What follows belongs to an exercise in optimizing a design on an open flow for small area and a short achievable clock period; a production flow would make more cautious choices. Function was checked by simulation only, so behaviour that the tests miss may differ from the original. The series may have gaps, and a smaller design here may also do less where the tests do not look. Power and IR drop assume default switching activity.

**design/flow/config.mk**
```make
export PLATFORM = sky130hd
export DESIGN_NAME = bigkey_top
export DESIGN_NICKNAME = bigkey_top
export VERILOG_FILES = /design/flow/design.v
export SDC_FILE = /design/flow/constraint.sdc
export NUM_CORES = 4
export LEC_CHECK = 0
export CAP_MARGIN = 20
export CORE_MARGIN = 2
export CORE_UTILIZATION = 55
export SETUP_SLACK_MARGIN = 1.9
export SLEW_MARGIN = 20
```
**design/flow/constraint.sdc**
```tcl
create_clock -name core_clock -period 4.5 [get_ports {clk}]
set_input_delay 0.9000 -clock core_clock [delete_from_list [all_inputs] [get_ports {clk}]]
set_output_delay 0.9000 -clock core_clock [all_outputs]
set_load 0.01 [all_outputs]
```
**design/flow/design.v**
```verilog
module bigkey_top (
  input  wire         clk,
  input  wire [255:0] key,
  input  wire [3:0]   count,
  input  wire         start,
  input  wire         encrypt,
  output wire [191:0] ksi,
  output wire [3:0]   new_count,
  output wire         data_ready
);
bigkey u_bigkey(
  .pcount_3_(count[3]),
  .pkey_5_(key[5]),
  .pkey_131_(key[131]),
  .pkey_144_(key[144]),
  .pkey_157_(key[157]),
  .pkey_230_(key[230]),
  .pkey_243_(key[243]),
  .pcount_2_(count[2]),
  .pkey_4_(key[4]),
  .pkey_132_(key[132]),
  .pkey_143_(key[143]),
  .pkey_158_(key[158]),
  .pkey_169_(key[169]),
  .pkey_231_(key[231]),
  .pkey_242_(key[242]),
  .pcount_1_(count[1]),
  .pkey_7_(key[7]),
  .pkey_146_(key[146]),
  .pkey_159_(key[159]),
  .pkey_168_(key[168]),
  .pkey_245_(key[245]),
  .pcount_0_(count[0]),
  .pkey_6_(key[6]),
  .pkey_130_(key[130]),
  .pkey_145_(key[145]),
  .pkey_167_(key[167]),
  .pkey_244_(key[244]),
  .pkey_9_(key[9]),
  .pkey_16_(key[16]),
  .pkey_27_(key[27]),
  .pkey_38_(key[38]),
  .pkey_49_(key[49]),
  .pkey_122_(key[122]),
  .pkey_148_(key[148]),
  .pkey_153_(key[153]),
  .pkey_166_(key[166]),
  .pkey_221_(key[221]),
  .pkey_247_(key[247]),
  .pkey_252_(key[252]),
  .pkey_8_(key[8]),
  .pkey_17_(key[17]),
  .pkey_26_(key[26]),
  .pkey_39_(key[39]),
  .pkey_48_(key[48]),
  .pkey_110_(key[110]),
  .pkey_121_(key[121]),
  .pkey_147_(key[147]),
  .pkey_154_(key[154]),
  .pkey_165_(key[165]),
  .pkey_220_(key[220]),
  .pkey_246_(key[246]),
  .pkey_253_(key[253]),
  .pkey_18_(key[18]),
  .pkey_29_(key[29]),
  .pkey_36_(key[36]),
  .pkey_47_(key[47]),
  .pkey_111_(key[111]),
  .pkey_120_(key[120]),
  .pkey_155_(key[155]),
  .pkey_164_(key[164]),
  .pkey_210_(key[210]),
  .pkey_249_(key[249]),
  .pkey_254_(key[254]),
  .pkey_19_(key[19]),
  .pkey_28_(key[28]),
  .pkey_37_(key[37]),
  .pkey_46_(key[46]),
  .pkey_112_(key[112]),
  .pkey_149_(key[149]),
  .pkey_156_(key[156]),
  .pkey_163_(key[163]),
  .pkey_211_(key[211]),
  .pkey_248_(key[248]),
  .pkey_255_(key[255]),
  .pkey_56_(key[56]),
  .pkey_67_(key[67]),
  .pkey_78_(key[78]),
  .pkey_89_(key[89]),
  .pkey_113_(key[113]),
  .pkey_126_(key[126]),
  .pkey_139_(key[139]),
  .pkey_162_(key[162]),
  .pkey_212_(key[212]),
  .pkey_225_(key[225]),
  .pkey_238_(key[238]),
  .pkey_57_(key[57]),
  .pkey_66_(key[66]),
  .pkey_79_(key[79]),
  .pkey_88_(key[88]),
  .pkey_114_(key[114]),
  .pkey_125_(key[125]),
  .pkey_150_(key[150]),
  .pkey_161_(key[161]),
  .pkey_213_(key[213]),
  .pkey_224_(key[224]),
  .pkey_239_(key[239]),
  .pkey_58_(key[58]),
  .pkey_69_(key[69]),
  .pkey_76_(key[76]),
  .pkey_87_(key[87]),
  .pkey_115_(key[115]),
  .pkey_124_(key[124]),
  .pkey_137_(key[137]),
  .pkey_151_(key[151]),
  .pkey_160_(key[160]),
  .pkey_214_(key[214]),
  .pkey_223_(key[223]),
  .pkey_236_(key[236]),
  .pkey_250_(key[250]),
  .pkey_59_(key[59]),
  .pkey_68_(key[68]),
  .pkey_77_(key[77]),
  .pkey_86_(key[86]),
  .pkey_116_(key[116]),
  .pkey_123_(key[123]),
  .pkey_138_(key[138]),
  .pkey_152_(key[152]),
  .pkey_215_(key[215]),
  .pkey_222_(key[222]),
  .pkey_237_(key[237]),
  .pkey_251_(key[251]),
  .pkey_1_(key[1]),
  .pkey_96_(key[96]),
  .pkey_117_(key[117]),
  .pkey_135_(key[135]),
  .pkey_140_(key[140]),
  .pkey_216_(key[216]),
  .pkey_229_(key[229]),
  .pkey_234_(key[234]),
  .pkey_0_(key[0]),
  .pkey_97_(key[97]),
  .pkey_118_(key[118]),
  .pkey_129_(key[129]),
  .pkey_136_(key[136]),
  .pkey_217_(key[217]),
  .pkey_228_(key[228]),
  .pkey_235_(key[235]),
  .pkey_3_(key[3]),
  .pkey_98_(key[98]),
  .pkey_119_(key[119]),
  .pkey_128_(key[128]),
  .pkey_133_(key[133]),
  .pkey_142_(key[142]),
  .pkey_218_(key[218]),
  .pkey_227_(key[227]),
  .pkey_232_(key[232]),
  .pkey_241_(key[241]),
  .pkey_2_(key[2]),
  .pkey_99_(key[99]),
  .pkey_127_(key[127]),
  .pkey_134_(key[134]),
  .pkey_141_(key[141]),
  .pkey_219_(key[219]),
  .pkey_226_(key[226]),
  .pkey_233_(key[233]),
  .pkey_240_(key[240]),
  .pkey_70_(key[70]),
  .pkey_81_(key[81]),
  .pkey_92_(key[92]),
  .pkey_108_(key[108]),
  .pkey_180_(key[180]),
  .pkey_193_(key[193]),
  .pkey_207_(key[207]),
  .pkey_71_(key[71]),
  .pkey_80_(key[80]),
  .pkey_93_(key[93]),
  .pkey_107_(key[107]),
  .pkey_194_(key[194]),
  .pkey_206_(key[206]),
  .clk(clk),
  .pkey_50_(key[50]),
  .pkey_61_(key[61]),
  .pkey_94_(key[94]),
  .pkey_182_(key[182]),
  .pkey_195_(key[195]),
  .pkey_209_(key[209]),
  .pstart_0_(start),
  .pkey_51_(key[51]),
  .pkey_60_(key[60]),
  .pkey_95_(key[95]),
  .pkey_109_(key[109]),
  .pkey_181_(key[181]),
  .pkey_196_(key[196]),
  .pkey_208_(key[208]),
  .pkey_52_(key[52]),
  .pkey_63_(key[63]),
  .pkey_74_(key[74]),
  .pkey_85_(key[85]),
  .pkey_104_(key[104]),
  .pkey_171_(key[171]),
  .pkey_197_(key[197]),
  .pkey_203_(key[203]),
  .pencrypt_0_(encrypt),
  .pkey_53_(key[53]),
  .pkey_62_(key[62]),
  .pkey_75_(key[75]),
  .pkey_84_(key[84]),
  .pkey_103_(key[103]),
  .pkey_172_(key[172]),
  .pkey_198_(key[198]),
  .pkey_202_(key[202]),
  .pkey_54_(key[54]),
  .pkey_65_(key[65]),
  .pkey_72_(key[72]),
  .pkey_83_(key[83]),
  .pkey_90_(key[90]),
  .pkey_106_(key[106]),
  .pkey_199_(key[199]),
  .pkey_205_(key[205]),
  .pkey_55_(key[55]),
  .pkey_64_(key[64]),
  .pkey_73_(key[73]),
  .pkey_82_(key[82]),
  .pkey_91_(key[91]),
  .pkey_105_(key[105]),
  .pkey_170_(key[170]),
  .pkey_204_(key[204]),
  .pkey_12_(key[12]),
  .pkey_23_(key[23]),
  .pkey_34_(key[34]),
  .pkey_45_(key[45]),
  .pkey_100_(key[100]),
  .pkey_175_(key[175]),
  .pkey_188_(key[188]),
  .pkey_13_(key[13]),
  .pkey_22_(key[22]),
  .pkey_35_(key[35]),
  .pkey_44_(key[44]),
  .pkey_176_(key[176]),
  .pkey_187_(key[187]),
  .pkey_14_(key[14]),
  .pkey_25_(key[25]),
  .pkey_32_(key[32]),
  .pkey_43_(key[43]),
  .pkey_102_(key[102]),
  .pkey_173_(key[173]),
  .pkey_201_(key[201]),
  .pkey_15_(key[15]),
  .pkey_24_(key[24]),
  .pkey_33_(key[33]),
  .pkey_42_(key[42]),
  .pkey_101_(key[101]),
  .pkey_174_(key[174]),
  .pkey_189_(key[189]),
  .pkey_200_(key[200]),
  .pkey_30_(key[30]),
  .pkey_41_(key[41]),
  .pkey_179_(key[179]),
  .pkey_184_(key[184]),
  .pkey_31_(key[31]),
  .pkey_40_(key[40]),
  .pkey_183_(key[183]),
  .pkey_190_(key[190]),
  .pkey_10_(key[10]),
  .pkey_21_(key[21]),
  .pkey_177_(key[177]),
  .pkey_186_(key[186]),
  .pkey_191_(key[191]),
  .pkey_11_(key[11]),
  .pkey_20_(key[20]),
  .pkey_178_(key[178]),
  .pkey_185_(key[185]),
  .pkey_192_(key[192]),
  .pksi_50_(ksi[50]),
  .pksi_61_(ksi[61]),
  .pksi_72_(ksi[72]),
  .pksi_83_(ksi[83]),
  .pksi_94_(ksi[94]),
  .pksi_102_(ksi[102]),
  .pksi_115_(ksi[115]),
  .pksi_128_(ksi[128]),
  .pdata_ready_0_(data_ready),
  .pksi_51_(ksi[51]),
  .pksi_60_(ksi[60]),
  .pksi_73_(ksi[73]),
  .pksi_82_(ksi[82]),
  .pksi_95_(ksi[95]),
  .pksi_101_(ksi[101]),
  .pksi_116_(ksi[116]),
  .pksi_127_(ksi[127]),
  .pksi_52_(ksi[52]),
  .pksi_63_(ksi[63]),
  .pksi_70_(ksi[70]),
  .pksi_81_(ksi[81]),
  .pksi_96_(ksi[96]),
  .pksi_100_(ksi[100]),
  .pksi_113_(ksi[113]),
  .pksi_53_(ksi[53]),
  .pksi_62_(ksi[62]),
  .pksi_71_(ksi[71]),
  .pksi_80_(ksi[80]),
  .pksi_97_(ksi[97]),
  .pksi_114_(ksi[114]),
  .pksi_129_(ksi[129]),
  .pksi_54_(ksi[54]),
  .pksi_65_(ksi[65]),
  .pksi_76_(ksi[76]),
  .pksi_87_(ksi[87]),
  .pksi_90_(ksi[90]),
  .pksi_119_(ksi[119]),
  .pksi_124_(ksi[124]),
  .pksi_191_(ksi[191]),
  .pksi_55_(ksi[55]),
  .pksi_64_(ksi[64]),
  .pksi_77_(ksi[77]),
  .pksi_86_(ksi[86]),
  .pksi_91_(ksi[91]),
  .pksi_123_(ksi[123]),
  .pksi_56_(ksi[56]),
  .pksi_67_(ksi[67]),
  .pksi_74_(ksi[74]),
  .pksi_85_(ksi[85]),
  .pksi_92_(ksi[92]),
  .pksi_117_(ksi[117]),
  .pksi_126_(ksi[126]),
  .pksi_57_(ksi[57]),
  .pksi_66_(ksi[66]),
  .pksi_75_(ksi[75]),
  .pksi_84_(ksi[84]),
  .pksi_93_(ksi[93]),
  .pksi_118_(ksi[118]),
  .pksi_125_(ksi[125]),
  .pksi_190_(ksi[190]),
  .pksi_14_(ksi[14]),
  .pksi_25_(ksi[25]),
  .pksi_36_(ksi[36]),
  .pksi_47_(ksi[47]),
  .pksi_120_(ksi[120]),
  .pksi_15_(ksi[15]),
  .pksi_24_(ksi[24]),
  .pksi_37_(ksi[37]),
  .pksi_46_(ksi[46]),
  .pksi_109_(ksi[109]),
  .pnew_count_3_(new_count[3]),
  .pksi_16_(ksi[16]),
  .pksi_27_(ksi[27]),
  .pksi_34_(ksi[34]),
  .pksi_45_(ksi[45]),
  .pksi_108_(ksi[108]),
  .pksi_122_(ksi[122]),
  .pksi_17_(ksi[17]),
  .pksi_26_(ksi[26]),
  .pksi_35_(ksi[35]),
  .pksi_44_(ksi[44]),
  .pksi_107_(ksi[107]),
  .pksi_121_(ksi[121]),
  .pksi_10_(ksi[10]),
  .pksi_21_(ksi[21]),
  .pksi_32_(ksi[32]),
  .pksi_43_(ksi[43]),
  .pksi_106_(ksi[106]),
  .pksi_111_(ksi[111]),
  .pnew_count_0_(new_count[0]),
  .pksi_11_(ksi[11]),
  .pksi_20_(ksi[20]),
  .pksi_33_(ksi[33]),
  .pksi_42_(ksi[42]),
  .pksi_105_(ksi[105]),
  .pksi_112_(ksi[112]),
  .pksi_12_(ksi[12]),
  .pksi_23_(ksi[23]),
  .pksi_30_(ksi[30]),
  .pksi_41_(ksi[41]),
  .pksi_104_(ksi[104]),
  .pnew_count_2_(new_count[2]),
  .pksi_13_(ksi[13]),
  .pksi_22_(ksi[22]),
  .pksi_31_(ksi[31]),
  .pksi_40_(ksi[40]),
  .pksi_103_(ksi[103]),
  .pksi_110_(ksi[110]),
  .pnew_count_1_(new_count[1]),
  .pksi_3_(ksi[3]),
  .pksi_151_(ksi[151]),
  .pksi_164_(ksi[164]),
  .pksi_177_(ksi[177]),
  .pksi_2_(ksi[2]),
  .pksi_152_(ksi[152]),
  .pksi_163_(ksi[163]),
  .pksi_178_(ksi[178]),
  .pksi_189_(ksi[189]),
  .pksi_1_(ksi[1]),
  .pksi_166_(ksi[166]),
  .pksi_179_(ksi[179]),
  .pksi_188_(ksi[188]),
  .pksi_0_(ksi[0]),
  .pksi_150_(ksi[150]),
  .pksi_165_(ksi[165]),
  .pksi_187_(ksi[187]),
  .pksi_18_(ksi[18]),
  .pksi_29_(ksi[29]),
  .pksi_142_(ksi[142]),
  .pksi_168_(ksi[168]),
  .pksi_173_(ksi[173]),
  .pksi_186_(ksi[186]),
  .pksi_19_(ksi[19]),
  .pksi_28_(ksi[28]),
  .pksi_130_(ksi[130]),
  .pksi_141_(ksi[141]),
  .pksi_167_(ksi[167]),
  .pksi_174_(ksi[174]),
  .pksi_185_(ksi[185]),
  .pksi_38_(ksi[38]),
  .pksi_49_(ksi[49]),
  .pksi_131_(ksi[131]),
  .pksi_140_(ksi[140]),
  .pksi_175_(ksi[175]),
  .pksi_184_(ksi[184]),
  .pksi_39_(ksi[39]),
  .pksi_48_(ksi[48]),
  .pksi_132_(ksi[132]),
  .pksi_169_(ksi[169]),
  .pksi_176_(ksi[176]),
  .pksi_183_(ksi[183]),
  .pksi_58_(ksi[58]),
  .pksi_69_(ksi[69]),
  .pksi_133_(ksi[133]),
  .pksi_146_(ksi[146]),
  .pksi_159_(ksi[159]),
  .pksi_182_(ksi[182]),
  .pksi_59_(ksi[59]),
  .pksi_68_(ksi[68]),
  .pksi_134_(ksi[134]),
  .pksi_145_(ksi[145]),
  .pksi_170_(ksi[170]),
  .pksi_181_(ksi[181]),
  .pksi_9_(ksi[9]),
  .pksi_78_(ksi[78]),
  .pksi_89_(ksi[89]),
  .pksi_135_(ksi[135]),
  .pksi_144_(ksi[144]),
  .pksi_157_(ksi[157]),
  .pksi_171_(ksi[171]),
  .pksi_180_(ksi[180]),
  .pksi_8_(ksi[8]),
  .pksi_79_(ksi[79]),
  .pksi_88_(ksi[88]),
  .pksi_136_(ksi[136]),
  .pksi_143_(ksi[143]),
  .pksi_158_(ksi[158]),
  .pksi_172_(ksi[172]),
  .pksi_7_(ksi[7]),
  .pksi_98_(ksi[98]),
  .pksi_137_(ksi[137]),
  .pksi_155_(ksi[155]),
  .pksi_160_(ksi[160]),
  .pksi_6_(ksi[6]),
  .pksi_99_(ksi[99]),
  .pksi_138_(ksi[138]),
  .pksi_149_(ksi[149]),
  .pksi_156_(ksi[156]),
  .pksi_5_(ksi[5]),
  .pksi_139_(ksi[139]),
  .pksi_148_(ksi[148]),
  .pksi_153_(ksi[153]),
  .pksi_162_(ksi[162]),
  .pksi_4_(ksi[4]),
  .pksi_147_(ksi[147]),
  .pksi_154_(ksi[154]),
  .pksi_161_(ksi[161]));
endmodule

module bigkey (
	pcount_3_, pkey_5_, pkey_131_, pkey_144_, pkey_157_, pkey_230_, pkey_243_, pcount_2_, 
	pkey_4_, pkey_132_, pkey_143_, pkey_158_, pkey_169_, pkey_231_, pkey_242_, pcount_1_, pkey_7_, pkey_146_, 
	pkey_159_, pkey_168_, pkey_245_, pcount_0_, pkey_6_, pkey_130_, pkey_145_, pkey_167_, pkey_244_, pkey_9_, 
	pkey_16_, pkey_27_, pkey_38_, pkey_49_, pkey_122_, pkey_148_, pkey_153_, pkey_166_, pkey_221_, pkey_247_, 
	pkey_252_, pkey_8_, pkey_17_, pkey_26_, pkey_39_, pkey_48_, pkey_110_, pkey_121_, pkey_147_, pkey_154_, 
	pkey_165_, pkey_220_, pkey_246_, pkey_253_, pkey_18_, pkey_29_, pkey_36_, pkey_47_, pkey_111_, pkey_120_, 
	pkey_155_, pkey_164_, pkey_210_, pkey_249_, pkey_254_, pkey_19_, pkey_28_, pkey_37_, pkey_46_, pkey_112_, 
	pkey_149_, pkey_156_, pkey_163_, pkey_211_, pkey_248_, pkey_255_, pkey_56_, pkey_67_, pkey_78_, pkey_89_, 
	pkey_113_, pkey_126_, pkey_139_, pkey_162_, pkey_212_, pkey_225_, pkey_238_, pkey_57_, pkey_66_, pkey_79_, 
	pkey_88_, pkey_114_, pkey_125_, pkey_150_, pkey_161_, pkey_213_, pkey_224_, pkey_239_, pkey_58_, pkey_69_, 
	pkey_76_, pkey_87_, pkey_115_, pkey_124_, pkey_137_, pkey_151_, pkey_160_, pkey_214_, pkey_223_, pkey_236_, 
	pkey_250_, pkey_59_, pkey_68_, pkey_77_, pkey_86_, pkey_116_, pkey_123_, pkey_138_, pkey_152_, pkey_215_, 
	pkey_222_, pkey_237_, pkey_251_, pkey_1_, pkey_96_, pkey_117_, pkey_135_, pkey_140_, pkey_216_, pkey_229_, 
	pkey_234_, pkey_0_, pkey_97_, pkey_118_, pkey_129_, pkey_136_, pkey_217_, pkey_228_, pkey_235_, pkey_3_, 
	pkey_98_, pkey_119_, pkey_128_, pkey_133_, pkey_142_, pkey_218_, pkey_227_, pkey_232_, pkey_241_, pkey_2_, 
	pkey_99_, pkey_127_, pkey_134_, pkey_141_, pkey_219_, pkey_226_, pkey_233_, pkey_240_, pkey_70_, pkey_81_, 
	pkey_92_, pkey_108_, pkey_180_, pkey_193_, pkey_207_, pkey_71_, pkey_80_, pkey_93_, pkey_107_, pkey_194_, 
	pkey_206_, clk, pkey_50_, pkey_61_, pkey_94_, pkey_182_, pkey_195_, pkey_209_, pstart_0_, pkey_51_, 
	pkey_60_, pkey_95_, pkey_109_, pkey_181_, pkey_196_, pkey_208_, pkey_52_, pkey_63_, pkey_74_, pkey_85_, 
	pkey_104_, pkey_171_, pkey_197_, pkey_203_, pencrypt_0_, pkey_53_, pkey_62_, pkey_75_, pkey_84_, pkey_103_, 
	pkey_172_, pkey_198_, pkey_202_, pkey_54_, pkey_65_, pkey_72_, pkey_83_, pkey_90_, pkey_106_, pkey_199_, 
	pkey_205_, pkey_55_, pkey_64_, pkey_73_, pkey_82_, pkey_91_, pkey_105_, pkey_170_, pkey_204_, pkey_12_, 
	pkey_23_, pkey_34_, pkey_45_, pkey_100_, pkey_175_, pkey_188_, pkey_13_, pkey_22_, pkey_35_, pkey_44_, 
	pkey_176_, pkey_187_, pkey_14_, pkey_25_, pkey_32_, pkey_43_, pkey_102_, pkey_173_, pkey_201_, pkey_15_, 
	pkey_24_, pkey_33_, pkey_42_, pkey_101_, pkey_174_, pkey_189_, pkey_200_, pkey_30_, pkey_41_, pkey_179_, 
	pkey_184_, pkey_31_, pkey_40_, pkey_183_, pkey_190_, pkey_10_, pkey_21_, pkey_177_, pkey_186_, pkey_191_, 
	pkey_11_, pkey_20_, pkey_178_, pkey_185_, pkey_192_, pksi_50_, pksi_61_, pksi_72_, pksi_83_, pksi_94_, 
	pksi_102_, pksi_115_, pksi_128_, pdata_ready_0_, pksi_51_, pksi_60_, pksi_73_, pksi_82_, pksi_95_, pksi_101_, 
	pksi_116_, pksi_127_, pksi_52_, pksi_63_, pksi_70_, pksi_81_, pksi_96_, pksi_100_, pksi_113_, pksi_53_, 
	pksi_62_, pksi_71_, pksi_80_, pksi_97_, pksi_114_, pksi_129_, pksi_54_, pksi_65_, pksi_76_, pksi_87_, 
	pksi_90_, pksi_119_, pksi_124_, pksi_191_, pksi_55_, pksi_64_, pksi_77_, pksi_86_, pksi_91_, pksi_123_, 
	pksi_56_, pksi_67_, pksi_74_, pksi_85_, pksi_92_, pksi_117_, pksi_126_, pksi_57_, pksi_66_, pksi_75_, 
	pksi_84_, pksi_93_, pksi_118_, pksi_125_, pksi_190_, pksi_14_, pksi_25_, pksi_36_, pksi_47_, pksi_120_, 
	pksi_15_, pksi_24_, pksi_37_, pksi_46_, pksi_109_, pnew_count_3_, pksi_16_, pksi_27_, pksi_34_, pksi_45_, 
	pksi_108_, pksi_122_, pksi_17_, pksi_26_, pksi_35_, pksi_44_, pksi_107_, pksi_121_, pksi_10_, pksi_21_, 
	pksi_32_, pksi_43_, pksi_106_, pksi_111_, pnew_count_0_, pksi_11_, pksi_20_, pksi_33_, pksi_42_, pksi_105_, 
	pksi_112_, pksi_12_, pksi_23_, pksi_30_, pksi_41_, pksi_104_, pnew_count_2_, pksi_13_, pksi_22_, pksi_31_, 
	pksi_40_, pksi_103_, pksi_110_, pnew_count_1_, pksi_3_, pksi_151_, pksi_164_, pksi_177_, pksi_2_, pksi_152_, 
	pksi_163_, pksi_178_, pksi_189_, pksi_1_, pksi_166_, pksi_179_, pksi_188_, pksi_0_, pksi_150_, pksi_165_, 
	pksi_187_, pksi_18_, pksi_29_, pksi_142_, pksi_168_, pksi_173_, pksi_186_, pksi_19_, pksi_28_, pksi_130_, 
	pksi_141_, pksi_167_, pksi_174_, pksi_185_, pksi_38_, pksi_49_, pksi_131_, pksi_140_, pksi_175_, pksi_184_, 
	pksi_39_, pksi_48_, pksi_132_, pksi_169_, pksi_176_, pksi_183_, pksi_58_, pksi_69_, pksi_133_, pksi_146_, 
	pksi_159_, pksi_182_, pksi_59_, pksi_68_, pksi_134_, pksi_145_, pksi_170_, pksi_181_, pksi_9_, pksi_78_, 
	pksi_89_, pksi_135_, pksi_144_, pksi_157_, pksi_171_, pksi_180_, pksi_8_, pksi_79_, pksi_88_, pksi_136_, 
	pksi_143_, pksi_158_, pksi_172_, pksi_7_, pksi_98_, pksi_137_, pksi_155_, pksi_160_, pksi_6_, pksi_99_, 
	pksi_138_, pksi_149_, pksi_156_, pksi_5_, pksi_139_, pksi_148_, pksi_153_, pksi_162_, pksi_4_, pksi_147_, 
	pksi_154_, pksi_161_);
input pcount_3_;
input pkey_5_;
input pkey_131_;
input pkey_144_;
input pkey_157_;
input pkey_230_;
input pkey_243_;
input pcount_2_;
input pkey_4_;
input pkey_132_;
input pkey_143_;
input pkey_158_;
input pkey_169_;
input pkey_231_;
input pkey_242_;
input pcount_1_;
input pkey_7_;
input pkey_146_;
input pkey_159_;
input pkey_168_;
input pkey_245_;
input pcount_0_;
input pkey_6_;
input pkey_130_;
input pkey_145_;
input pkey_167_;
input pkey_244_;
input pkey_9_;
input pkey_16_;
input pkey_27_;
input pkey_38_;
input pkey_49_;
input pkey_122_;
input pkey_148_;
input pkey_153_;
input pkey_166_;
input pkey_221_;
input pkey_247_;
input pkey_252_;
input pkey_8_;
input pkey_17_;
input pkey_26_;
input pkey_39_;
input pkey_48_;
input pkey_110_;
input pkey_121_;
input pkey_147_;
input pkey_154_;
input pkey_165_;
input pkey_220_;
input pkey_246_;
input pkey_253_;
input pkey_18_;
input pkey_29_;
input pkey_36_;
input pkey_47_;
input pkey_111_;
input pkey_120_;
input pkey_155_;
input pkey_164_;
input pkey_210_;
input pkey_249_;
input pkey_254_;
input pkey_19_;
input pkey_28_;
input pkey_37_;
input pkey_46_;
input pkey_112_;
input pkey_149_;
input pkey_156_;
input pkey_163_;
input pkey_211_;
input pkey_248_;
input pkey_255_;
input pkey_56_;
input pkey_67_;
input pkey_78_;
input pkey_89_;
input pkey_113_;
input pkey_126_;
input pkey_139_;
input pkey_162_;
input pkey_212_;
input pkey_225_;
input pkey_238_;
input pkey_57_;
input pkey_66_;
input pkey_79_;
input pkey_88_;
input pkey_114_;
input pkey_125_;
input pkey_150_;
input pkey_161_;
input pkey_213_;
input pkey_224_;
input pkey_239_;
input pkey_58_;
input pkey_69_;
input pkey_76_;
input pkey_87_;
input pkey_115_;
input pkey_124_;
input pkey_137_;
input pkey_151_;
input pkey_160_;
input pkey_214_;
input pkey_223_;
input pkey_236_;
input pkey_250_;
input pkey_59_;
input pkey_68_;
input pkey_77_;
input pkey_86_;
input pkey_116_;
input pkey_123_;
input pkey_138_;
input pkey_152_;
input pkey_215_;
input pkey_222_;
input pkey_237_;
input pkey_251_;
input pkey_1_;
input pkey_96_;
input pkey_117_;
input pkey_135_;
input pkey_140_;
input pkey_216_;
input pkey_229_;
input pkey_234_;
input pkey_0_;
input pkey_97_;
input pkey_118_;
input pkey_129_;
input pkey_136_;
input pkey_217_;
input pkey_228_;
input pkey_235_;
input pkey_3_;
input pkey_98_;
input pkey_119_;
input pkey_128_;
input pkey_133_;
input pkey_142_;
input pkey_218_;
input pkey_227_;
input pkey_232_;
input pkey_241_;
input pkey_2_;
input pkey_99_;
input pkey_127_;
input pkey_134_;
input pkey_141_;
input pkey_219_;
input pkey_226_;
input pkey_233_;
input pkey_240_;
input pkey_70_;
input pkey_81_;
input pkey_92_;
input pkey_108_;
input pkey_180_;
input pkey_193_;
input pkey_207_;
input pkey_71_;
input pkey_80_;
input pkey_93_;
input pkey_107_;
input pkey_194_;
input pkey_206_;
input clk;
input pkey_50_;
input pkey_61_;
input pkey_94_;
input pkey_182_;
input pkey_195_;
input pkey_209_;
input pstart_0_;
input pkey_51_;
input pkey_60_;
input pkey_95_;
input pkey_109_;
input pkey_181_;
input pkey_196_;
input pkey_208_;
input pkey_52_;
input pkey_63_;
input pkey_74_;
input pkey_85_;
input pkey_104_;
input pkey_171_;
input pkey_197_;
input pkey_203_;
input pencrypt_0_;
input pkey_53_;
input pkey_62_;
input pkey_75_;
input pkey_84_;
input pkey_103_;
input pkey_172_;
input pkey_198_;
input pkey_202_;
input pkey_54_;
input pkey_65_;
input pkey_72_;
input pkey_83_;
input pkey_90_;
input pkey_106_;
input pkey_199_;
input pkey_205_;
input pkey_55_;
input pkey_64_;
input pkey_73_;
input pkey_82_;
input pkey_91_;
input pkey_105_;
input pkey_170_;
input pkey_204_;
input pkey_12_;
input pkey_23_;
input pkey_34_;
input pkey_45_;
input pkey_100_;
input pkey_175_;
input pkey_188_;
input pkey_13_;
input pkey_22_;
input pkey_35_;
input pkey_44_;
input pkey_176_;
input pkey_187_;
input pkey_14_;
input pkey_25_;
input pkey_32_;
input pkey_43_;
input pkey_102_;
input pkey_173_;
input pkey_201_;
input pkey_15_;
input pkey_24_;
input pkey_33_;
input pkey_42_;
input pkey_101_;
input pkey_174_;
input pkey_189_;
input pkey_200_;
input pkey_30_;
input pkey_41_;
input pkey_179_;
input pkey_184_;
input pkey_31_;
input pkey_40_;
input pkey_183_;
input pkey_190_;
input pkey_10_;
input pkey_21_;
input pkey_177_;
input pkey_186_;
input pkey_191_;
input pkey_11_;
input pkey_20_;
input pkey_178_;
input pkey_185_;
input pkey_192_;
output pksi_50_;
output pksi_61_;
output pksi_72_;
output pksi_83_;
output pksi_94_;
output pksi_102_;
output pksi_115_;
output pksi_128_;
output pdata_ready_0_;
output pksi_51_;
output pksi_60_;
output pksi_73_;
output pksi_82_;
output pksi_95_;
output pksi_101_;
output pksi_116_;
output pksi_127_;
output pksi_52_;
output pksi_63_;
output pksi_70_;
output pksi_81_;
output pksi_96_;
output pksi_100_;
output pksi_113_;
output pksi_53_;
output pksi_62_;
output pksi_71_;
output pksi_80_;
output pksi_97_;
output pksi_114_;
output pksi_129_;
output pksi_54_;
output pksi_65_;
output pksi_76_;
output pksi_87_;
output pksi_90_;
output pksi_119_;
output pksi_124_;
output pksi_191_;
output pksi_55_;
output pksi_64_;
output pksi_77_;
output pksi_86_;
output pksi_91_;
output pksi_123_;
output pksi_56_;
output pksi_67_;
output pksi_74_;
output pksi_85_;
output pksi_92_;
output pksi_117_;
output pksi_126_;
output pksi_57_;
output pksi_66_;
output pksi_75_;
output pksi_84_;
output pksi_93_;
output pksi_118_;
output pksi_125_;
output pksi_190_;
output pksi_14_;
output pksi_25_;
output pksi_36_;
output pksi_47_;
output pksi_120_;
output pksi_15_;
output pksi_24_;
output pksi_37_;
output pksi_46_;
output pksi_109_;
output pnew_count_3_;
output pksi_16_;
output pksi_27_;
output pksi_34_;
output pksi_45_;
output pksi_108_;
output pksi_122_;
output pksi_17_;
output pksi_26_;
output pksi_35_;
output pksi_44_;
output pksi_107_;
output pksi_121_;
output pksi_10_;
output pksi_21_;
output pksi_32_;
output pksi_43_;
output pksi_106_;
output pksi_111_;
output pnew_count_0_;
output pksi_11_;
output pksi_20_;
output pksi_33_;
output pksi_42_;
output pksi_105_;
output pksi_112_;
output pksi_12_;
output pksi_23_;
output pksi_30_;
output pksi_41_;
output pksi_104_;
output pnew_count_2_;
output pksi_13_;
output pksi_22_;
output pksi_31_;
output pksi_40_;
output pksi_103_;
output pksi_110_;
output pnew_count_1_;
output pksi_3_;
output pksi_151_;
output pksi_164_;
output pksi_177_;
output pksi_2_;
output pksi_152_;
output pksi_163_;
output pksi_178_;
output pksi_189_;
output pksi_1_;
output pksi_166_;
output pksi_179_;
output pksi_188_;
output pksi_0_;
output pksi_150_;
output pksi_165_;
output pksi_187_;
output pksi_18_;
output pksi_29_;
output pksi_142_;
output pksi_168_;
output pksi_173_;
output pksi_186_;
output pksi_19_;
output pksi_28_;
output pksi_130_;
output pksi_141_;
output pksi_167_;
output pksi_174_;
output pksi_185_;
output pksi_38_;
output pksi_49_;
output pksi_131_;
output pksi_140_;
output pksi_175_;
output pksi_184_;
output pksi_39_;
output pksi_48_;
output pksi_132_;
output pksi_169_;
output pksi_176_;
output pksi_183_;
output pksi_58_;
output pksi_69_;
output pksi_133_;
output pksi_146_;
output pksi_159_;
output pksi_182_;
output pksi_59_;
output pksi_68_;
output pksi_134_;
output pksi_145_;
output pksi_170_;
output pksi_181_;
output pksi_9_;
output pksi_78_;
output pksi_89_;
output pksi_135_;
output pksi_144_;
output pksi_157_;
output pksi_171_;
output pksi_180_;
output pksi_8_;
output pksi_79_;
output pksi_88_;
output pksi_136_;
output pksi_143_;
output pksi_158_;
output pksi_172_;
output pksi_7_;
output pksi_98_;
output pksi_137_;
output pksi_155_;
output pksi_160_;
output pksi_6_;
output pksi_99_;
output pksi_138_;
output pksi_149_;
output pksi_156_;
output pksi_5_;
output pksi_139_;
output pksi_148_;
output pksi_153_;
output pksi_162_;
output pksi_4_;
output pksi_147_;
output pksi_154_;
output pksi_161_;
reg pksi_0_;
reg pksi_1_;
reg pksi_2_;
reg pksi_3_;
reg pksi_4_;
reg pksi_5_;
reg pksi_6_;
reg pksi_7_;
reg pksi_8_;
reg pksi_9_;
reg pksi_10_;
reg pksi_11_;
reg pksi_12_;
reg pksi_13_;
reg pksi_14_;
reg pksi_15_;
reg pksi_16_;
reg pksi_17_;
reg pksi_18_;
reg pksi_19_;
reg pksi_20_;
reg pksi_21_;
reg pksi_22_;
reg pksi_23_;
reg pksi_24_;
reg pksi_25_;
reg pksi_26_;
reg pksi_27_;
reg pksi_28_;
reg pksi_29_;
reg pksi_30_;
reg pksi_31_;
reg pksi_32_;
reg pksi_33_;
reg pksi_34_;
reg pksi_35_;
reg pksi_36_;
reg pksi_37_;
reg pksi_38_;
reg pksi_39_;
reg pksi_40_;
reg pksi_41_;
reg pksi_42_;
reg pksi_43_;
reg pksi_44_;
reg pksi_45_;
reg pksi_46_;
reg pksi_47_;
reg pksi_48_;
reg pksi_49_;
reg pksi_50_;
reg pksi_51_;
reg pksi_52_;
reg pksi_53_;
reg pksi_54_;
reg pksi_55_;
reg pksi_56_;
reg pksi_57_;
reg pksi_58_;
reg pksi_59_;
reg pksi_60_;
reg pksi_61_;
reg pksi_62_;
reg pksi_63_;
reg pksi_64_;
reg pksi_65_;
reg pksi_66_;
reg pksi_67_;
reg pksi_68_;
reg pksi_69_;
reg pksi_70_;
reg pksi_71_;
reg pksi_72_;
reg pksi_73_;
reg pksi_74_;
reg pksi_75_;
reg pksi_76_;
reg pksi_77_;
reg pksi_78_;
reg pksi_79_;
reg pksi_80_;
reg pksi_81_;
reg pksi_82_;
reg pksi_83_;
reg pksi_84_;
reg pksi_85_;
reg pksi_86_;
reg pksi_87_;
reg pksi_89_;
reg pksi_91_;
reg pksi_92_;
reg pksi_93_;
reg pksi_94_;
reg pksi_95_;
reg pksi_96_;
reg pksi_97_;
reg pksi_98_;
reg pksi_99_;
reg pksi_100_;
reg pksi_101_;
reg pksi_102_;
reg pksi_103_;
reg pksi_104_;
reg pksi_105_;
reg pksi_106_;
reg pksi_107_;
reg pksi_108_;
reg pksi_109_;
reg pksi_110_;
reg pksi_111_;
reg pksi_112_;
reg pksi_113_;
reg pksi_114_;
reg pksi_115_;
reg pksi_116_;
reg pksi_117_;
reg pksi_118_;
reg pksi_119_;
reg pksi_120_;
reg pksi_121_;
reg pksi_122_;
reg pksi_123_;
reg pksi_124_;
reg pksi_125_;
reg pksi_126_;
reg pksi_127_;
reg pksi_128_;
reg pksi_129_;
reg pksi_130_;
reg pksi_131_;
reg pksi_132_;
reg pksi_133_;
reg pksi_134_;
reg pksi_135_;
reg pksi_136_;
reg pksi_137_;
reg pksi_138_;
reg pksi_140_;
reg pksi_141_;
reg pksi_142_;
reg pksi_144_;
reg pksi_145_;
reg pksi_146_;
reg pksi_147_;
reg pksi_148_;
reg pksi_149_;
reg pksi_150_;
reg pksi_151_;
reg pksi_152_;
reg pksi_153_;
reg pksi_154_;
reg pksi_155_;
reg pksi_156_;
reg pksi_157_;
reg pksi_158_;
reg pksi_159_;
reg pksi_160_;
reg pksi_161_;
reg pksi_162_;
reg pksi_163_;
reg pksi_164_;
reg pksi_165_;
reg pksi_166_;
reg pksi_167_;
reg pksi_169_;
reg pksi_170_;
reg pksi_171_;
reg pksi_172_;
reg pksi_173_;
reg pksi_174_;
reg pksi_175_;
reg pksi_176_;
reg pksi_177_;
reg pksi_178_;
reg pksi_179_;
reg pksi_180_;
reg pksi_182_;
reg pksi_183_;
reg pksi_184_;
reg pksi_185_;
reg pksi_186_;
reg pksi_188_;
reg pksi_189_;
reg pksi_190_;
reg n_n2280;
reg n_n2379;
reg n_n2391;
reg n_n2438;
reg n_n2737;
reg n_n2741;
reg n_n2746;
reg n_n2749;
reg n_n2757;
reg n_n2770;
reg n_n2774;
reg n_n2779;
reg n_n2789;
reg n_n2802;
reg n_n2806;
reg n_n2811;
reg n_n2821;
reg n_n2834;
reg n_n2838;
reg n_n2843;
reg n_n2853;
reg n_n2865;
reg n_n2877;
reg n_n2879;
reg n_n2881;
reg n_n2885;
reg n_n2889;
reg n_n2899;
reg n_n2909;
reg n_n2917;
reg n_n2921;
reg n_n2931;
reg n_n2943;
reg n_n2945;
reg n_n2950;
reg n_n2954;
reg n_n2964;
reg n_n2976;
reg n_n2982;
reg n_n2986;
wire d_pksi_0_;
wire d_pksi_1_;
wire d_pksi_2_;
wire d_pksi_3_;
wire d_pksi_4_;
wire d_pksi_5_;
wire d_pksi_6_;
wire d_pksi_7_;
wire d_pksi_8_;
wire d_pksi_9_;
wire d_pksi_10_;
wire d_pksi_11_;
wire d_pksi_12_;
wire d_pksi_13_;
wire d_pksi_14_;
wire d_pksi_15_;
wire d_pksi_16_;
wire d_pksi_17_;
wire d_pksi_18_;
wire d_pksi_19_;
wire d_pksi_20_;
wire d_pksi_21_;
wire d_pksi_22_;
wire d_pksi_23_;
wire d_pksi_24_;
wire d_pksi_25_;
wire d_pksi_26_;
wire d_pksi_27_;
wire d_pksi_28_;
wire d_pksi_29_;
wire d_pksi_30_;
wire d_pksi_31_;
wire d_pksi_32_;
wire d_pksi_33_;
wire d_pksi_34_;
wire d_pksi_35_;
wire d_pksi_36_;
wire d_pksi_37_;
wire d_pksi_38_;
wire d_pksi_39_;
wire d_pksi_40_;
wire d_pksi_41_;
wire d_pksi_42_;
wire d_pksi_43_;
wire d_pksi_44_;
wire d_pksi_45_;
wire d_pksi_46_;
wire d_pksi_47_;
wire d_pksi_48_;
wire d_pksi_49_;
wire d_pksi_50_;
wire d_pksi_51_;
wire d_pksi_52_;
wire d_pksi_53_;
wire d_pksi_54_;
wire d_pksi_55_;
wire d_pksi_56_;
wire d_pksi_57_;
wire d_pksi_58_;
wire d_pksi_59_;
wire d_pksi_60_;
wire d_pksi_61_;
wire d_pksi_62_;
wire d_pksi_63_;
wire d_pksi_64_;
wire d_pksi_65_;
wire d_pksi_66_;
wire d_pksi_67_;
wire d_pksi_68_;
wire d_pksi_69_;
wire d_pksi_70_;
wire d_pksi_71_;
wire d_pksi_72_;
wire d_pksi_73_;
wire d_pksi_74_;
wire d_pksi_75_;
wire d_pksi_76_;
wire d_pksi_77_;
wire d_pksi_78_;
wire d_pksi_79_;
wire d_pksi_80_;
wire d_pksi_81_;
wire d_pksi_82_;
wire d_pksi_83_;
wire d_pksi_84_;
wire d_pksi_85_;
wire d_pksi_86_;
wire d_pksi_87_;
wire d_pksi_89_;
wire d_pksi_91_;
wire d_pksi_92_;
wire d_pksi_93_;
wire d_pksi_94_;
wire d_pksi_95_;
wire d_pksi_96_;
wire d_pksi_97_;
wire d_pksi_98_;
wire d_pksi_99_;
wire d_pksi_100_;
wire d_pksi_101_;
wire d_pksi_102_;
wire d_pksi_103_;
wire d_pksi_104_;
wire d_pksi_105_;
wire d_pksi_106_;
wire d_pksi_107_;
wire d_pksi_108_;
wire d_pksi_109_;
wire d_pksi_110_;
wire d_pksi_111_;
wire d_pksi_112_;
wire d_pksi_113_;
wire d_pksi_114_;
wire d_pksi_115_;
wire d_pksi_116_;
wire d_pksi_117_;
wire d_pksi_118_;
wire d_pksi_119_;
wire d_pksi_120_;
wire d_pksi_121_;
wire d_pksi_122_;
wire d_pksi_123_;
wire d_pksi_124_;
wire d_pksi_125_;
wire d_pksi_126_;
wire d_pksi_127_;
wire d_pksi_128_;
wire d_pksi_129_;
wire d_pksi_130_;
wire d_pksi_131_;
wire d_pksi_132_;
wire d_pksi_133_;
wire d_pksi_134_;
wire d_pksi_135_;
wire d_pksi_136_;
wire d_pksi_137_;
wire d_pksi_138_;
wire d_pksi_140_;
wire d_pksi_141_;
wire d_pksi_142_;
wire d_pksi_144_;
wire d_pksi_145_;
wire d_pksi_146_;
wire d_pksi_147_;
wire d_pksi_148_;
wire d_pksi_149_;
wire d_pksi_150_;
wire d_pksi_151_;
wire d_pksi_152_;
wire d_pksi_153_;
wire d_pksi_154_;
wire d_pksi_155_;
wire d_pksi_156_;
wire d_pksi_157_;
wire d_pksi_158_;
wire d_pksi_159_;
wire d_pksi_160_;
wire d_pksi_161_;
wire d_pksi_162_;
wire d_pksi_163_;
wire d_pksi_164_;
wire d_pksi_165_;
wire d_pksi_166_;
wire d_pksi_167_;
wire d_pksi_169_;
wire d_pksi_170_;
wire d_pksi_171_;
wire d_pksi_172_;
wire d_pksi_173_;
wire d_pksi_174_;
wire d_pksi_175_;
wire d_pksi_176_;
wire d_pksi_177_;
wire d_pksi_178_;
wire d_pksi_179_;
wire d_pksi_180_;
wire d_pksi_182_;
wire d_pksi_183_;
wire d_pksi_184_;
wire d_pksi_185_;
wire d_pksi_186_;
wire d_pksi_188_;
wire d_pksi_189_;
wire d_pksi_190_;
wire d_n_n2280;
wire d_n_n2379;
wire d_n_n2391;
wire d_n_n2438;
wire d_n_n2737;
wire d_n_n2741;
wire d_n_n2746;
wire d_n_n2749;
wire d_n_n2757;
wire d_n_n2770;
wire d_n_n2774;
wire d_n_n2779;
wire d_n_n2789;
wire d_n_n2802;
wire d_n_n2806;
wire d_n_n2811;
wire d_n_n2821;
wire d_n_n2834;
wire d_n_n2838;
wire d_n_n2843;
wire d_n_n2853;
wire d_n_n2865;
wire d_n_n2877;
wire d_n_n2879;
wire d_n_n2881;
wire d_n_n2885;
wire d_n_n2889;
wire d_n_n2899;
wire d_n_n2909;
wire d_n_n2917;
wire d_n_n2921;
wire d_n_n2931;
wire d_n_n2943;
wire d_n_n2945;
wire d_n_n2950;
wire d_n_n2954;
wire d_n_n2964;
wire d_n_n2976;
wire d_n_n2982;
wire d_n_n2986;
wire [2:0] tn0a, tn1a, tn0b, tn1b;
wire [3:0] ld1, ld0;
bk_ctl ctl (.start(pstart_0_), .encrypt(pencrypt_0_), .c0(pcount_0_), .c1(pcount_1_), .c2(pcount_2_), .c3(pcount_3_),
            .nc0(pnew_count_0_), .nc1(pnew_count_1_), .nc2(pnew_count_2_), .nc3(pnew_count_3_), .dr(pdata_ready_0_),
            .tn0a(tn0a), .tn1a(tn1a), .tn0b(tn0b), .tn1b(tn1b), .ld1(ld1), .ld0(ld0));
bk_pair p_pksi_0_ (.a(pksi_0_), .b(pksi_115_), .ta0(tn0a[0]), .ta1(tn0a[1]), .ta2(tn0a[2]), .tb0(tn1a[0]), .tb1(tn1a[1]), .tb2(tn1a[2]), .l1(ld1[0]), .l0(ld0[0]), .ka1(pkey_9_), .ka0(pkey_17_), .kb1(pkey_13_), .kb0(pkey_21_), .da(d_pksi_0_), .db(d_pksi_115_));
bk_pair p_pksi_1_ (.a(pksi_1_), .b(pksi_105_), .ta0(tn0a[0]), .ta1(tn0a[1]), .ta2(tn0a[2]), .tb0(tn1a[0]), .tb1(tn1a[1]), .tb2(tn1a[2]), .l1(ld1[0]), .l0(ld0[0]), .ka1(pkey_50_), .ka0(pkey_58_), .kb1(pkey_52_), .kb0(pkey_60_), .da(d_pksi_1_), .db(d_pksi_105_));
bk_pair p_pksi_2_ (.a(pksi_2_), .b(pksi_110_), .ta0(tn0a[0]), .ta1(tn0a[1]), .ta2(tn0a[2]), .tb0(tn1a[0]), .tb1(tn1a[1]), .tb2(tn1a[2]), .l1(ld1[0]), .l0(ld0[0]), .ka1(pkey_33_), .ka0(pkey_41_), .kb1(pkey_37_), .kb0(pkey_45_), .da(d_pksi_2_), .db(d_pksi_110_));
bk_pair p_pksi_3_ (.a(pksi_3_), .b(pksi_97_), .ta0(tn0a[0]), .ta1(tn0a[1]), .ta2(tn0a[2]), .tb0(tn1a[0]), .tb1(tn1a[1]), .tb2(tn1a[2]), .l1(ld1[0]), .l0(ld0[0]), .ka1(pkey_59_), .ka0(pkey_2_), .kb1(pkey_27_), .kb0(pkey_4_), .da(d_pksi_3_), .db(d_pksi_97_));
bk_pair p_pksi_4_ (.a(pksi_4_), .b(pksi_118_), .ta0(tn0a[0]), .ta1(tn0a[1]), .ta2(tn0a[2]), .tb0(tn1a[0]), .tb1(tn1a[1]), .tb2(tn1a[2]), .l1(ld1[0]), .l0(ld0[0]), .ka1(pkey_48_), .ka0(pkey_56_), .kb1(pkey_54_), .kb0(pkey_62_), .da(d_pksi_4_), .db(d_pksi_118_));
bk_pair p_pksi_5_ (.a(pksi_5_), .b(pksi_106_), .ta0(tn0a[0]), .ta1(tn0a[1]), .ta2(tn0a[2]), .tb0(tn1a[0]), .tb1(tn1a[1]), .tb2(tn1a[2]), .l1(ld1[0]), .l0(ld0[0]), .ka1(pkey_16_), .ka0(pkey_24_), .kb1(pkey_22_), .kb0(pkey_30_), .da(d_pksi_5_), .db(d_pksi_106_));
bk_pair p_pksi_6_ (.a(pksi_6_), .b(pksi_98_), .ta0(tn0a[0]), .ta1(tn0a[1]), .ta2(tn0a[2]), .tb0(tn1a[0]), .tb1(tn1a[1]), .tb2(tn1a[2]), .l1(ld1[0]), .l0(ld0[0]), .ka1(pkey_32_), .ka0(pkey_40_), .kb1(pkey_38_), .kb0(pkey_46_), .da(d_pksi_6_), .db(d_pksi_98_));
bk_pair p_pksi_7_ (.a(pksi_7_), .b(pksi_111_), .ta0(tn0a[0]), .ta1(tn0a[1]), .ta2(tn0a[2]), .tb0(tn1a[0]), .tb1(tn1a[1]), .tb2(tn1a[2]), .l1(ld1[0]), .l0(ld0[0]), .ka1(pkey_120_), .ka0(pkey_35_), .kb1(pkey_126_), .kb0(pkey_3_), .da(d_pksi_7_), .db(d_pksi_111_));
bk_pair p_pksi_8_ (.a(pksi_8_), .b(n_n2976), .ta0(tn0a[0]), .ta1(tn0a[1]), .ta2(tn0a[2]), .tb0(tn1a[0]), .tb1(tn1a[1]), .tb2(tn1a[2]), .l1(ld1[0]), .l0(ld0[0]), .ka1(pkey_1_), .ka0(pkey_9_), .kb1(pkey_5_), .kb0(pkey_13_), .da(d_pksi_8_), .db(d_n_n2976));
bk_pair p_pksi_9_ (.a(pksi_9_), .b(pksi_112_), .ta0(tn0a[0]), .ta1(tn0a[1]), .ta2(tn0a[2]), .tb0(tn1a[0]), .tb1(tn1a[1]), .tb2(tn1a[2]), .l1(ld1[0]), .l0(ld0[0]), .ka1(pkey_8_), .ka0(pkey_16_), .kb1(pkey_14_), .kb0(pkey_22_), .da(d_pksi_9_), .db(d_pksi_112_));
bk_pair p_pksi_10_ (.a(pksi_10_), .b(pksi_109_), .ta0(tn0a[0]), .ta1(tn0a[1]), .ta2(tn0a[2]), .tb0(tn1a[0]), .tb1(tn1a[1]), .tb2(tn1a[2]), .l1(ld1[0]), .l0(ld0[0]), .ka1(pkey_18_), .ka0(pkey_26_), .kb1(pkey_20_), .kb0(pkey_28_), .da(d_pksi_10_), .db(d_pksi_109_));
bk_pair p_pksi_11_ (.a(pksi_11_), .b(n_n2982), .ta0(tn0a[0]), .ta1(tn0a[1]), .ta2(tn0a[2]), .tb0(tn1a[0]), .tb1(tn1a[1]), .tb2(tn1a[2]), .l1(ld1[0]), .l0(ld0[0]), .ka1(pkey_41_), .ka0(pkey_49_), .kb1(pkey_45_), .kb0(pkey_53_), .da(d_pksi_11_), .db(d_n_n2982));
bk_pair p_pksi_12_ (.a(pksi_12_), .b(pksi_104_), .ta0(tn0a[0]), .ta1(tn0a[1]), .ta2(tn0a[2]), .tb0(tn1a[0]), .tb1(tn1a[1]), .tb2(tn1a[2]), .l1(ld1[0]), .l0(ld0[0]), .ka1(pkey_2_), .ka0(pkey_10_), .kb1(pkey_4_), .kb0(pkey_12_), .da(d_pksi_12_), .db(d_pksi_104_));
bk_pair p_pksi_13_ (.a(pksi_13_), .b(pksi_100_), .ta0(tn0a[0]), .ta1(tn0a[1]), .ta2(tn0a[2]), .tb0(tn1a[0]), .tb1(tn1a[1]), .tb2(tn1a[2]), .l1(ld1[0]), .l0(ld0[0]), .ka1(pkey_34_), .ka0(pkey_42_), .kb1(pkey_36_), .kb0(pkey_44_), .da(d_pksi_13_), .db(d_pksi_100_));
bk_pair p_pksi_14_ (.a(pksi_14_), .b(pksi_103_), .ta0(tn0a[0]), .ta1(tn0a[1]), .ta2(tn0a[2]), .tb0(tn1a[0]), .tb1(tn1a[1]), .tb2(tn1a[2]), .l1(ld1[0]), .l0(ld0[0]), .ka1(pkey_25_), .ka0(pkey_33_), .kb1(pkey_29_), .kb0(pkey_37_), .da(d_pksi_14_), .db(d_pksi_103_));
bk_pair p_pksi_15_ (.a(pksi_15_), .b(pksi_119_), .ta0(tn0a[0]), .ta1(tn0a[1]), .ta2(tn0a[2]), .tb0(tn1a[0]), .tb1(tn1a[1]), .tb2(tn1a[2]), .l1(ld1[0]), .l0(ld0[0]), .ka1(pkey_24_), .ka0(pkey_32_), .kb1(pkey_30_), .kb0(pkey_38_), .da(d_pksi_15_), .db(d_pksi_119_));
bk_pair p_pksi_16_ (.a(pksi_16_), .b(n_n2964), .ta0(tn0a[0]), .ta1(tn0a[1]), .ta2(tn0a[2]), .tb0(tn1a[0]), .tb1(tn1a[1]), .tb2(tn1a[2]), .l1(ld1[0]), .l0(ld0[0]), .ka1(pkey_43_), .ka0(pkey_51_), .kb1(pkey_11_), .kb0(pkey_19_), .da(d_pksi_16_), .db(d_n_n2964));
bk_pair p_pksi_17_ (.a(pksi_17_), .b(pksi_117_), .ta0(tn0a[0]), .ta1(tn0a[1]), .ta2(tn0a[2]), .tb0(tn1a[0]), .tb1(tn1a[1]), .tb2(tn1a[2]), .l1(ld1[0]), .l0(ld0[0]), .ka1(pkey_57_), .ka0(pkey_0_), .kb1(pkey_61_), .kb0(pkey_6_), .da(d_pksi_17_), .db(d_pksi_117_));
bk_pair p_pksi_18_ (.a(pksi_18_), .b(pksi_108_), .ta0(tn0a[0]), .ta1(tn0a[1]), .ta2(tn0a[2]), .tb0(tn1a[0]), .tb1(tn1a[1]), .tb2(tn1a[2]), .l1(ld1[0]), .l0(ld0[0]), .ka1(pkey_58_), .ka0(pkey_1_), .kb1(pkey_60_), .kb0(pkey_5_), .da(d_pksi_18_), .db(d_pksi_108_));
bk_pair p_pksi_19_ (.a(pksi_19_), .b(n_n2986), .ta0(tn0a[0]), .ta1(tn0a[1]), .ta2(tn0a[2]), .tb0(tn1a[0]), .tb1(tn1a[1]), .tb2(tn1a[2]), .l1(ld1[0]), .l0(ld0[0]), .ka1(pkey_0_), .ka0(pkey_8_), .kb1(pkey_6_), .kb0(pkey_14_), .da(d_pksi_19_), .db(d_n_n2986));
bk_pair p_pksi_20_ (.a(pksi_20_), .b(pksi_101_), .ta0(tn0a[0]), .ta1(tn0a[1]), .ta2(tn0a[2]), .tb0(tn1a[0]), .tb1(tn1a[1]), .tb2(tn1a[2]), .l1(ld1[0]), .l0(ld0[0]), .ka1(pkey_35_), .ka0(pkey_43_), .kb1(pkey_3_), .kb0(pkey_11_), .da(d_pksi_20_), .db(d_pksi_101_));
bk_pair p_pksi_21_ (.a(pksi_21_), .b(pksi_107_), .ta0(tn0a[0]), .ta1(tn0a[1]), .ta2(tn0a[2]), .tb0(tn1a[0]), .tb1(tn1a[1]), .tb2(tn1a[2]), .l1(ld1[0]), .l0(ld0[0]), .ka1(pkey_26_), .ka0(pkey_34_), .kb1(pkey_28_), .kb0(pkey_36_), .da(d_pksi_21_), .db(d_pksi_107_));
bk_pair p_pksi_22_ (.a(pksi_22_), .b(pksi_96_), .ta0(tn0a[0]), .ta1(tn0a[1]), .ta2(tn0a[2]), .tb0(tn1a[0]), .tb1(tn1a[1]), .tb2(tn1a[2]), .l1(ld1[0]), .l0(ld0[0]), .ka1(pkey_17_), .ka0(pkey_25_), .kb1(pkey_21_), .kb0(pkey_29_), .da(d_pksi_22_), .db(d_pksi_96_));
bk_pair p_pksi_23_ (.a(pksi_23_), .b(pksi_102_), .ta0(tn0a[0]), .ta1(tn0a[1]), .ta2(tn0a[2]), .tb0(tn1a[0]), .tb1(tn1a[1]), .tb2(tn1a[2]), .l1(ld1[0]), .l0(ld0[0]), .ka1(pkey_40_), .ka0(pkey_48_), .kb1(pkey_46_), .kb0(pkey_54_), .da(d_pksi_23_), .db(d_pksi_102_));
bk_pair p_pksi_24_ (.a(pksi_24_), .b(n_n2945), .ta0(tn0a[0]), .ta1(tn0a[1]), .ta2(tn0a[2]), .tb0(tn1a[0]), .tb1(tn1a[1]), .tb2(tn1a[2]), .l1(ld1[0]), .l0(ld0[0]), .ka1(pkey_73_), .ka0(pkey_81_), .kb1(pkey_77_), .kb0(pkey_85_), .da(d_pksi_24_), .db(d_n_n2945));
bk_pair p_pksi_25_ (.a(pksi_25_), .b(pksi_129_), .ta0(tn0a[0]), .ta1(tn0a[1]), .ta2(tn0a[2]), .tb0(tn1a[0]), .tb1(tn1a[1]), .tb2(tn1a[2]), .l1(ld1[0]), .l0(ld0[0]), .ka1(pkey_114_), .ka0(pkey_122_), .kb1(pkey_116_), .kb0(pkey_124_), .da(d_pksi_25_), .db(d_pksi_129_));
bk_pair p_pksi_26_ (.a(pksi_26_), .b(pksi_134_), .ta0(tn0a[0]), .ta1(tn0a[1]), .ta2(tn0a[2]), .tb0(tn1a[0]), .tb1(tn1a[1]), .tb2(tn1a[2]), .l1(ld1[0]), .l0(ld0[0]), .ka1(pkey_97_), .ka0(pkey_105_), .kb1(pkey_101_), .kb0(pkey_109_), .da(d_pksi_26_), .db(d_pksi_134_));
bk_pair p_pksi_27_ (.a(pksi_27_), .b(pksi_121_), .ta0(tn0a[0]), .ta1(tn0a[1]), .ta2(tn0a[2]), .tb0(tn1a[0]), .tb1(tn1a[1]), .tb2(tn1a[2]), .l1(ld1[0]), .l0(ld0[0]), .ka1(pkey_123_), .ka0(pkey_66_), .kb1(pkey_91_), .kb0(pkey_68_), .da(d_pksi_27_), .db(d_pksi_121_));
bk_pair p_pksi_28_ (.a(pksi_28_), .b(pksi_142_), .ta0(tn0a[0]), .ta1(tn0a[1]), .ta2(tn0a[2]), .tb0(tn1a[0]), .tb1(tn1a[1]), .tb2(tn1a[2]), .l1(ld1[1]), .l0(ld0[1]), .ka1(pkey_112_), .ka0(pkey_120_), .kb1(pkey_118_), .kb0(pkey_126_), .da(d_pksi_28_), .db(d_pksi_142_));
bk_pair p_pksi_29_ (.a(pksi_29_), .b(pksi_130_), .ta0(tn0a[0]), .ta1(tn0a[1]), .ta2(tn0a[2]), .tb0(tn1a[0]), .tb1(tn1a[1]), .tb2(tn1a[2]), .l1(ld1[1]), .l0(ld0[1]), .ka1(pkey_80_), .ka0(pkey_88_), .kb1(pkey_86_), .kb0(pkey_94_), .da(d_pksi_29_), .db(d_pksi_130_));
bk_pair p_pksi_30_ (.a(pksi_30_), .b(pksi_122_), .ta0(tn0a[0]), .ta1(tn0a[1]), .ta2(tn0a[2]), .tb0(tn1a[0]), .tb1(tn1a[1]), .tb2(tn1a[2]), .l1(ld1[1]), .l0(ld0[1]), .ka1(pkey_96_), .ka0(pkey_104_), .kb1(pkey_102_), .kb0(pkey_110_), .da(d_pksi_30_), .db(d_pksi_122_));
bk_pair p_pksi_31_ (.a(pksi_31_), .b(pksi_135_), .ta0(tn0a[0]), .ta1(tn0a[1]), .ta2(tn0a[2]), .tb0(tn1a[0]), .tb1(tn1a[1]), .tb2(tn1a[2]), .l1(ld1[1]), .l0(ld0[1]), .ka1(pkey_184_), .ka0(pkey_99_), .kb1(pkey_190_), .kb0(pkey_67_), .da(d_pksi_31_), .db(d_pksi_135_));
bk_pair p_pksi_32_ (.a(pksi_32_), .b(n_n2943), .ta0(tn0a[0]), .ta1(tn0a[1]), .ta2(tn0a[2]), .tb0(tn1a[0]), .tb1(tn1a[1]), .tb2(tn1a[2]), .l1(ld1[1]), .l0(ld0[1]), .ka1(pkey_65_), .ka0(pkey_73_), .kb1(pkey_69_), .kb0(pkey_77_), .da(d_pksi_32_), .db(d_n_n2943));
bk_pair p_pksi_33_ (.a(pksi_33_), .b(pksi_136_), .ta0(tn0a[0]), .ta1(tn0a[1]), .ta2(tn0a[2]), .tb0(tn1a[0]), .tb1(tn1a[1]), .tb2(tn1a[2]), .l1(ld1[1]), .l0(ld0[1]), .ka1(pkey_72_), .ka0(pkey_80_), .kb1(pkey_78_), .kb0(pkey_86_), .da(d_pksi_33_), .db(d_pksi_136_));
bk_pair p_pksi_34_ (.a(pksi_34_), .b(pksi_133_), .ta0(tn0a[0]), .ta1(tn0a[1]), .ta2(tn0a[2]), .tb0(tn1a[0]), .tb1(tn1a[1]), .tb2(tn1a[2]), .l1(ld1[1]), .l0(ld0[1]), .ka1(pkey_82_), .ka0(pkey_90_), .kb1(pkey_84_), .kb0(pkey_92_), .da(d_pksi_34_), .db(d_pksi_133_));
bk_pair p_pksi_35_ (.a(pksi_35_), .b(n_n2950), .ta0(tn0a[0]), .ta1(tn0a[1]), .ta2(tn0a[2]), .tb0(tn1a[0]), .tb1(tn1a[1]), .tb2(tn1a[2]), .l1(ld1[1]), .l0(ld0[1]), .ka1(pkey_105_), .ka0(pkey_113_), .kb1(pkey_109_), .kb0(pkey_117_), .da(d_pksi_35_), .db(d_n_n2950));
bk_pair p_pksi_36_ (.a(pksi_36_), .b(pksi_128_), .ta0(tn0a[0]), .ta1(tn0a[1]), .ta2(tn0a[2]), .tb0(tn1a[0]), .tb1(tn1a[1]), .tb2(tn1a[2]), .l1(ld1[1]), .l0(ld0[1]), .ka1(pkey_66_), .ka0(pkey_74_), .kb1(pkey_68_), .kb0(pkey_76_), .da(d_pksi_36_), .db(d_pksi_128_));
bk_pair p_pksi_37_ (.a(pksi_37_), .b(pksi_124_), .ta0(tn0a[0]), .ta1(tn0a[1]), .ta2(tn0a[2]), .tb0(tn1a[0]), .tb1(tn1a[1]), .tb2(tn1a[2]), .l1(ld1[1]), .l0(ld0[1]), .ka1(pkey_98_), .ka0(pkey_106_), .kb1(pkey_100_), .kb0(pkey_44_), .da(d_pksi_37_), .db(d_pksi_124_));
bk_pair p_pksi_38_ (.a(pksi_38_), .b(pksi_127_), .ta0(tn0a[0]), .ta1(tn0a[1]), .ta2(tn0a[2]), .tb0(tn1a[0]), .tb1(tn1a[1]), .tb2(tn1a[2]), .l1(ld1[1]), .l0(ld0[1]), .ka1(pkey_89_), .ka0(pkey_97_), .kb1(pkey_93_), .kb0(pkey_101_), .da(d_pksi_38_), .db(d_pksi_127_));
bk_pair p_pksi_39_ (.a(pksi_39_), .b(n_n2438), .ta0(tn0a[0]), .ta1(tn0a[1]), .ta2(tn0a[2]), .tb0(tn1a[0]), .tb1(tn1a[1]), .tb2(tn1a[2]), .l1(ld1[1]), .l0(ld0[1]), .ka1(pkey_88_), .ka0(pkey_96_), .kb1(pkey_94_), .kb0(pkey_102_), .da(d_pksi_39_), .db(d_n_n2438));
bk_pair p_pksi_40_ (.a(pksi_40_), .b(n_n2931), .ta0(tn0a[0]), .ta1(tn0a[1]), .ta2(tn0a[2]), .tb0(tn1a[0]), .tb1(tn1a[1]), .tb2(tn1a[2]), .l1(ld1[1]), .l0(ld0[1]), .ka1(pkey_107_), .ka0(pkey_115_), .kb1(pkey_75_), .kb0(pkey_83_), .da(d_pksi_40_), .db(d_n_n2931));
bk_pair p_pksi_41_ (.a(pksi_41_), .b(pksi_141_), .ta0(tn0a[0]), .ta1(tn0a[1]), .ta2(tn0a[2]), .tb0(tn1a[0]), .tb1(tn1a[1]), .tb2(tn1a[2]), .l1(ld1[1]), .l0(ld0[1]), .ka1(pkey_121_), .ka0(pkey_64_), .kb1(pkey_125_), .kb0(pkey_70_), .da(d_pksi_41_), .db(d_pksi_141_));
bk_pair p_pksi_42_ (.a(pksi_42_), .b(pksi_132_), .ta0(tn0a[0]), .ta1(tn0a[1]), .ta2(tn0a[2]), .tb0(tn1a[0]), .tb1(tn1a[1]), .tb2(tn1a[2]), .l1(ld1[1]), .l0(ld0[1]), .ka1(pkey_122_), .ka0(pkey_65_), .kb1(pkey_124_), .kb0(pkey_69_), .da(d_pksi_42_), .db(d_pksi_132_));
bk_pair p_pksi_43_ (.a(pksi_43_), .b(n_n2954), .ta0(tn0a[0]), .ta1(tn0a[1]), .ta2(tn0a[2]), .tb0(tn1a[0]), .tb1(tn1a[1]), .tb2(tn1a[2]), .l1(ld1[1]), .l0(ld0[1]), .ka1(pkey_64_), .ka0(pkey_72_), .kb1(pkey_70_), .kb0(pkey_78_), .da(d_pksi_43_), .db(d_n_n2954));
bk_pair p_pksi_44_ (.a(pksi_44_), .b(pksi_125_), .ta0(tn0a[0]), .ta1(tn0a[1]), .ta2(tn0a[2]), .tb0(tn1a[0]), .tb1(tn1a[1]), .tb2(tn1a[2]), .l1(ld1[1]), .l0(ld0[1]), .ka1(pkey_99_), .ka0(pkey_107_), .kb1(pkey_67_), .kb0(pkey_75_), .da(d_pksi_44_), .db(d_pksi_125_));
bk_pair p_pksi_45_ (.a(pksi_45_), .b(pksi_131_), .ta0(tn0a[0]), .ta1(tn0a[1]), .ta2(tn0a[2]), .tb0(tn1a[0]), .tb1(tn1a[1]), .tb2(tn1a[2]), .l1(ld1[1]), .l0(ld0[1]), .ka1(pkey_90_), .ka0(pkey_98_), .kb1(pkey_92_), .kb0(pkey_100_), .da(d_pksi_45_), .db(d_pksi_131_));
bk_pair p_pksi_46_ (.a(pksi_46_), .b(pksi_120_), .ta0(tn0a[0]), .ta1(tn0a[1]), .ta2(tn0a[2]), .tb0(tn1a[0]), .tb1(tn1a[1]), .tb2(tn1a[2]), .l1(ld1[1]), .l0(ld0[1]), .ka1(pkey_81_), .ka0(pkey_89_), .kb1(pkey_85_), .kb0(pkey_93_), .da(d_pksi_46_), .db(d_pksi_120_));
bk_pair p_pksi_47_ (.a(pksi_47_), .b(pksi_126_), .ta0(tn0a[0]), .ta1(tn0a[1]), .ta2(tn0a[2]), .tb0(tn1a[0]), .tb1(tn1a[1]), .tb2(tn1a[2]), .l1(ld1[1]), .l0(ld0[1]), .ka1(pkey_104_), .ka0(pkey_112_), .kb1(pkey_110_), .kb0(pkey_118_), .da(d_pksi_47_), .db(d_pksi_126_));
bk_pair p_pksi_48_ (.a(pksi_48_), .b(pksi_163_), .ta0(tn0a[0]), .ta1(tn0a[1]), .ta2(tn0a[2]), .tb0(tn1a[0]), .tb1(tn1a[1]), .tb2(tn1a[2]), .l1(ld1[1]), .l0(ld0[1]), .ka1(pkey_137_), .ka0(pkey_145_), .kb1(pkey_141_), .kb0(pkey_149_), .da(d_pksi_48_), .db(d_pksi_163_));
bk_pair p_pksi_49_ (.a(pksi_49_), .b(n_n2909), .ta0(tn0a[0]), .ta1(tn0a[1]), .ta2(tn0a[2]), .tb0(tn1a[0]), .tb1(tn1a[1]), .tb2(tn1a[2]), .l1(ld1[1]), .l0(ld0[1]), .ka1(pkey_178_), .ka0(pkey_186_), .kb1(pkey_180_), .kb0(pkey_188_), .da(d_pksi_49_), .db(d_n_n2909));
bk_pair p_pksi_50_ (.a(pksi_50_), .b(pksi_158_), .ta0(tn0a[0]), .ta1(tn0a[1]), .ta2(tn0a[2]), .tb0(tn1a[0]), .tb1(tn1a[1]), .tb2(tn1a[2]), .l1(ld1[1]), .l0(ld0[1]), .ka1(pkey_161_), .ka0(pkey_169_), .kb1(pkey_165_), .kb0(pkey_173_), .da(d_pksi_50_), .db(d_pksi_158_));
bk_pair p_pksi_51_ (.a(pksi_51_), .b(pksi_145_), .ta0(tn0a[0]), .ta1(tn0a[1]), .ta2(tn0a[2]), .tb0(tn1a[0]), .tb1(tn1a[1]), .tb2(tn1a[2]), .l1(ld1[1]), .l0(ld0[1]), .ka1(pkey_187_), .ka0(pkey_130_), .kb1(pkey_155_), .kb0(pkey_132_), .da(d_pksi_51_), .db(d_pksi_145_));
bk_pair p_pksi_52_ (.a(pksi_52_), .b(pksi_166_), .ta0(tn0a[0]), .ta1(tn0a[1]), .ta2(tn0a[2]), .tb0(tn1a[0]), .tb1(tn1a[1]), .tb2(tn1a[2]), .l1(ld1[1]), .l0(ld0[1]), .ka1(pkey_176_), .ka0(pkey_184_), .kb1(pkey_182_), .kb0(pkey_190_), .da(d_pksi_52_), .db(d_pksi_166_));
bk_pair p_pksi_53_ (.a(pksi_53_), .b(pksi_154_), .ta0(tn0a[0]), .ta1(tn0a[1]), .ta2(tn0a[2]), .tb0(tn1a[0]), .tb1(tn1a[1]), .tb2(tn1a[2]), .l1(ld1[1]), .l0(ld0[1]), .ka1(pkey_144_), .ka0(pkey_152_), .kb1(pkey_150_), .kb0(pkey_158_), .da(d_pksi_53_), .db(d_pksi_154_));
bk_pair p_pksi_54_ (.a(pksi_54_), .b(pksi_146_), .ta0(tn0a[0]), .ta1(tn0a[1]), .ta2(tn0a[2]), .tb0(tn1a[0]), .tb1(tn1a[1]), .tb2(tn1a[2]), .l1(ld1[1]), .l0(ld0[1]), .ka1(pkey_160_), .ka0(pkey_168_), .kb1(pkey_166_), .kb0(pkey_174_), .da(d_pksi_54_), .db(d_pksi_146_));
bk_pair p_pksi_55_ (.a(pksi_55_), .b(pksi_159_), .ta0(tn0a[0]), .ta1(tn0a[1]), .ta2(tn0a[2]), .tb0(tn1a[0]), .tb1(tn1a[1]), .tb2(tn1a[2]), .l1(ld1[1]), .l0(ld0[1]), .ka1(pkey_248_), .ka0(pkey_163_), .kb1(pkey_254_), .kb0(pkey_131_), .da(d_pksi_55_), .db(d_pksi_159_));
bk_pair p_pksi_56_ (.a(pksi_56_), .b(pksi_153_), .ta0(tn0b[0]), .ta1(tn0b[1]), .ta2(tn0b[2]), .tb0(tn1b[0]), .tb1(tn1b[1]), .tb2(tn1b[2]), .l1(ld1[2]), .l0(ld0[2]), .ka1(pkey_129_), .ka0(pkey_137_), .kb1(pkey_133_), .kb0(pkey_141_), .da(d_pksi_56_), .db(d_pksi_153_));
bk_pair p_pksi_57_ (.a(pksi_57_), .b(pksi_160_), .ta0(tn0b[0]), .ta1(tn0b[1]), .ta2(tn0b[2]), .tb0(tn1b[0]), .tb1(tn1b[1]), .tb2(tn1b[2]), .l1(ld1[2]), .l0(ld0[2]), .ka1(pkey_136_), .ka0(pkey_144_), .kb1(pkey_142_), .kb0(pkey_150_), .da(d_pksi_57_), .db(d_pksi_160_));
bk_pair p_pksi_58_ (.a(pksi_58_), .b(pksi_157_), .ta0(tn0b[0]), .ta1(tn0b[1]), .ta2(tn0b[2]), .tb0(tn1b[0]), .tb1(tn1b[1]), .tb2(tn1b[2]), .l1(ld1[2]), .l0(ld0[2]), .ka1(pkey_146_), .ka0(pkey_154_), .kb1(pkey_148_), .kb0(pkey_156_), .da(d_pksi_58_), .db(d_pksi_157_));
bk_pair p_pksi_59_ (.a(pksi_59_), .b(n_n2917), .ta0(tn0b[0]), .ta1(tn0b[1]), .ta2(tn0b[2]), .tb0(tn1b[0]), .tb1(tn1b[1]), .tb2(tn1b[2]), .l1(ld1[2]), .l0(ld0[2]), .ka1(pkey_169_), .ka0(pkey_177_), .kb1(pkey_173_), .kb0(pkey_181_), .da(d_pksi_59_), .db(d_n_n2917));
bk_pair p_pksi_60_ (.a(pksi_60_), .b(pksi_152_), .ta0(tn0b[0]), .ta1(tn0b[1]), .ta2(tn0b[2]), .tb0(tn1b[0]), .tb1(tn1b[1]), .tb2(tn1b[2]), .l1(ld1[2]), .l0(ld0[2]), .ka1(pkey_130_), .ka0(pkey_138_), .kb1(pkey_132_), .kb0(pkey_140_), .da(d_pksi_60_), .db(d_pksi_152_));
bk_pair p_pksi_61_ (.a(pksi_61_), .b(pksi_148_), .ta0(tn0b[0]), .ta1(tn0b[1]), .ta2(tn0b[2]), .tb0(tn1b[0]), .tb1(tn1b[1]), .tb2(tn1b[2]), .l1(ld1[2]), .l0(ld0[2]), .ka1(pkey_162_), .ka0(pkey_170_), .kb1(pkey_164_), .kb0(pkey_172_), .da(d_pksi_61_), .db(d_pksi_148_));
bk_pair p_pksi_62_ (.a(pksi_62_), .b(pksi_151_), .ta0(tn0b[0]), .ta1(tn0b[1]), .ta2(tn0b[2]), .tb0(tn1b[0]), .tb1(tn1b[1]), .tb2(tn1b[2]), .l1(ld1[2]), .l0(ld0[2]), .ka1(pkey_153_), .ka0(pkey_161_), .kb1(pkey_157_), .kb0(pkey_165_), .da(d_pksi_62_), .db(d_pksi_151_));
bk_pair p_pksi_63_ (.a(pksi_63_), .b(pksi_167_), .ta0(tn0b[0]), .ta1(tn0b[1]), .ta2(tn0b[2]), .tb0(tn1b[0]), .tb1(tn1b[1]), .tb2(tn1b[2]), .l1(ld1[2]), .l0(ld0[2]), .ka1(pkey_152_), .ka0(pkey_160_), .kb1(pkey_158_), .kb0(pkey_166_), .da(d_pksi_63_), .db(d_pksi_167_));
bk_pair p_pksi_64_ (.a(pksi_64_), .b(n_n2899), .ta0(tn0b[0]), .ta1(tn0b[1]), .ta2(tn0b[2]), .tb0(tn1b[0]), .tb1(tn1b[1]), .tb2(tn1b[2]), .l1(ld1[2]), .l0(ld0[2]), .ka1(pkey_171_), .ka0(pkey_179_), .kb1(pkey_139_), .kb0(pkey_147_), .da(d_pksi_64_), .db(d_n_n2899));
bk_pair p_pksi_65_ (.a(pksi_65_), .b(pksi_165_), .ta0(tn0b[0]), .ta1(tn0b[1]), .ta2(tn0b[2]), .tb0(tn1b[0]), .tb1(tn1b[1]), .tb2(tn1b[2]), .l1(ld1[2]), .l0(ld0[2]), .ka1(pkey_185_), .ka0(pkey_128_), .kb1(pkey_189_), .kb0(pkey_134_), .da(d_pksi_65_), .db(d_pksi_165_));
bk_pair p_pksi_66_ (.a(pksi_66_), .b(pksi_156_), .ta0(tn0b[0]), .ta1(tn0b[1]), .ta2(tn0b[2]), .tb0(tn1b[0]), .tb1(tn1b[1]), .tb2(tn1b[2]), .l1(ld1[2]), .l0(ld0[2]), .ka1(pkey_186_), .ka0(pkey_129_), .kb1(pkey_188_), .kb0(pkey_133_), .da(d_pksi_66_), .db(d_pksi_156_));
bk_pair p_pksi_67_ (.a(pksi_67_), .b(n_n2921), .ta0(tn0b[0]), .ta1(tn0b[1]), .ta2(tn0b[2]), .tb0(tn1b[0]), .tb1(tn1b[1]), .tb2(tn1b[2]), .l1(ld1[2]), .l0(ld0[2]), .ka1(pkey_128_), .ka0(pkey_136_), .kb1(pkey_134_), .kb0(pkey_142_), .da(d_pksi_67_), .db(d_n_n2921));
bk_pair p_pksi_68_ (.a(pksi_68_), .b(pksi_149_), .ta0(tn0b[0]), .ta1(tn0b[1]), .ta2(tn0b[2]), .tb0(tn1b[0]), .tb1(tn1b[1]), .tb2(tn1b[2]), .l1(ld1[2]), .l0(ld0[2]), .ka1(pkey_163_), .ka0(pkey_171_), .kb1(pkey_131_), .kb0(pkey_139_), .da(d_pksi_68_), .db(d_pksi_149_));
bk_pair p_pksi_69_ (.a(pksi_69_), .b(pksi_155_), .ta0(tn0b[0]), .ta1(tn0b[1]), .ta2(tn0b[2]), .tb0(tn1b[0]), .tb1(tn1b[1]), .tb2(tn1b[2]), .l1(ld1[2]), .l0(ld0[2]), .ka1(pkey_154_), .ka0(pkey_162_), .kb1(pkey_156_), .kb0(pkey_164_), .da(d_pksi_69_), .db(d_pksi_155_));
bk_pair p_pksi_70_ (.a(pksi_70_), .b(pksi_144_), .ta0(tn0b[0]), .ta1(tn0b[1]), .ta2(tn0b[2]), .tb0(tn1b[0]), .tb1(tn1b[1]), .tb2(tn1b[2]), .l1(ld1[2]), .l0(ld0[2]), .ka1(pkey_145_), .ka0(pkey_153_), .kb1(pkey_149_), .kb0(pkey_157_), .da(d_pksi_70_), .db(d_pksi_144_));
bk_pair p_pksi_71_ (.a(pksi_71_), .b(pksi_150_), .ta0(tn0b[0]), .ta1(tn0b[1]), .ta2(tn0b[2]), .tb0(tn1b[0]), .tb1(tn1b[1]), .tb2(tn1b[2]), .l1(ld1[2]), .l0(ld0[2]), .ka1(pkey_168_), .ka0(pkey_176_), .kb1(pkey_174_), .kb0(pkey_182_), .da(d_pksi_71_), .db(d_pksi_150_));
bk_pair p_pksi_72_ (.a(pksi_72_), .b(n_n2879), .ta0(tn0b[0]), .ta1(tn0b[1]), .ta2(tn0b[2]), .tb0(tn1b[0]), .tb1(tn1b[1]), .tb2(tn1b[2]), .l1(ld1[2]), .l0(ld0[2]), .ka1(pkey_201_), .ka0(pkey_209_), .kb1(pkey_205_), .kb0(pkey_213_), .da(d_pksi_72_), .db(d_n_n2879));
bk_pair p_pksi_73_ (.a(pksi_73_), .b(pksi_177_), .ta0(tn0b[0]), .ta1(tn0b[1]), .ta2(tn0b[2]), .tb0(tn1b[0]), .tb1(tn1b[1]), .tb2(tn1b[2]), .l1(ld1[2]), .l0(ld0[2]), .ka1(pkey_242_), .ka0(pkey_250_), .kb1(pkey_244_), .kb0(pkey_252_), .da(d_pksi_73_), .db(d_pksi_177_));
bk_pair p_pksi_74_ (.a(pksi_74_), .b(pksi_182_), .ta0(tn0b[0]), .ta1(tn0b[1]), .ta2(tn0b[2]), .tb0(tn1b[0]), .tb1(tn1b[1]), .tb2(tn1b[2]), .l1(ld1[2]), .l0(ld0[2]), .ka1(pkey_225_), .ka0(pkey_233_), .kb1(pkey_229_), .kb0(pkey_237_), .da(d_pksi_74_), .db(d_pksi_182_));
bk_pair p_pksi_75_ (.a(pksi_75_), .b(pksi_169_), .ta0(tn0b[0]), .ta1(tn0b[1]), .ta2(tn0b[2]), .tb0(tn1b[0]), .tb1(tn1b[1]), .tb2(tn1b[2]), .l1(ld1[2]), .l0(ld0[2]), .ka1(pkey_251_), .ka0(pkey_194_), .kb1(pkey_219_), .kb0(pkey_196_), .da(d_pksi_75_), .db(d_pksi_169_));
bk_pair p_pksi_76_ (.a(pksi_76_), .b(pksi_190_), .ta0(tn0b[0]), .ta1(tn0b[1]), .ta2(tn0b[2]), .tb0(tn1b[0]), .tb1(tn1b[1]), .tb2(tn1b[2]), .l1(ld1[2]), .l0(ld0[2]), .ka1(pkey_240_), .ka0(pkey_248_), .kb1(pkey_246_), .kb0(pkey_254_), .da(d_pksi_76_), .db(d_pksi_190_));
bk_pair p_pksi_77_ (.a(pksi_77_), .b(pksi_178_), .ta0(tn0b[0]), .ta1(tn0b[1]), .ta2(tn0b[2]), .tb0(tn1b[0]), .tb1(tn1b[1]), .tb2(tn1b[2]), .l1(ld1[2]), .l0(ld0[2]), .ka1(pkey_208_), .ka0(pkey_216_), .kb1(pkey_214_), .kb0(pkey_222_), .da(d_pksi_77_), .db(d_pksi_178_));
bk_pair p_pksi_78_ (.a(pksi_78_), .b(pksi_170_), .ta0(tn0b[0]), .ta1(tn0b[1]), .ta2(tn0b[2]), .tb0(tn1b[0]), .tb1(tn1b[1]), .tb2(tn1b[2]), .l1(ld1[2]), .l0(ld0[2]), .ka1(pkey_224_), .ka0(pkey_232_), .kb1(pkey_230_), .kb0(pkey_238_), .da(d_pksi_78_), .db(d_pksi_170_));
bk_pair p_pksi_79_ (.a(pksi_79_), .b(pksi_183_), .ta0(tn0b[0]), .ta1(tn0b[1]), .ta2(tn0b[2]), .tb0(tn1b[0]), .tb1(tn1b[1]), .tb2(tn1b[2]), .l1(ld1[2]), .l0(ld0[2]), .ka1(pkey_56_), .ka0(pkey_227_), .kb1(pkey_62_), .kb0(pkey_195_), .da(d_pksi_79_), .db(d_pksi_183_));
bk_pair p_pksi_80_ (.a(pksi_80_), .b(n_n2877), .ta0(tn0b[0]), .ta1(tn0b[1]), .ta2(tn0b[2]), .tb0(tn1b[0]), .tb1(tn1b[1]), .tb2(tn1b[2]), .l1(ld1[2]), .l0(ld0[2]), .ka1(pkey_193_), .ka0(pkey_201_), .kb1(pkey_197_), .kb0(pkey_205_), .da(d_pksi_80_), .db(d_n_n2877));
bk_pair p_pksi_81_ (.a(pksi_81_), .b(pksi_184_), .ta0(tn0b[0]), .ta1(tn0b[1]), .ta2(tn0b[2]), .tb0(tn1b[0]), .tb1(tn1b[1]), .tb2(tn1b[2]), .l1(ld1[2]), .l0(ld0[2]), .ka1(pkey_200_), .ka0(pkey_208_), .kb1(pkey_206_), .kb0(pkey_214_), .da(d_pksi_81_), .db(d_pksi_184_));
bk_pair p_pksi_82_ (.a(pksi_82_), .b(n_n2379), .ta0(tn0b[0]), .ta1(tn0b[1]), .ta2(tn0b[2]), .tb0(tn1b[0]), .tb1(tn1b[1]), .tb2(tn1b[2]), .l1(ld1[2]), .l0(ld0[2]), .ka1(pkey_210_), .ka0(pkey_218_), .kb1(pkey_212_), .kb0(pkey_220_), .da(d_pksi_82_), .db(d_n_n2379));
bk_pair p_pksi_83_ (.a(pksi_83_), .b(n_n2885), .ta0(tn0b[0]), .ta1(tn0b[1]), .ta2(tn0b[2]), .tb0(tn1b[0]), .tb1(tn1b[1]), .tb2(tn1b[2]), .l1(ld1[2]), .l0(ld0[2]), .ka1(pkey_233_), .ka0(pkey_241_), .kb1(pkey_237_), .kb0(pkey_245_), .da(d_pksi_83_), .db(d_n_n2885));
bk_pair p_pksi_84_ (.a(pksi_84_), .b(pksi_176_), .ta0(tn0b[0]), .ta1(tn0b[1]), .ta2(tn0b[2]), .tb0(tn1b[0]), .tb1(tn1b[1]), .tb2(tn1b[2]), .l1(ld1[3]), .l0(ld0[3]), .ka1(pkey_194_), .ka0(pkey_202_), .kb1(pkey_196_), .kb0(pkey_204_), .da(d_pksi_84_), .db(d_pksi_176_));
bk_pair p_pksi_85_ (.a(pksi_85_), .b(pksi_172_), .ta0(tn0b[0]), .ta1(tn0b[1]), .ta2(tn0b[2]), .tb0(tn1b[0]), .tb1(tn1b[1]), .tb2(tn1b[2]), .l1(ld1[3]), .l0(ld0[3]), .ka1(pkey_226_), .ka0(pkey_234_), .kb1(pkey_228_), .kb0(pkey_172_), .da(d_pksi_85_), .db(d_pksi_172_));
bk_pair p_pksi_86_ (.a(pksi_86_), .b(pksi_175_), .ta0(tn0b[0]), .ta1(tn0b[1]), .ta2(tn0b[2]), .tb0(tn1b[0]), .tb1(tn1b[1]), .tb2(tn1b[2]), .l1(ld1[3]), .l0(ld0[3]), .ka1(pkey_217_), .ka0(pkey_225_), .kb1(pkey_221_), .kb0(pkey_229_), .da(d_pksi_86_), .db(d_pksi_175_));
bk_pair p_pksi_87_ (.a(pksi_87_), .b(n_n2391), .ta0(tn0b[0]), .ta1(tn0b[1]), .ta2(tn0b[2]), .tb0(tn1b[0]), .tb1(tn1b[1]), .tb2(tn1b[2]), .l1(ld1[3]), .l0(ld0[3]), .ka1(pkey_216_), .ka0(pkey_224_), .kb1(pkey_222_), .kb0(pkey_230_), .da(d_pksi_87_), .db(d_n_n2391));
bk_pair p_pksi_89_ (.a(pksi_89_), .b(pksi_189_), .ta0(tn0b[0]), .ta1(tn0b[1]), .ta2(tn0b[2]), .tb0(tn1b[0]), .tb1(tn1b[1]), .tb2(tn1b[2]), .l1(ld1[3]), .l0(ld0[3]), .ka1(pkey_249_), .ka0(pkey_192_), .kb1(pkey_253_), .kb0(pkey_198_), .da(d_pksi_89_), .db(d_pksi_189_));
bk_pair p_pksi_91_ (.a(pksi_91_), .b(n_n2889), .ta0(tn0b[0]), .ta1(tn0b[1]), .ta2(tn0b[2]), .tb0(tn1b[0]), .tb1(tn1b[1]), .tb2(tn1b[2]), .l1(ld1[3]), .l0(ld0[3]), .ka1(pkey_192_), .ka0(pkey_200_), .kb1(pkey_198_), .kb0(pkey_206_), .da(d_pksi_91_), .db(d_n_n2889));
bk_pair p_pksi_92_ (.a(pksi_92_), .b(pksi_173_), .ta0(tn0b[0]), .ta1(tn0b[1]), .ta2(tn0b[2]), .tb0(tn1b[0]), .tb1(tn1b[1]), .tb2(tn1b[2]), .l1(ld1[3]), .l0(ld0[3]), .ka1(pkey_227_), .ka0(pkey_235_), .kb1(pkey_195_), .kb0(pkey_203_), .da(d_pksi_92_), .db(d_pksi_173_));
bk_pair p_pksi_93_ (.a(pksi_93_), .b(pksi_179_), .ta0(tn0b[0]), .ta1(tn0b[1]), .ta2(tn0b[2]), .tb0(tn1b[0]), .tb1(tn1b[1]), .tb2(tn1b[2]), .l1(ld1[3]), .l0(ld0[3]), .ka1(pkey_218_), .ka0(pkey_226_), .kb1(pkey_220_), .kb0(pkey_228_), .da(d_pksi_93_), .db(d_pksi_179_));
bk_pair p_pksi_94_ (.a(pksi_94_), .b(n_n2881), .ta0(tn0b[0]), .ta1(tn0b[1]), .ta2(tn0b[2]), .tb0(tn1b[0]), .tb1(tn1b[1]), .tb2(tn1b[2]), .l1(ld1[3]), .l0(ld0[3]), .ka1(pkey_209_), .ka0(pkey_217_), .kb1(pkey_213_), .kb0(pkey_221_), .da(d_pksi_94_), .db(d_n_n2881));
bk_pair p_pksi_95_ (.a(pksi_95_), .b(pksi_174_), .ta0(tn0b[0]), .ta1(tn0b[1]), .ta2(tn0b[2]), .tb0(tn1b[0]), .tb1(tn1b[1]), .tb2(tn1b[2]), .l1(ld1[3]), .l0(ld0[3]), .ka1(pkey_232_), .ka0(pkey_240_), .kb1(pkey_238_), .kb0(pkey_246_), .da(d_pksi_95_), .db(d_pksi_174_));
bk_pair p_n_n2280 (.a(n_n2280), .b(n_n2865), .ta0(tn0b[0]), .ta1(tn0b[1]), .ta2(tn0b[2]), .tb0(tn1b[0]), .tb1(tn1b[1]), .tb2(tn1b[2]), .l1(ld1[3]), .l0(ld0[3]), .ka1(pkey_235_), .ka0(pkey_243_), .kb1(pkey_203_), .kb0(pkey_211_), .da(d_n_n2280), .db(d_n_n2865));
bk_pair p_n_n2737 (.a(n_n2737), .b(pksi_185_), .ta0(tn0b[0]), .ta1(tn0b[1]), .ta2(tn0b[2]), .tb0(tn1b[0]), .tb1(tn1b[1]), .tb2(tn1b[2]), .l1(ld1[3]), .l0(ld0[3]), .ka1(pkey_243_), .ka0(pkey_251_), .kb1(pkey_211_), .kb0(pkey_219_), .da(d_n_n2737), .db(d_pksi_185_));
bk_pair p_n_n2741 (.a(n_n2741), .b(pksi_188_), .ta0(tn0b[0]), .ta1(tn0b[1]), .ta2(tn0b[2]), .tb0(tn1b[0]), .tb1(tn1b[1]), .tb2(tn1b[2]), .l1(ld1[3]), .l0(ld0[3]), .ka1(pkey_202_), .ka0(pkey_210_), .kb1(pkey_204_), .kb0(pkey_212_), .da(d_n_n2741), .db(d_pksi_188_));
bk_pair p_n_n2746 (.a(n_n2746), .b(pksi_186_), .ta0(tn0b[0]), .ta1(tn0b[1]), .ta2(tn0b[2]), .tb0(tn1b[0]), .tb1(tn1b[1]), .tb2(tn1b[2]), .l1(ld1[3]), .l0(ld0[3]), .ka1(pkey_234_), .ka0(pkey_242_), .kb1(pkey_172_), .kb0(pkey_244_), .da(d_n_n2746), .db(d_pksi_186_));
bk_pair p_n_n2749 (.a(n_n2749), .b(pksi_180_), .ta0(tn0b[0]), .ta1(tn0b[1]), .ta2(tn0b[2]), .tb0(tn1b[0]), .tb1(tn1b[1]), .tb2(tn1b[2]), .l1(ld1[3]), .l0(ld0[3]), .ka1(pkey_250_), .ka0(pkey_193_), .kb1(pkey_252_), .kb0(pkey_197_), .da(d_n_n2749), .db(d_pksi_180_));
bk_pair p_n_n2757 (.a(n_n2757), .b(pksi_171_), .ta0(tn0b[0]), .ta1(tn0b[1]), .ta2(tn0b[2]), .tb0(tn1b[0]), .tb1(tn1b[1]), .tb2(tn1b[2]), .l1(ld1[3]), .l0(ld0[3]), .ka1(pkey_241_), .ka0(pkey_249_), .kb1(pkey_245_), .kb0(pkey_253_), .da(d_n_n2757), .db(d_pksi_171_));
bk_pair p_n_n2770 (.a(n_n2770), .b(pksi_161_), .ta0(tn0b[0]), .ta1(tn0b[1]), .ta2(tn0b[2]), .tb0(tn1b[0]), .tb1(tn1b[1]), .tb2(tn1b[2]), .l1(ld1[3]), .l0(ld0[3]), .ka1(pkey_179_), .ka0(pkey_187_), .kb1(pkey_147_), .kb0(pkey_155_), .da(d_n_n2770), .db(d_pksi_161_));
bk_pair p_n_n2774 (.a(n_n2774), .b(pksi_164_), .ta0(tn0b[0]), .ta1(tn0b[1]), .ta2(tn0b[2]), .tb0(tn1b[0]), .tb1(tn1b[1]), .tb2(tn1b[2]), .l1(ld1[3]), .l0(ld0[3]), .ka1(pkey_138_), .ka0(pkey_146_), .kb1(pkey_140_), .kb0(pkey_148_), .da(d_n_n2774), .db(d_pksi_164_));
bk_pair p_n_n2779 (.a(n_n2779), .b(pksi_162_), .ta0(tn0b[0]), .ta1(tn0b[1]), .ta2(tn0b[2]), .tb0(tn1b[0]), .tb1(tn1b[1]), .tb2(tn1b[2]), .l1(ld1[3]), .l0(ld0[3]), .ka1(pkey_170_), .ka0(pkey_178_), .kb1(pkey_172_), .kb0(pkey_180_), .da(d_n_n2779), .db(d_pksi_162_));
bk_pair p_n_n2789 (.a(n_n2789), .b(pksi_147_), .ta0(tn0b[0]), .ta1(tn0b[1]), .ta2(tn0b[2]), .tb0(tn1b[0]), .tb1(tn1b[1]), .tb2(tn1b[2]), .l1(ld1[3]), .l0(ld0[3]), .ka1(pkey_177_), .ka0(pkey_185_), .kb1(pkey_181_), .kb0(pkey_189_), .da(d_n_n2789), .db(d_pksi_147_));
bk_pair p_n_n2802 (.a(n_n2802), .b(pksi_137_), .ta0(tn0b[0]), .ta1(tn0b[1]), .ta2(tn0b[2]), .tb0(tn1b[0]), .tb1(tn1b[1]), .tb2(tn1b[2]), .l1(ld1[3]), .l0(ld0[3]), .ka1(pkey_115_), .ka0(pkey_123_), .kb1(pkey_83_), .kb0(pkey_91_), .da(d_n_n2802), .db(d_pksi_137_));
bk_pair p_n_n2806 (.a(n_n2806), .b(pksi_140_), .ta0(tn0b[0]), .ta1(tn0b[1]), .ta2(tn0b[2]), .tb0(tn1b[0]), .tb1(tn1b[1]), .tb2(tn1b[2]), .l1(ld1[3]), .l0(ld0[3]), .ka1(pkey_74_), .ka0(pkey_82_), .kb1(pkey_76_), .kb0(pkey_84_), .da(d_n_n2806), .db(d_pksi_140_));
bk_pair p_n_n2811 (.a(n_n2811), .b(pksi_138_), .ta0(tn0b[0]), .ta1(tn0b[1]), .ta2(tn0b[2]), .tb0(tn1b[0]), .tb1(tn1b[1]), .tb2(tn1b[2]), .l1(ld1[3]), .l0(ld0[3]), .ka1(pkey_106_), .ka0(pkey_114_), .kb1(pkey_44_), .kb0(pkey_116_), .da(d_n_n2811), .db(d_pksi_138_));
bk_pair p_n_n2821 (.a(n_n2821), .b(pksi_123_), .ta0(tn0b[0]), .ta1(tn0b[1]), .ta2(tn0b[2]), .tb0(tn1b[0]), .tb1(tn1b[1]), .tb2(tn1b[2]), .l1(ld1[3]), .l0(ld0[3]), .ka1(pkey_113_), .ka0(pkey_121_), .kb1(pkey_117_), .kb0(pkey_125_), .da(d_n_n2821), .db(d_pksi_123_));
bk_pair p_n_n2834 (.a(n_n2834), .b(pksi_113_), .ta0(tn0b[0]), .ta1(tn0b[1]), .ta2(tn0b[2]), .tb0(tn1b[0]), .tb1(tn1b[1]), .tb2(tn1b[2]), .l1(ld1[3]), .l0(ld0[3]), .ka1(pkey_51_), .ka0(pkey_59_), .kb1(pkey_19_), .kb0(pkey_27_), .da(d_n_n2834), .db(d_pksi_113_));
bk_pair p_n_n2838 (.a(n_n2838), .b(pksi_116_), .ta0(tn0b[0]), .ta1(tn0b[1]), .ta2(tn0b[2]), .tb0(tn1b[0]), .tb1(tn1b[1]), .tb2(tn1b[2]), .l1(ld1[3]), .l0(ld0[3]), .ka1(pkey_10_), .ka0(pkey_18_), .kb1(pkey_12_), .kb0(pkey_20_), .da(d_n_n2838), .db(d_pksi_116_));
bk_pair p_n_n2843 (.a(n_n2843), .b(pksi_114_), .ta0(tn0b[0]), .ta1(tn0b[1]), .ta2(tn0b[2]), .tb0(tn1b[0]), .tb1(tn1b[1]), .tb2(tn1b[2]), .l1(ld1[3]), .l0(ld0[3]), .ka1(pkey_42_), .ka0(pkey_50_), .kb1(pkey_44_), .kb0(pkey_52_), .da(d_n_n2843), .db(d_pksi_114_));
bk_pair p_n_n2853 (.a(n_n2853), .b(pksi_99_), .ta0(tn0b[0]), .ta1(tn0b[1]), .ta2(tn0b[2]), .tb0(tn1b[0]), .tb1(tn1b[1]), .tb2(tn1b[2]), .l1(ld1[3]), .l0(ld0[3]), .ka1(pkey_49_), .ka0(pkey_57_), .kb1(pkey_53_), .kb0(pkey_61_), .da(d_n_n2853), .db(d_pksi_99_));
always @(posedge clk) begin
  pksi_0_ <= d_pksi_0_;
  pksi_1_ <= d_pksi_1_;
  pksi_2_ <= d_pksi_2_;
  pksi_3_ <= d_pksi_3_;
  pksi_4_ <= d_pksi_4_;
  pksi_5_ <= d_pksi_5_;
  pksi_6_ <= d_pksi_6_;
  pksi_7_ <= d_pksi_7_;
  pksi_8_ <= d_pksi_8_;
  pksi_9_ <= d_pksi_9_;
  pksi_10_ <= d_pksi_10_;
  pksi_11_ <= d_pksi_11_;
  pksi_12_ <= d_pksi_12_;
  pksi_13_ <= d_pksi_13_;
  pksi_14_ <= d_pksi_14_;
  pksi_15_ <= d_pksi_15_;
  pksi_16_ <= d_pksi_16_;
  pksi_17_ <= d_pksi_17_;
  pksi_18_ <= d_pksi_18_;
  pksi_19_ <= d_pksi_19_;
  pksi_20_ <= d_pksi_20_;
  pksi_21_ <= d_pksi_21_;
  pksi_22_ <= d_pksi_22_;
  pksi_23_ <= d_pksi_23_;
  pksi_24_ <= d_pksi_24_;
  pksi_25_ <= d_pksi_25_;
  pksi_26_ <= d_pksi_26_;
  pksi_27_ <= d_pksi_27_;
  pksi_28_ <= d_pksi_28_;
  pksi_29_ <= d_pksi_29_;
  pksi_30_ <= d_pksi_30_;
  pksi_31_ <= d_pksi_31_;
  pksi_32_ <= d_pksi_32_;
  pksi_33_ <= d_pksi_33_;
  pksi_34_ <= d_pksi_34_;
  pksi_35_ <= d_pksi_35_;
  pksi_36_ <= d_pksi_36_;
  pksi_37_ <= d_pksi_37_;
  pksi_38_ <= d_pksi_38_;
  pksi_39_ <= d_pksi_39_;
  pksi_40_ <= d_pksi_40_;
  pksi_41_ <= d_pksi_41_;
  pksi_42_ <= d_pksi_42_;
  pksi_43_ <= d_pksi_43_;
  pksi_44_ <= d_pksi_44_;
  pksi_45_ <= d_pksi_45_;
  pksi_46_ <= d_pksi_46_;
  pksi_47_ <= d_pksi_47_;
  pksi_48_ <= d_pksi_48_;
  pksi_49_ <= d_pksi_49_;
  pksi_50_ <= d_pksi_50_;
  pksi_51_ <= d_pksi_51_;
  pksi_52_ <= d_pksi_52_;
  pksi_53_ <= d_pksi_53_;
  pksi_54_ <= d_pksi_54_;
  pksi_55_ <= d_pksi_55_;
  pksi_56_ <= d_pksi_56_;
  pksi_57_ <= d_pksi_57_;
  pksi_58_ <= d_pksi_58_;
  pksi_59_ <= d_pksi_59_;
  pksi_60_ <= d_pksi_60_;
  pksi_61_ <= d_pksi_61_;
  pksi_62_ <= d_pksi_62_;
  pksi_63_ <= d_pksi_63_;
  pksi_64_ <= d_pksi_64_;
  pksi_65_ <= d_pksi_65_;
  pksi_66_ <= d_pksi_66_;
  pksi_67_ <= d_pksi_67_;
  pksi_68_ <= d_pksi_68_;
  pksi_69_ <= d_pksi_69_;
  pksi_70_ <= d_pksi_70_;
  pksi_71_ <= d_pksi_71_;
  pksi_72_ <= d_pksi_72_;
  pksi_73_ <= d_pksi_73_;
  pksi_74_ <= d_pksi_74_;
  pksi_75_ <= d_pksi_75_;
  pksi_76_ <= d_pksi_76_;
  pksi_77_ <= d_pksi_77_;
  pksi_78_ <= d_pksi_78_;
  pksi_79_ <= d_pksi_79_;
  pksi_80_ <= d_pksi_80_;
  pksi_81_ <= d_pksi_81_;
  pksi_82_ <= d_pksi_82_;
  pksi_83_ <= d_pksi_83_;
  pksi_84_ <= d_pksi_84_;
  pksi_85_ <= d_pksi_85_;
  pksi_86_ <= d_pksi_86_;
  pksi_87_ <= d_pksi_87_;
  pksi_89_ <= d_pksi_89_;
  pksi_91_ <= d_pksi_91_;
  pksi_92_ <= d_pksi_92_;
  pksi_93_ <= d_pksi_93_;
  pksi_94_ <= d_pksi_94_;
  pksi_95_ <= d_pksi_95_;
  pksi_96_ <= d_pksi_96_;
  pksi_97_ <= d_pksi_97_;
  pksi_98_ <= d_pksi_98_;
  pksi_99_ <= d_pksi_99_;
  pksi_100_ <= d_pksi_100_;
  pksi_101_ <= d_pksi_101_;
  pksi_102_ <= d_pksi_102_;
  pksi_103_ <= d_pksi_103_;
  pksi_104_ <= d_pksi_104_;
  pksi_105_ <= d_pksi_105_;
  pksi_106_ <= d_pksi_106_;
  pksi_107_ <= d_pksi_107_;
  pksi_108_ <= d_pksi_108_;
  pksi_109_ <= d_pksi_109_;
  pksi_110_ <= d_pksi_110_;
  pksi_111_ <= d_pksi_111_;
  pksi_112_ <= d_pksi_112_;
  pksi_113_ <= d_pksi_113_;
  pksi_114_ <= d_pksi_114_;
  pksi_115_ <= d_pksi_115_;
  pksi_116_ <= d_pksi_116_;
  pksi_117_ <= d_pksi_117_;
  pksi_118_ <= d_pksi_118_;
  pksi_119_ <= d_pksi_119_;
  pksi_120_ <= d_pksi_120_;
  pksi_121_ <= d_pksi_121_;
  pksi_122_ <= d_pksi_122_;
  pksi_123_ <= d_pksi_123_;
  pksi_124_ <= d_pksi_124_;
  pksi_125_ <= d_pksi_125_;
  pksi_126_ <= d_pksi_126_;
  pksi_127_ <= d_pksi_127_;
  pksi_128_ <= d_pksi_128_;
  pksi_129_ <= d_pksi_129_;
  pksi_130_ <= d_pksi_130_;
  pksi_131_ <= d_pksi_131_;
  pksi_132_ <= d_pksi_132_;
  pksi_133_ <= d_pksi_133_;
  pksi_134_ <= d_pksi_134_;
  pksi_135_ <= d_pksi_135_;
  pksi_136_ <= d_pksi_136_;
  pksi_137_ <= d_pksi_137_;
  pksi_138_ <= d_pksi_138_;
  pksi_140_ <= d_pksi_140_;
  pksi_141_ <= d_pksi_141_;
  pksi_142_ <= d_pksi_142_;
  pksi_144_ <= d_pksi_144_;
  pksi_145_ <= d_pksi_145_;
  pksi_146_ <= d_pksi_146_;
  pksi_147_ <= d_pksi_147_;
  pksi_148_ <= d_pksi_148_;
  pksi_149_ <= d_pksi_149_;
  pksi_150_ <= d_pksi_150_;
  pksi_151_ <= d_pksi_151_;
  pksi_152_ <= d_pksi_152_;
  pksi_153_ <= d_pksi_153_;
  pksi_154_ <= d_pksi_154_;
  pksi_155_ <= d_pksi_155_;
  pksi_156_ <= d_pksi_156_;
  pksi_157_ <= d_pksi_157_;
  pksi_158_ <= d_pksi_158_;
  pksi_159_ <= d_pksi_159_;
  pksi_160_ <= d_pksi_160_;
  pksi_161_ <= d_pksi_161_;
  pksi_162_ <= d_pksi_162_;
  pksi_163_ <= d_pksi_163_;
  pksi_164_ <= d_pksi_164_;
  pksi_165_ <= d_pksi_165_;
  pksi_166_ <= d_pksi_166_;
  pksi_167_ <= d_pksi_167_;
  pksi_169_ <= d_pksi_169_;
  pksi_170_ <= d_pksi_170_;
  pksi_171_ <= d_pksi_171_;
  pksi_172_ <= d_pksi_172_;
  pksi_173_ <= d_pksi_173_;
  pksi_174_ <= d_pksi_174_;
  pksi_175_ <= d_pksi_175_;
  pksi_176_ <= d_pksi_176_;
  pksi_177_ <= d_pksi_177_;
  pksi_178_ <= d_pksi_178_;
  pksi_179_ <= d_pksi_179_;
  pksi_180_ <= d_pksi_180_;
  pksi_182_ <= d_pksi_182_;
  pksi_183_ <= d_pksi_183_;
  pksi_184_ <= d_pksi_184_;
  pksi_185_ <= d_pksi_185_;
  pksi_186_ <= d_pksi_186_;
  pksi_188_ <= d_pksi_188_;
  pksi_189_ <= d_pksi_189_;
  pksi_190_ <= d_pksi_190_;
  n_n2280 <= d_n_n2280;
  n_n2379 <= d_n_n2379;
  n_n2391 <= d_n_n2391;
  n_n2438 <= d_n_n2438;
  n_n2737 <= d_n_n2737;
  n_n2741 <= d_n_n2741;
  n_n2746 <= d_n_n2746;
  n_n2749 <= d_n_n2749;
  n_n2757 <= d_n_n2757;
  n_n2770 <= d_n_n2770;
  n_n2774 <= d_n_n2774;
  n_n2779 <= d_n_n2779;
  n_n2789 <= d_n_n2789;
  n_n2802 <= d_n_n2802;
  n_n2806 <= d_n_n2806;
  n_n2811 <= d_n_n2811;
  n_n2821 <= d_n_n2821;
  n_n2834 <= d_n_n2834;
  n_n2838 <= d_n_n2838;
  n_n2843 <= d_n_n2843;
  n_n2853 <= d_n_n2853;
  n_n2865 <= d_n_n2865;
  n_n2877 <= d_n_n2877;
  n_n2879 <= d_n_n2879;
  n_n2881 <= d_n_n2881;
  n_n2885 <= d_n_n2885;
  n_n2889 <= d_n_n2889;
  n_n2899 <= d_n_n2899;
  n_n2909 <= d_n_n2909;
  n_n2917 <= d_n_n2917;
  n_n2921 <= d_n_n2921;
  n_n2931 <= d_n_n2931;
  n_n2943 <= d_n_n2943;
  n_n2945 <= d_n_n2945;
  n_n2950 <= d_n_n2950;
  n_n2954 <= d_n_n2954;
  n_n2964 <= d_n_n2964;
  n_n2976 <= d_n_n2976;
  n_n2982 <= d_n_n2982;
  n_n2986 <= d_n_n2986;
end
assign pksi_88_ = n_n2280;
assign pksi_90_ = n_n2280;
assign pksi_139_ = n_n2438;
assign pksi_143_ = n_n2438;
assign pksi_168_ = n_n2379;
assign pksi_181_ = n_n2379;
assign pksi_187_ = n_n2391;
assign pksi_191_ = n_n2391;
endmodule
module bk_ctl (input start, input encrypt, input c0, input c1, input c2, input c3,
               output nc0, output nc1, output nc2, output nc3, output dr,
               output [2:0] tn0a, output [2:0] tn1a, output [2:0] tn0b, output [2:0] tn1b,
               output [3:0] ld1, output [3:0] ld0);
  reg [2:0] t0, t1;
  reg [4:0] cmb;
  always @* begin
    case ({encrypt, c3, c2, c1, c0})
      5'd0: begin t0 = 3'b101; t1 = 3'b110; end
      5'd1: begin t0 = 3'b101; t1 = 3'b110; end
      5'd2: begin t0 = 3'b110; t1 = 3'b101; end
      5'd3: begin t0 = 3'b110; t1 = 3'b101; end
      5'd4: begin t0 = 3'b110; t1 = 3'b101; end
      5'd5: begin t0 = 3'b110; t1 = 3'b101; end
      5'd6: begin t0 = 3'b110; t1 = 3'b101; end
      5'd7: begin t0 = 3'b110; t1 = 3'b101; end
      5'd8: begin t0 = 3'b101; t1 = 3'b110; end
      5'd9: begin t0 = 3'b110; t1 = 3'b101; end
      5'd10: begin t0 = 3'b110; t1 = 3'b101; end
      5'd11: begin t0 = 3'b110; t1 = 3'b101; end
      5'd12: begin t0 = 3'b110; t1 = 3'b101; end
      5'd13: begin t0 = 3'b110; t1 = 3'b101; end
      5'd14: begin t0 = 3'b110; t1 = 3'b101; end
      5'd15: begin t0 = 3'b101; t1 = 3'b110; end
      5'd16: begin t0 = 3'b100; t1 = 3'b010; end
      5'd17: begin t0 = 3'b010; t1 = 3'b100; end
      5'd18: begin t0 = 3'b010; t1 = 3'b100; end
      5'd19: begin t0 = 3'b010; t1 = 3'b100; end
      5'd20: begin t0 = 3'b010; t1 = 3'b100; end
      5'd21: begin t0 = 3'b010; t1 = 3'b100; end
      5'd22: begin t0 = 3'b010; t1 = 3'b100; end
      5'd23: begin t0 = 3'b100; t1 = 3'b010; end
      5'd24: begin t0 = 3'b010; t1 = 3'b100; end
      5'd25: begin t0 = 3'b010; t1 = 3'b100; end
      5'd26: begin t0 = 3'b010; t1 = 3'b100; end
      5'd27: begin t0 = 3'b010; t1 = 3'b100; end
      5'd28: begin t0 = 3'b010; t1 = 3'b100; end
      5'd29: begin t0 = 3'b010; t1 = 3'b100; end
      5'd30: begin t0 = 3'b100; t1 = 3'b010; end
      5'd31: begin t0 = 3'b010; t1 = 3'b100; end
      default: begin t0 = 3'b000; t1 = 3'b000; end
    endcase
    case ({start, encrypt, c3, c2, c1, c0})
      6'd0: cmb = 5'b11111;
      6'd1: cmb = 5'b00000;
      6'd2: cmb = 5'b00001;
      6'd3: cmb = 5'b00010;
      6'd4: cmb = 5'b00011;
      6'd5: cmb = 5'b00100;
      6'd6: cmb = 5'b00101;
      6'd7: cmb = 5'b00110;
      6'd8: cmb = 5'b00111;
      6'd9: cmb = 5'b01000;
      6'd10: cmb = 5'b01001;
      6'd11: cmb = 5'b01010;
      6'd12: cmb = 5'b01011;
      6'd13: cmb = 5'b01100;
      6'd14: cmb = 5'b01101;
      6'd15: cmb = 5'b01110;
      6'd16: cmb = 5'b00001;
      6'd17: cmb = 5'b00010;
      6'd18: cmb = 5'b00011;
      6'd19: cmb = 5'b00100;
      6'd20: cmb = 5'b00101;
      6'd21: cmb = 5'b00110;
      6'd22: cmb = 5'b00111;
      6'd23: cmb = 5'b01000;
      6'd24: cmb = 5'b01001;
      6'd25: cmb = 5'b01010;
      6'd26: cmb = 5'b01011;
      6'd27: cmb = 5'b01100;
      6'd28: cmb = 5'b01101;
      6'd29: cmb = 5'b01110;
      6'd30: cmb = 5'b01111;
      6'd31: cmb = 5'b10000;
      6'd32: cmb = 5'b01111;
      6'd33: cmb = 5'b01111;
      6'd34: cmb = 5'b01111;
      6'd35: cmb = 5'b01111;
      6'd36: cmb = 5'b01111;
      6'd37: cmb = 5'b01111;
      6'd38: cmb = 5'b01111;
      6'd39: cmb = 5'b01111;
      6'd40: cmb = 5'b01111;
      6'd41: cmb = 5'b01111;
      6'd42: cmb = 5'b01111;
      6'd43: cmb = 5'b01111;
      6'd44: cmb = 5'b01111;
      6'd45: cmb = 5'b01111;
      6'd46: cmb = 5'b01111;
      6'd47: cmb = 5'b01111;
      6'd48: cmb = 5'b00000;
      6'd49: cmb = 5'b00000;
      6'd50: cmb = 5'b00000;
      6'd51: cmb = 5'b00000;
      6'd52: cmb = 5'b00000;
      6'd53: cmb = 5'b00000;
      6'd54: cmb = 5'b00000;
      6'd55: cmb = 5'b00000;
      6'd56: cmb = 5'b00000;
      6'd57: cmb = 5'b00000;
      6'd58: cmb = 5'b00000;
      6'd59: cmb = 5'b00000;
      6'd60: cmb = 5'b00000;
      6'd61: cmb = 5'b00000;
      6'd62: cmb = 5'b00000;
      6'd63: cmb = 5'b00000;
      default: cmb = 5'b00000;
    endcase
  end
  wire [2:0] tn0 = start ? 3'b111 : ~t0;
  wire [2:0] tn1 = start ? 3'b111 : ~t1;
  assign tn0a = tn0;
  assign tn0b = tn0;
  assign tn1a = tn1;
  assign tn1b = tn1;
  assign ld1 = {4{start & encrypt}};
  assign ld0 = {4{start & ~encrypt}};
  assign {dr, nc3, nc2, nc1, nc0} = cmb;
endmodule
module bk_pair (input a, input b, input ta0, input ta1, input ta2, input tb0, input tb1, input tb2, input l1, input l0,
                input ka1, input ka0, input kb1, input kb0, output da, output db);
  wire x = a ^ b;
  wire n = a & b;
  wire z = ~(a | b);
  wire fa = ~((x & ta1) | (n & ta2) | (z & ta0));
  wire fb = ~((x & tb1) | (n & tb2) | (z & tb0));
  assign da = fa | (l1 & ka1) | (l0 & ka0);
  assign db = fb | (l1 & kb1) | (l0 & kb0);
endmodule
```
**design/flow/flow/run.sh**
```bash
#!/bin/bash
# The standard layout, except that
#  - modules bk_pair and bk_ctl are read as the gate-level versions in
#    flow/*_cells.v (same functions; the registers and their names are untouched),
#  - the port buffers are small fast buffers (buf_1) instead of the default.
set -euo pipefail
python3 flow/subst.py design.v design_cells.v flow/bk_pair_cells.v flow/bk_ctl_cells.v > subst.log 2>&1
bash standard.sh VERILOG_FILES="$PWD/design_cells.v" \
  BUFFER_PORTS_ARGS="-buffer_cell sky130_fd_sc_hd__buf_1" finish > standard.log 2>&1
```
**design/flow/flow/bk_ctl_cells.v**
```verilog
// Gate-level bk_ctl for the layout: the same function as the RTL's bk_ctl.
// u[i] = (count[i] == encrypt): bit i carries the increment (encrypt) or
// decrement (not encrypt) on to bit i+1. sp is class 0's "special" mode flag.
// Each distributed signal is made inverted and then driven by its own inverters.
module bk_ctl (input start, input encrypt, input c0, input c1, input c2, input c3,
               output nc0, output nc1, output nc2, output nc3, output dr,
               output [2:0] tn0a, output [2:0] tn1a, output [2:0] tn0b, output [2:0] tn1b,
               output [3:0] ld1, output [3:0] ld0);
  wire u0, u1, u2, u3, x1, x2, x3, p2n, p3n, a4n, sp, spn;
  sky130_fd_sc_hd__xnor2_1 gu0 (.A(c0), .B(encrypt), .Y(u0));
  sky130_fd_sc_hd__xnor2_1 gu1 (.A(c1), .B(encrypt), .Y(u1));
  sky130_fd_sc_hd__xnor2_1 gu2 (.A(c2), .B(encrypt), .Y(u2));
  sky130_fd_sc_hd__xnor2_1 gu3 (.A(c3), .B(encrypt), .Y(u3));
  sky130_fd_sc_hd__mux2i_2 gn0 (.A0(c0), .A1(encrypt), .S(start), .Y(nc0));
  sky130_fd_sc_hd__xnor2_1 gx1 (.A(c1), .B(u0), .Y(x1));
  sky130_fd_sc_hd__mux2i_2 gn1 (.A0(x1), .A1(encrypt), .S(start), .Y(nc1));
  sky130_fd_sc_hd__nand2_1 gp2 (.A(u0), .B(u1), .Y(p2n));
  sky130_fd_sc_hd__xor2_1  gx2 (.A(c2), .B(p2n), .X(x2));
  sky130_fd_sc_hd__mux2i_2 gn2 (.A0(x2), .A1(encrypt), .S(start), .Y(nc2));
  sky130_fd_sc_hd__nand3_1 gp3 (.A(u0), .B(u1), .C(u2), .Y(p3n));
  sky130_fd_sc_hd__xor2_1  gx3 (.A(c3), .B(p3n), .X(x3));
  sky130_fd_sc_hd__mux2i_2 gn3 (.A0(x3), .A1(encrypt), .S(start), .Y(nc3));
  sky130_fd_sc_hd__nand4_1 ga4 (.A(u0), .B(u1), .C(u2), .D(u3), .Y(a4n));
  sky130_fd_sc_hd__nor2_2  gdr (.A(start), .B(a4n), .Y(dr));
  // sp = encrypt ? (count is 0, 7 or 14) : (count is 0, 1, 8 or 15), from count directly
  wire t1n, a4cn, spd, x30, h7, z01, z23, z4n, spe;
  sky130_fd_sc_hd__a211o_1 gd1s (.A1(c3), .A2(c0), .B1(c2), .C1(c1), .X(t1n));
  sky130_fd_sc_hd__nand4_1 ga4c (.A(c0), .B(c1), .C(c2), .D(c3), .Y(a4cn));
  sky130_fd_sc_hd__nand2_1 gd2s (.A(t1n), .B(a4cn), .Y(spd));
  sky130_fd_sc_hd__xor2_1  ge1s (.A(c3), .B(c0), .X(x30));
  sky130_fd_sc_hd__nand3_1 ge2s (.A(c2), .B(c1), .C(x30), .Y(h7));
  sky130_fd_sc_hd__nor2_1  gz01 (.A(c0), .B(c1), .Y(z01));
  sky130_fd_sc_hd__nor2_1  gz23 (.A(c2), .B(c3), .Y(z23));
  sky130_fd_sc_hd__nand2_1 gz4 (.A(z01), .B(z23), .Y(z4n));
  sky130_fd_sc_hd__nand2_1 ge3s (.A(z4n), .B(h7), .Y(spe));
  sky130_fd_sc_hd__mux2i_1 gspn (.A0(spd), .A1(spe), .S(encrypt), .Y(spn));
  sky130_fd_sc_hd__inv_1   gsp (.A(spn), .Y(sp));
  wire [2:0] tn0n, tn1n;
  wire ld1n, ld0n;
  sky130_fd_sc_hd__nor3_2   ga0 (.A(start), .B(encrypt), .C(spn), .Y(tn0n[0]));
  sky130_fd_sc_hd__nor2_2   ga1 (.A(start), .B(sp), .Y(tn0n[1]));
  sky130_fd_sc_hd__a21oi_2  ga2 (.A1(encrypt), .A2(spn), .B1(start), .Y(tn0n[2]));
  sky130_fd_sc_hd__nor3_2   gb0 (.A(start), .B(encrypt), .C(sp), .Y(tn1n[0]));
  sky130_fd_sc_hd__nor2_2   gb1 (.A(start), .B(spn), .Y(tn1n[1]));
  sky130_fd_sc_hd__a21oi_2  gb2 (.A1(encrypt), .A2(sp), .B1(start), .Y(tn1n[2]));
  sky130_fd_sc_hd__nand2_4  gl1 (.A(start), .B(encrypt), .Y(ld1n));
  sky130_fd_sc_hd__nand2b_4 gl0 (.A_N(encrypt), .B(start), .Y(ld0n));
  sky130_fd_sc_hd__inv_8    gi0a0 (.A(tn0n[0]), .Y(tn0a[0]));
  sky130_fd_sc_hd__inv_8    gi0b0 (.A(tn0n[0]), .Y(tn0b[0]));
  sky130_fd_sc_hd__inv_8    gi1a0 (.A(tn1n[0]), .Y(tn1a[0]));
  sky130_fd_sc_hd__inv_8    gi1b0 (.A(tn1n[0]), .Y(tn1b[0]));
  sky130_fd_sc_hd__inv_8    gi0a1 (.A(tn0n[1]), .Y(tn0a[1]));
  sky130_fd_sc_hd__inv_8    gi0b1 (.A(tn0n[1]), .Y(tn0b[1]));
  sky130_fd_sc_hd__inv_8    gi1a1 (.A(tn1n[1]), .Y(tn1a[1]));
  sky130_fd_sc_hd__inv_8    gi1b1 (.A(tn1n[1]), .Y(tn1b[1]));
  sky130_fd_sc_hd__inv_8    gi0a2 (.A(tn0n[2]), .Y(tn0a[2]));
  sky130_fd_sc_hd__inv_8    gi0b2 (.A(tn0n[2]), .Y(tn0b[2]));
  sky130_fd_sc_hd__inv_8    gi1a2 (.A(tn1n[2]), .Y(tn1a[2]));
  sky130_fd_sc_hd__inv_8    gi1b2 (.A(tn1n[2]), .Y(tn1b[2]));
  sky130_fd_sc_hd__inv_8    gil10 (.A(ld1n), .Y(ld1[0]));
  sky130_fd_sc_hd__inv_8    gil00 (.A(ld0n), .Y(ld0[0]));
  sky130_fd_sc_hd__inv_8    gil11 (.A(ld1n), .Y(ld1[1]));
  sky130_fd_sc_hd__inv_8    gil01 (.A(ld0n), .Y(ld0[1]));
  sky130_fd_sc_hd__inv_8    gil12 (.A(ld1n), .Y(ld1[2]));
  sky130_fd_sc_hd__inv_8    gil02 (.A(ld0n), .Y(ld0[2]));
  sky130_fd_sc_hd__inv_8    gil13 (.A(ld1n), .Y(ld1[3]));
  sky130_fd_sc_hd__inv_8    gil03 (.A(ld0n), .Y(ld0[3]));
endmodule
```
**design/flow/flow/bk_pair_cells.v**
```verilog
// Gate-level bk_pair for the layout: the same function as the RTL's bk_pair,
// in sky130 cells chosen for area.
module bk_pair (input a, input b, input ta0, input ta1, input ta2, input tb0, input tb1, input tb2, input l1, input l0,
                input ka1, input ka0, input kb1, input kb0, output da, output db);
  wire x, n, z, fa, fb;
  sky130_fd_sc_hd__ha_1     uh (.A(a), .B(b), .SUM(x), .COUT(n));
  sky130_fd_sc_hd__nor2_1   uz (.A(a), .B(b), .Y(z));
  sky130_fd_sc_hd__a222oi_1 ufa (.A1(x), .A2(ta1), .B1(n), .B2(ta2), .C1(z), .C2(ta0), .Y(fa));
  sky130_fd_sc_hd__a221o_1  uda (.A1(l1), .A2(ka1), .B1(l0), .B2(ka0), .C1(fa), .X(da));
  sky130_fd_sc_hd__a222oi_1 ufb (.A1(x), .A2(tb1), .B1(n), .B2(tb2), .C1(z), .C2(tb0), .Y(fb));
  sky130_fd_sc_hd__a221o_1  udb (.A1(l1), .A2(kb1), .B1(l0), .B2(kb0), .C1(fb), .X(db));
endmodule
```
**design/flow/flow/subst.py**
```python
# Writes argv[2]: argv[1] (design.v) with each module defined in the files
# argv[3:] replacing the module of the same name.
import re, sys
src = open(sys.argv[1]).read()
for f in sys.argv[3:]:
    text = open(f).read()
    name = re.search(r'^module\s+(\w+)', text, re.M).group(1)
    src, n = re.subn(r'^module %s\b.*?^endmodule\b' % name, lambda m: text.strip(), src, flags=re.S | re.M)
    assert n == 1, (name, n)
open(sys.argv[2], 'w').write(src)
```
**design/flow/standard.sh**
```bash
#!/bin/bash
# synth_recipe.tcl (not shown) runs the flow's synth.tcl, then flattens the netlist and writes it again
# the make line also repeats each setting of config.mk as NAME=value (left out here)
make -C /OpenROAD-flow-scripts/flow DESIGN_CONFIG=/design/flow/config.mk WORK_HOME=/design/flow/orfs CLKGATE_MAP_FILE= SYNTH_SCRIPT=/design/flow/synth_recipe.tcl "${@:-finish}"
```
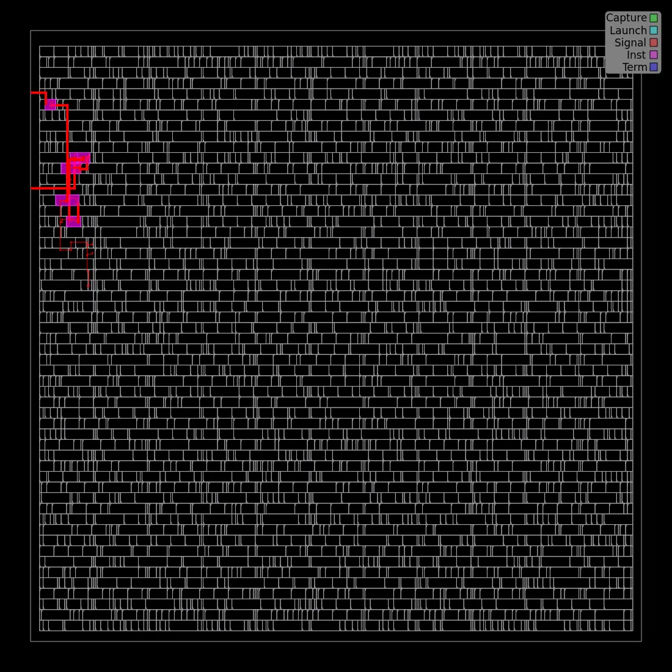
Run 1: the worst timing path
final core occ: 63.3%
final worst slack: 1800 ps
setup TNS: 0 ps
final cell count without fillers: 1717

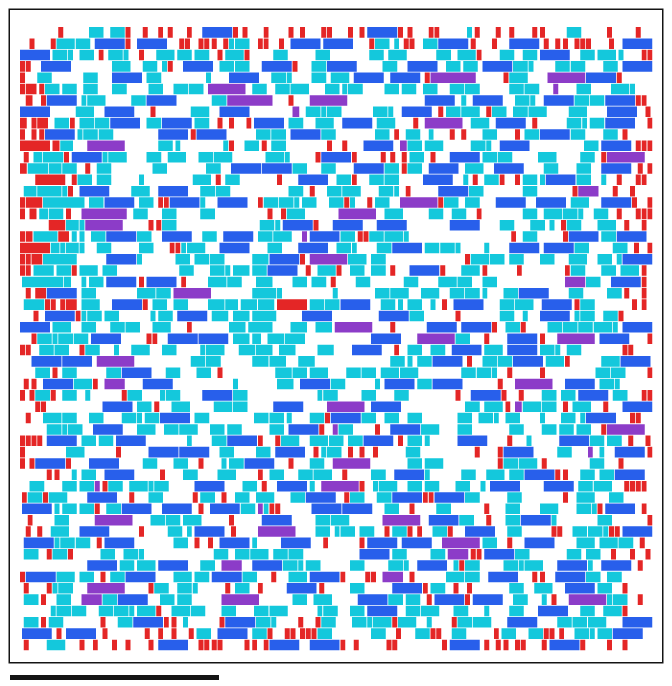
Run 1: cells coloured by class
Scale bar: 50 µm.
Key: blue = flip-flops [cells 224]; red = other buffers and delay cells [cells 433]; purple = clock drivers and dummy loads [cells 46]; cyan = all other logic [cells 726]
row cnt: 55
core area: 0.0227 mm²
final instance area: 0.0144 mm²

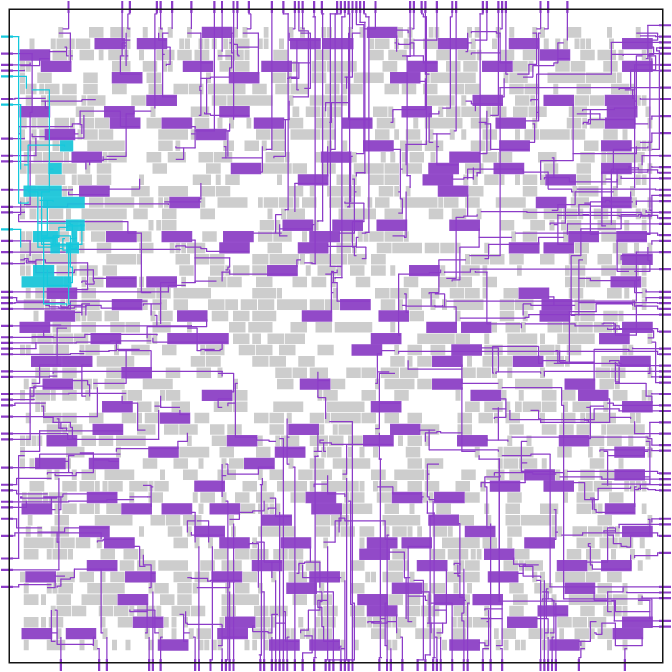
Run 1: nets reached from selected ports
Key: purple = `ksi` [bits 192, direction output, end cells 188, buffers 192, wire 7930 µm]; cyan = `count` [bits 4, direction input, end cells 14, buffers 6, wire 296 µm]
I/O pin cnt: 460
PortBufs: 425

==> results.txt, run 1 <==
Sw Ratio 38.5%; Final #Nets 1786; most instantiated cells after synthesis a221o_1, a222oi_1, dfxtp_1; Yosys reg bits 224; share of cells above drive strength 1 6.86%; pwr dens 895 mW/mm²; r2r setup slk 3240 ps; CP endpoint kind primary output; worst r2r src u_bigkey.pksi_51_; Post-synth EDFFs 0; root buffer cell clkbuf_16; Placer Congestion roughly 0.85; critical path launch point count[2]; largest cells by area after synthesis dfxtp_1, a221o_1, a222oi_1, buf_4, ha_1; CP startpoint kind primary input; max incr delay on CP 190 ps; DRT iter0 DRCs about 3000; final period utilization approximately three fifths; CTS tree built; Remaining DRCs 0; worst vdd ir 0.387 mV; Hold WS roughly 620 ps; number of clock sinks 224; Seq pwr share a little under a third; internal power between 7 and 8 mW; Lkg Pwr roughly 5.4 nW; total track usage 34.3%; Slew HR between 60 and 70%; global route overflow 0; Post-Syn Area 0.0128 mm²; Hold WC Path Type in -> reg; largest net degree at the start of global routing 57; drt total wl roughly 45000 µm; Mapped Cells ~1100; Comb pwr share 51.8%; post-synthesis sequential area ratio 35.1%; dominant cell type by area after synthesis dfxtp_1; switching power 4.96 mW; routed len/inst 26.3 µm; Crit Path Category in -> out; Die Footprint between 0.02 and 0.025 mm²; TritonRoute pass-1 iters 10; yosys warns 1; Achievable Freq around 0.37 GHz; Die Y-Extent 156 µm; CP required 3600 ps; Hold Fails Final Rpt 0; placed wire-length estimate 28500 µm; Critical Path AT roughly 1800 ps; Clk network pwr share 17.4%; Synth cell types 21; status no timing/DRC/antenna violations; Area Overhead vs Synth 12.7%; top cell type's share of synthesized area a little over a third; RSZ-0062 raised after global routing yes; Worst Skew 11.1 ps; H-tree depth 1; first-pass GRT wire length roughly 67000 µm; Initial Util between 50% and 60%; MaxCap Viol Count 0; CTS max path bufs 3; Slew Limit Fails 0; vias per cell roughly 7.4; slew at the pin closest to its max-slew limit 464 ps; CP max stage cell xnor2_2; crit path max fanout 6; CTS clk-pin slew, worst paths 60 ps; crit-path cells buf_4, xnor2_2, nand3_2, xor2_1, mux2i_2, buf_2; initial antenna violation count 2; fillers a little over 2000; syn nets 1521; vias 12635; Clk Latency, worst-skew pair 540 ps; Final ANT Viol Nets 0; worst hold start key[219]; Mapped Avg Cell Area 11.1 µm²; vias in the first global route about 12000; hold buffers post-CTS 0; Synth Flop Type dfxtp_1; min Tclk post-route 2700 ps; count of final setup violators 0; Horiz. Die Dim ~160 µm; asr flop ratio synth 0%; CTS Buf Count 26
==> run 1: final timing paths <==
kind                         to  cells past startpoint
max                new_count[3]                      6
min          u_bigkey.pksi_169_                      2
max reg2reg  u_bigkey.pksi_145_                      3
min reg2reg   u_bigkey.pksi_83_                      3
==> run 1: what timing repair did <==
item	4_1_cts	5_1_grt
buffers inserted	3	3
pin swaps	5	7
gates resized for setup	24	10
endpoints found under the setup margin	142	19
==> run 1: power groups by stage <==
| stage | logic, mW | registers, mW | clock network (mW) |
|---|---|---|---|
| floorplan | 6.01 | 3.77 | 0 |
| global placement | 6.25 | 3.94 | 0 |
| detailed placement | 6.46 | 3.97 | 0 |
| CTS | 6.51 | 3.94 | 2.26 |
| global route | 7.33 | 4.09 | 2.34 |
| finish | 6.67 | 3.96 | 2.24 |
==> run 1: cell usage in the layout (no fill, tap or decap), drive strengths merged, types with 5 or more instances in the layout <==
| cell | instances |
|---|---|
| buf | 432 |
| nand2 | 5 |
| a222oi | 224 |
| mux2i | 5 |
| xnor2 | 5 |
| ha | 112 |
| clkbuf | 41 |
| nor2 | 117 |
| dfxtp | 224 |
| a221o | 224 |
| inv | 21 |
==> run 1: per-stage QoR <==
step / area [µm²] / util [%] / setup WS, ps / std cells / total power, mW
5_1_grt: 14400 / 63.3 / 1780 / 1716 / 13.8
3_3_place_gp: 13300 / 58.5 / 1260 / 1662 / 10.2
6_report: 14400 / 63.3 / 1800 / 1717 / 12.9
2_1_floorplan: 12800 / - / 1900 / 1146 / 9.79
3_5_place_dp: 13300 / 58.5 / 1160 / 1662 / 10.4
4_1_cts: 14300 / 63.0 / 1820 / 1711 / 12.7
==> run 1: kinds of logic after synthesis <==
logic type               synth area share (%)
XOR/XNOR                                0.549
multiplexers                            0.510
flip-flops                               35.1
buffers and inverters                    13.3
AND/OR/NAND/NOR                          4.15
AO/OA/AOI/OAI                            35.3
adder cells (fa/ha/maj)                  11.0
==> run 1: critical path, delay by kind of cell <==
kind	cells	cell delay, ps
XOR/XNOR	2	350
buffers and inverters	2	310
multiplexers	1	140
AND/OR/NAND/NOR	1	110
==> run 1: layout make-up <==
type / count / area, µm² / share of cell area, %
tap: 285 / 357 / 2.48
sequential: 224 / 4480 / 31.2
multi-input combinational: 705 / 6670 / 46.4
clock buffer: 40 / 795 / 5.52
inverter: 21 / 229 / 1.59
timing repair buffer: 433 / 1740 / 12.1
antenna: 3 / 7.51 / 0.0522
clock inverter: 6 / 105 / 0.731
==> run 1: metal layers <==
| metal | share of wire [%] | GRT usage (%) | up-vias |
|---|---|---|---|
| met5 | 0 | 0 | - |
| met4 | 4.1 | 14.5 | 0 |
| met3 | 12 | 8.81 | 117 |
| met2 | 47 | 55.9 | 844 |
| met1 | 37 | 43.0 | 6125 |
| li1 | - | - | 5549 |
==> run 1 -> run 2 <==
--- a/design/flow/config.mk
+++ b/design/flow/config.mk
@@ -8,5 +8,8 @@
 export CAP_MARGIN = 20
 export CORE_MARGIN = 2
 export CORE_UTILIZATION = 55
+export CTS_BUF_LIST = sky130_fd_sc_hd__clkbuf_16
+export CTS_CLUSTER_DIAMETER = 80
+export CTS_CLUSTER_SIZE = 16
 export SETUP_SLACK_MARGIN = 1.9
 export SLEW_MARGIN = 20
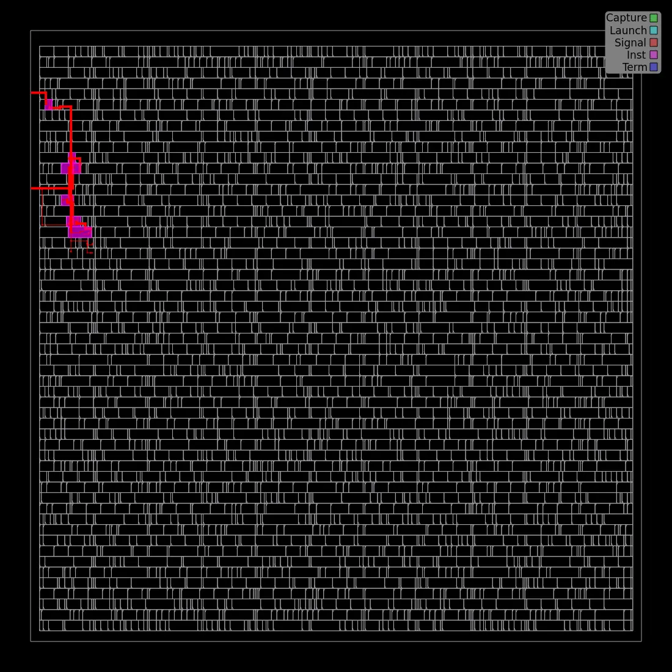
Run 2: the worst timing path
final cell count without fillers: 1693
final core occ: 61.4%
min Tclk post-route: 2700 ps

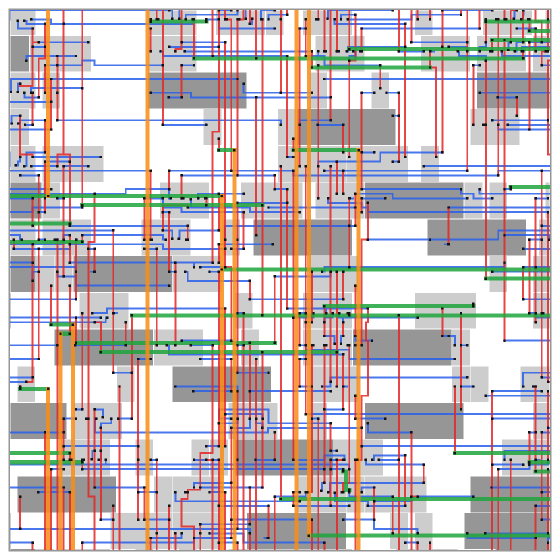
Run 2: close-up of the layout
Window x 97 to 137, y 19 to 59 µm. Cells in grey, sequential cells in the stronger grey; small squares are vias.
Key: green = met3; red = met2; orange = met4; blue = met1
Most frequent: buf_1 (22). Sequential cells in the window: 17. 89 logic cells have their middle in the window.

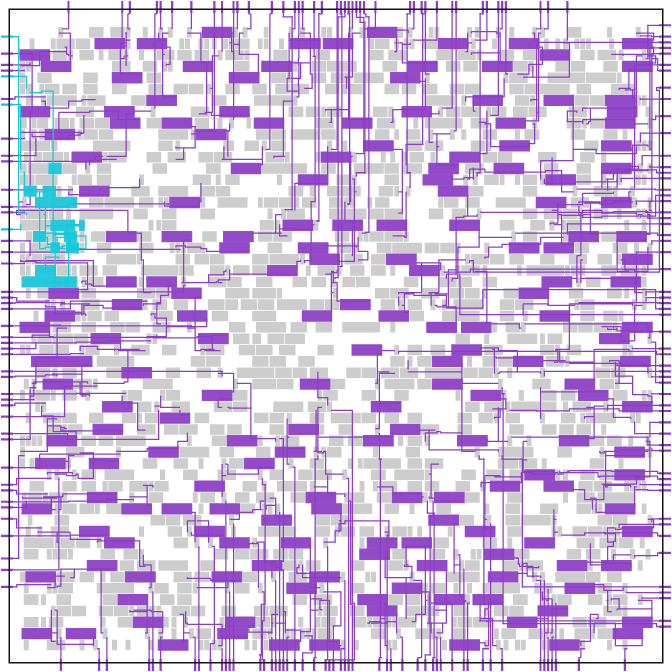
Run 2: nets reached from selected ports
Key: purple = `ksi` [bits 192, direction output, end cells 188, buffers 192, wire 7970 µm]; cyan = `count` [bits 4, direction input, end cells 14, buffers 5, wire 257 µm]

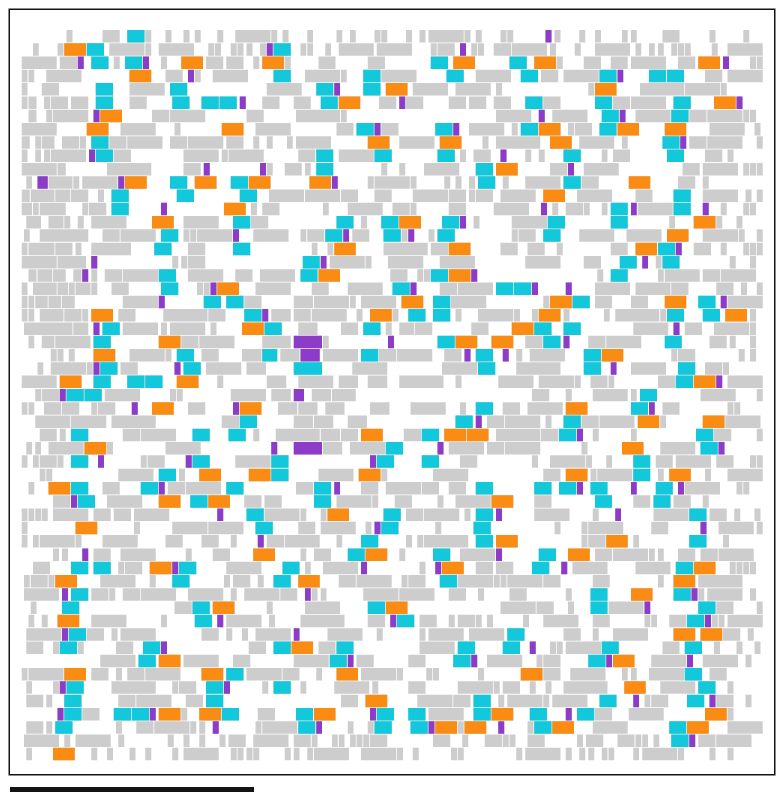
Run 2: gate-type map
Scale bar: 50 µm.
Key: orange = adder and majority cells [cells 112, where widely spread]; purple = NOR gates [cells 119, where widely spread]; cyan = inverting AOI/OAI gates [cells 226, where widely spread]
multi-input combinational area share: 47.8%
commonest non-fill, non-tap cell in the layout: buf_1

==> results.txt, run 2 <==
status no timing/DRC/antenna violations; DP Cell Count 1662; Yosys reg bits 224; worst hold start key[28]; fillers 2081; H-tree depth 1; RSZ-0062 raised after global routing yes; Critical Path AT 1800 ps; Crit path top cell by count buf_2; Clk network pwr share 11.6%; Slew Limit Fails 0; DP Worst Slack about 1200 ps; Sw Ratio approximately two fifths; core area about 0.023 mm²; asr flop ratio synth 0%; CP endpoint kind primary output; Hold Fails Final Rpt 0; Slew HR 69.2%; CP max stage cell xnor2_2; PortBufs about 430; initial antenna violation count 5; vias in the first global route 11812; I/O pin cnt 460; worst vdd ir a little over 0.4 mV; CTS max path bufs 3; Placer Congestion 0.855; top cell type's share of synthesized area roughly a third; setup TNS 0 ps; Initial Util 56.2%; Die Y-Extent between 150 and 200 µm; Final ANT Viol Nets 0; crit-path cells buf_2, xnor2_2, nand3_2, xor2_1, mux2i_2, buf_2; Horiz. Die Dim 156 µm; Final #Nets 1779; Post-Syn Area ~0.013 mm²; Area Overhead vs Synth 9.20%; Hold WC Path Type in -> reg; Synth Flop Type dfxtp_1; final worst slack 1800 ps; placed wire-length estimate 28500 µm; row cnt between 50 and 60; vias 12615; count of final setup violators 0; root buffer cell clkbuf_16; Mapped Cells 1146; Worst Skew ~5.8 ps; syn nets ~1500; global route overflow 0; CP required 3600 ps; MaxCap Viol Count 0; slew at the pin closest to its max-slew limit 462 ps; vias per cell 7.45; post-synthesis sequential area ratio between 30% and 40%; Die Footprint 0.0244 mm²; pwr dens roughly 860 mW/mm²; first-pass GRT wire length 66600 µm; Synth cell types 21; most frequent cells in the layout buf_1, dfxtp_1, a221o_1, a222oi_1, nor2_1; CP startpoint kind primary input; DRT iter0 DRCs 2764; Mapped Avg Cell Area approximately 11 µm²; Post-synth EDFFs 0; worst r2r src u_bigkey.n_n2280; Crit Path Category in -> out; critical path launch point count[2]; switching power 4.83 mW; Achievable Freq 0.370 GHz; CTS clk-pin slew, worst paths 70 ps; Comb pwr share 55.5%; dominant cell type by area after synthesis dfxtp_1; Lkg Pwr 5.21 nW; hold buffers post-CTS 0; Multi-input gate area 0.00666 mm²; Remaining DRCs 0; Seq pwr share 32.9%; total track usage between 30% and 40%; most instantiated cells after synthesis a221o_1, a222oi_1, dfxtp_1; largest net degree at the start of global routing 57; largest cells by area after synthesis dfxtp_1, a221o_1, a222oi_1, buf_4, ha_1; CTS Buf Count 17; max incr delay on CP 190 ps; internal power 7.21 mW; drt total wl 45200 µm; share of cells above drive strength 1 5.35%; TritonRoute pass-1 iters 10; final period utilization between 60% and 70%; Clk Latency, worst-skew pair 490 ps; crit path max fanout 6; yosys warns 1; number of clock sinks 224; CTS tree built; FF/Latch Area around 0.0045 mm²; routed len/inst between 20 and 30 µm
==> run 2: cell types whose count changed in the layout (fill, tap and decap cells not counted), sizes merged <==
| cell | previous run | this run |
|---|---|---|
| buf | 432 | 434 |
| clkinv | 3 | 1 |
| diode | 3 | 6 |
| bufinv | 3 | 0 |
| clkbuf | 41 | 17 |
==> run 2: power groups by stage <==
stage	registers [mW]	clock network (mW)	logic [mW]
after floorplan	3.77	0	6.01
after global placement	3.94	0	6.25
after detailed placement	3.97	0	6.46
after CTS	3.94	1.41	6.50
after global routing	4.09	1.48	7.34
final	3.96	1.40	6.68
==> run 2: area by class of cell <==
class / instances / share of cell area, %
Timing Repair Buffer: 434 / 12.5
Sequential cell: 224 / 32.2
Inverter: 21 / 1.68
Multi-Input combinational cell: 705 / 47.8
Antenna cell: 6 / 0.108
Timing Repair inverter: 1 / 0.0629
Tap cell: 285 / 2.56
Clock buffer: 17 / 3.05
==> run 2: worst paths after layout <==
check	endpoint	slack, ps	cells after the start
max	new_count[3]	1800	6
min	u_bigkey.pksi_109_	660	2
max reg2reg	u_bigkey.n_n2280	3230	3
min reg2reg	u_bigkey.pksi_83_	770	3
==> run 2: per-layer routing <==
layer  wire (µm)  GRT usage, %  vias to the layer above
met2       20700          55.0                      885
met1       16900          43.0                     6115
met3        5640          9.22                      112
met5           0             0                        -
met4        1970          15.0                        0
li1            -             -                     5503
==> run 2: logic make-up (layout without fill, tap and decap cells) <==
group	Yosys count	count (layout)	synth area share [%]
AOI/OAI and AO/OA	451	451	35.3
DFF	224	224	35.1
xor gates and xnor gates	8	8	0.549
muxes	5	5	0.510
other	0	6	0
and+or+nand+nor	129	129	4.15
buffers and inverters	217	473	13.3
adders and majority gates	112	112	11.0
==> run 2: metrics by stage <==
step	cell area (µm²)	power, mW	hold WS (ps)
2_1_floorplan	12800	9.79	714
3_3_place_gp	13300	10.2	733
3_5_place_dp	13300	10.4	743
4_1_cts	13800	11.9	649
5_1_grt	13900	12.9	657
6_report	13900	12.0	658
==> run 2: what timing repair did <==
item / in CTS / in global routing
setup buffers: 4 / 3
gates cloned: 0 / 1
pin swaps: 4 / 8
gates resized for setup: 24 / 6
setup endpoints to repair: 229 / 55
==> run 2: critical path, delay by kind of cell <==
kind / cells / cell delay [ps]
mux: 1 / 140
simple gates: 1 / 100
xor+xnor: 2 / 350
buf+inv: 2 / 310
==> run 2 -> run 3 <==
--- a/design/flow/config.mk
+++ b/design/flow/config.mk
@@ -11,5 +11,5 @@
 export CTS_BUF_LIST = sky130_fd_sc_hd__clkbuf_16
 export CTS_CLUSTER_DIAMETER = 80
 export CTS_CLUSTER_SIZE = 16
-export SETUP_SLACK_MARGIN = 1.9
+export SETUP_SLACK_MARGIN = 1.75
 export SLEW_MARGIN = 20
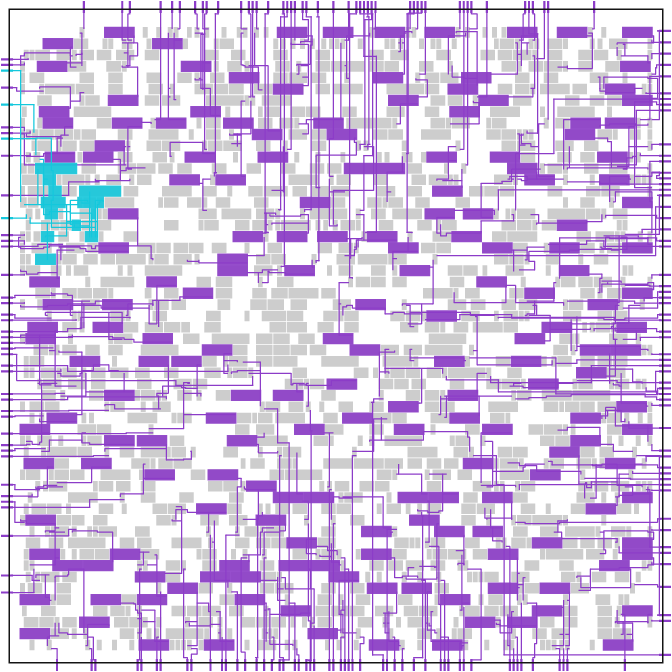
Run 3: nets reached from selected ports
Key: cyan = `count` [bits 4, direction input, end cells 14, buffers 4, wire 243 µm]; purple = `ksi` [bits 192, direction output, end cells 188, buffers 192, wire 7760 µm]

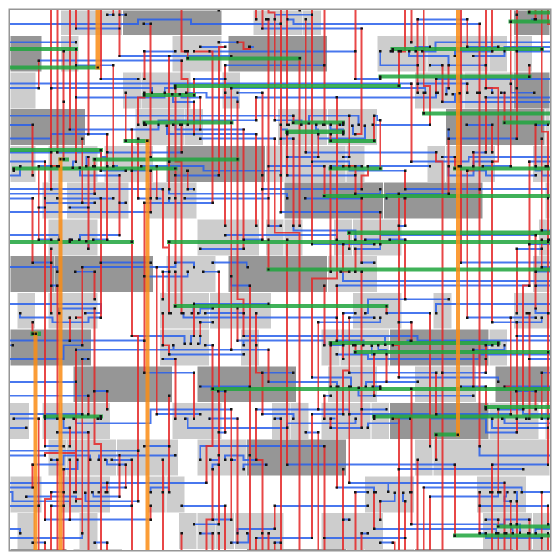
Run 3: close-up of the layout
Window x 97 to 137, y 19 to 59 µm. Cells in grey, sequential cells in the stronger grey; small squares are vias.
Key: green = met3; orange = met4; blue = met1; red = met2
97 logic cells have their middle in the window. Sequential cells in the window: 16. Most frequent: buf_1 (26), a221o_1 (19), a222oi_1 (17).

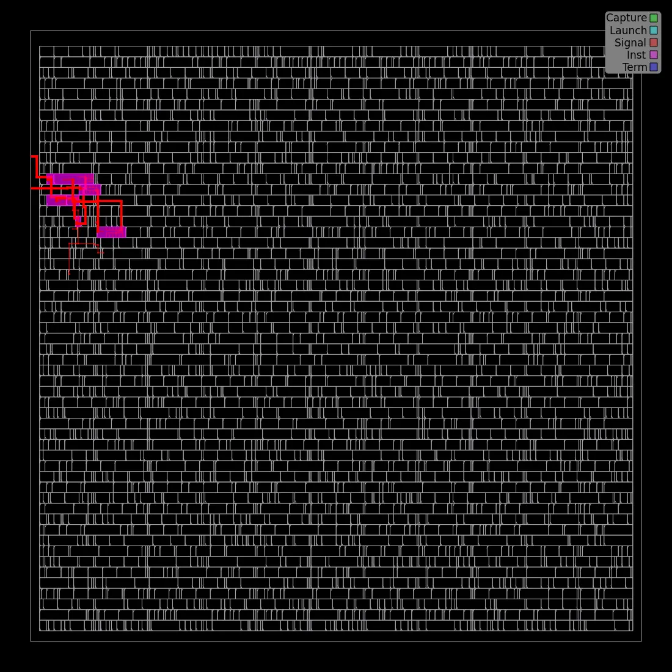
Run 3: the worst timing path
min Tclk post-route: 2770 ps
final core occ: 61.4%
final cell count without fillers: 1698

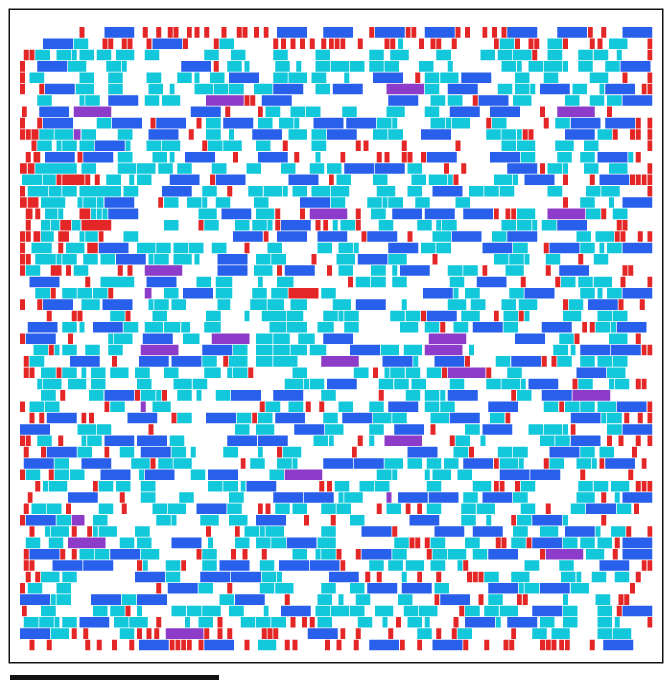
Run 3: cells coloured by class
Scale bar: 50 µm.
Key: blue = flip-flops [cells 224]; cyan = all other logic [cells 726]; red = other buffers and delay cells [cells 433]; purple = clock drivers and dummy loads [cells 24]
final instance area: 0.0139 mm²
sequential share of cell area: 32.2%

==> results.txt, run 3 <==
Mapped Cells between 1000 and 1500; CTS tree built; TritonRoute pass-1 iters 14; Yosys reg bits 224; Hold WS 653 ps; CTS Buf Count 18; core area 0.0227 mm²; share of cells above drive strength 1 5.40%; most instantiated cells after synthesis a221o_1, a222oi_1, dfxtp_1; largest cells by area after synthesis dfxtp_1, a221o_1, a222oi_1, buf_4, ha_1; DRT iter0 DRCs ~2700; Area Overhead vs Synth 9.28%; total track usage 34.6%; Achievable Freq 0.362 GHz; crit path max fanout 6; Hold WC Path Type in -> reg; number of clock sinks 224; Final ANT Viol Nets 0; RR Endpoint u_bigkey.n_n2865; MaxCap Viol Count 0; worst r2r src u_bigkey.n_n2280; Initial Util 56.2%; slew at the pin closest to its max-slew limit between 600 and 700 ps; top cell type's share of synthesized area 35.1%; Crit Path Category in -> out; pwr dens between 800 and 900 mW/mm²; r2r setup slk 3240 ps; CP endpoint kind primary output; PortBufs between 400 and 500; largest net degree at the start of global routing 57; Die Footprint 0.0244 mm²; setup TNS 0 ps; most frequent cells in the layout buf_1, dfxtp_1, a221o_1, a222oi_1, nor2_1; Mapped Avg Cell Area about 11 µm²; row cnt 55; asr flop ratio synth 0%; Synth cell types 21; worst hold start key[36]; DP Worst Slack 970 ps; H-tree depth 1; global route overflow 0; vias per cell about 7.4; root buffer cell clkbuf_16; post-synthesis sequential area ratio 35.1%; Worst R2R Path Depth 3; I/O pin cnt 460; placed wire-length estimate 28300 µm; CP startpoint kind primary input; drt total wl between 40000 and 50000 µm; Worst Skew around 11 ps; dominant cell type by area after synthesis dfxtp_1; status no timing/DRC/antenna violations; Synth Flop Type dfxtp_1; Critical Path AT 1870 ps; count of final setup violators 0; Setup crit end new_count[2]; Slew HR 55.8%; Placer Congestion between 0.8 and 0.9; Overall Power 12.1 mW; Clk Latency, worst-skew pair 500 ps; vias 12634; critical path launch point encrypt; Post-Syn Area 0.0128 mm²; yosys warns 1; DP Cell Count 1662; CTS clk-pin slew, worst paths 80 ps; Final #Nets 1778; Remaining DRCs 0; initial antenna violation count 4; final period utilization around three fifths; fillers 2008; final worst slack 1730 ps; syn nets approximately 1500; RSZ-0062 raised after global routing yes; Hold Fails Final Rpt 0; commonest non-fill, non-tap cell in the layout buf_1; Slew Limit Fails 0; worst vdd ir 0.381 mV; Die Y-Extent 156 µm; Post-synth EDFFs 0; first-pass GRT wire length between 60000 and 70000 µm; vias in the first global route 11775; Lkg Pwr approximately 5.2 nW; CP required between 3000 and 4000 ps; Horiz. Die Dim ~160 µm; routed len/inst 26.7 µm; CTS max path bufs 3; Placed Area 0.0133 mm²
[run 3: worst min-delay path by stage]
stage | end | slack [ps] | cells past startpoint
4_1_cts | u_bigkey.pksi_106_ | 640 | 2
5_1_grt | u_bigkey.pksi_41_ | 660 | 2
3_3_place_gp | u_bigkey.pksi_11_ | 740 | 3
2_1_floorplan | u_bigkey.n_n2280 | 710 | 3
6_report | u_bigkey.pksi_107_ | 650 | 2
3_5_place_dp | u_bigkey.n_n2954 | 750 | 3
[run 3: critical path, cell delays in order]
cell and delay, ps:
buf_8 100, buf_12 140, xnor2_4 180, nand2_1 90, xor2_1 150, mux2i_2 140, buf_2 150
[run 3: timing repair]
action,CTS,global route
hold buffers,0,0
setup endpoints to repair,228,229
gates resized for setup,16,7
pin swaps,2,4
gates cloned,0,0
setup buffers,5,1
[run 3: metal layers]
layer	routed length [µm]	vias to the layer above	share of wire, %	track usage, %
li1	-	5513	-	-
met1	17500	6137	38	45.8
met2	20900	885	46	54.6
met3	5320	99	12	7.42
met4	1720	0	3.8	14.8
met5	0	-	0	0
[run 3: cell type report]
type / instances / area [µm²] / area share [%]
Antenna cell: 6 / 15.0 / 0.108
Timing Repair Buffer: 433 / 1700 / 12.2
Tap cell: 285 / 357 / 2.56
Clock buffer: 19 / 475 / 3.41
Clock inverter: 5 / 26.3 / 0.188
Multi-Input combinational cell: 705 / 6660 / 47.7
Sequential cell: 224 / 4480 / 32.2
Inverter: 21 / 229 / 1.64
[run 3: power by group]
group          total, mW  internal [mW]  switching, mW
registers           3.96           3.12          0.837
clock network       1.52          0.758          0.766
logic               6.62           3.40           3.22
total               12.1           7.28           4.83
[run 3: cell families after synthesis]
group	Yosys count	synth area share (%)
simple gates	129	4.15
flops	224	35.1
buf+inv	217	13.3
compound gates	451	35.3
mux	5	0.510
xor+xnor	8	0.549
fa+ha+maj	112	11.0
==> run 3 -> run 4 <==
--- a/design/flow/config.mk
+++ b/design/flow/config.mk
@@ -11,5 +11,5 @@
 export CTS_BUF_LIST = sky130_fd_sc_hd__clkbuf_16
 export CTS_CLUSTER_DIAMETER = 80
 export CTS_CLUSTER_SIZE = 16
-export SETUP_SLACK_MARGIN = 1.75
+export SETUP_SLACK_MARGIN = 1.6
 export SLEW_MARGIN = 20
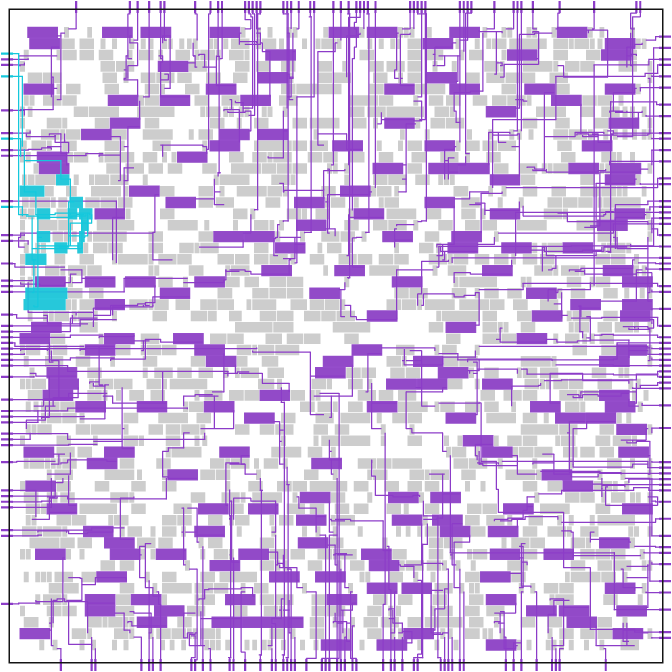
Run 4: nets reached from selected ports
Key: purple = `ksi` [bits 192, direction output, end cells 188, buffers 192, wire 7830 µm]; cyan = `count` [bits 4, direction input, end cells 14, buffers 4, wire 255 µm]

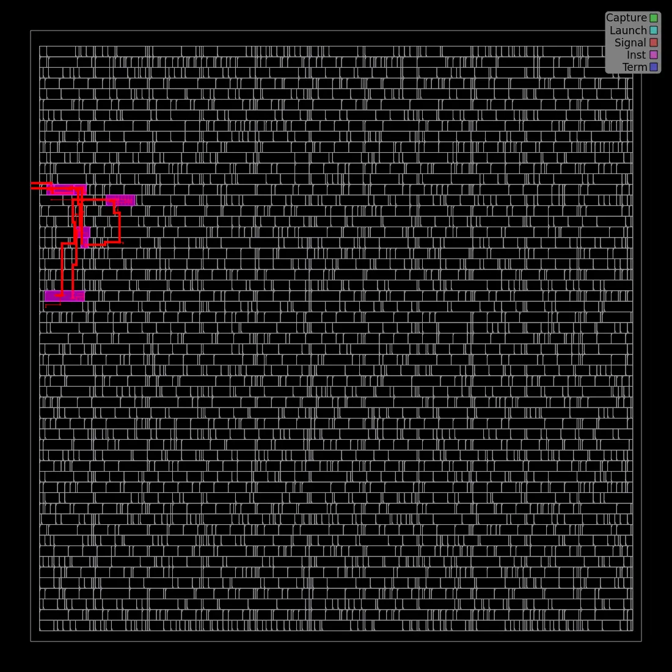
Run 4: the worst timing path
final cell count without fillers: 1687
final core occ: 60.9%
final worst slack: 1640 ps
min Tclk post-route: 2860 ps

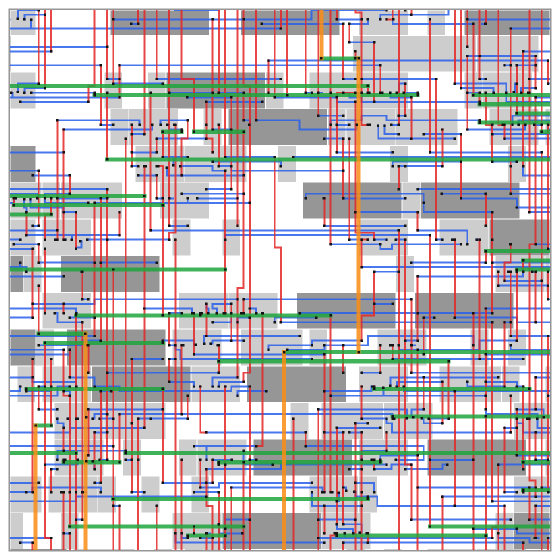
Run 4: close-up of the layout
Window x 97 to 137, y 19 to 59 µm. Cells in grey, sequential cells in the stronger grey; small squares are vias.
Key: orange = met4; blue = met1; red = met2; green = met3
Most frequent: buf_1 (25), a222oi_1 (19). Sequential cells in the window: 17. 96 logic cells have their middle in the window.

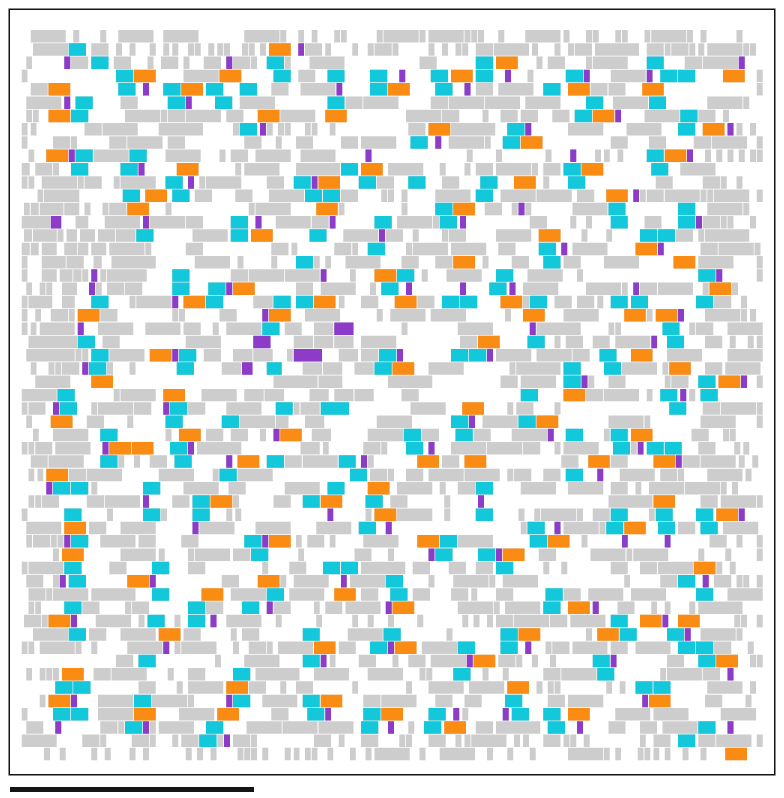
Run 4: gate-type map
Scale bar: 50 µm.
Key: purple = NOR gates [cells 119, where widely spread]; orange = adder and majority cells [cells 112, where widely spread]; cyan = inverting AOI/OAI gates [cells 226, where widely spread]
multi-input combinational area share: 48.1%

==> results.txt, run 4 <==
Horiz. Die Dim 156 µm; commonest non-fill, non-tap cell in the layout buf_1; number of clock sinks 224; fillers about 2100; Remaining DRCs 0; yosys warns 1; worst vdd ir about 0.4 mV; pwr dens 868 mW/mm²; Sw Ratio 40.0%; Seq pwr share 33.0%; vias in the first global route 11717; Die Y-Extent 156 µm; Critical Path AT 1960 ps; CTS tree built; Multi-input gate area around 0.0067 mm²; slew at the pin closest to its max-slew limit 700 ps; Synth cell types 21; Placer Congestion 0.860; count of final setup violators 0; Post-synth EDFFs 0; Clk network pwr share 11.6%; Post-Syn Area 0.0128 mm²; CP startpoint kind primary input; asr flop ratio synth 0%; syn nets approximately 1500; global route overflow 0; Lkg Pwr 5.17 nW; most frequent cells in the layout buf_1, dfxtp_1, a221o_1, a222oi_1, nor2_1; TritonRoute pass-1 iters 12; dominant cell type by area after synthesis dfxtp_1; initial antenna violation count 4; worst r2r src u_bigkey.pksi_140_; CTS Buf Count 17; Slew Limit Fails 0; hold endpoint u_bigkey.n_n2899; core area around 0.023 mm²; H-tree depth 1; RSZ-0062 raised after global routing yes; Area Overhead vs Synth 8.39%; placed wire-length estimate 28500 µm; routed len/inst 26.9 µm; total track usage ~34%; internal power 7.20 mW; Mapped Cells 1146; Hold Fails Final Rpt 0; CP endpoint kind primary output; worst hold start key[147]; largest net degree at the start of global routing 57; Final #Nets 1776; DRT iter0 DRCs ~2700; r2r setup slk between 3000 and 4000 ps; vias per cell 7.43; vias 12528; largest cells by area after synthesis dfxtp_1, a221o_1, a222oi_1, buf_4, ha_1; RR Endpoint u_bigkey.pksi_140_; setup TNS 0 ps; switching power slightly below 5 mW; share of cells above drive strength 1 4.86%; CTS clk-pin slew, worst paths 70 ps; first-pass GRT wire length about 67000 µm; Mapped Avg Cell Area 11.1 µm²; root buffer cell clkbuf_16; status no timing/DRC/antenna violations; Final ANT Viol Nets 0; Die Footprint 0.0244 mm²; PortBufs 425; Hold Crit Depth 2; row cnt 55; Initial Util 56.2%; crit path max fanout 7; Achievable Freq 0.349 GHz; final period utilization 63.6%; drt total wl approximately 45000 µm; Clk Latency, worst-skew pair a little under 500 ps; MaxCap Viol Count 0; top cell type's share of synthesized area 35.1%; Synth Flop Type dfxtp_1; Hold WS 661 ps
## run 4: changes by cell type in the layout (fill, tap and decap cells not counted), moves of 2 or more
cell and change:
clkbuf_16 -2, clkinv_1 -2, buf_1 +2, clkinv_2 -2, diode_2 -3
## run 4: cells by family after synthesis
kind of cell	after synthesis	synth area share, %
AOI/OAI and AO/OA	451	35.3
xor gates and xnor gates	8	0.549
adders and majority gates	112	11.0
buffers and inverters	217	13.3
DFF	224	35.1
muxes	5	0.510
and+or+nand+nor	129	4.15
## run 4: critical path: stages
cell and delay (ps):
buf_2 140, buf_12 160, xnor2_4 200, nand3_2 90, xor2_1 160, mux2i_2 150, buf_2 160
## run 4: how the worst max path moves through the flow
stage	start	to	slack [ps]	cells after the start
floorplan	count[3]	u_bigkey.n_n2379	1690	9
global placement	count[3]	u_bigkey.pksi_127_	980	10
detailed placement	count[3]	u_bigkey.pksi_140_	860	10
CTS	encrypt	new_count[3]	1600	7
global route	encrypt	new_count[3]	1590	7
finish	encrypt	new_count[3]	1640	7
## run 4: metal layers
| metal | share of wire, % | global-route usage (%) |
|---|---|---|
| met3 | 12 | 7.70 |
| met2 | 46 | 55.7 |
| met4 | 3.6 | 13.7 |
| met5 | 0 | 0 |
| met1 | 39 | 44.5 |
## run 4: area by class of cell
cell class / count / area share, %
multi-input combinational: 705 / 48.1
sequential: 224 / 32.4
timing repair buffer: 432 / 12.1
clock buffer: 17 / 3.08
tap: 285 / 2.58
inverter: 21 / 1.66
antenna: 3 / 0.0543
## run 4: power by group through the flow
stage / logic, mW / clock network (mW) / registers, mW
final: 6.65 / 1.39 / 3.96
after global routing: 7.32 / 1.48 / 4.09
after CTS: 6.48 / 1.41 / 3.94
after detailed placement: 6.44 / 0 / 3.97
after global placement: 6.23 / 0 / 3.93
after floorplan: 6.01 / 0 / 3.77
## run 4: repair_timing
action                     CTS  global route
setup endpoints to repair  124           141
pin swaps                    0             3
setup buffers                4             1
gates resized for setup      8            16
## run 4: metrics by stage
| step | instances | cell area [µm²] | power, mW |
|---|---|---|---|
| after floorplan | 1146 | 12800 | 9.79 |
| after global placement | 1662 | 13300 | 10.2 |
| after detailed placement | 1662 | 13300 | 10.4 |
| after CTS | 1683 | 13800 | 11.8 |
| after global routing | 1687 | 13800 | 12.9 |
| final | 1687 | 13800 | 12.0 |
==> run 4 -> run 5 <==
--- a/design/flow/config.mk
+++ b/design/flow/config.mk
@@ -11,5 +11,5 @@
 export CTS_BUF_LIST = sky130_fd_sc_hd__clkbuf_16
 export CTS_CLUSTER_DIAMETER = 80
 export CTS_CLUSTER_SIZE = 16
-export SETUP_SLACK_MARGIN = 1.6
+export SETUP_SLACK_MARGIN = 2.0
 export SLEW_MARGIN = 20
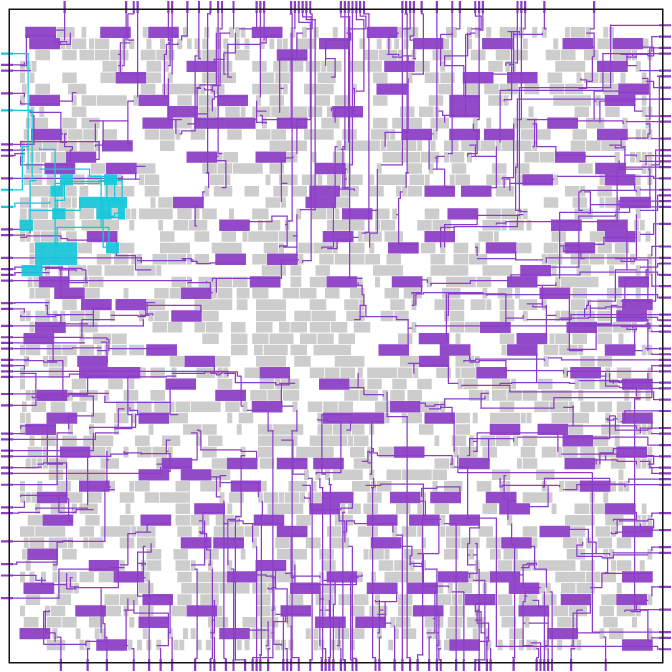
Run 5: nets reached from selected ports
Key: purple = `ksi` [bits 192, direction output, end cells 188, buffers 192, wire 7720 µm]; cyan = `count` [bits 4, direction input, end cells 14, buffers 4, wire 299 µm]

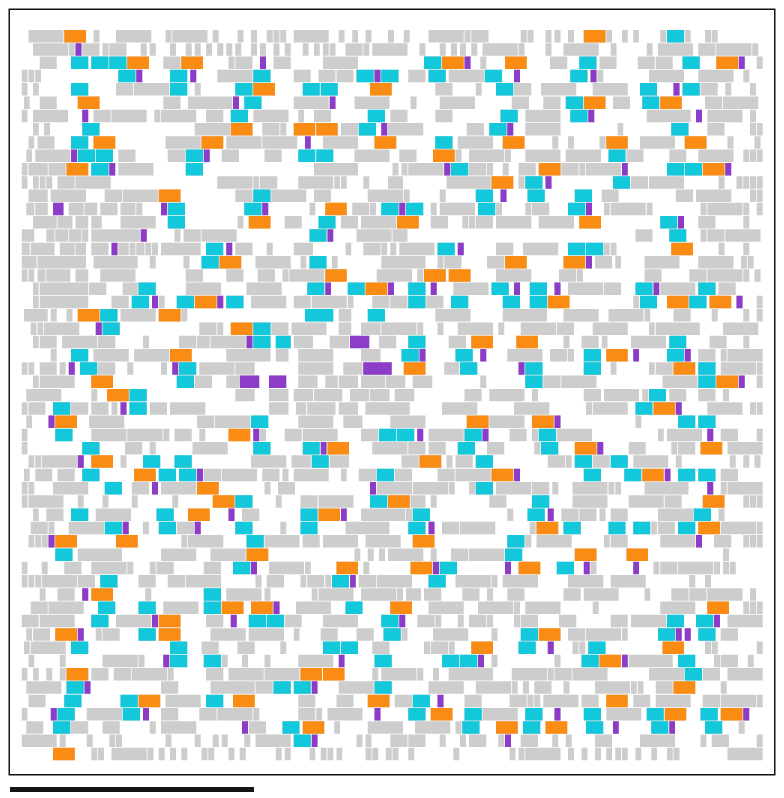
Run 5: gate-type map
Scale bar: 50 µm.
Key: purple = NOR gates [cells 119, where widely spread]; cyan = inverting AOI/OAI gates [cells 226, where widely spread]; orange = adder and majority cells [cells 112, where widely spread]
final cell count without fillers: 1702
multi-input combinational area share: 47.5%

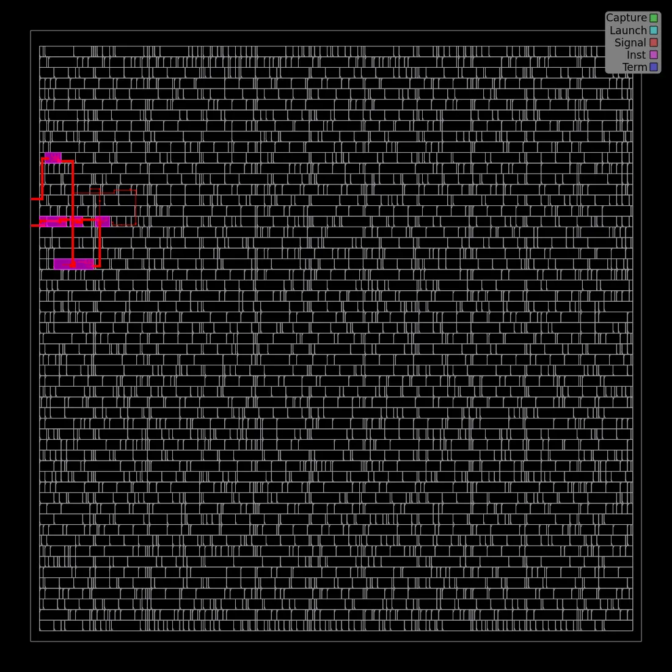
Run 5: the worst timing path
min Tclk post-route: 2670 ps
final core occ: 61.9%
final worst slack: 1830 ps

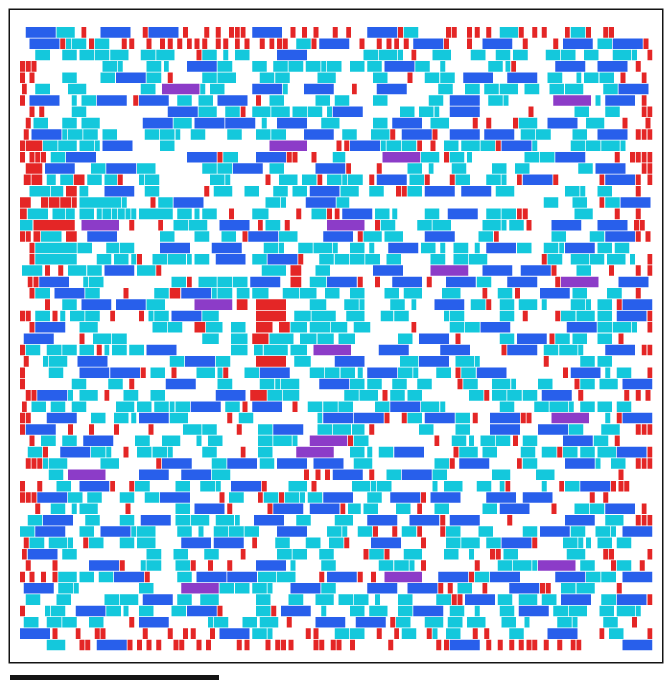
Run 5: cells coloured by class
Scale bar: 50 µm.
Key: cyan = all other logic [cells 731]; purple = cells driving clock nets [cells 17]; blue = flip-flops [cells 224]; red = other buffers and delay cells [cells 441]
sequential share of cell area: 31.9%
final instance area: 0.0141 mm²

==> results.txt, run 5 <==
status no timing/DRC/antenna violations; Hold WC Path Type in -> reg; Synth Area in Simple Gates 4.15%; dominant cell type by area after synthesis dfxtp_1; post-synthesis sequential area ratio 35.1%; Post-synth EDFFs 0; Remaining DRCs 0; Worst Skew 5.48 ps; Slew HR between 50% and 60%; CP endpoint kind primary output; DP Worst Slack 1040 ps; syn nets 1521; WL met3 5640 µm; Slew Limit Fails 0; H-tree depth 1; Final #Nets 1790; Die Footprint about 0.024 mm²; number of clock sinks 224; final period utilization 59.3%; largest net degree at the start of global routing between 50 and 60; Mapped Avg Cell Area about 11 µm²; Initial Util 56.2%; Post-Syn Area 0.0128 mm²; Clk Latency, worst-skew pair 490 ps; setup TNS 0 ps; Post-Synth Adder-Cell Area between 10% and 20%; post-synthesis mux area share 0.510%; CTS Buf Count 17; slew at the pin closest to its max-slew limit 631 ps; Synth Area in Compound Gates a little over a third; CTS clk-pin slew, worst paths 70 ps; PortBufs 425; first-pass GRT wire length 66900 µm; pwr dens 859 mW/mm²; top cell type's share of synthesized area 35.1%; CTS max path bufs 3; Horiz. Die Dim roughly 160 µm; Hold Fails Final Rpt 0; largest family of logic cells by synthesized area compound AO/OA/AOI/OAI gates; initial antenna violation count 4; placed wire-length estimate 28100 µm; DP Cell Count 1662; I/O pin cnt 460; drt total wl 46600 µm; commonest non-fill, non-tap cell in the layout buf_1; MaxCap Viol Count 0; Placer Congestion 0.848; vias per cell 7.42; met1 wire length 18000 µm; count of final setup violators 0; CP startpoint kind primary input; total track usage between 30 and 40%; Synth Flop Type dfxtp_1; max incr delay on CP 200 ps; Critical Path AT 1770 ps; Mapped Cells 1146; TritonRoute pass-1 iters 11; global route overflow 0; wire length on met2 21300 µm; Area Overhead vs Synth 10.2%; Crit Path Category in -> out; RSZ-0062 raised after global routing yes; vias 12630; share of cells above drive strength 1 between 6 and 7%; Achievable Freq 0.375 GHz; CP max stage cell xnor2_4; CP required 3600 ps; asr flop ratio synth 0%; row cnt 55; root buffer cell clkbuf_16; Synth Area in XOR/XNOR less than 1%; most instantiated cells after synthesis a221o_1, a222oi_1, dfxtp_1; Final ANT Viol Nets 0; worst vdd ir between 0.3 and 0.4 mV; Lkg Pwr between 5 and 6 nW; most frequent cells in the layout buf_1, dfxtp_1, a221o_1, a222oi_1, nor2_1; yosys warns 1; Synth cell types 21; Yosys reg bits between 200 and 250; largest cells by area after synthesis dfxtp_1, a221o_1, a222oi_1, buf_4, ha_1; DR top layer met4
-- run 5: worst max-delay path: cells and delay by family --
kind                      cells  cell delay [ps]
xor gates and xnor gates      2              360
buffers and inverters         2              270
muxes                         1              140
and+or+nand+nor               1              100
-- run 5: path summary, 6_finish.rpt --
check                                        from  slack, ps           endpoint  cells after the start
worst min register to register   u_bigkey.n_n2881        770  u_bigkey.pksi_94_                      3
worst min-delay path                     key[120]        660  u_bigkey.pksi_28_                      2
worst max register to register  u_bigkey.pksi_70_       3220  u_bigkey.pksi_70_                      3
worst max-delay path                     count[1]       1830       new_count[3]                      6
-- run 5: final cells by class --
type / count / area [µm²]
multi-input cells: 705 / 6680
repair inverters: 5 / 43.8
inverters: 21 / 241
diodes: 4 / 10.0
fillers: 2000 / 8650
well taps: 285 / 357
repair buffers: 441 / 1820
clock buffers: 17 / 425
flip-flops and latches: 224 / 4480
-- run 5: per-stage QoR --
stage | total power, mW | area, µm² | utilization, % | hold slack [ps]
finish | 12.1 | 14100 | 61.9 | 659
global route | 12.9 | 14100 | 61.9 | 660
CTS | 11.9 | 13900 | 61.1 | 647
detailed placement | 10.4 | 13300 | 58.6 | 747
global placement | 10.2 | 13300 | 58.6 | 734
floorplan | 9.79 | 12800 | - | 714
-- run 5: cell families (layout without fill, tap and decap cells) --
kind of cell             after synthesis  in the layout
AO/OA/AOI/OAI                        451            451
flip-flops                           224            224
buffers and inverters                217            484
AND/OR/NAND/NOR                      129            129
adder cells (fa/ha/maj)              112            112
XOR/XNOR                               8              8
multiplexers                           5              5
other                                  0              4
-- run 5: power by group --
part | switching (mW) | leakage, nW | internal (mW)
Combinational | 3.28 | 3.18 | 3.43
Clock | 0.726 | 0.210 | 0.673
Sequential | 0.839 | 1.89 | 3.12
-- run 5: repair_timing --
action / in CTS / in global routing
resized for setup: 26 / 13
setup buffers: 6 / 8
pin swaps: 6 / 9
cloned: 0 / 5
endpoints found under the setup margin: 229 / 147
hold buffers: 0 / 0
-- run 5: routing by layer --
metal | GRT usage (%) | vias up
li1 | - | 5527
met1 | 44.8 | 6094
met2 | 55.4 | 907
met3 | 7.42 | 102
met4 | 13.1 | 0
met5 | 0 | -
==> run 5 -> run 6 <==
--- a/design/flow/config.mk
+++ b/design/flow/config.mk
@@ -11,5 +11,5 @@
 export CTS_BUF_LIST = sky130_fd_sc_hd__clkbuf_16
 export CTS_CLUSTER_DIAMETER = 80
 export CTS_CLUSTER_SIZE = 16
-export SETUP_SLACK_MARGIN = 2.0
+export SETUP_SLACK_MARGIN = 2.2
 export SLEW_MARGIN = 20
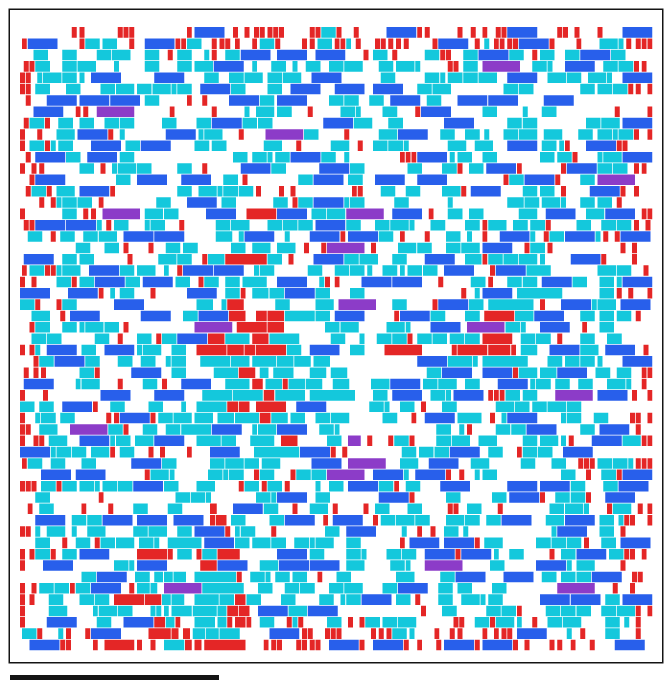
Run 6: cells coloured by class
Scale bar: 50 µm.
Key: purple = clock drivers and dummy loads [cells 18]; red = other buffers and delay cells [cells 460]; blue = flip-flops [cells 224]; cyan = all other logic [cells 742]
sequential share of cell area: 30.4%
final core occ: 64.9%
final instance area: 0.0147 mm²

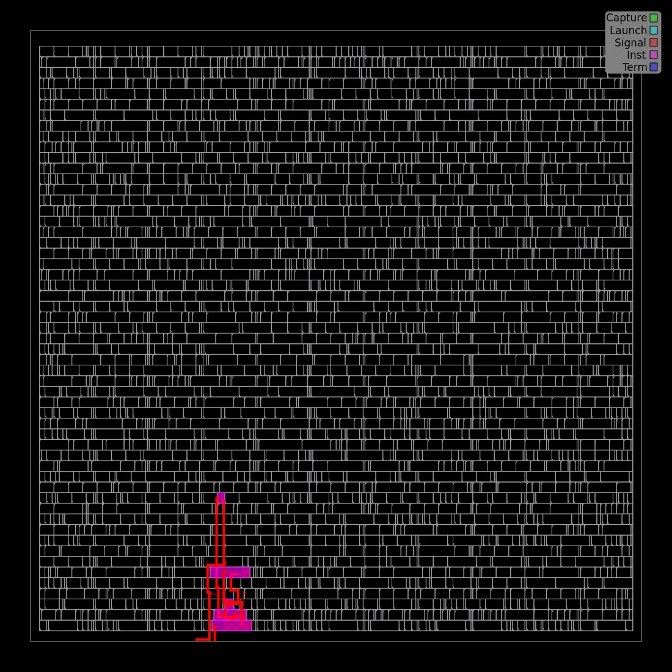
Run 6: the worst timing path
min Tclk post-route: 2710 ps
final worst slack: 1790 ps
final cell count without fillers: 1735

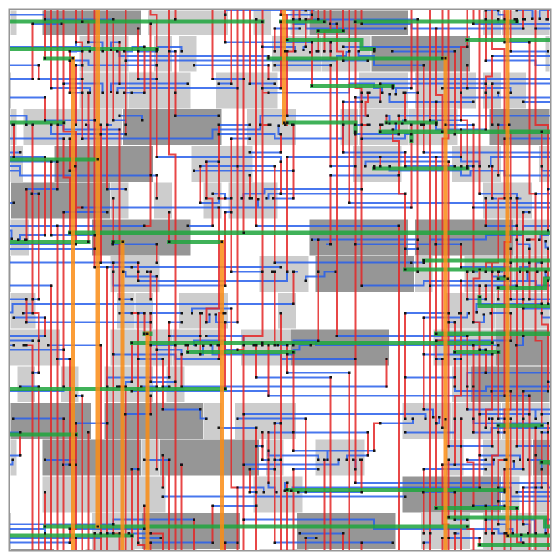
Run 6: close-up of the layout
Window x 97 to 137, y 19 to 59 µm. Cells in grey, sequential cells in the stronger grey; small squares are vias.
Key: blue = met1; red = met2; orange = met4; green = met3
Most frequent: dfxtp_1 (21), a221o_1 (18), a222oi_1 (18). 92 logic cells have their middle in the window. Sequential cells in the window: 21.

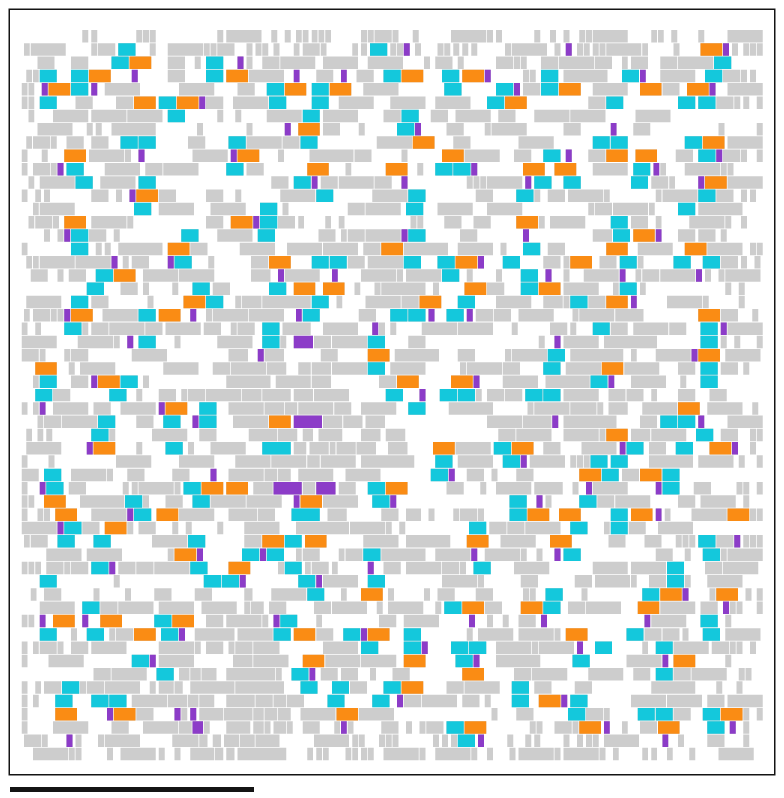
Run 6: gate-type map
Scale bar: 50 µm.
Key: cyan = inverting AOI/OAI gates [cells 226, where widely spread]; orange = adder and majority cells [cells 112, where widely spread]; purple = NOR gates [cells 119, where widely spread]
multi-input combinational area share: 45.4%

==> results.txt, run 6 <==
CP required 3600 ps; post-synthesis sequential area ratio 35.1%; Yosys reg bits about 220; Hold Fails Final Rpt 0; commonest non-fill, non-tap cell in the layout buf_1; Final #Nets 1820; dominant cell type by area after synthesis dfxtp_1; placed wire-length estimate 28600 µm; H-tree depth 1; Clk Latency, worst-skew pair 500 ps; Synth Flop Type dfxtp_1; max incr delay on CP 190 ps; Hold WC Path Type in -> reg; Hold Crit Depth 2; Remaining DRCs 0; CTS tree built; initial antenna violation count 5; Hold WS 654 ps; Horiz. Die Dim 156 µm; Lkg Pwr 5.56 nW; share of cells above drive strength 1 8.52%; CP max stage cell xnor2_4; Area Overhead vs Synth 15.5%; setup TNS 0 ps; total track usage 34.6%; slew at the pin closest to its max-slew limit 452 ps; status no timing/DRC/antenna violations; RSZ-0062 raised after global routing yes; Worst Skew 4.52 ps; Slew Limit Fails 0; Placed Area 0.0134 mm²; CTS Buf Count 17; Critical Path AT 1810 ps; CP endpoint kind primary output; CTS max path bufs 3; Die Footprint 0.0244 mm²; Synth Area in Simple Gates under 10%; Multi-input gate area 0.00669 mm²; Crit Path Category in -> out; worst vdd ir 0.524 mV; DP Worst Slack 1080 ps; post-synthesis mux area share 0.510%; syn nets 1521; vias 13058; yosys warns 1; core area 0.0227 mm²; Slew HR 69.9%
-- run 6: area by class of cell --
type	count	area share, %
multi-input cells	705	45.4
flip-flops and latches	224	30.4
repair buffers	460	14.6
clock buffers	17	2.89
well taps	285	2.42
inverters	21	2.28
repair inverters	16	1.86
diodes	6	0.102
clock inverters	1	0.0594
-- run 6: repair_timing --
item / 4_1_cts / 5_1_grt
pin swaps: 14 / 228
buffers inserted: 9 / 23
gates cloned: 0 / 17
setup endpoints to repair: 229 / 229
resized for setup: 32 / 82
-- run 6: kinds of logic after synthesis --
logic type | Yosys count
adders and majority gates | 112
and+or+nand+nor | 129
DFF | 224
muxes | 5
AOI/OAI and AO/OA | 451
xor gates and xnor gates | 8
buffers and inverters | 217
-- run 6: worst max-delay path: cells and delay by family --
| kind | cells | cell delay [ps] |
|---|---|---|
| muxes | 1 | 180 |
| and+or+nand+nor | 1 | 70 |
| buffers and inverters | 2 | 310 |
| xor gates and xnor gates | 2 | 340 |
-- run 6: routing by layer --
layer | wire length, µm | vias up | global-route usage [%]
met1 | 18200 | 6296 | 44.2
met4 | 2180 | 2 | 14.7
met5 | 16 | - | 0
met2 | 22900 | 1020 | 55.3
li1 | - | 5612 | -
met3 | 6420 | 128 | 9.36
-- run 6: power breakdown --
part | internal, mW | switching, mW
logic | 3.52 | 3.41
clock network | 0.677 | 0.741
registers | 3.12 | 0.853
total | 7.32 | 5.00
-- run 6: through the flow --
stage,util [%],total power [mW]
2_1_floorplan,-,9.80
3_3_place_gp,58.8,10.2
3_5_place_dp,58.8,10.4
4_1_cts,61.3,11.9
5_1_grt,64.9,13.2
6_report,64.9,12.3
-- run 6: worst paths after layout --
check | startpoint | end | slack [ps]
setup / recovery | encrypt | new_count[2] | 1790
hold / removal | key[34] | u_bigkey.pksi_21_ | 650
setup reg to reg | u_bigkey.pksi_28_ | u_bigkey.pksi_142_ | 3210
hold reg to reg | u_bigkey.n_n2964 | u_bigkey.pksi_16_ | 770
==> run 6 -> run 7 <==
--- a/design/flow/config.mk
+++ b/design/flow/config.mk
@@ -9,7 +9,7 @@
 export CORE_MARGIN = 2
 export CORE_UTILIZATION = 55
 export CTS_BUF_LIST = sky130_fd_sc_hd__clkbuf_16
-export CTS_CLUSTER_DIAMETER = 80
-export CTS_CLUSTER_SIZE = 16
-export SETUP_SLACK_MARGIN = 2.2
+export CTS_CLUSTER_DIAMETER = 100
+export CTS_CLUSTER_SIZE = 26
+export SETUP_SLACK_MARGIN = 1.9
 export SLEW_MARGIN = 20
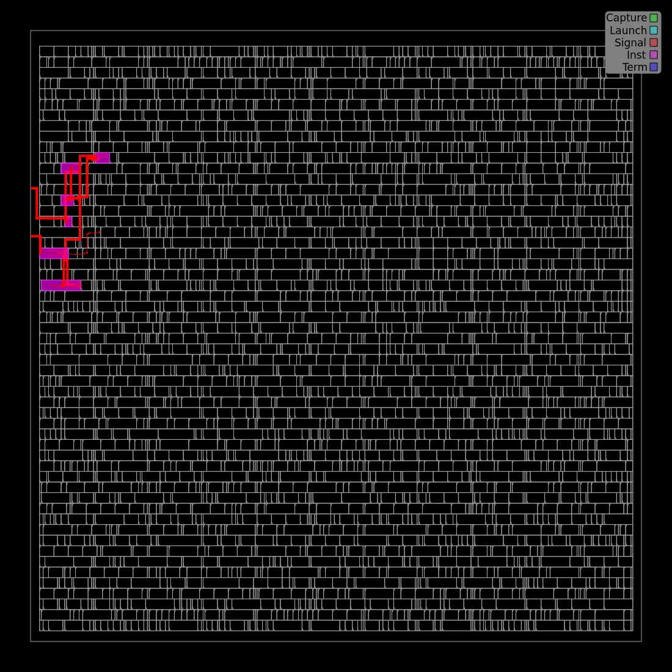
Run 7: the worst timing path
final cell count without fillers: 1693
final worst slack: 1800 ps
final core occ: 61.4%

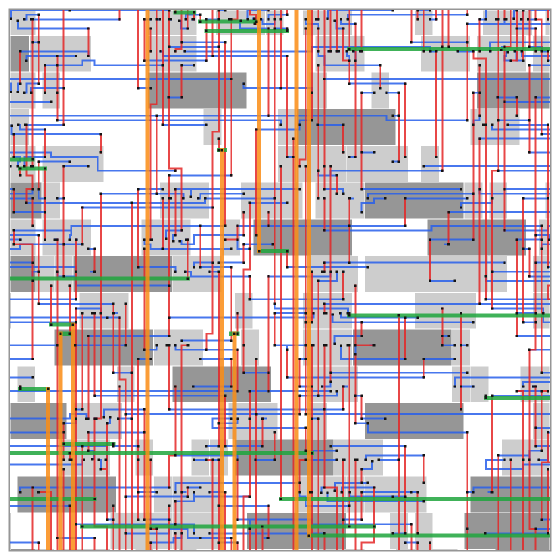
Run 7: close-up of the layout
Window x 97 to 137, y 19 to 59 µm. Cells in grey, sequential cells in the stronger grey; small squares are vias.
Key: green = met3; blue = met1; orange = met4; red = met2
Most frequent: buf_1 (22). Sequential cells in the window: 17. 90 logic cells have their middle in the window.

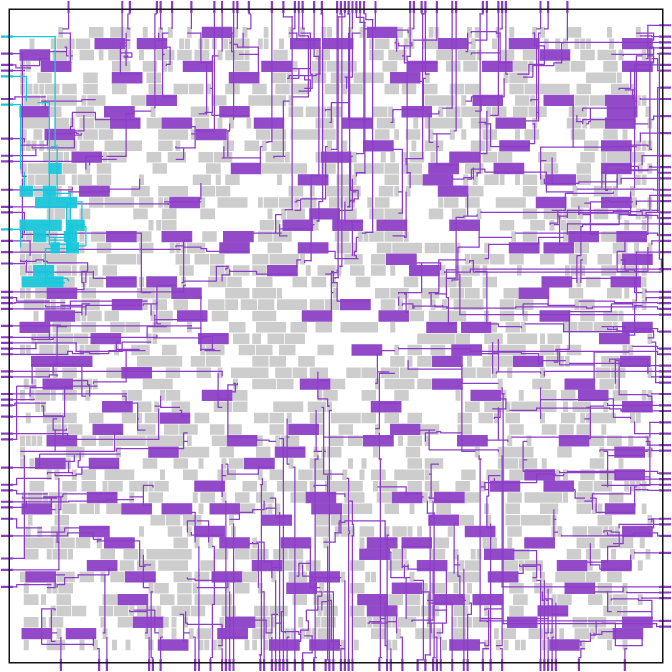
Run 7: nets reached from selected ports
Key: cyan = `count` [bits 4, direction input, end cells 14, buffers 5, wire 252 µm]; purple = `ksi` [bits 192, direction output, end cells 188, buffers 192, wire 7940 µm]

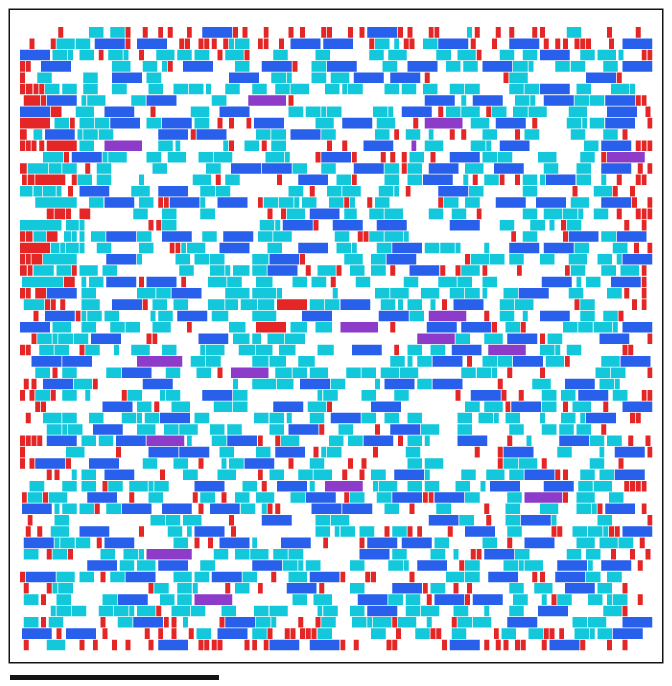
Run 7: cells coloured by class
Scale bar: 50 µm.
Key: blue = flip-flops [cells 224]; red = other buffers and delay cells [cells 435]; cyan = all other logic [cells 727]; purple = clock drivers and dummy loads [cells 16]
final instance area: 0.0139 mm²
sequential share of cell area: 32.2%

==> results.txt, run 7 <==
drt total wl 45400 µm; Worst Skew 12.9 ps; Hold Fails Final Rpt 0; Critical Path AT 1800 ps; most instantiated cells after synthesis a221o_1, a222oi_1, dfxtp_1; Buf+Inv Stages, Crit Path 2; largest cells by area after synthesis dfxtp_1, a221o_1, a222oi_1, buf_4, ha_1; number of clock sinks around 220; total track usage 34.0%; PortBufs 425; Post-synth EDFFs 0; Hold WC Path Type in -> reg; CTS tree built; Final #Nets between 1500 and 2000; yosys warns 1; first-pass GRT wire length about 66000 µm; worst vdd ir approximately 0.38 mV; Synth Flop Type dfxtp_1; count of final setup violators 0; placed wire-length estimate roughly 28000 µm; Worst R2R Path Depth 3; Remaining DRCs 0; Lkg Pwr between 5 and 6 nW; Die Y-Extent 156 µm; RR Endpoint u_bigkey.pksi_145_; DP Cell Count ~1700; CTS clk-pin slew, worst paths 110 ps; commonest non-fill, non-tap cell in the layout buf_1; vias per cell between 7 and 8; routed len/inst 26.8 µm; post-synthesis sequential area ratio about a third; Crit Path Category in -> out; Horiz. Die Dim 156 µm; CP startpoint kind primary input; Synth cell types 21; DRT iter0 DRCs between 2000 and 3000; vias 12586; vias in the first global route about 12000; core area 0.0227 mm²; TritonRoute pass-1 iters 10; final period utilization 60.0%; hold endpoint u_bigkey.pksi_185_; asr flop ratio synth 0%; crit path max fanout 6; Initial Util approximately 56%; H-tree depth 1; Final ANT Viol Nets 0; Die Footprint between 0.02 and 0.025 mm²; I/O pin cnt 460; Yosys reg bits 224; Hold Crit Depth 2; Crit path depth 6; Mapped Avg Cell Area ~11 µm²; initial antenna violation count 5; Mapped Cells between 1000 and 1500; Area Overhead vs Synth 9.21%; root buffer cell clkbuf_16; largest net degree at the start of global routing 57; CTS max path bufs 3; status no timing/DRC/antenna violations; dominant cell type by area after synthesis dfxtp_1; min Tclk post-route 2700 ps; CTS Buf Count 12; Achievable Freq 0.370 GHz; global route overflow 0; setup TNS 0 ps; Post-Syn Area 0.0128 mm²; pwr dens 859 mW/mm²; Slew Limit Fails 0; CP endpoint kind primary output; CP delay by family, top XOR/XNOR gates; CP required approximately 3600 ps; r2r setup slk 3210 ps; Placer Congestion 0.855; top cell type's share of synthesized area 35.1%; most frequent cells in the layout buf_1, dfxtp_1, a221o_1, a222oi_1, nor2_1; MaxCap Viol Count 0; Slew HR 69.2%; RSZ-0062 raised after global routing yes; Placed Area 0.0133 mm²; worst hold start key[219]; slew at the pin closest to its max-slew limit approximately 460 ps
## run 7: through the flow
stage | hold slack [ps] | power, mW | setup WS (ps)
finish | 660 | 12.0 | 1800
global placement | 733 | 10.2 | 1260
CTS | 652 | 11.8 | 1840
floorplan | 714 | 9.79 | 1900
global route | 654 | 12.8 | 1790
detailed placement | 743 | 10.4 | 1160
## run 7: how the worst max path moves through the flow
stage | start | endpoint | slack [ps]
floorplan | count[3] | u_bigkey.n_n2379 | 1900
global placement | encrypt | u_bigkey.pksi_99_ | 1260
detailed placement | count[0] | u_bigkey.pksi_145_ | 1160
CTS | encrypt | new_count[2] | 1840
global route | encrypt | new_count[1] | 1790
finish | count[0] | new_count[3] | 1800
## run 7: where the power goes
| group | switching, mW | internal (mW) | leakage (nW) | total [mW] |
|---|---|---|---|---|
| registers | 0.834 | 3.12 | 1.89 | 3.95 |
| clock network | 0.699 | 0.640 | 0.190 | 1.34 |
| logic | 3.26 | 3.42 | 3.13 | 6.68 |
| total | 4.79 | 7.17 | 5.21 | 12.0 |
## run 7: cell families after synthesis
group	Yosys count	synth area share [%]
mux	5	0.510
xor+xnor	8	0.549
flops	224	35.1
simple gates	129	4.15
fa+ha+maj	112	11.0
buf+inv	217	13.3
compound gates	451	35.3
## run 7: timing repair
action | in CTS | in global routing
endpoints found under the setup margin | 229 | 94
hold endpoints to repair | 0 | 0
setup buffers | 5 | 3
resized for setup | 24 | 13
pin swaps | 5 | 8
cloned | 0 | 1
hold buffers | 0 | 0
## run 7: cell type report
cell class              count  area (µm²)
flip-flops and latches    224        4480
repair inverters            1        8.76
inverters                  21         234
repair buffers            435        1770
clock buffers              13         325
diodes                      6        15.0
multi-input cells         705        6680
fillers                  2077        8770
clock inverters             3        63.8
well taps                 285         357
## run 7: layer usage
layer,vias to the layer above,track usage [%],share of wire (%)
met2,823,54.6,47
met1,6146,43.0,37
met3,110,9.00,12
met4,0,15.0,4.5
met5,-,0,0
li1,5507,-,-
==> run 7 -> run 8 <==
--- a/design/flow/config.mk
+++ b/design/flow/config.mk
@@ -9,7 +9,7 @@
 export CORE_MARGIN = 2
 export CORE_UTILIZATION = 55
 export CTS_BUF_LIST = sky130_fd_sc_hd__clkbuf_16
-export CTS_CLUSTER_DIAMETER = 100
-export CTS_CLUSTER_SIZE = 26
+export CTS_CLUSTER_DIAMETER = 90
+export CTS_CLUSTER_SIZE = 20
 export SETUP_SLACK_MARGIN = 1.9
 export SLEW_MARGIN = 20
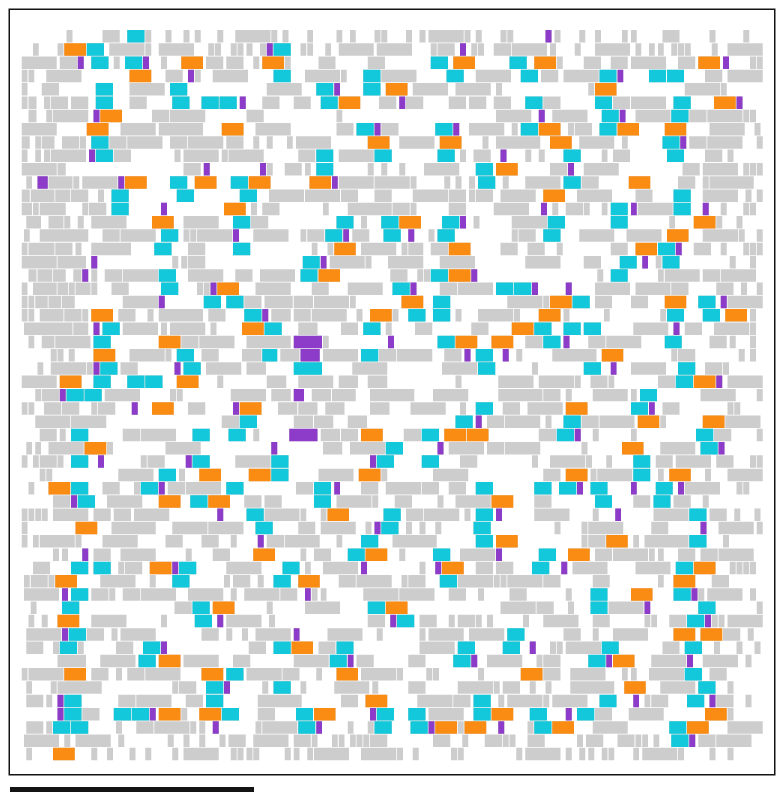
Run 8: gate-type map
Scale bar: 50 µm.
Key: orange = adder and majority cells [cells 112, where widely spread]; purple = NOR gates [cells 119, where widely spread]; cyan = inverting AOI/OAI gates [cells 226, where widely spread]
final cell count without fillers: 1692
multi-input combinational area share: 47.9%

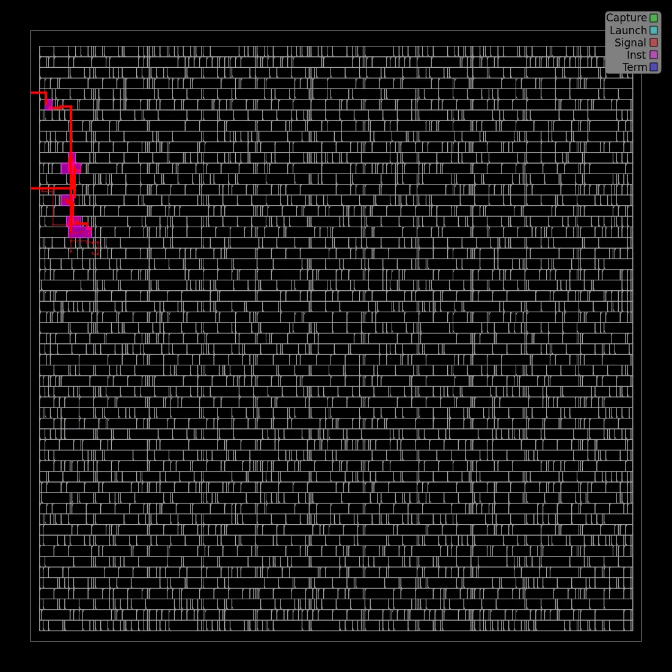
Run 8: the worst timing path
min Tclk post-route: 2700 ps
final core occ: 61.2%
final worst slack: 1800 ps

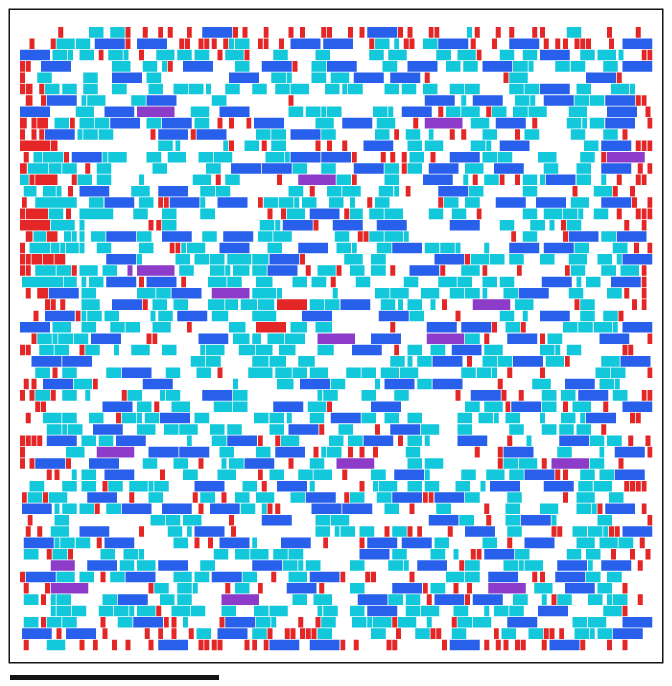
Run 8: cells coloured by class
Scale bar: 50 µm.
Key: blue = flip-flops [cells 224]; red = other buffers and delay cells [cells 434]; cyan = all other logic [cells 727]; purple = clock drivers and dummy loads [cells 17]
sequential share of cell area: 32.3%
final instance area: 0.0139 mm²

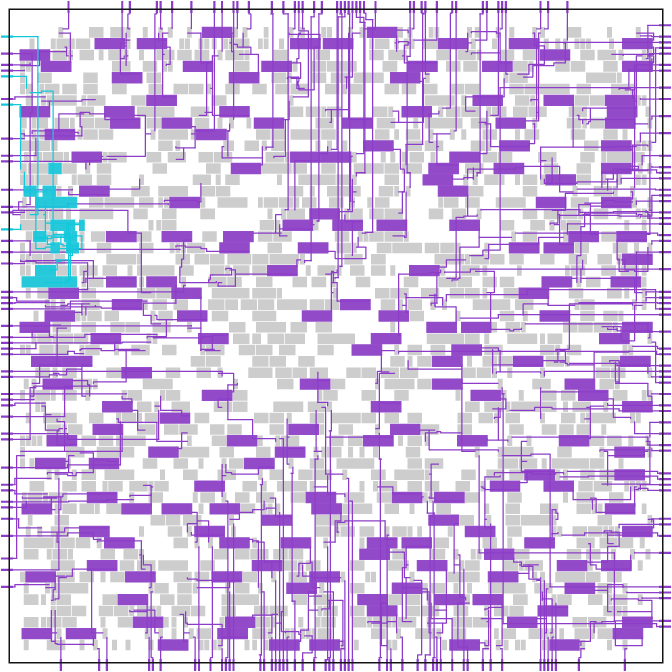
Run 8: nets reached from selected ports
Key: purple = `ksi` [bits 192, direction output, end cells 188, buffers 192, wire 7940 µm]; cyan = `count` [bits 4, direction input, end cells 14, buffers 5, wire 261 µm]

==> results.txt, run 8 <==
Die Footprint approximately 0.024 mm²; core area 0.0227 mm²; hold buffers post-CTS 0; count of final setup violators 0; placed wire-length estimate 28500 µm; most instantiated cells after synthesis a221o_1, a222oi_1, dfxtp_1; CTS tree built; Mapped Cells 1146; PortBufs 425; asr flop ratio synth 0%; post-synthesis sequential area ratio a little over a third; I/O pin cnt 460; syn nets between 1500 and 2000; Slew Limit Fails 0; dominant cell type by area after synthesis dfxtp_1; number of clock sinks roughly 220; CTS max path bufs 3; RSZ-0062 raised after global routing yes; Die Y-Extent 156 µm; share of cells above drive strength 1 5.28%; crit path max fanout 6; Overall Power 12.0 mW; Hold WC Path Type in -> reg; Placed Area 0.0133 mm²; Post-Syn Area 0.0128 mm²; DP Cell Count 1662; Synth Flop Type dfxtp_1; CP endpoint kind primary output; total track usage 34.0%; CTS clk-pin slew, worst paths 90 ps; Yosys reg bits approximately 220; commonest non-fill, non-tap cell in the layout buf_1; MaxCap Viol Count 0; largest cells by area after synthesis dfxtp_1, a221o_1, a222oi_1, buf_4, ha_1; pwr dens 861 mW/mm²; vias per cell 7.39; final period utilization 60.1%; Initial Util 56.2%; worst vdd ir 0.442 mV; global route overflow 0; Remaining DRCs 0; first-pass GRT wire length roughly 67000 µm; vias in the first global route 11803; CTS Buf Count 15; Slew HR between 60% and 70%; Crit path top cell by count buf_2; yosys warns 1; largest net degree at the start of global routing 57; Area Overhead vs Synth 8.94%; Lkg Pwr 5.20 nW; Synth cell types 21; setup TNS 0 ps; routed len/inst 26.7 µm; most frequent cells in the layout buf_1, dfxtp_1, a221o_1, a222oi_1, nor2_1; r2r setup slk 3220 ps; root buffer cell clkbuf_16; top cell type's share of synthesized area between 30% and 40%; Achievable Freq 0.370 GHz; Crit Path Category in -> out; CP max stage cell xnor2_2; Placer Congestion between 0.8 and 0.9; H-tree depth 1; max incr delay on CP 190 ps; Horiz. Die Dim 156 µm; Final #Nets 1777; Mapped Avg Cell Area roughly 11 µm²; Clk Latency, worst-skew pair 490 ps; vias 12506; DRT iter0 DRCs 2507; slew at the pin closest to its max-slew limit about 460 ps; status no timing/DRC/antenna violations; row cnt 55; Hold Fails Final Rpt 0; TritonRoute pass-1 iters 10; Final ANT Viol Nets 0; Post-synth EDFFs 0; crit-path cells buf_2, xnor2_2, nand3_2, xor2_1, mux2i_2, buf_2
run 8: worst paths after layout:
kind                            cells after the start           endpoint         startpoint
worst min register to register                      3   u_bigkey.pksi_8_   u_bigkey.n_n2976
worst min-delay path                                2  u_bigkey.pksi_98_            key[46]
worst max register to register                      3   u_bigkey.n_n2921  u_bigkey.pksi_67_
worst max-delay path                                6       new_count[3]           count[2]
run 8: worst max-delay path, delay by kind of cell:
| family | cells | cell delay, ps |
|---|---|---|
| buffers and inverters | 2 | 310 |
| XOR/XNOR | 2 | 350 |
| multiplexers | 1 | 140 |
| AND/OR/NAND/NOR | 1 | 100 |
run 8: kinds of logic (layout without fill, tap and decap cells):
logic type	after synthesis	count (layout)	synth area share (%)
buffers and inverters	217	473	13.3
DFF	224	224	35.1
AOI/OAI and AO/OA	451	451	35.3
xor gates and xnor gates	8	8	0.549
adders and majority gates	112	112	11.0
muxes	5	5	0.510
other	0	5	0
and+or+nand+nor	129	129	4.15
run 8: cell type report:
type	count	area, µm²
Sequential cell	224	4480
Inverter	21	234
Timing Repair Buffer	434	1750
Fill cell	2084	8810
Multi-Input combinational cell	705	6660
Timing Repair inverter	1	8.76
Tap cell	285	357
Clock inverter	2	20.0
Clock buffer	15	375
Antenna cell	5	12.5
run 8: stage by stage:
| stage | utilization (%) | hold WS [ps] | setup WS [ps] |
|---|---|---|---|
| floorplan | - | 714 | 1900 |
| global placement | 58.5 | 733 | 1260 |
| detailed placement | 58.5 | 743 | 1160 |
| CTS | 60.8 | 643 | 1800 |
| global route | 61.2 | 659 | 1780 |
| finish | 61.2 | 660 | 1800 |
run 8: report_power, final:
group          total (mW)  switching, mW  internal, mW
sequential           3.95          0.834          3.12
clock                1.33          0.718         0.609
combinational        6.68           3.27          3.42
run 8: routing by layer:
layer	track usage [%]	part of all wire (%)	vias to the layer above
met2	55.4	46	807
met4	13.9	4.2	0
li1	-	-	5503
met5	0	0	-
met3	8.39	12	100
met1	43.2	38	6096
run 8: repair_timing:
item | 4_1_cts | 5_1_grt
pin swaps | 4 | 8
resized for setup | 24 | 6
setup endpoints to repair | 226 | 62
cloned | 0 | 1
buffers inserted | 4 | 3
==> run 8 -> run 9 <==
==> design/flow/flow/bk_ctl_cells.v (replaced) <==
// Gate-level bk_ctl for the layout: the same function as the RTL's bk_ctl.
// u[i] = (count[i] == encrypt): bit i carries the increment (encrypt) or
// decrement (not encrypt) on to bit i+1. sp is class 0's "special" mode flag.
// Each distributed signal is made inverted and then driven by its own inverters.
module bk_ctl (input start, input encrypt, input c0, input c1, input c2, input c3,
               output nc0, output nc1, output nc2, output nc3, output dr,
               output [2:0] tn0a, output [2:0] tn1a, output [2:0] tn0b, output [2:0] tn1b,
               output [3:0] ld1, output [3:0] ld0);
  wire u0, u1, u2, u3, a4cn, a4n, o01, o23, t0000, t0111, t1110, t1111e, sp, spn;
  sky130_fd_sc_hd__xnor2_1 gu0 (.A(c0), .B(encrypt), .Y(u0));
  sky130_fd_sc_hd__xnor2_1 gu1 (.A(c1), .B(encrypt), .Y(u1));
  sky130_fd_sc_hd__xnor2_1 gu2 (.A(c2), .B(encrypt), .Y(u2));
  sky130_fd_sc_hd__xnor2_1 gu3 (.A(c3), .B(encrypt), .Y(u3));
  // new_count[i] = start ? ~encrypt : (encrypt ? inc[i] : dec[i]); data_ready likewise
  wire h2n, h3n, l2, l3, inc1, dec1, inc2, dec2, inc3, dec3, m1, m2, m3, z01, z23, z4n, m4;
  sky130_fd_sc_hd__mux2i_1 gn0 (.A0(c0), .A1(encrypt), .S(start), .Y(nc0));
  sky130_fd_sc_hd__xor2_1  gi1 (.A(c1), .B(c0), .X(inc1));
  sky130_fd_sc_hd__xnor2_1 gd1 (.A(c1), .B(c0), .Y(dec1));
  sky130_fd_sc_hd__mux2i_1 gm1 (.A0(dec1), .A1(inc1), .S(encrypt), .Y(m1));
  sky130_fd_sc_hd__mux2i_1 gn1 (.A0(m1), .A1(encrypt), .S(start), .Y(nc1));
  sky130_fd_sc_hd__nand2_1 gh2 (.A(c0), .B(c1), .Y(h2n));
  sky130_fd_sc_hd__nor2_1  gl2 (.A(c0), .B(c1), .Y(l2));
  sky130_fd_sc_hd__xnor2_1 gi2 (.A(c2), .B(h2n), .Y(inc2));
  sky130_fd_sc_hd__xor2_1  gd2 (.A(c2), .B(l2), .X(dec2));
  sky130_fd_sc_hd__mux2i_1 gm2 (.A0(dec2), .A1(inc2), .S(encrypt), .Y(m2));
  sky130_fd_sc_hd__mux2i_1 gn2 (.A0(m2), .A1(encrypt), .S(start), .Y(nc2));
  sky130_fd_sc_hd__nand3_1 gh3 (.A(c0), .B(c1), .C(c2), .Y(h3n));
  sky130_fd_sc_hd__nor3_1  gl3 (.A(c0), .B(c1), .C(c2), .Y(l3));
  sky130_fd_sc_hd__xnor2_1 gi3 (.A(c3), .B(h3n), .Y(inc3));
  sky130_fd_sc_hd__xor2_1  gd3 (.A(c3), .B(l3), .X(dec3));
  sky130_fd_sc_hd__mux2i_1 gm3 (.A0(dec3), .A1(inc3), .S(encrypt), .Y(m3));
  sky130_fd_sc_hd__mux2i_1 gn3 (.A0(m3), .A1(encrypt), .S(start), .Y(nc3));
  sky130_fd_sc_hd__nor2_1  gz01 (.A(c0), .B(c1), .Y(z01));
  sky130_fd_sc_hd__nor2_1  gz23 (.A(c2), .B(c3), .Y(z23));
  sky130_fd_sc_hd__nand2_1 gz4 (.A(z01), .B(z23), .Y(z4n));
  sky130_fd_sc_hd__nand4_1 ga4c (.A(c0), .B(c1), .C(c2), .D(c3), .Y(a4cn));
  sky130_fd_sc_hd__mux2i_1 gm4 (.A0(z4n), .A1(a4cn), .S(encrypt), .Y(m4));
  sky130_fd_sc_hd__nor2b_1 gdr (.A(start), .B_N(m4), .Y(dr));
  sky130_fd_sc_hd__nand4_1 ga4 (.A(u0), .B(u1), .C(u2), .D(u3), .Y(a4n));
  sky130_fd_sc_hd__nor2_1  go01 (.A(u0), .B(u1), .Y(o01));
  sky130_fd_sc_hd__nor2_1  go23 (.A(u2), .B(u3), .Y(o23));
  sky130_fd_sc_hd__nand2_1 gt0 (.A(o01), .B(o23), .Y(t0000));
  sky130_fd_sc_hd__nand4b_1 gt7 (.A_N(u3), .B(u2), .C(u1), .D(u0), .Y(t0111));
  sky130_fd_sc_hd__nand4b_1 gte (.A_N(u0), .B(u1), .C(u2), .D(u3), .Y(t1110));
  sky130_fd_sc_hd__or2_1   gtf (.A(a4n), .B(encrypt), .X(t1111e));
  sky130_fd_sc_hd__nand4_1 gsp (.A(t0000), .B(t0111), .C(t1110), .D(t1111e), .Y(sp));
  sky130_fd_sc_hd__inv_1   gspn (.A(sp), .Y(spn));
  wire [2:0] tn0n, tn1n;
  wire ldec1, ld0n;
  sky130_fd_sc_hd__nor3_2   ga0 (.A(start), .B(encrypt), .C(spn), .Y(tn0n[0]));
  sky130_fd_sc_hd__nor2_2   ga1 (.A(start), .B(sp), .Y(tn0n[1]));
  sky130_fd_sc_hd__a21oi_2  ga2 (.A1(encrypt), .A2(spn), .B1(start), .Y(tn0n[2]));
  sky130_fd_sc_hd__nor3_2   gb0 (.A(start), .B(encrypt), .C(sp), .Y(tn1n[0]));
  sky130_fd_sc_hd__nor2_2   gb1 (.A(start), .B(spn), .Y(tn1n[1]));
  sky130_fd_sc_hd__a21oi_2  gb2 (.A1(encrypt), .A2(sp), .B1(start), .Y(tn1n[2]));
  sky130_fd_sc_hd__nand2_4  gl1 (.A(start), .B(encrypt), .Y(ldec1));
  sky130_fd_sc_hd__nand2b_4 gl0 (.A_N(encrypt), .B(start), .Y(ld0n));
  sky130_fd_sc_hd__inv_8    gi0a0 (.A(tn0n[0]), .Y(tn0a[0]));
  sky130_fd_sc_hd__inv_8    gi0b0 (.A(tn0n[0]), .Y(tn0b[0]));
  sky130_fd_sc_hd__inv_8    gi1a0 (.A(tn1n[0]), .Y(tn1a[0]));
  sky130_fd_sc_hd__inv_8    gi1b0 (.A(tn1n[0]), .Y(tn1b[0]));
  sky130_fd_sc_hd__inv_8    gi0a1 (.A(tn0n[1]), .Y(tn0a[1]));
  sky130_fd_sc_hd__inv_8    gi0b1 (.A(tn0n[1]), .Y(tn0b[1]));
  sky130_fd_sc_hd__inv_8    gi1a1 (.A(tn1n[1]), .Y(tn1a[1]));
  sky130_fd_sc_hd__inv_8    gi1b1 (.A(tn1n[1]), .Y(tn1b[1]));
  sky130_fd_sc_hd__inv_8    gi0a2 (.A(tn0n[2]), .Y(tn0a[2]));
  sky130_fd_sc_hd__inv_8    gi0b2 (.A(tn0n[2]), .Y(tn0b[2]));
  sky130_fd_sc_hd__inv_8    gi1a2 (.A(tn1n[2]), .Y(tn1a[2]));
  sky130_fd_sc_hd__inv_8    gi1b2 (.A(tn1n[2]), .Y(tn1b[2]));
  sky130_fd_sc_hd__inv_8    gil10 (.A(ldec1), .Y(ld1[0]));
  sky130_fd_sc_hd__inv_8    gil00 (.A(ld0n), .Y(ld0[0]));
  sky130_fd_sc_hd__inv_8    gil11 (.A(ldec1), .Y(ld1[1]));
  sky130_fd_sc_hd__inv_8    gil01 (.A(ld0n), .Y(ld0[1]));
  sky130_fd_sc_hd__inv_8    gil12 (.A(ldec1), .Y(ld1[2]));
  sky130_fd_sc_hd__inv_8    gil02 (.A(ld0n), .Y(ld0[2]));
  sky130_fd_sc_hd__inv_8    gil13 (.A(ldec1), .Y(ld1[3]));
  sky130_fd_sc_hd__inv_8    gil03 (.A(ld0n), .Y(ld0[3]));
endmodule
--- a/design/flow/config.mk
+++ b/design/flow/config.mk
@@ -8,8 +8,5 @@
 export CAP_MARGIN = 20
 export CORE_MARGIN = 2
 export CORE_UTILIZATION = 55
-export CTS_BUF_LIST = sky130_fd_sc_hd__clkbuf_16
-export CTS_CLUSTER_DIAMETER = 90
-export CTS_CLUSTER_SIZE = 20
 export SETUP_SLACK_MARGIN = 1.9
 export SLEW_MARGIN = 20
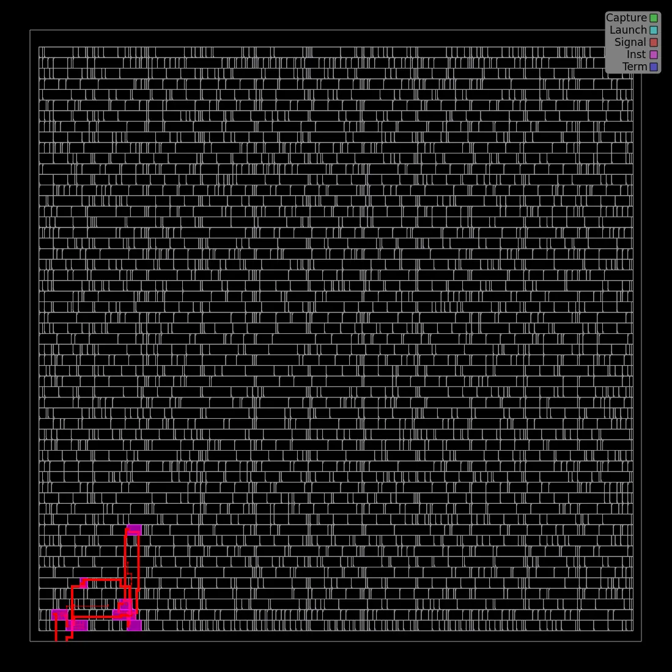
Run 9: the worst timing path
final cell count without fillers: 1793
min Tclk post-route: 2880 ps
final worst slack: 1620 ps

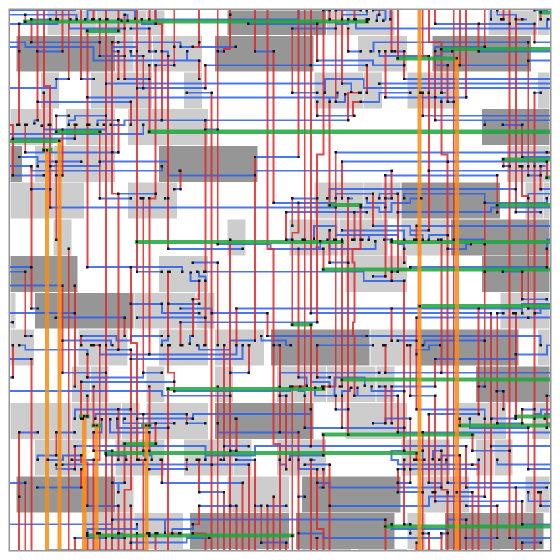
Run 9: close-up of the layout
Window x 98 to 138, y 19 to 59 µm. Cells in grey, sequential cells in the stronger grey; small squares are vias.
Key: blue = met1; green = met3; red = met2; orange = met4
Sequential cells in the window: 20. 90 logic cells have their middle in the window. Most frequent: dfxtp_1 (20), buf_1 (19), a221o_1 (18).

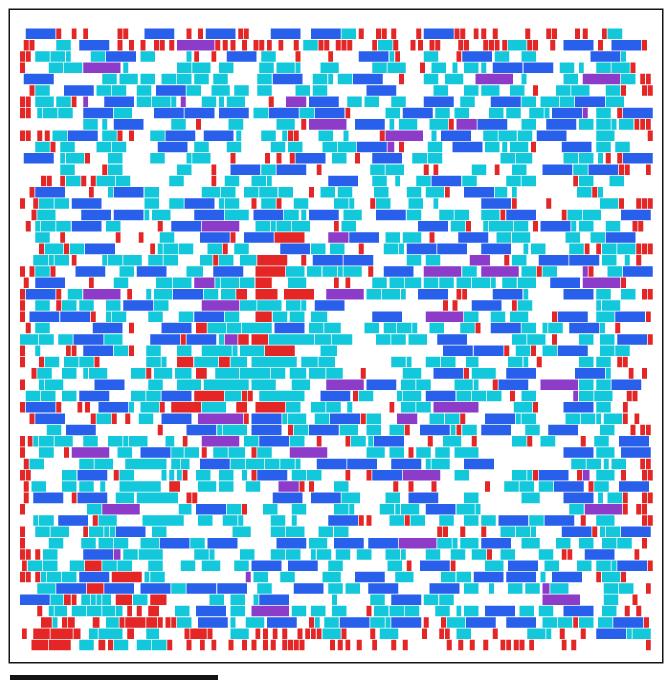
Run 9: cells coloured by class
Scale bar: 50 µm.
Key: purple = clock drivers and dummy loads [cells 45]; cyan = all other logic [cells 751]; red = other buffers and delay cells [cells 456]; blue = flip-flops [cells 224]
final instance area: 0.0150 mm²
sequential share of cell area: 29.8%
final core occ: 66.1%
core area: 0.0228 mm²

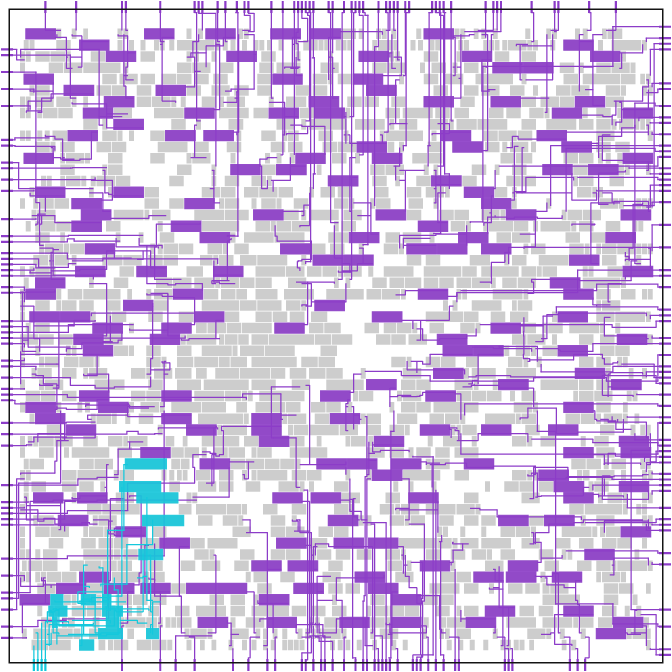
Run 9: nets reached from selected ports
Key: purple = `ksi` [bits 192, direction output, end cells 188, buffers 192, wire 8320 µm]; cyan = `count` [bits 4, direction input, end cells 18, buffers 14, wire 447 µm]

==> results.txt, run 9 <==
Worst Skew ~5.7 ps; commonest non-fill, non-tap cell in the layout buf_1; global route overflow 0; placed wire-length estimate 29000 µm; final period utilization roughly 64%; Mapped Cells about 1200; most instantiated cells after synthesis a221o_1, a222oi_1, dfxtp_1; RR Endpoint u_bigkey.pksi_180_; Lkg Pwr 5.72 nW; most frequent cells in the layout buf_1, dfxtp_1, a221o_1, a222oi_1, nor2_1; Die Footprint 0.0246 mm²; Crit Path Category in -> out; count of final setup violators 0; share of cells above drive strength 1 8.81%; PortBufs between 400 and 500; CP max stage cell xor2_1; number of clock sinks 224; Post-synth EDFFs 0; I/O pin cnt between 400 and 500; vias 13243; Horiz. Die Dim 157 µm; CP endpoint kind primary output; Clk Latency, worst-skew pair 530 ps; status no timing/DRC/antenna violations; yosys warns 1; setup TNS 0 ps; CTS clk-pin slew, worst paths 60 ps; CTS tree built; Area Overhead vs Synth 17.4%; initial antenna violation count 4; post-synthesis sequential area ratio 35.0%; vias per cell 7.39; Achievable Freq 0.348 GHz; Synth cell types 23; worst hold start key[226]; slew at the pin closest to its max-slew limit between 400 and 500 ps; vias in the first global route 12095; routed len/inst 28.0 µm; max incr delay on CP 200 ps; fillers 1892; drt total wl 50200 µm; first-pass GRT wire length 67800 µm; worst r2r src u_bigkey.n_n2749; Critical Path AT roughly 2000 ps
[run 9: worst max-delay path: cells and delay by family]
family	cells	cell delay, ps
xor+xnor	1	200
buf+inv	3	400
mux	2	320
simple gates	1	150
[run 9: worst max path at each step]
stage | end | slack [ps] | cells after the start
after floorplan | u_bigkey.n_n2280 | 1840 | 9
after global placement | u_bigkey.pksi_109_ | 860 | 9
after detailed placement | u_bigkey.pksi_180_ | 780 | 9
after CTS | new_count[3] | 1780 | 7
after global routing | u_bigkey.pksi_140_ | 1600 | 14
final | new_count[3] | 1620 | 7
[run 9: area by class of cell]
| cell class | instances | area [µm²] | share of cell area [%] |
|---|---|---|---|
| multi-input combinational | 715 | 6770 | 45.0 |
| sequential | 224 | 4480 | 29.8 |
| timing repair buffer | 456 | 2030 | 13.5 |
| clock buffer | 38 | 744 | 4.95 |
| tap | 313 | 392 | 2.60 |
| inverter | 21 | 328 | 2.18 |
| timing repair inverter | 15 | 201 | 1.34 |
| clock inverter | 7 | 88.8 | 0.590 |
| antenna | 4 | 10.0 | 0.0665 |
[run 9: what timing repair did]
action                     in CTS  in global routing
setup buffers                   8                 19
setup endpoints to repair     229                175
gates resized for setup        19                 53
gates cloned                    1                 15
pin swaps                       4                131
[run 9: power breakdown]
| group | total [mW] | switching, mW | internal, mW |
|---|---|---|---|
| Combinational | 7.00 | 3.47 | 3.52 |
| Sequential | 3.99 | 0.865 | 3.13 |
| Clock | 2.10 | 0.846 | 1.25 |
[run 9: logic make-up after synthesis]
logic type               share of synthesized area, %
AND/OR/NAND/NOR                                  4.42
flip-flops                                       35.0
adder cells (fa/ha/maj)                          10.9
buffers and inverters                            13.3
multiplexers                                    0.625
XOR/XNOR                                        0.683
AO/OA/AOI/OAI                                    35.1
[run 9: per-stage QoR]
| step | instance area [µm²] | util, % | std cells |
|---|---|---|---|
| floorplan | 12900 | - | 1156 |
| global placement | 13500 | 59.2 | 1701 |
| detailed placement | 13500 | 59.2 | 1701 |
| CTS | 14500 | 63.4 | 1755 |
| global route | 15000 | 66.1 | 1792 |
| finish | 15000 | 66.1 | 1793 |
[run 9: routing by layer]
metal / global-route usage, % / up-vias / wire length [µm]
li1: - / 5668 / -
met1: 44.7 / 6373 / 18600
met2: 56.4 / 1045 / 23000
met3: 7.89 / 155 / 6330
met4: 15.3 / 2 / 2270
met5: 0 / - / 13

## separate check: timing with driven ports
In the flow no input, the clock included, has a driving cell. The finished layouts below were timed again as built, in two steps. Step 1, drivers: a clkbuf_16 drives clk and a buf_2 each remaining input, both assumed. Step 2 moves the port delays by t, midway between the first and last clock arrival at a register: inputs arrive t later, outputs are due t later. That takes back most of the time a late clock gives input paths. Three values: ideal, step 1, step 2; two values: the first two.
run	t, ns	setup slack, ns	hold slack, ns	clock arrival spread, ns
run 1	0.581	1.798 / 1.775 / 1.394	0.625 / 0.601 / 0.760	0.013 / 0.014
run 2	0.541	1.795 / 1.766 / 1.435	0.658 / 0.632 / 0.768	0.012 / 0.012
run 3	0.549	1.735 / 1.690 / 1.393	0.653 / 0.624 / 0.759	0.014 / 0.014
run 4	0.535	1.638 / 1.604 / 1.230	0.661 / 0.647 / 0.759	0.012 / 0.012
run 5	0.540	1.831 / 1.776 / 1.319	0.659 / 0.631 / 0.767	0.007 / 0.007
run 6	0.550	1.786 / 1.727 / 1.334	0.654 / 0.627 / 0.775	0.009 / 0.009
run 7	0.532	1.799 / 1.742 / 1.456	0.660 / 0.640 / 0.783	0.026 / 0.026
run 8	0.530	1.796 / 1.767 / 1.463	0.660 / 0.644 / 0.758	0.021 / 0.020
run 9	0.573	1.625 / 1.592 / 1.120	0.627 / 0.610 / 0.758	0.011 / 0.011
After both steps every run listed still meets setup and hold. The setup slack of run 5, which loses most, moves by -0.055 ns with the drivers and by -0.512 ns with both steps.
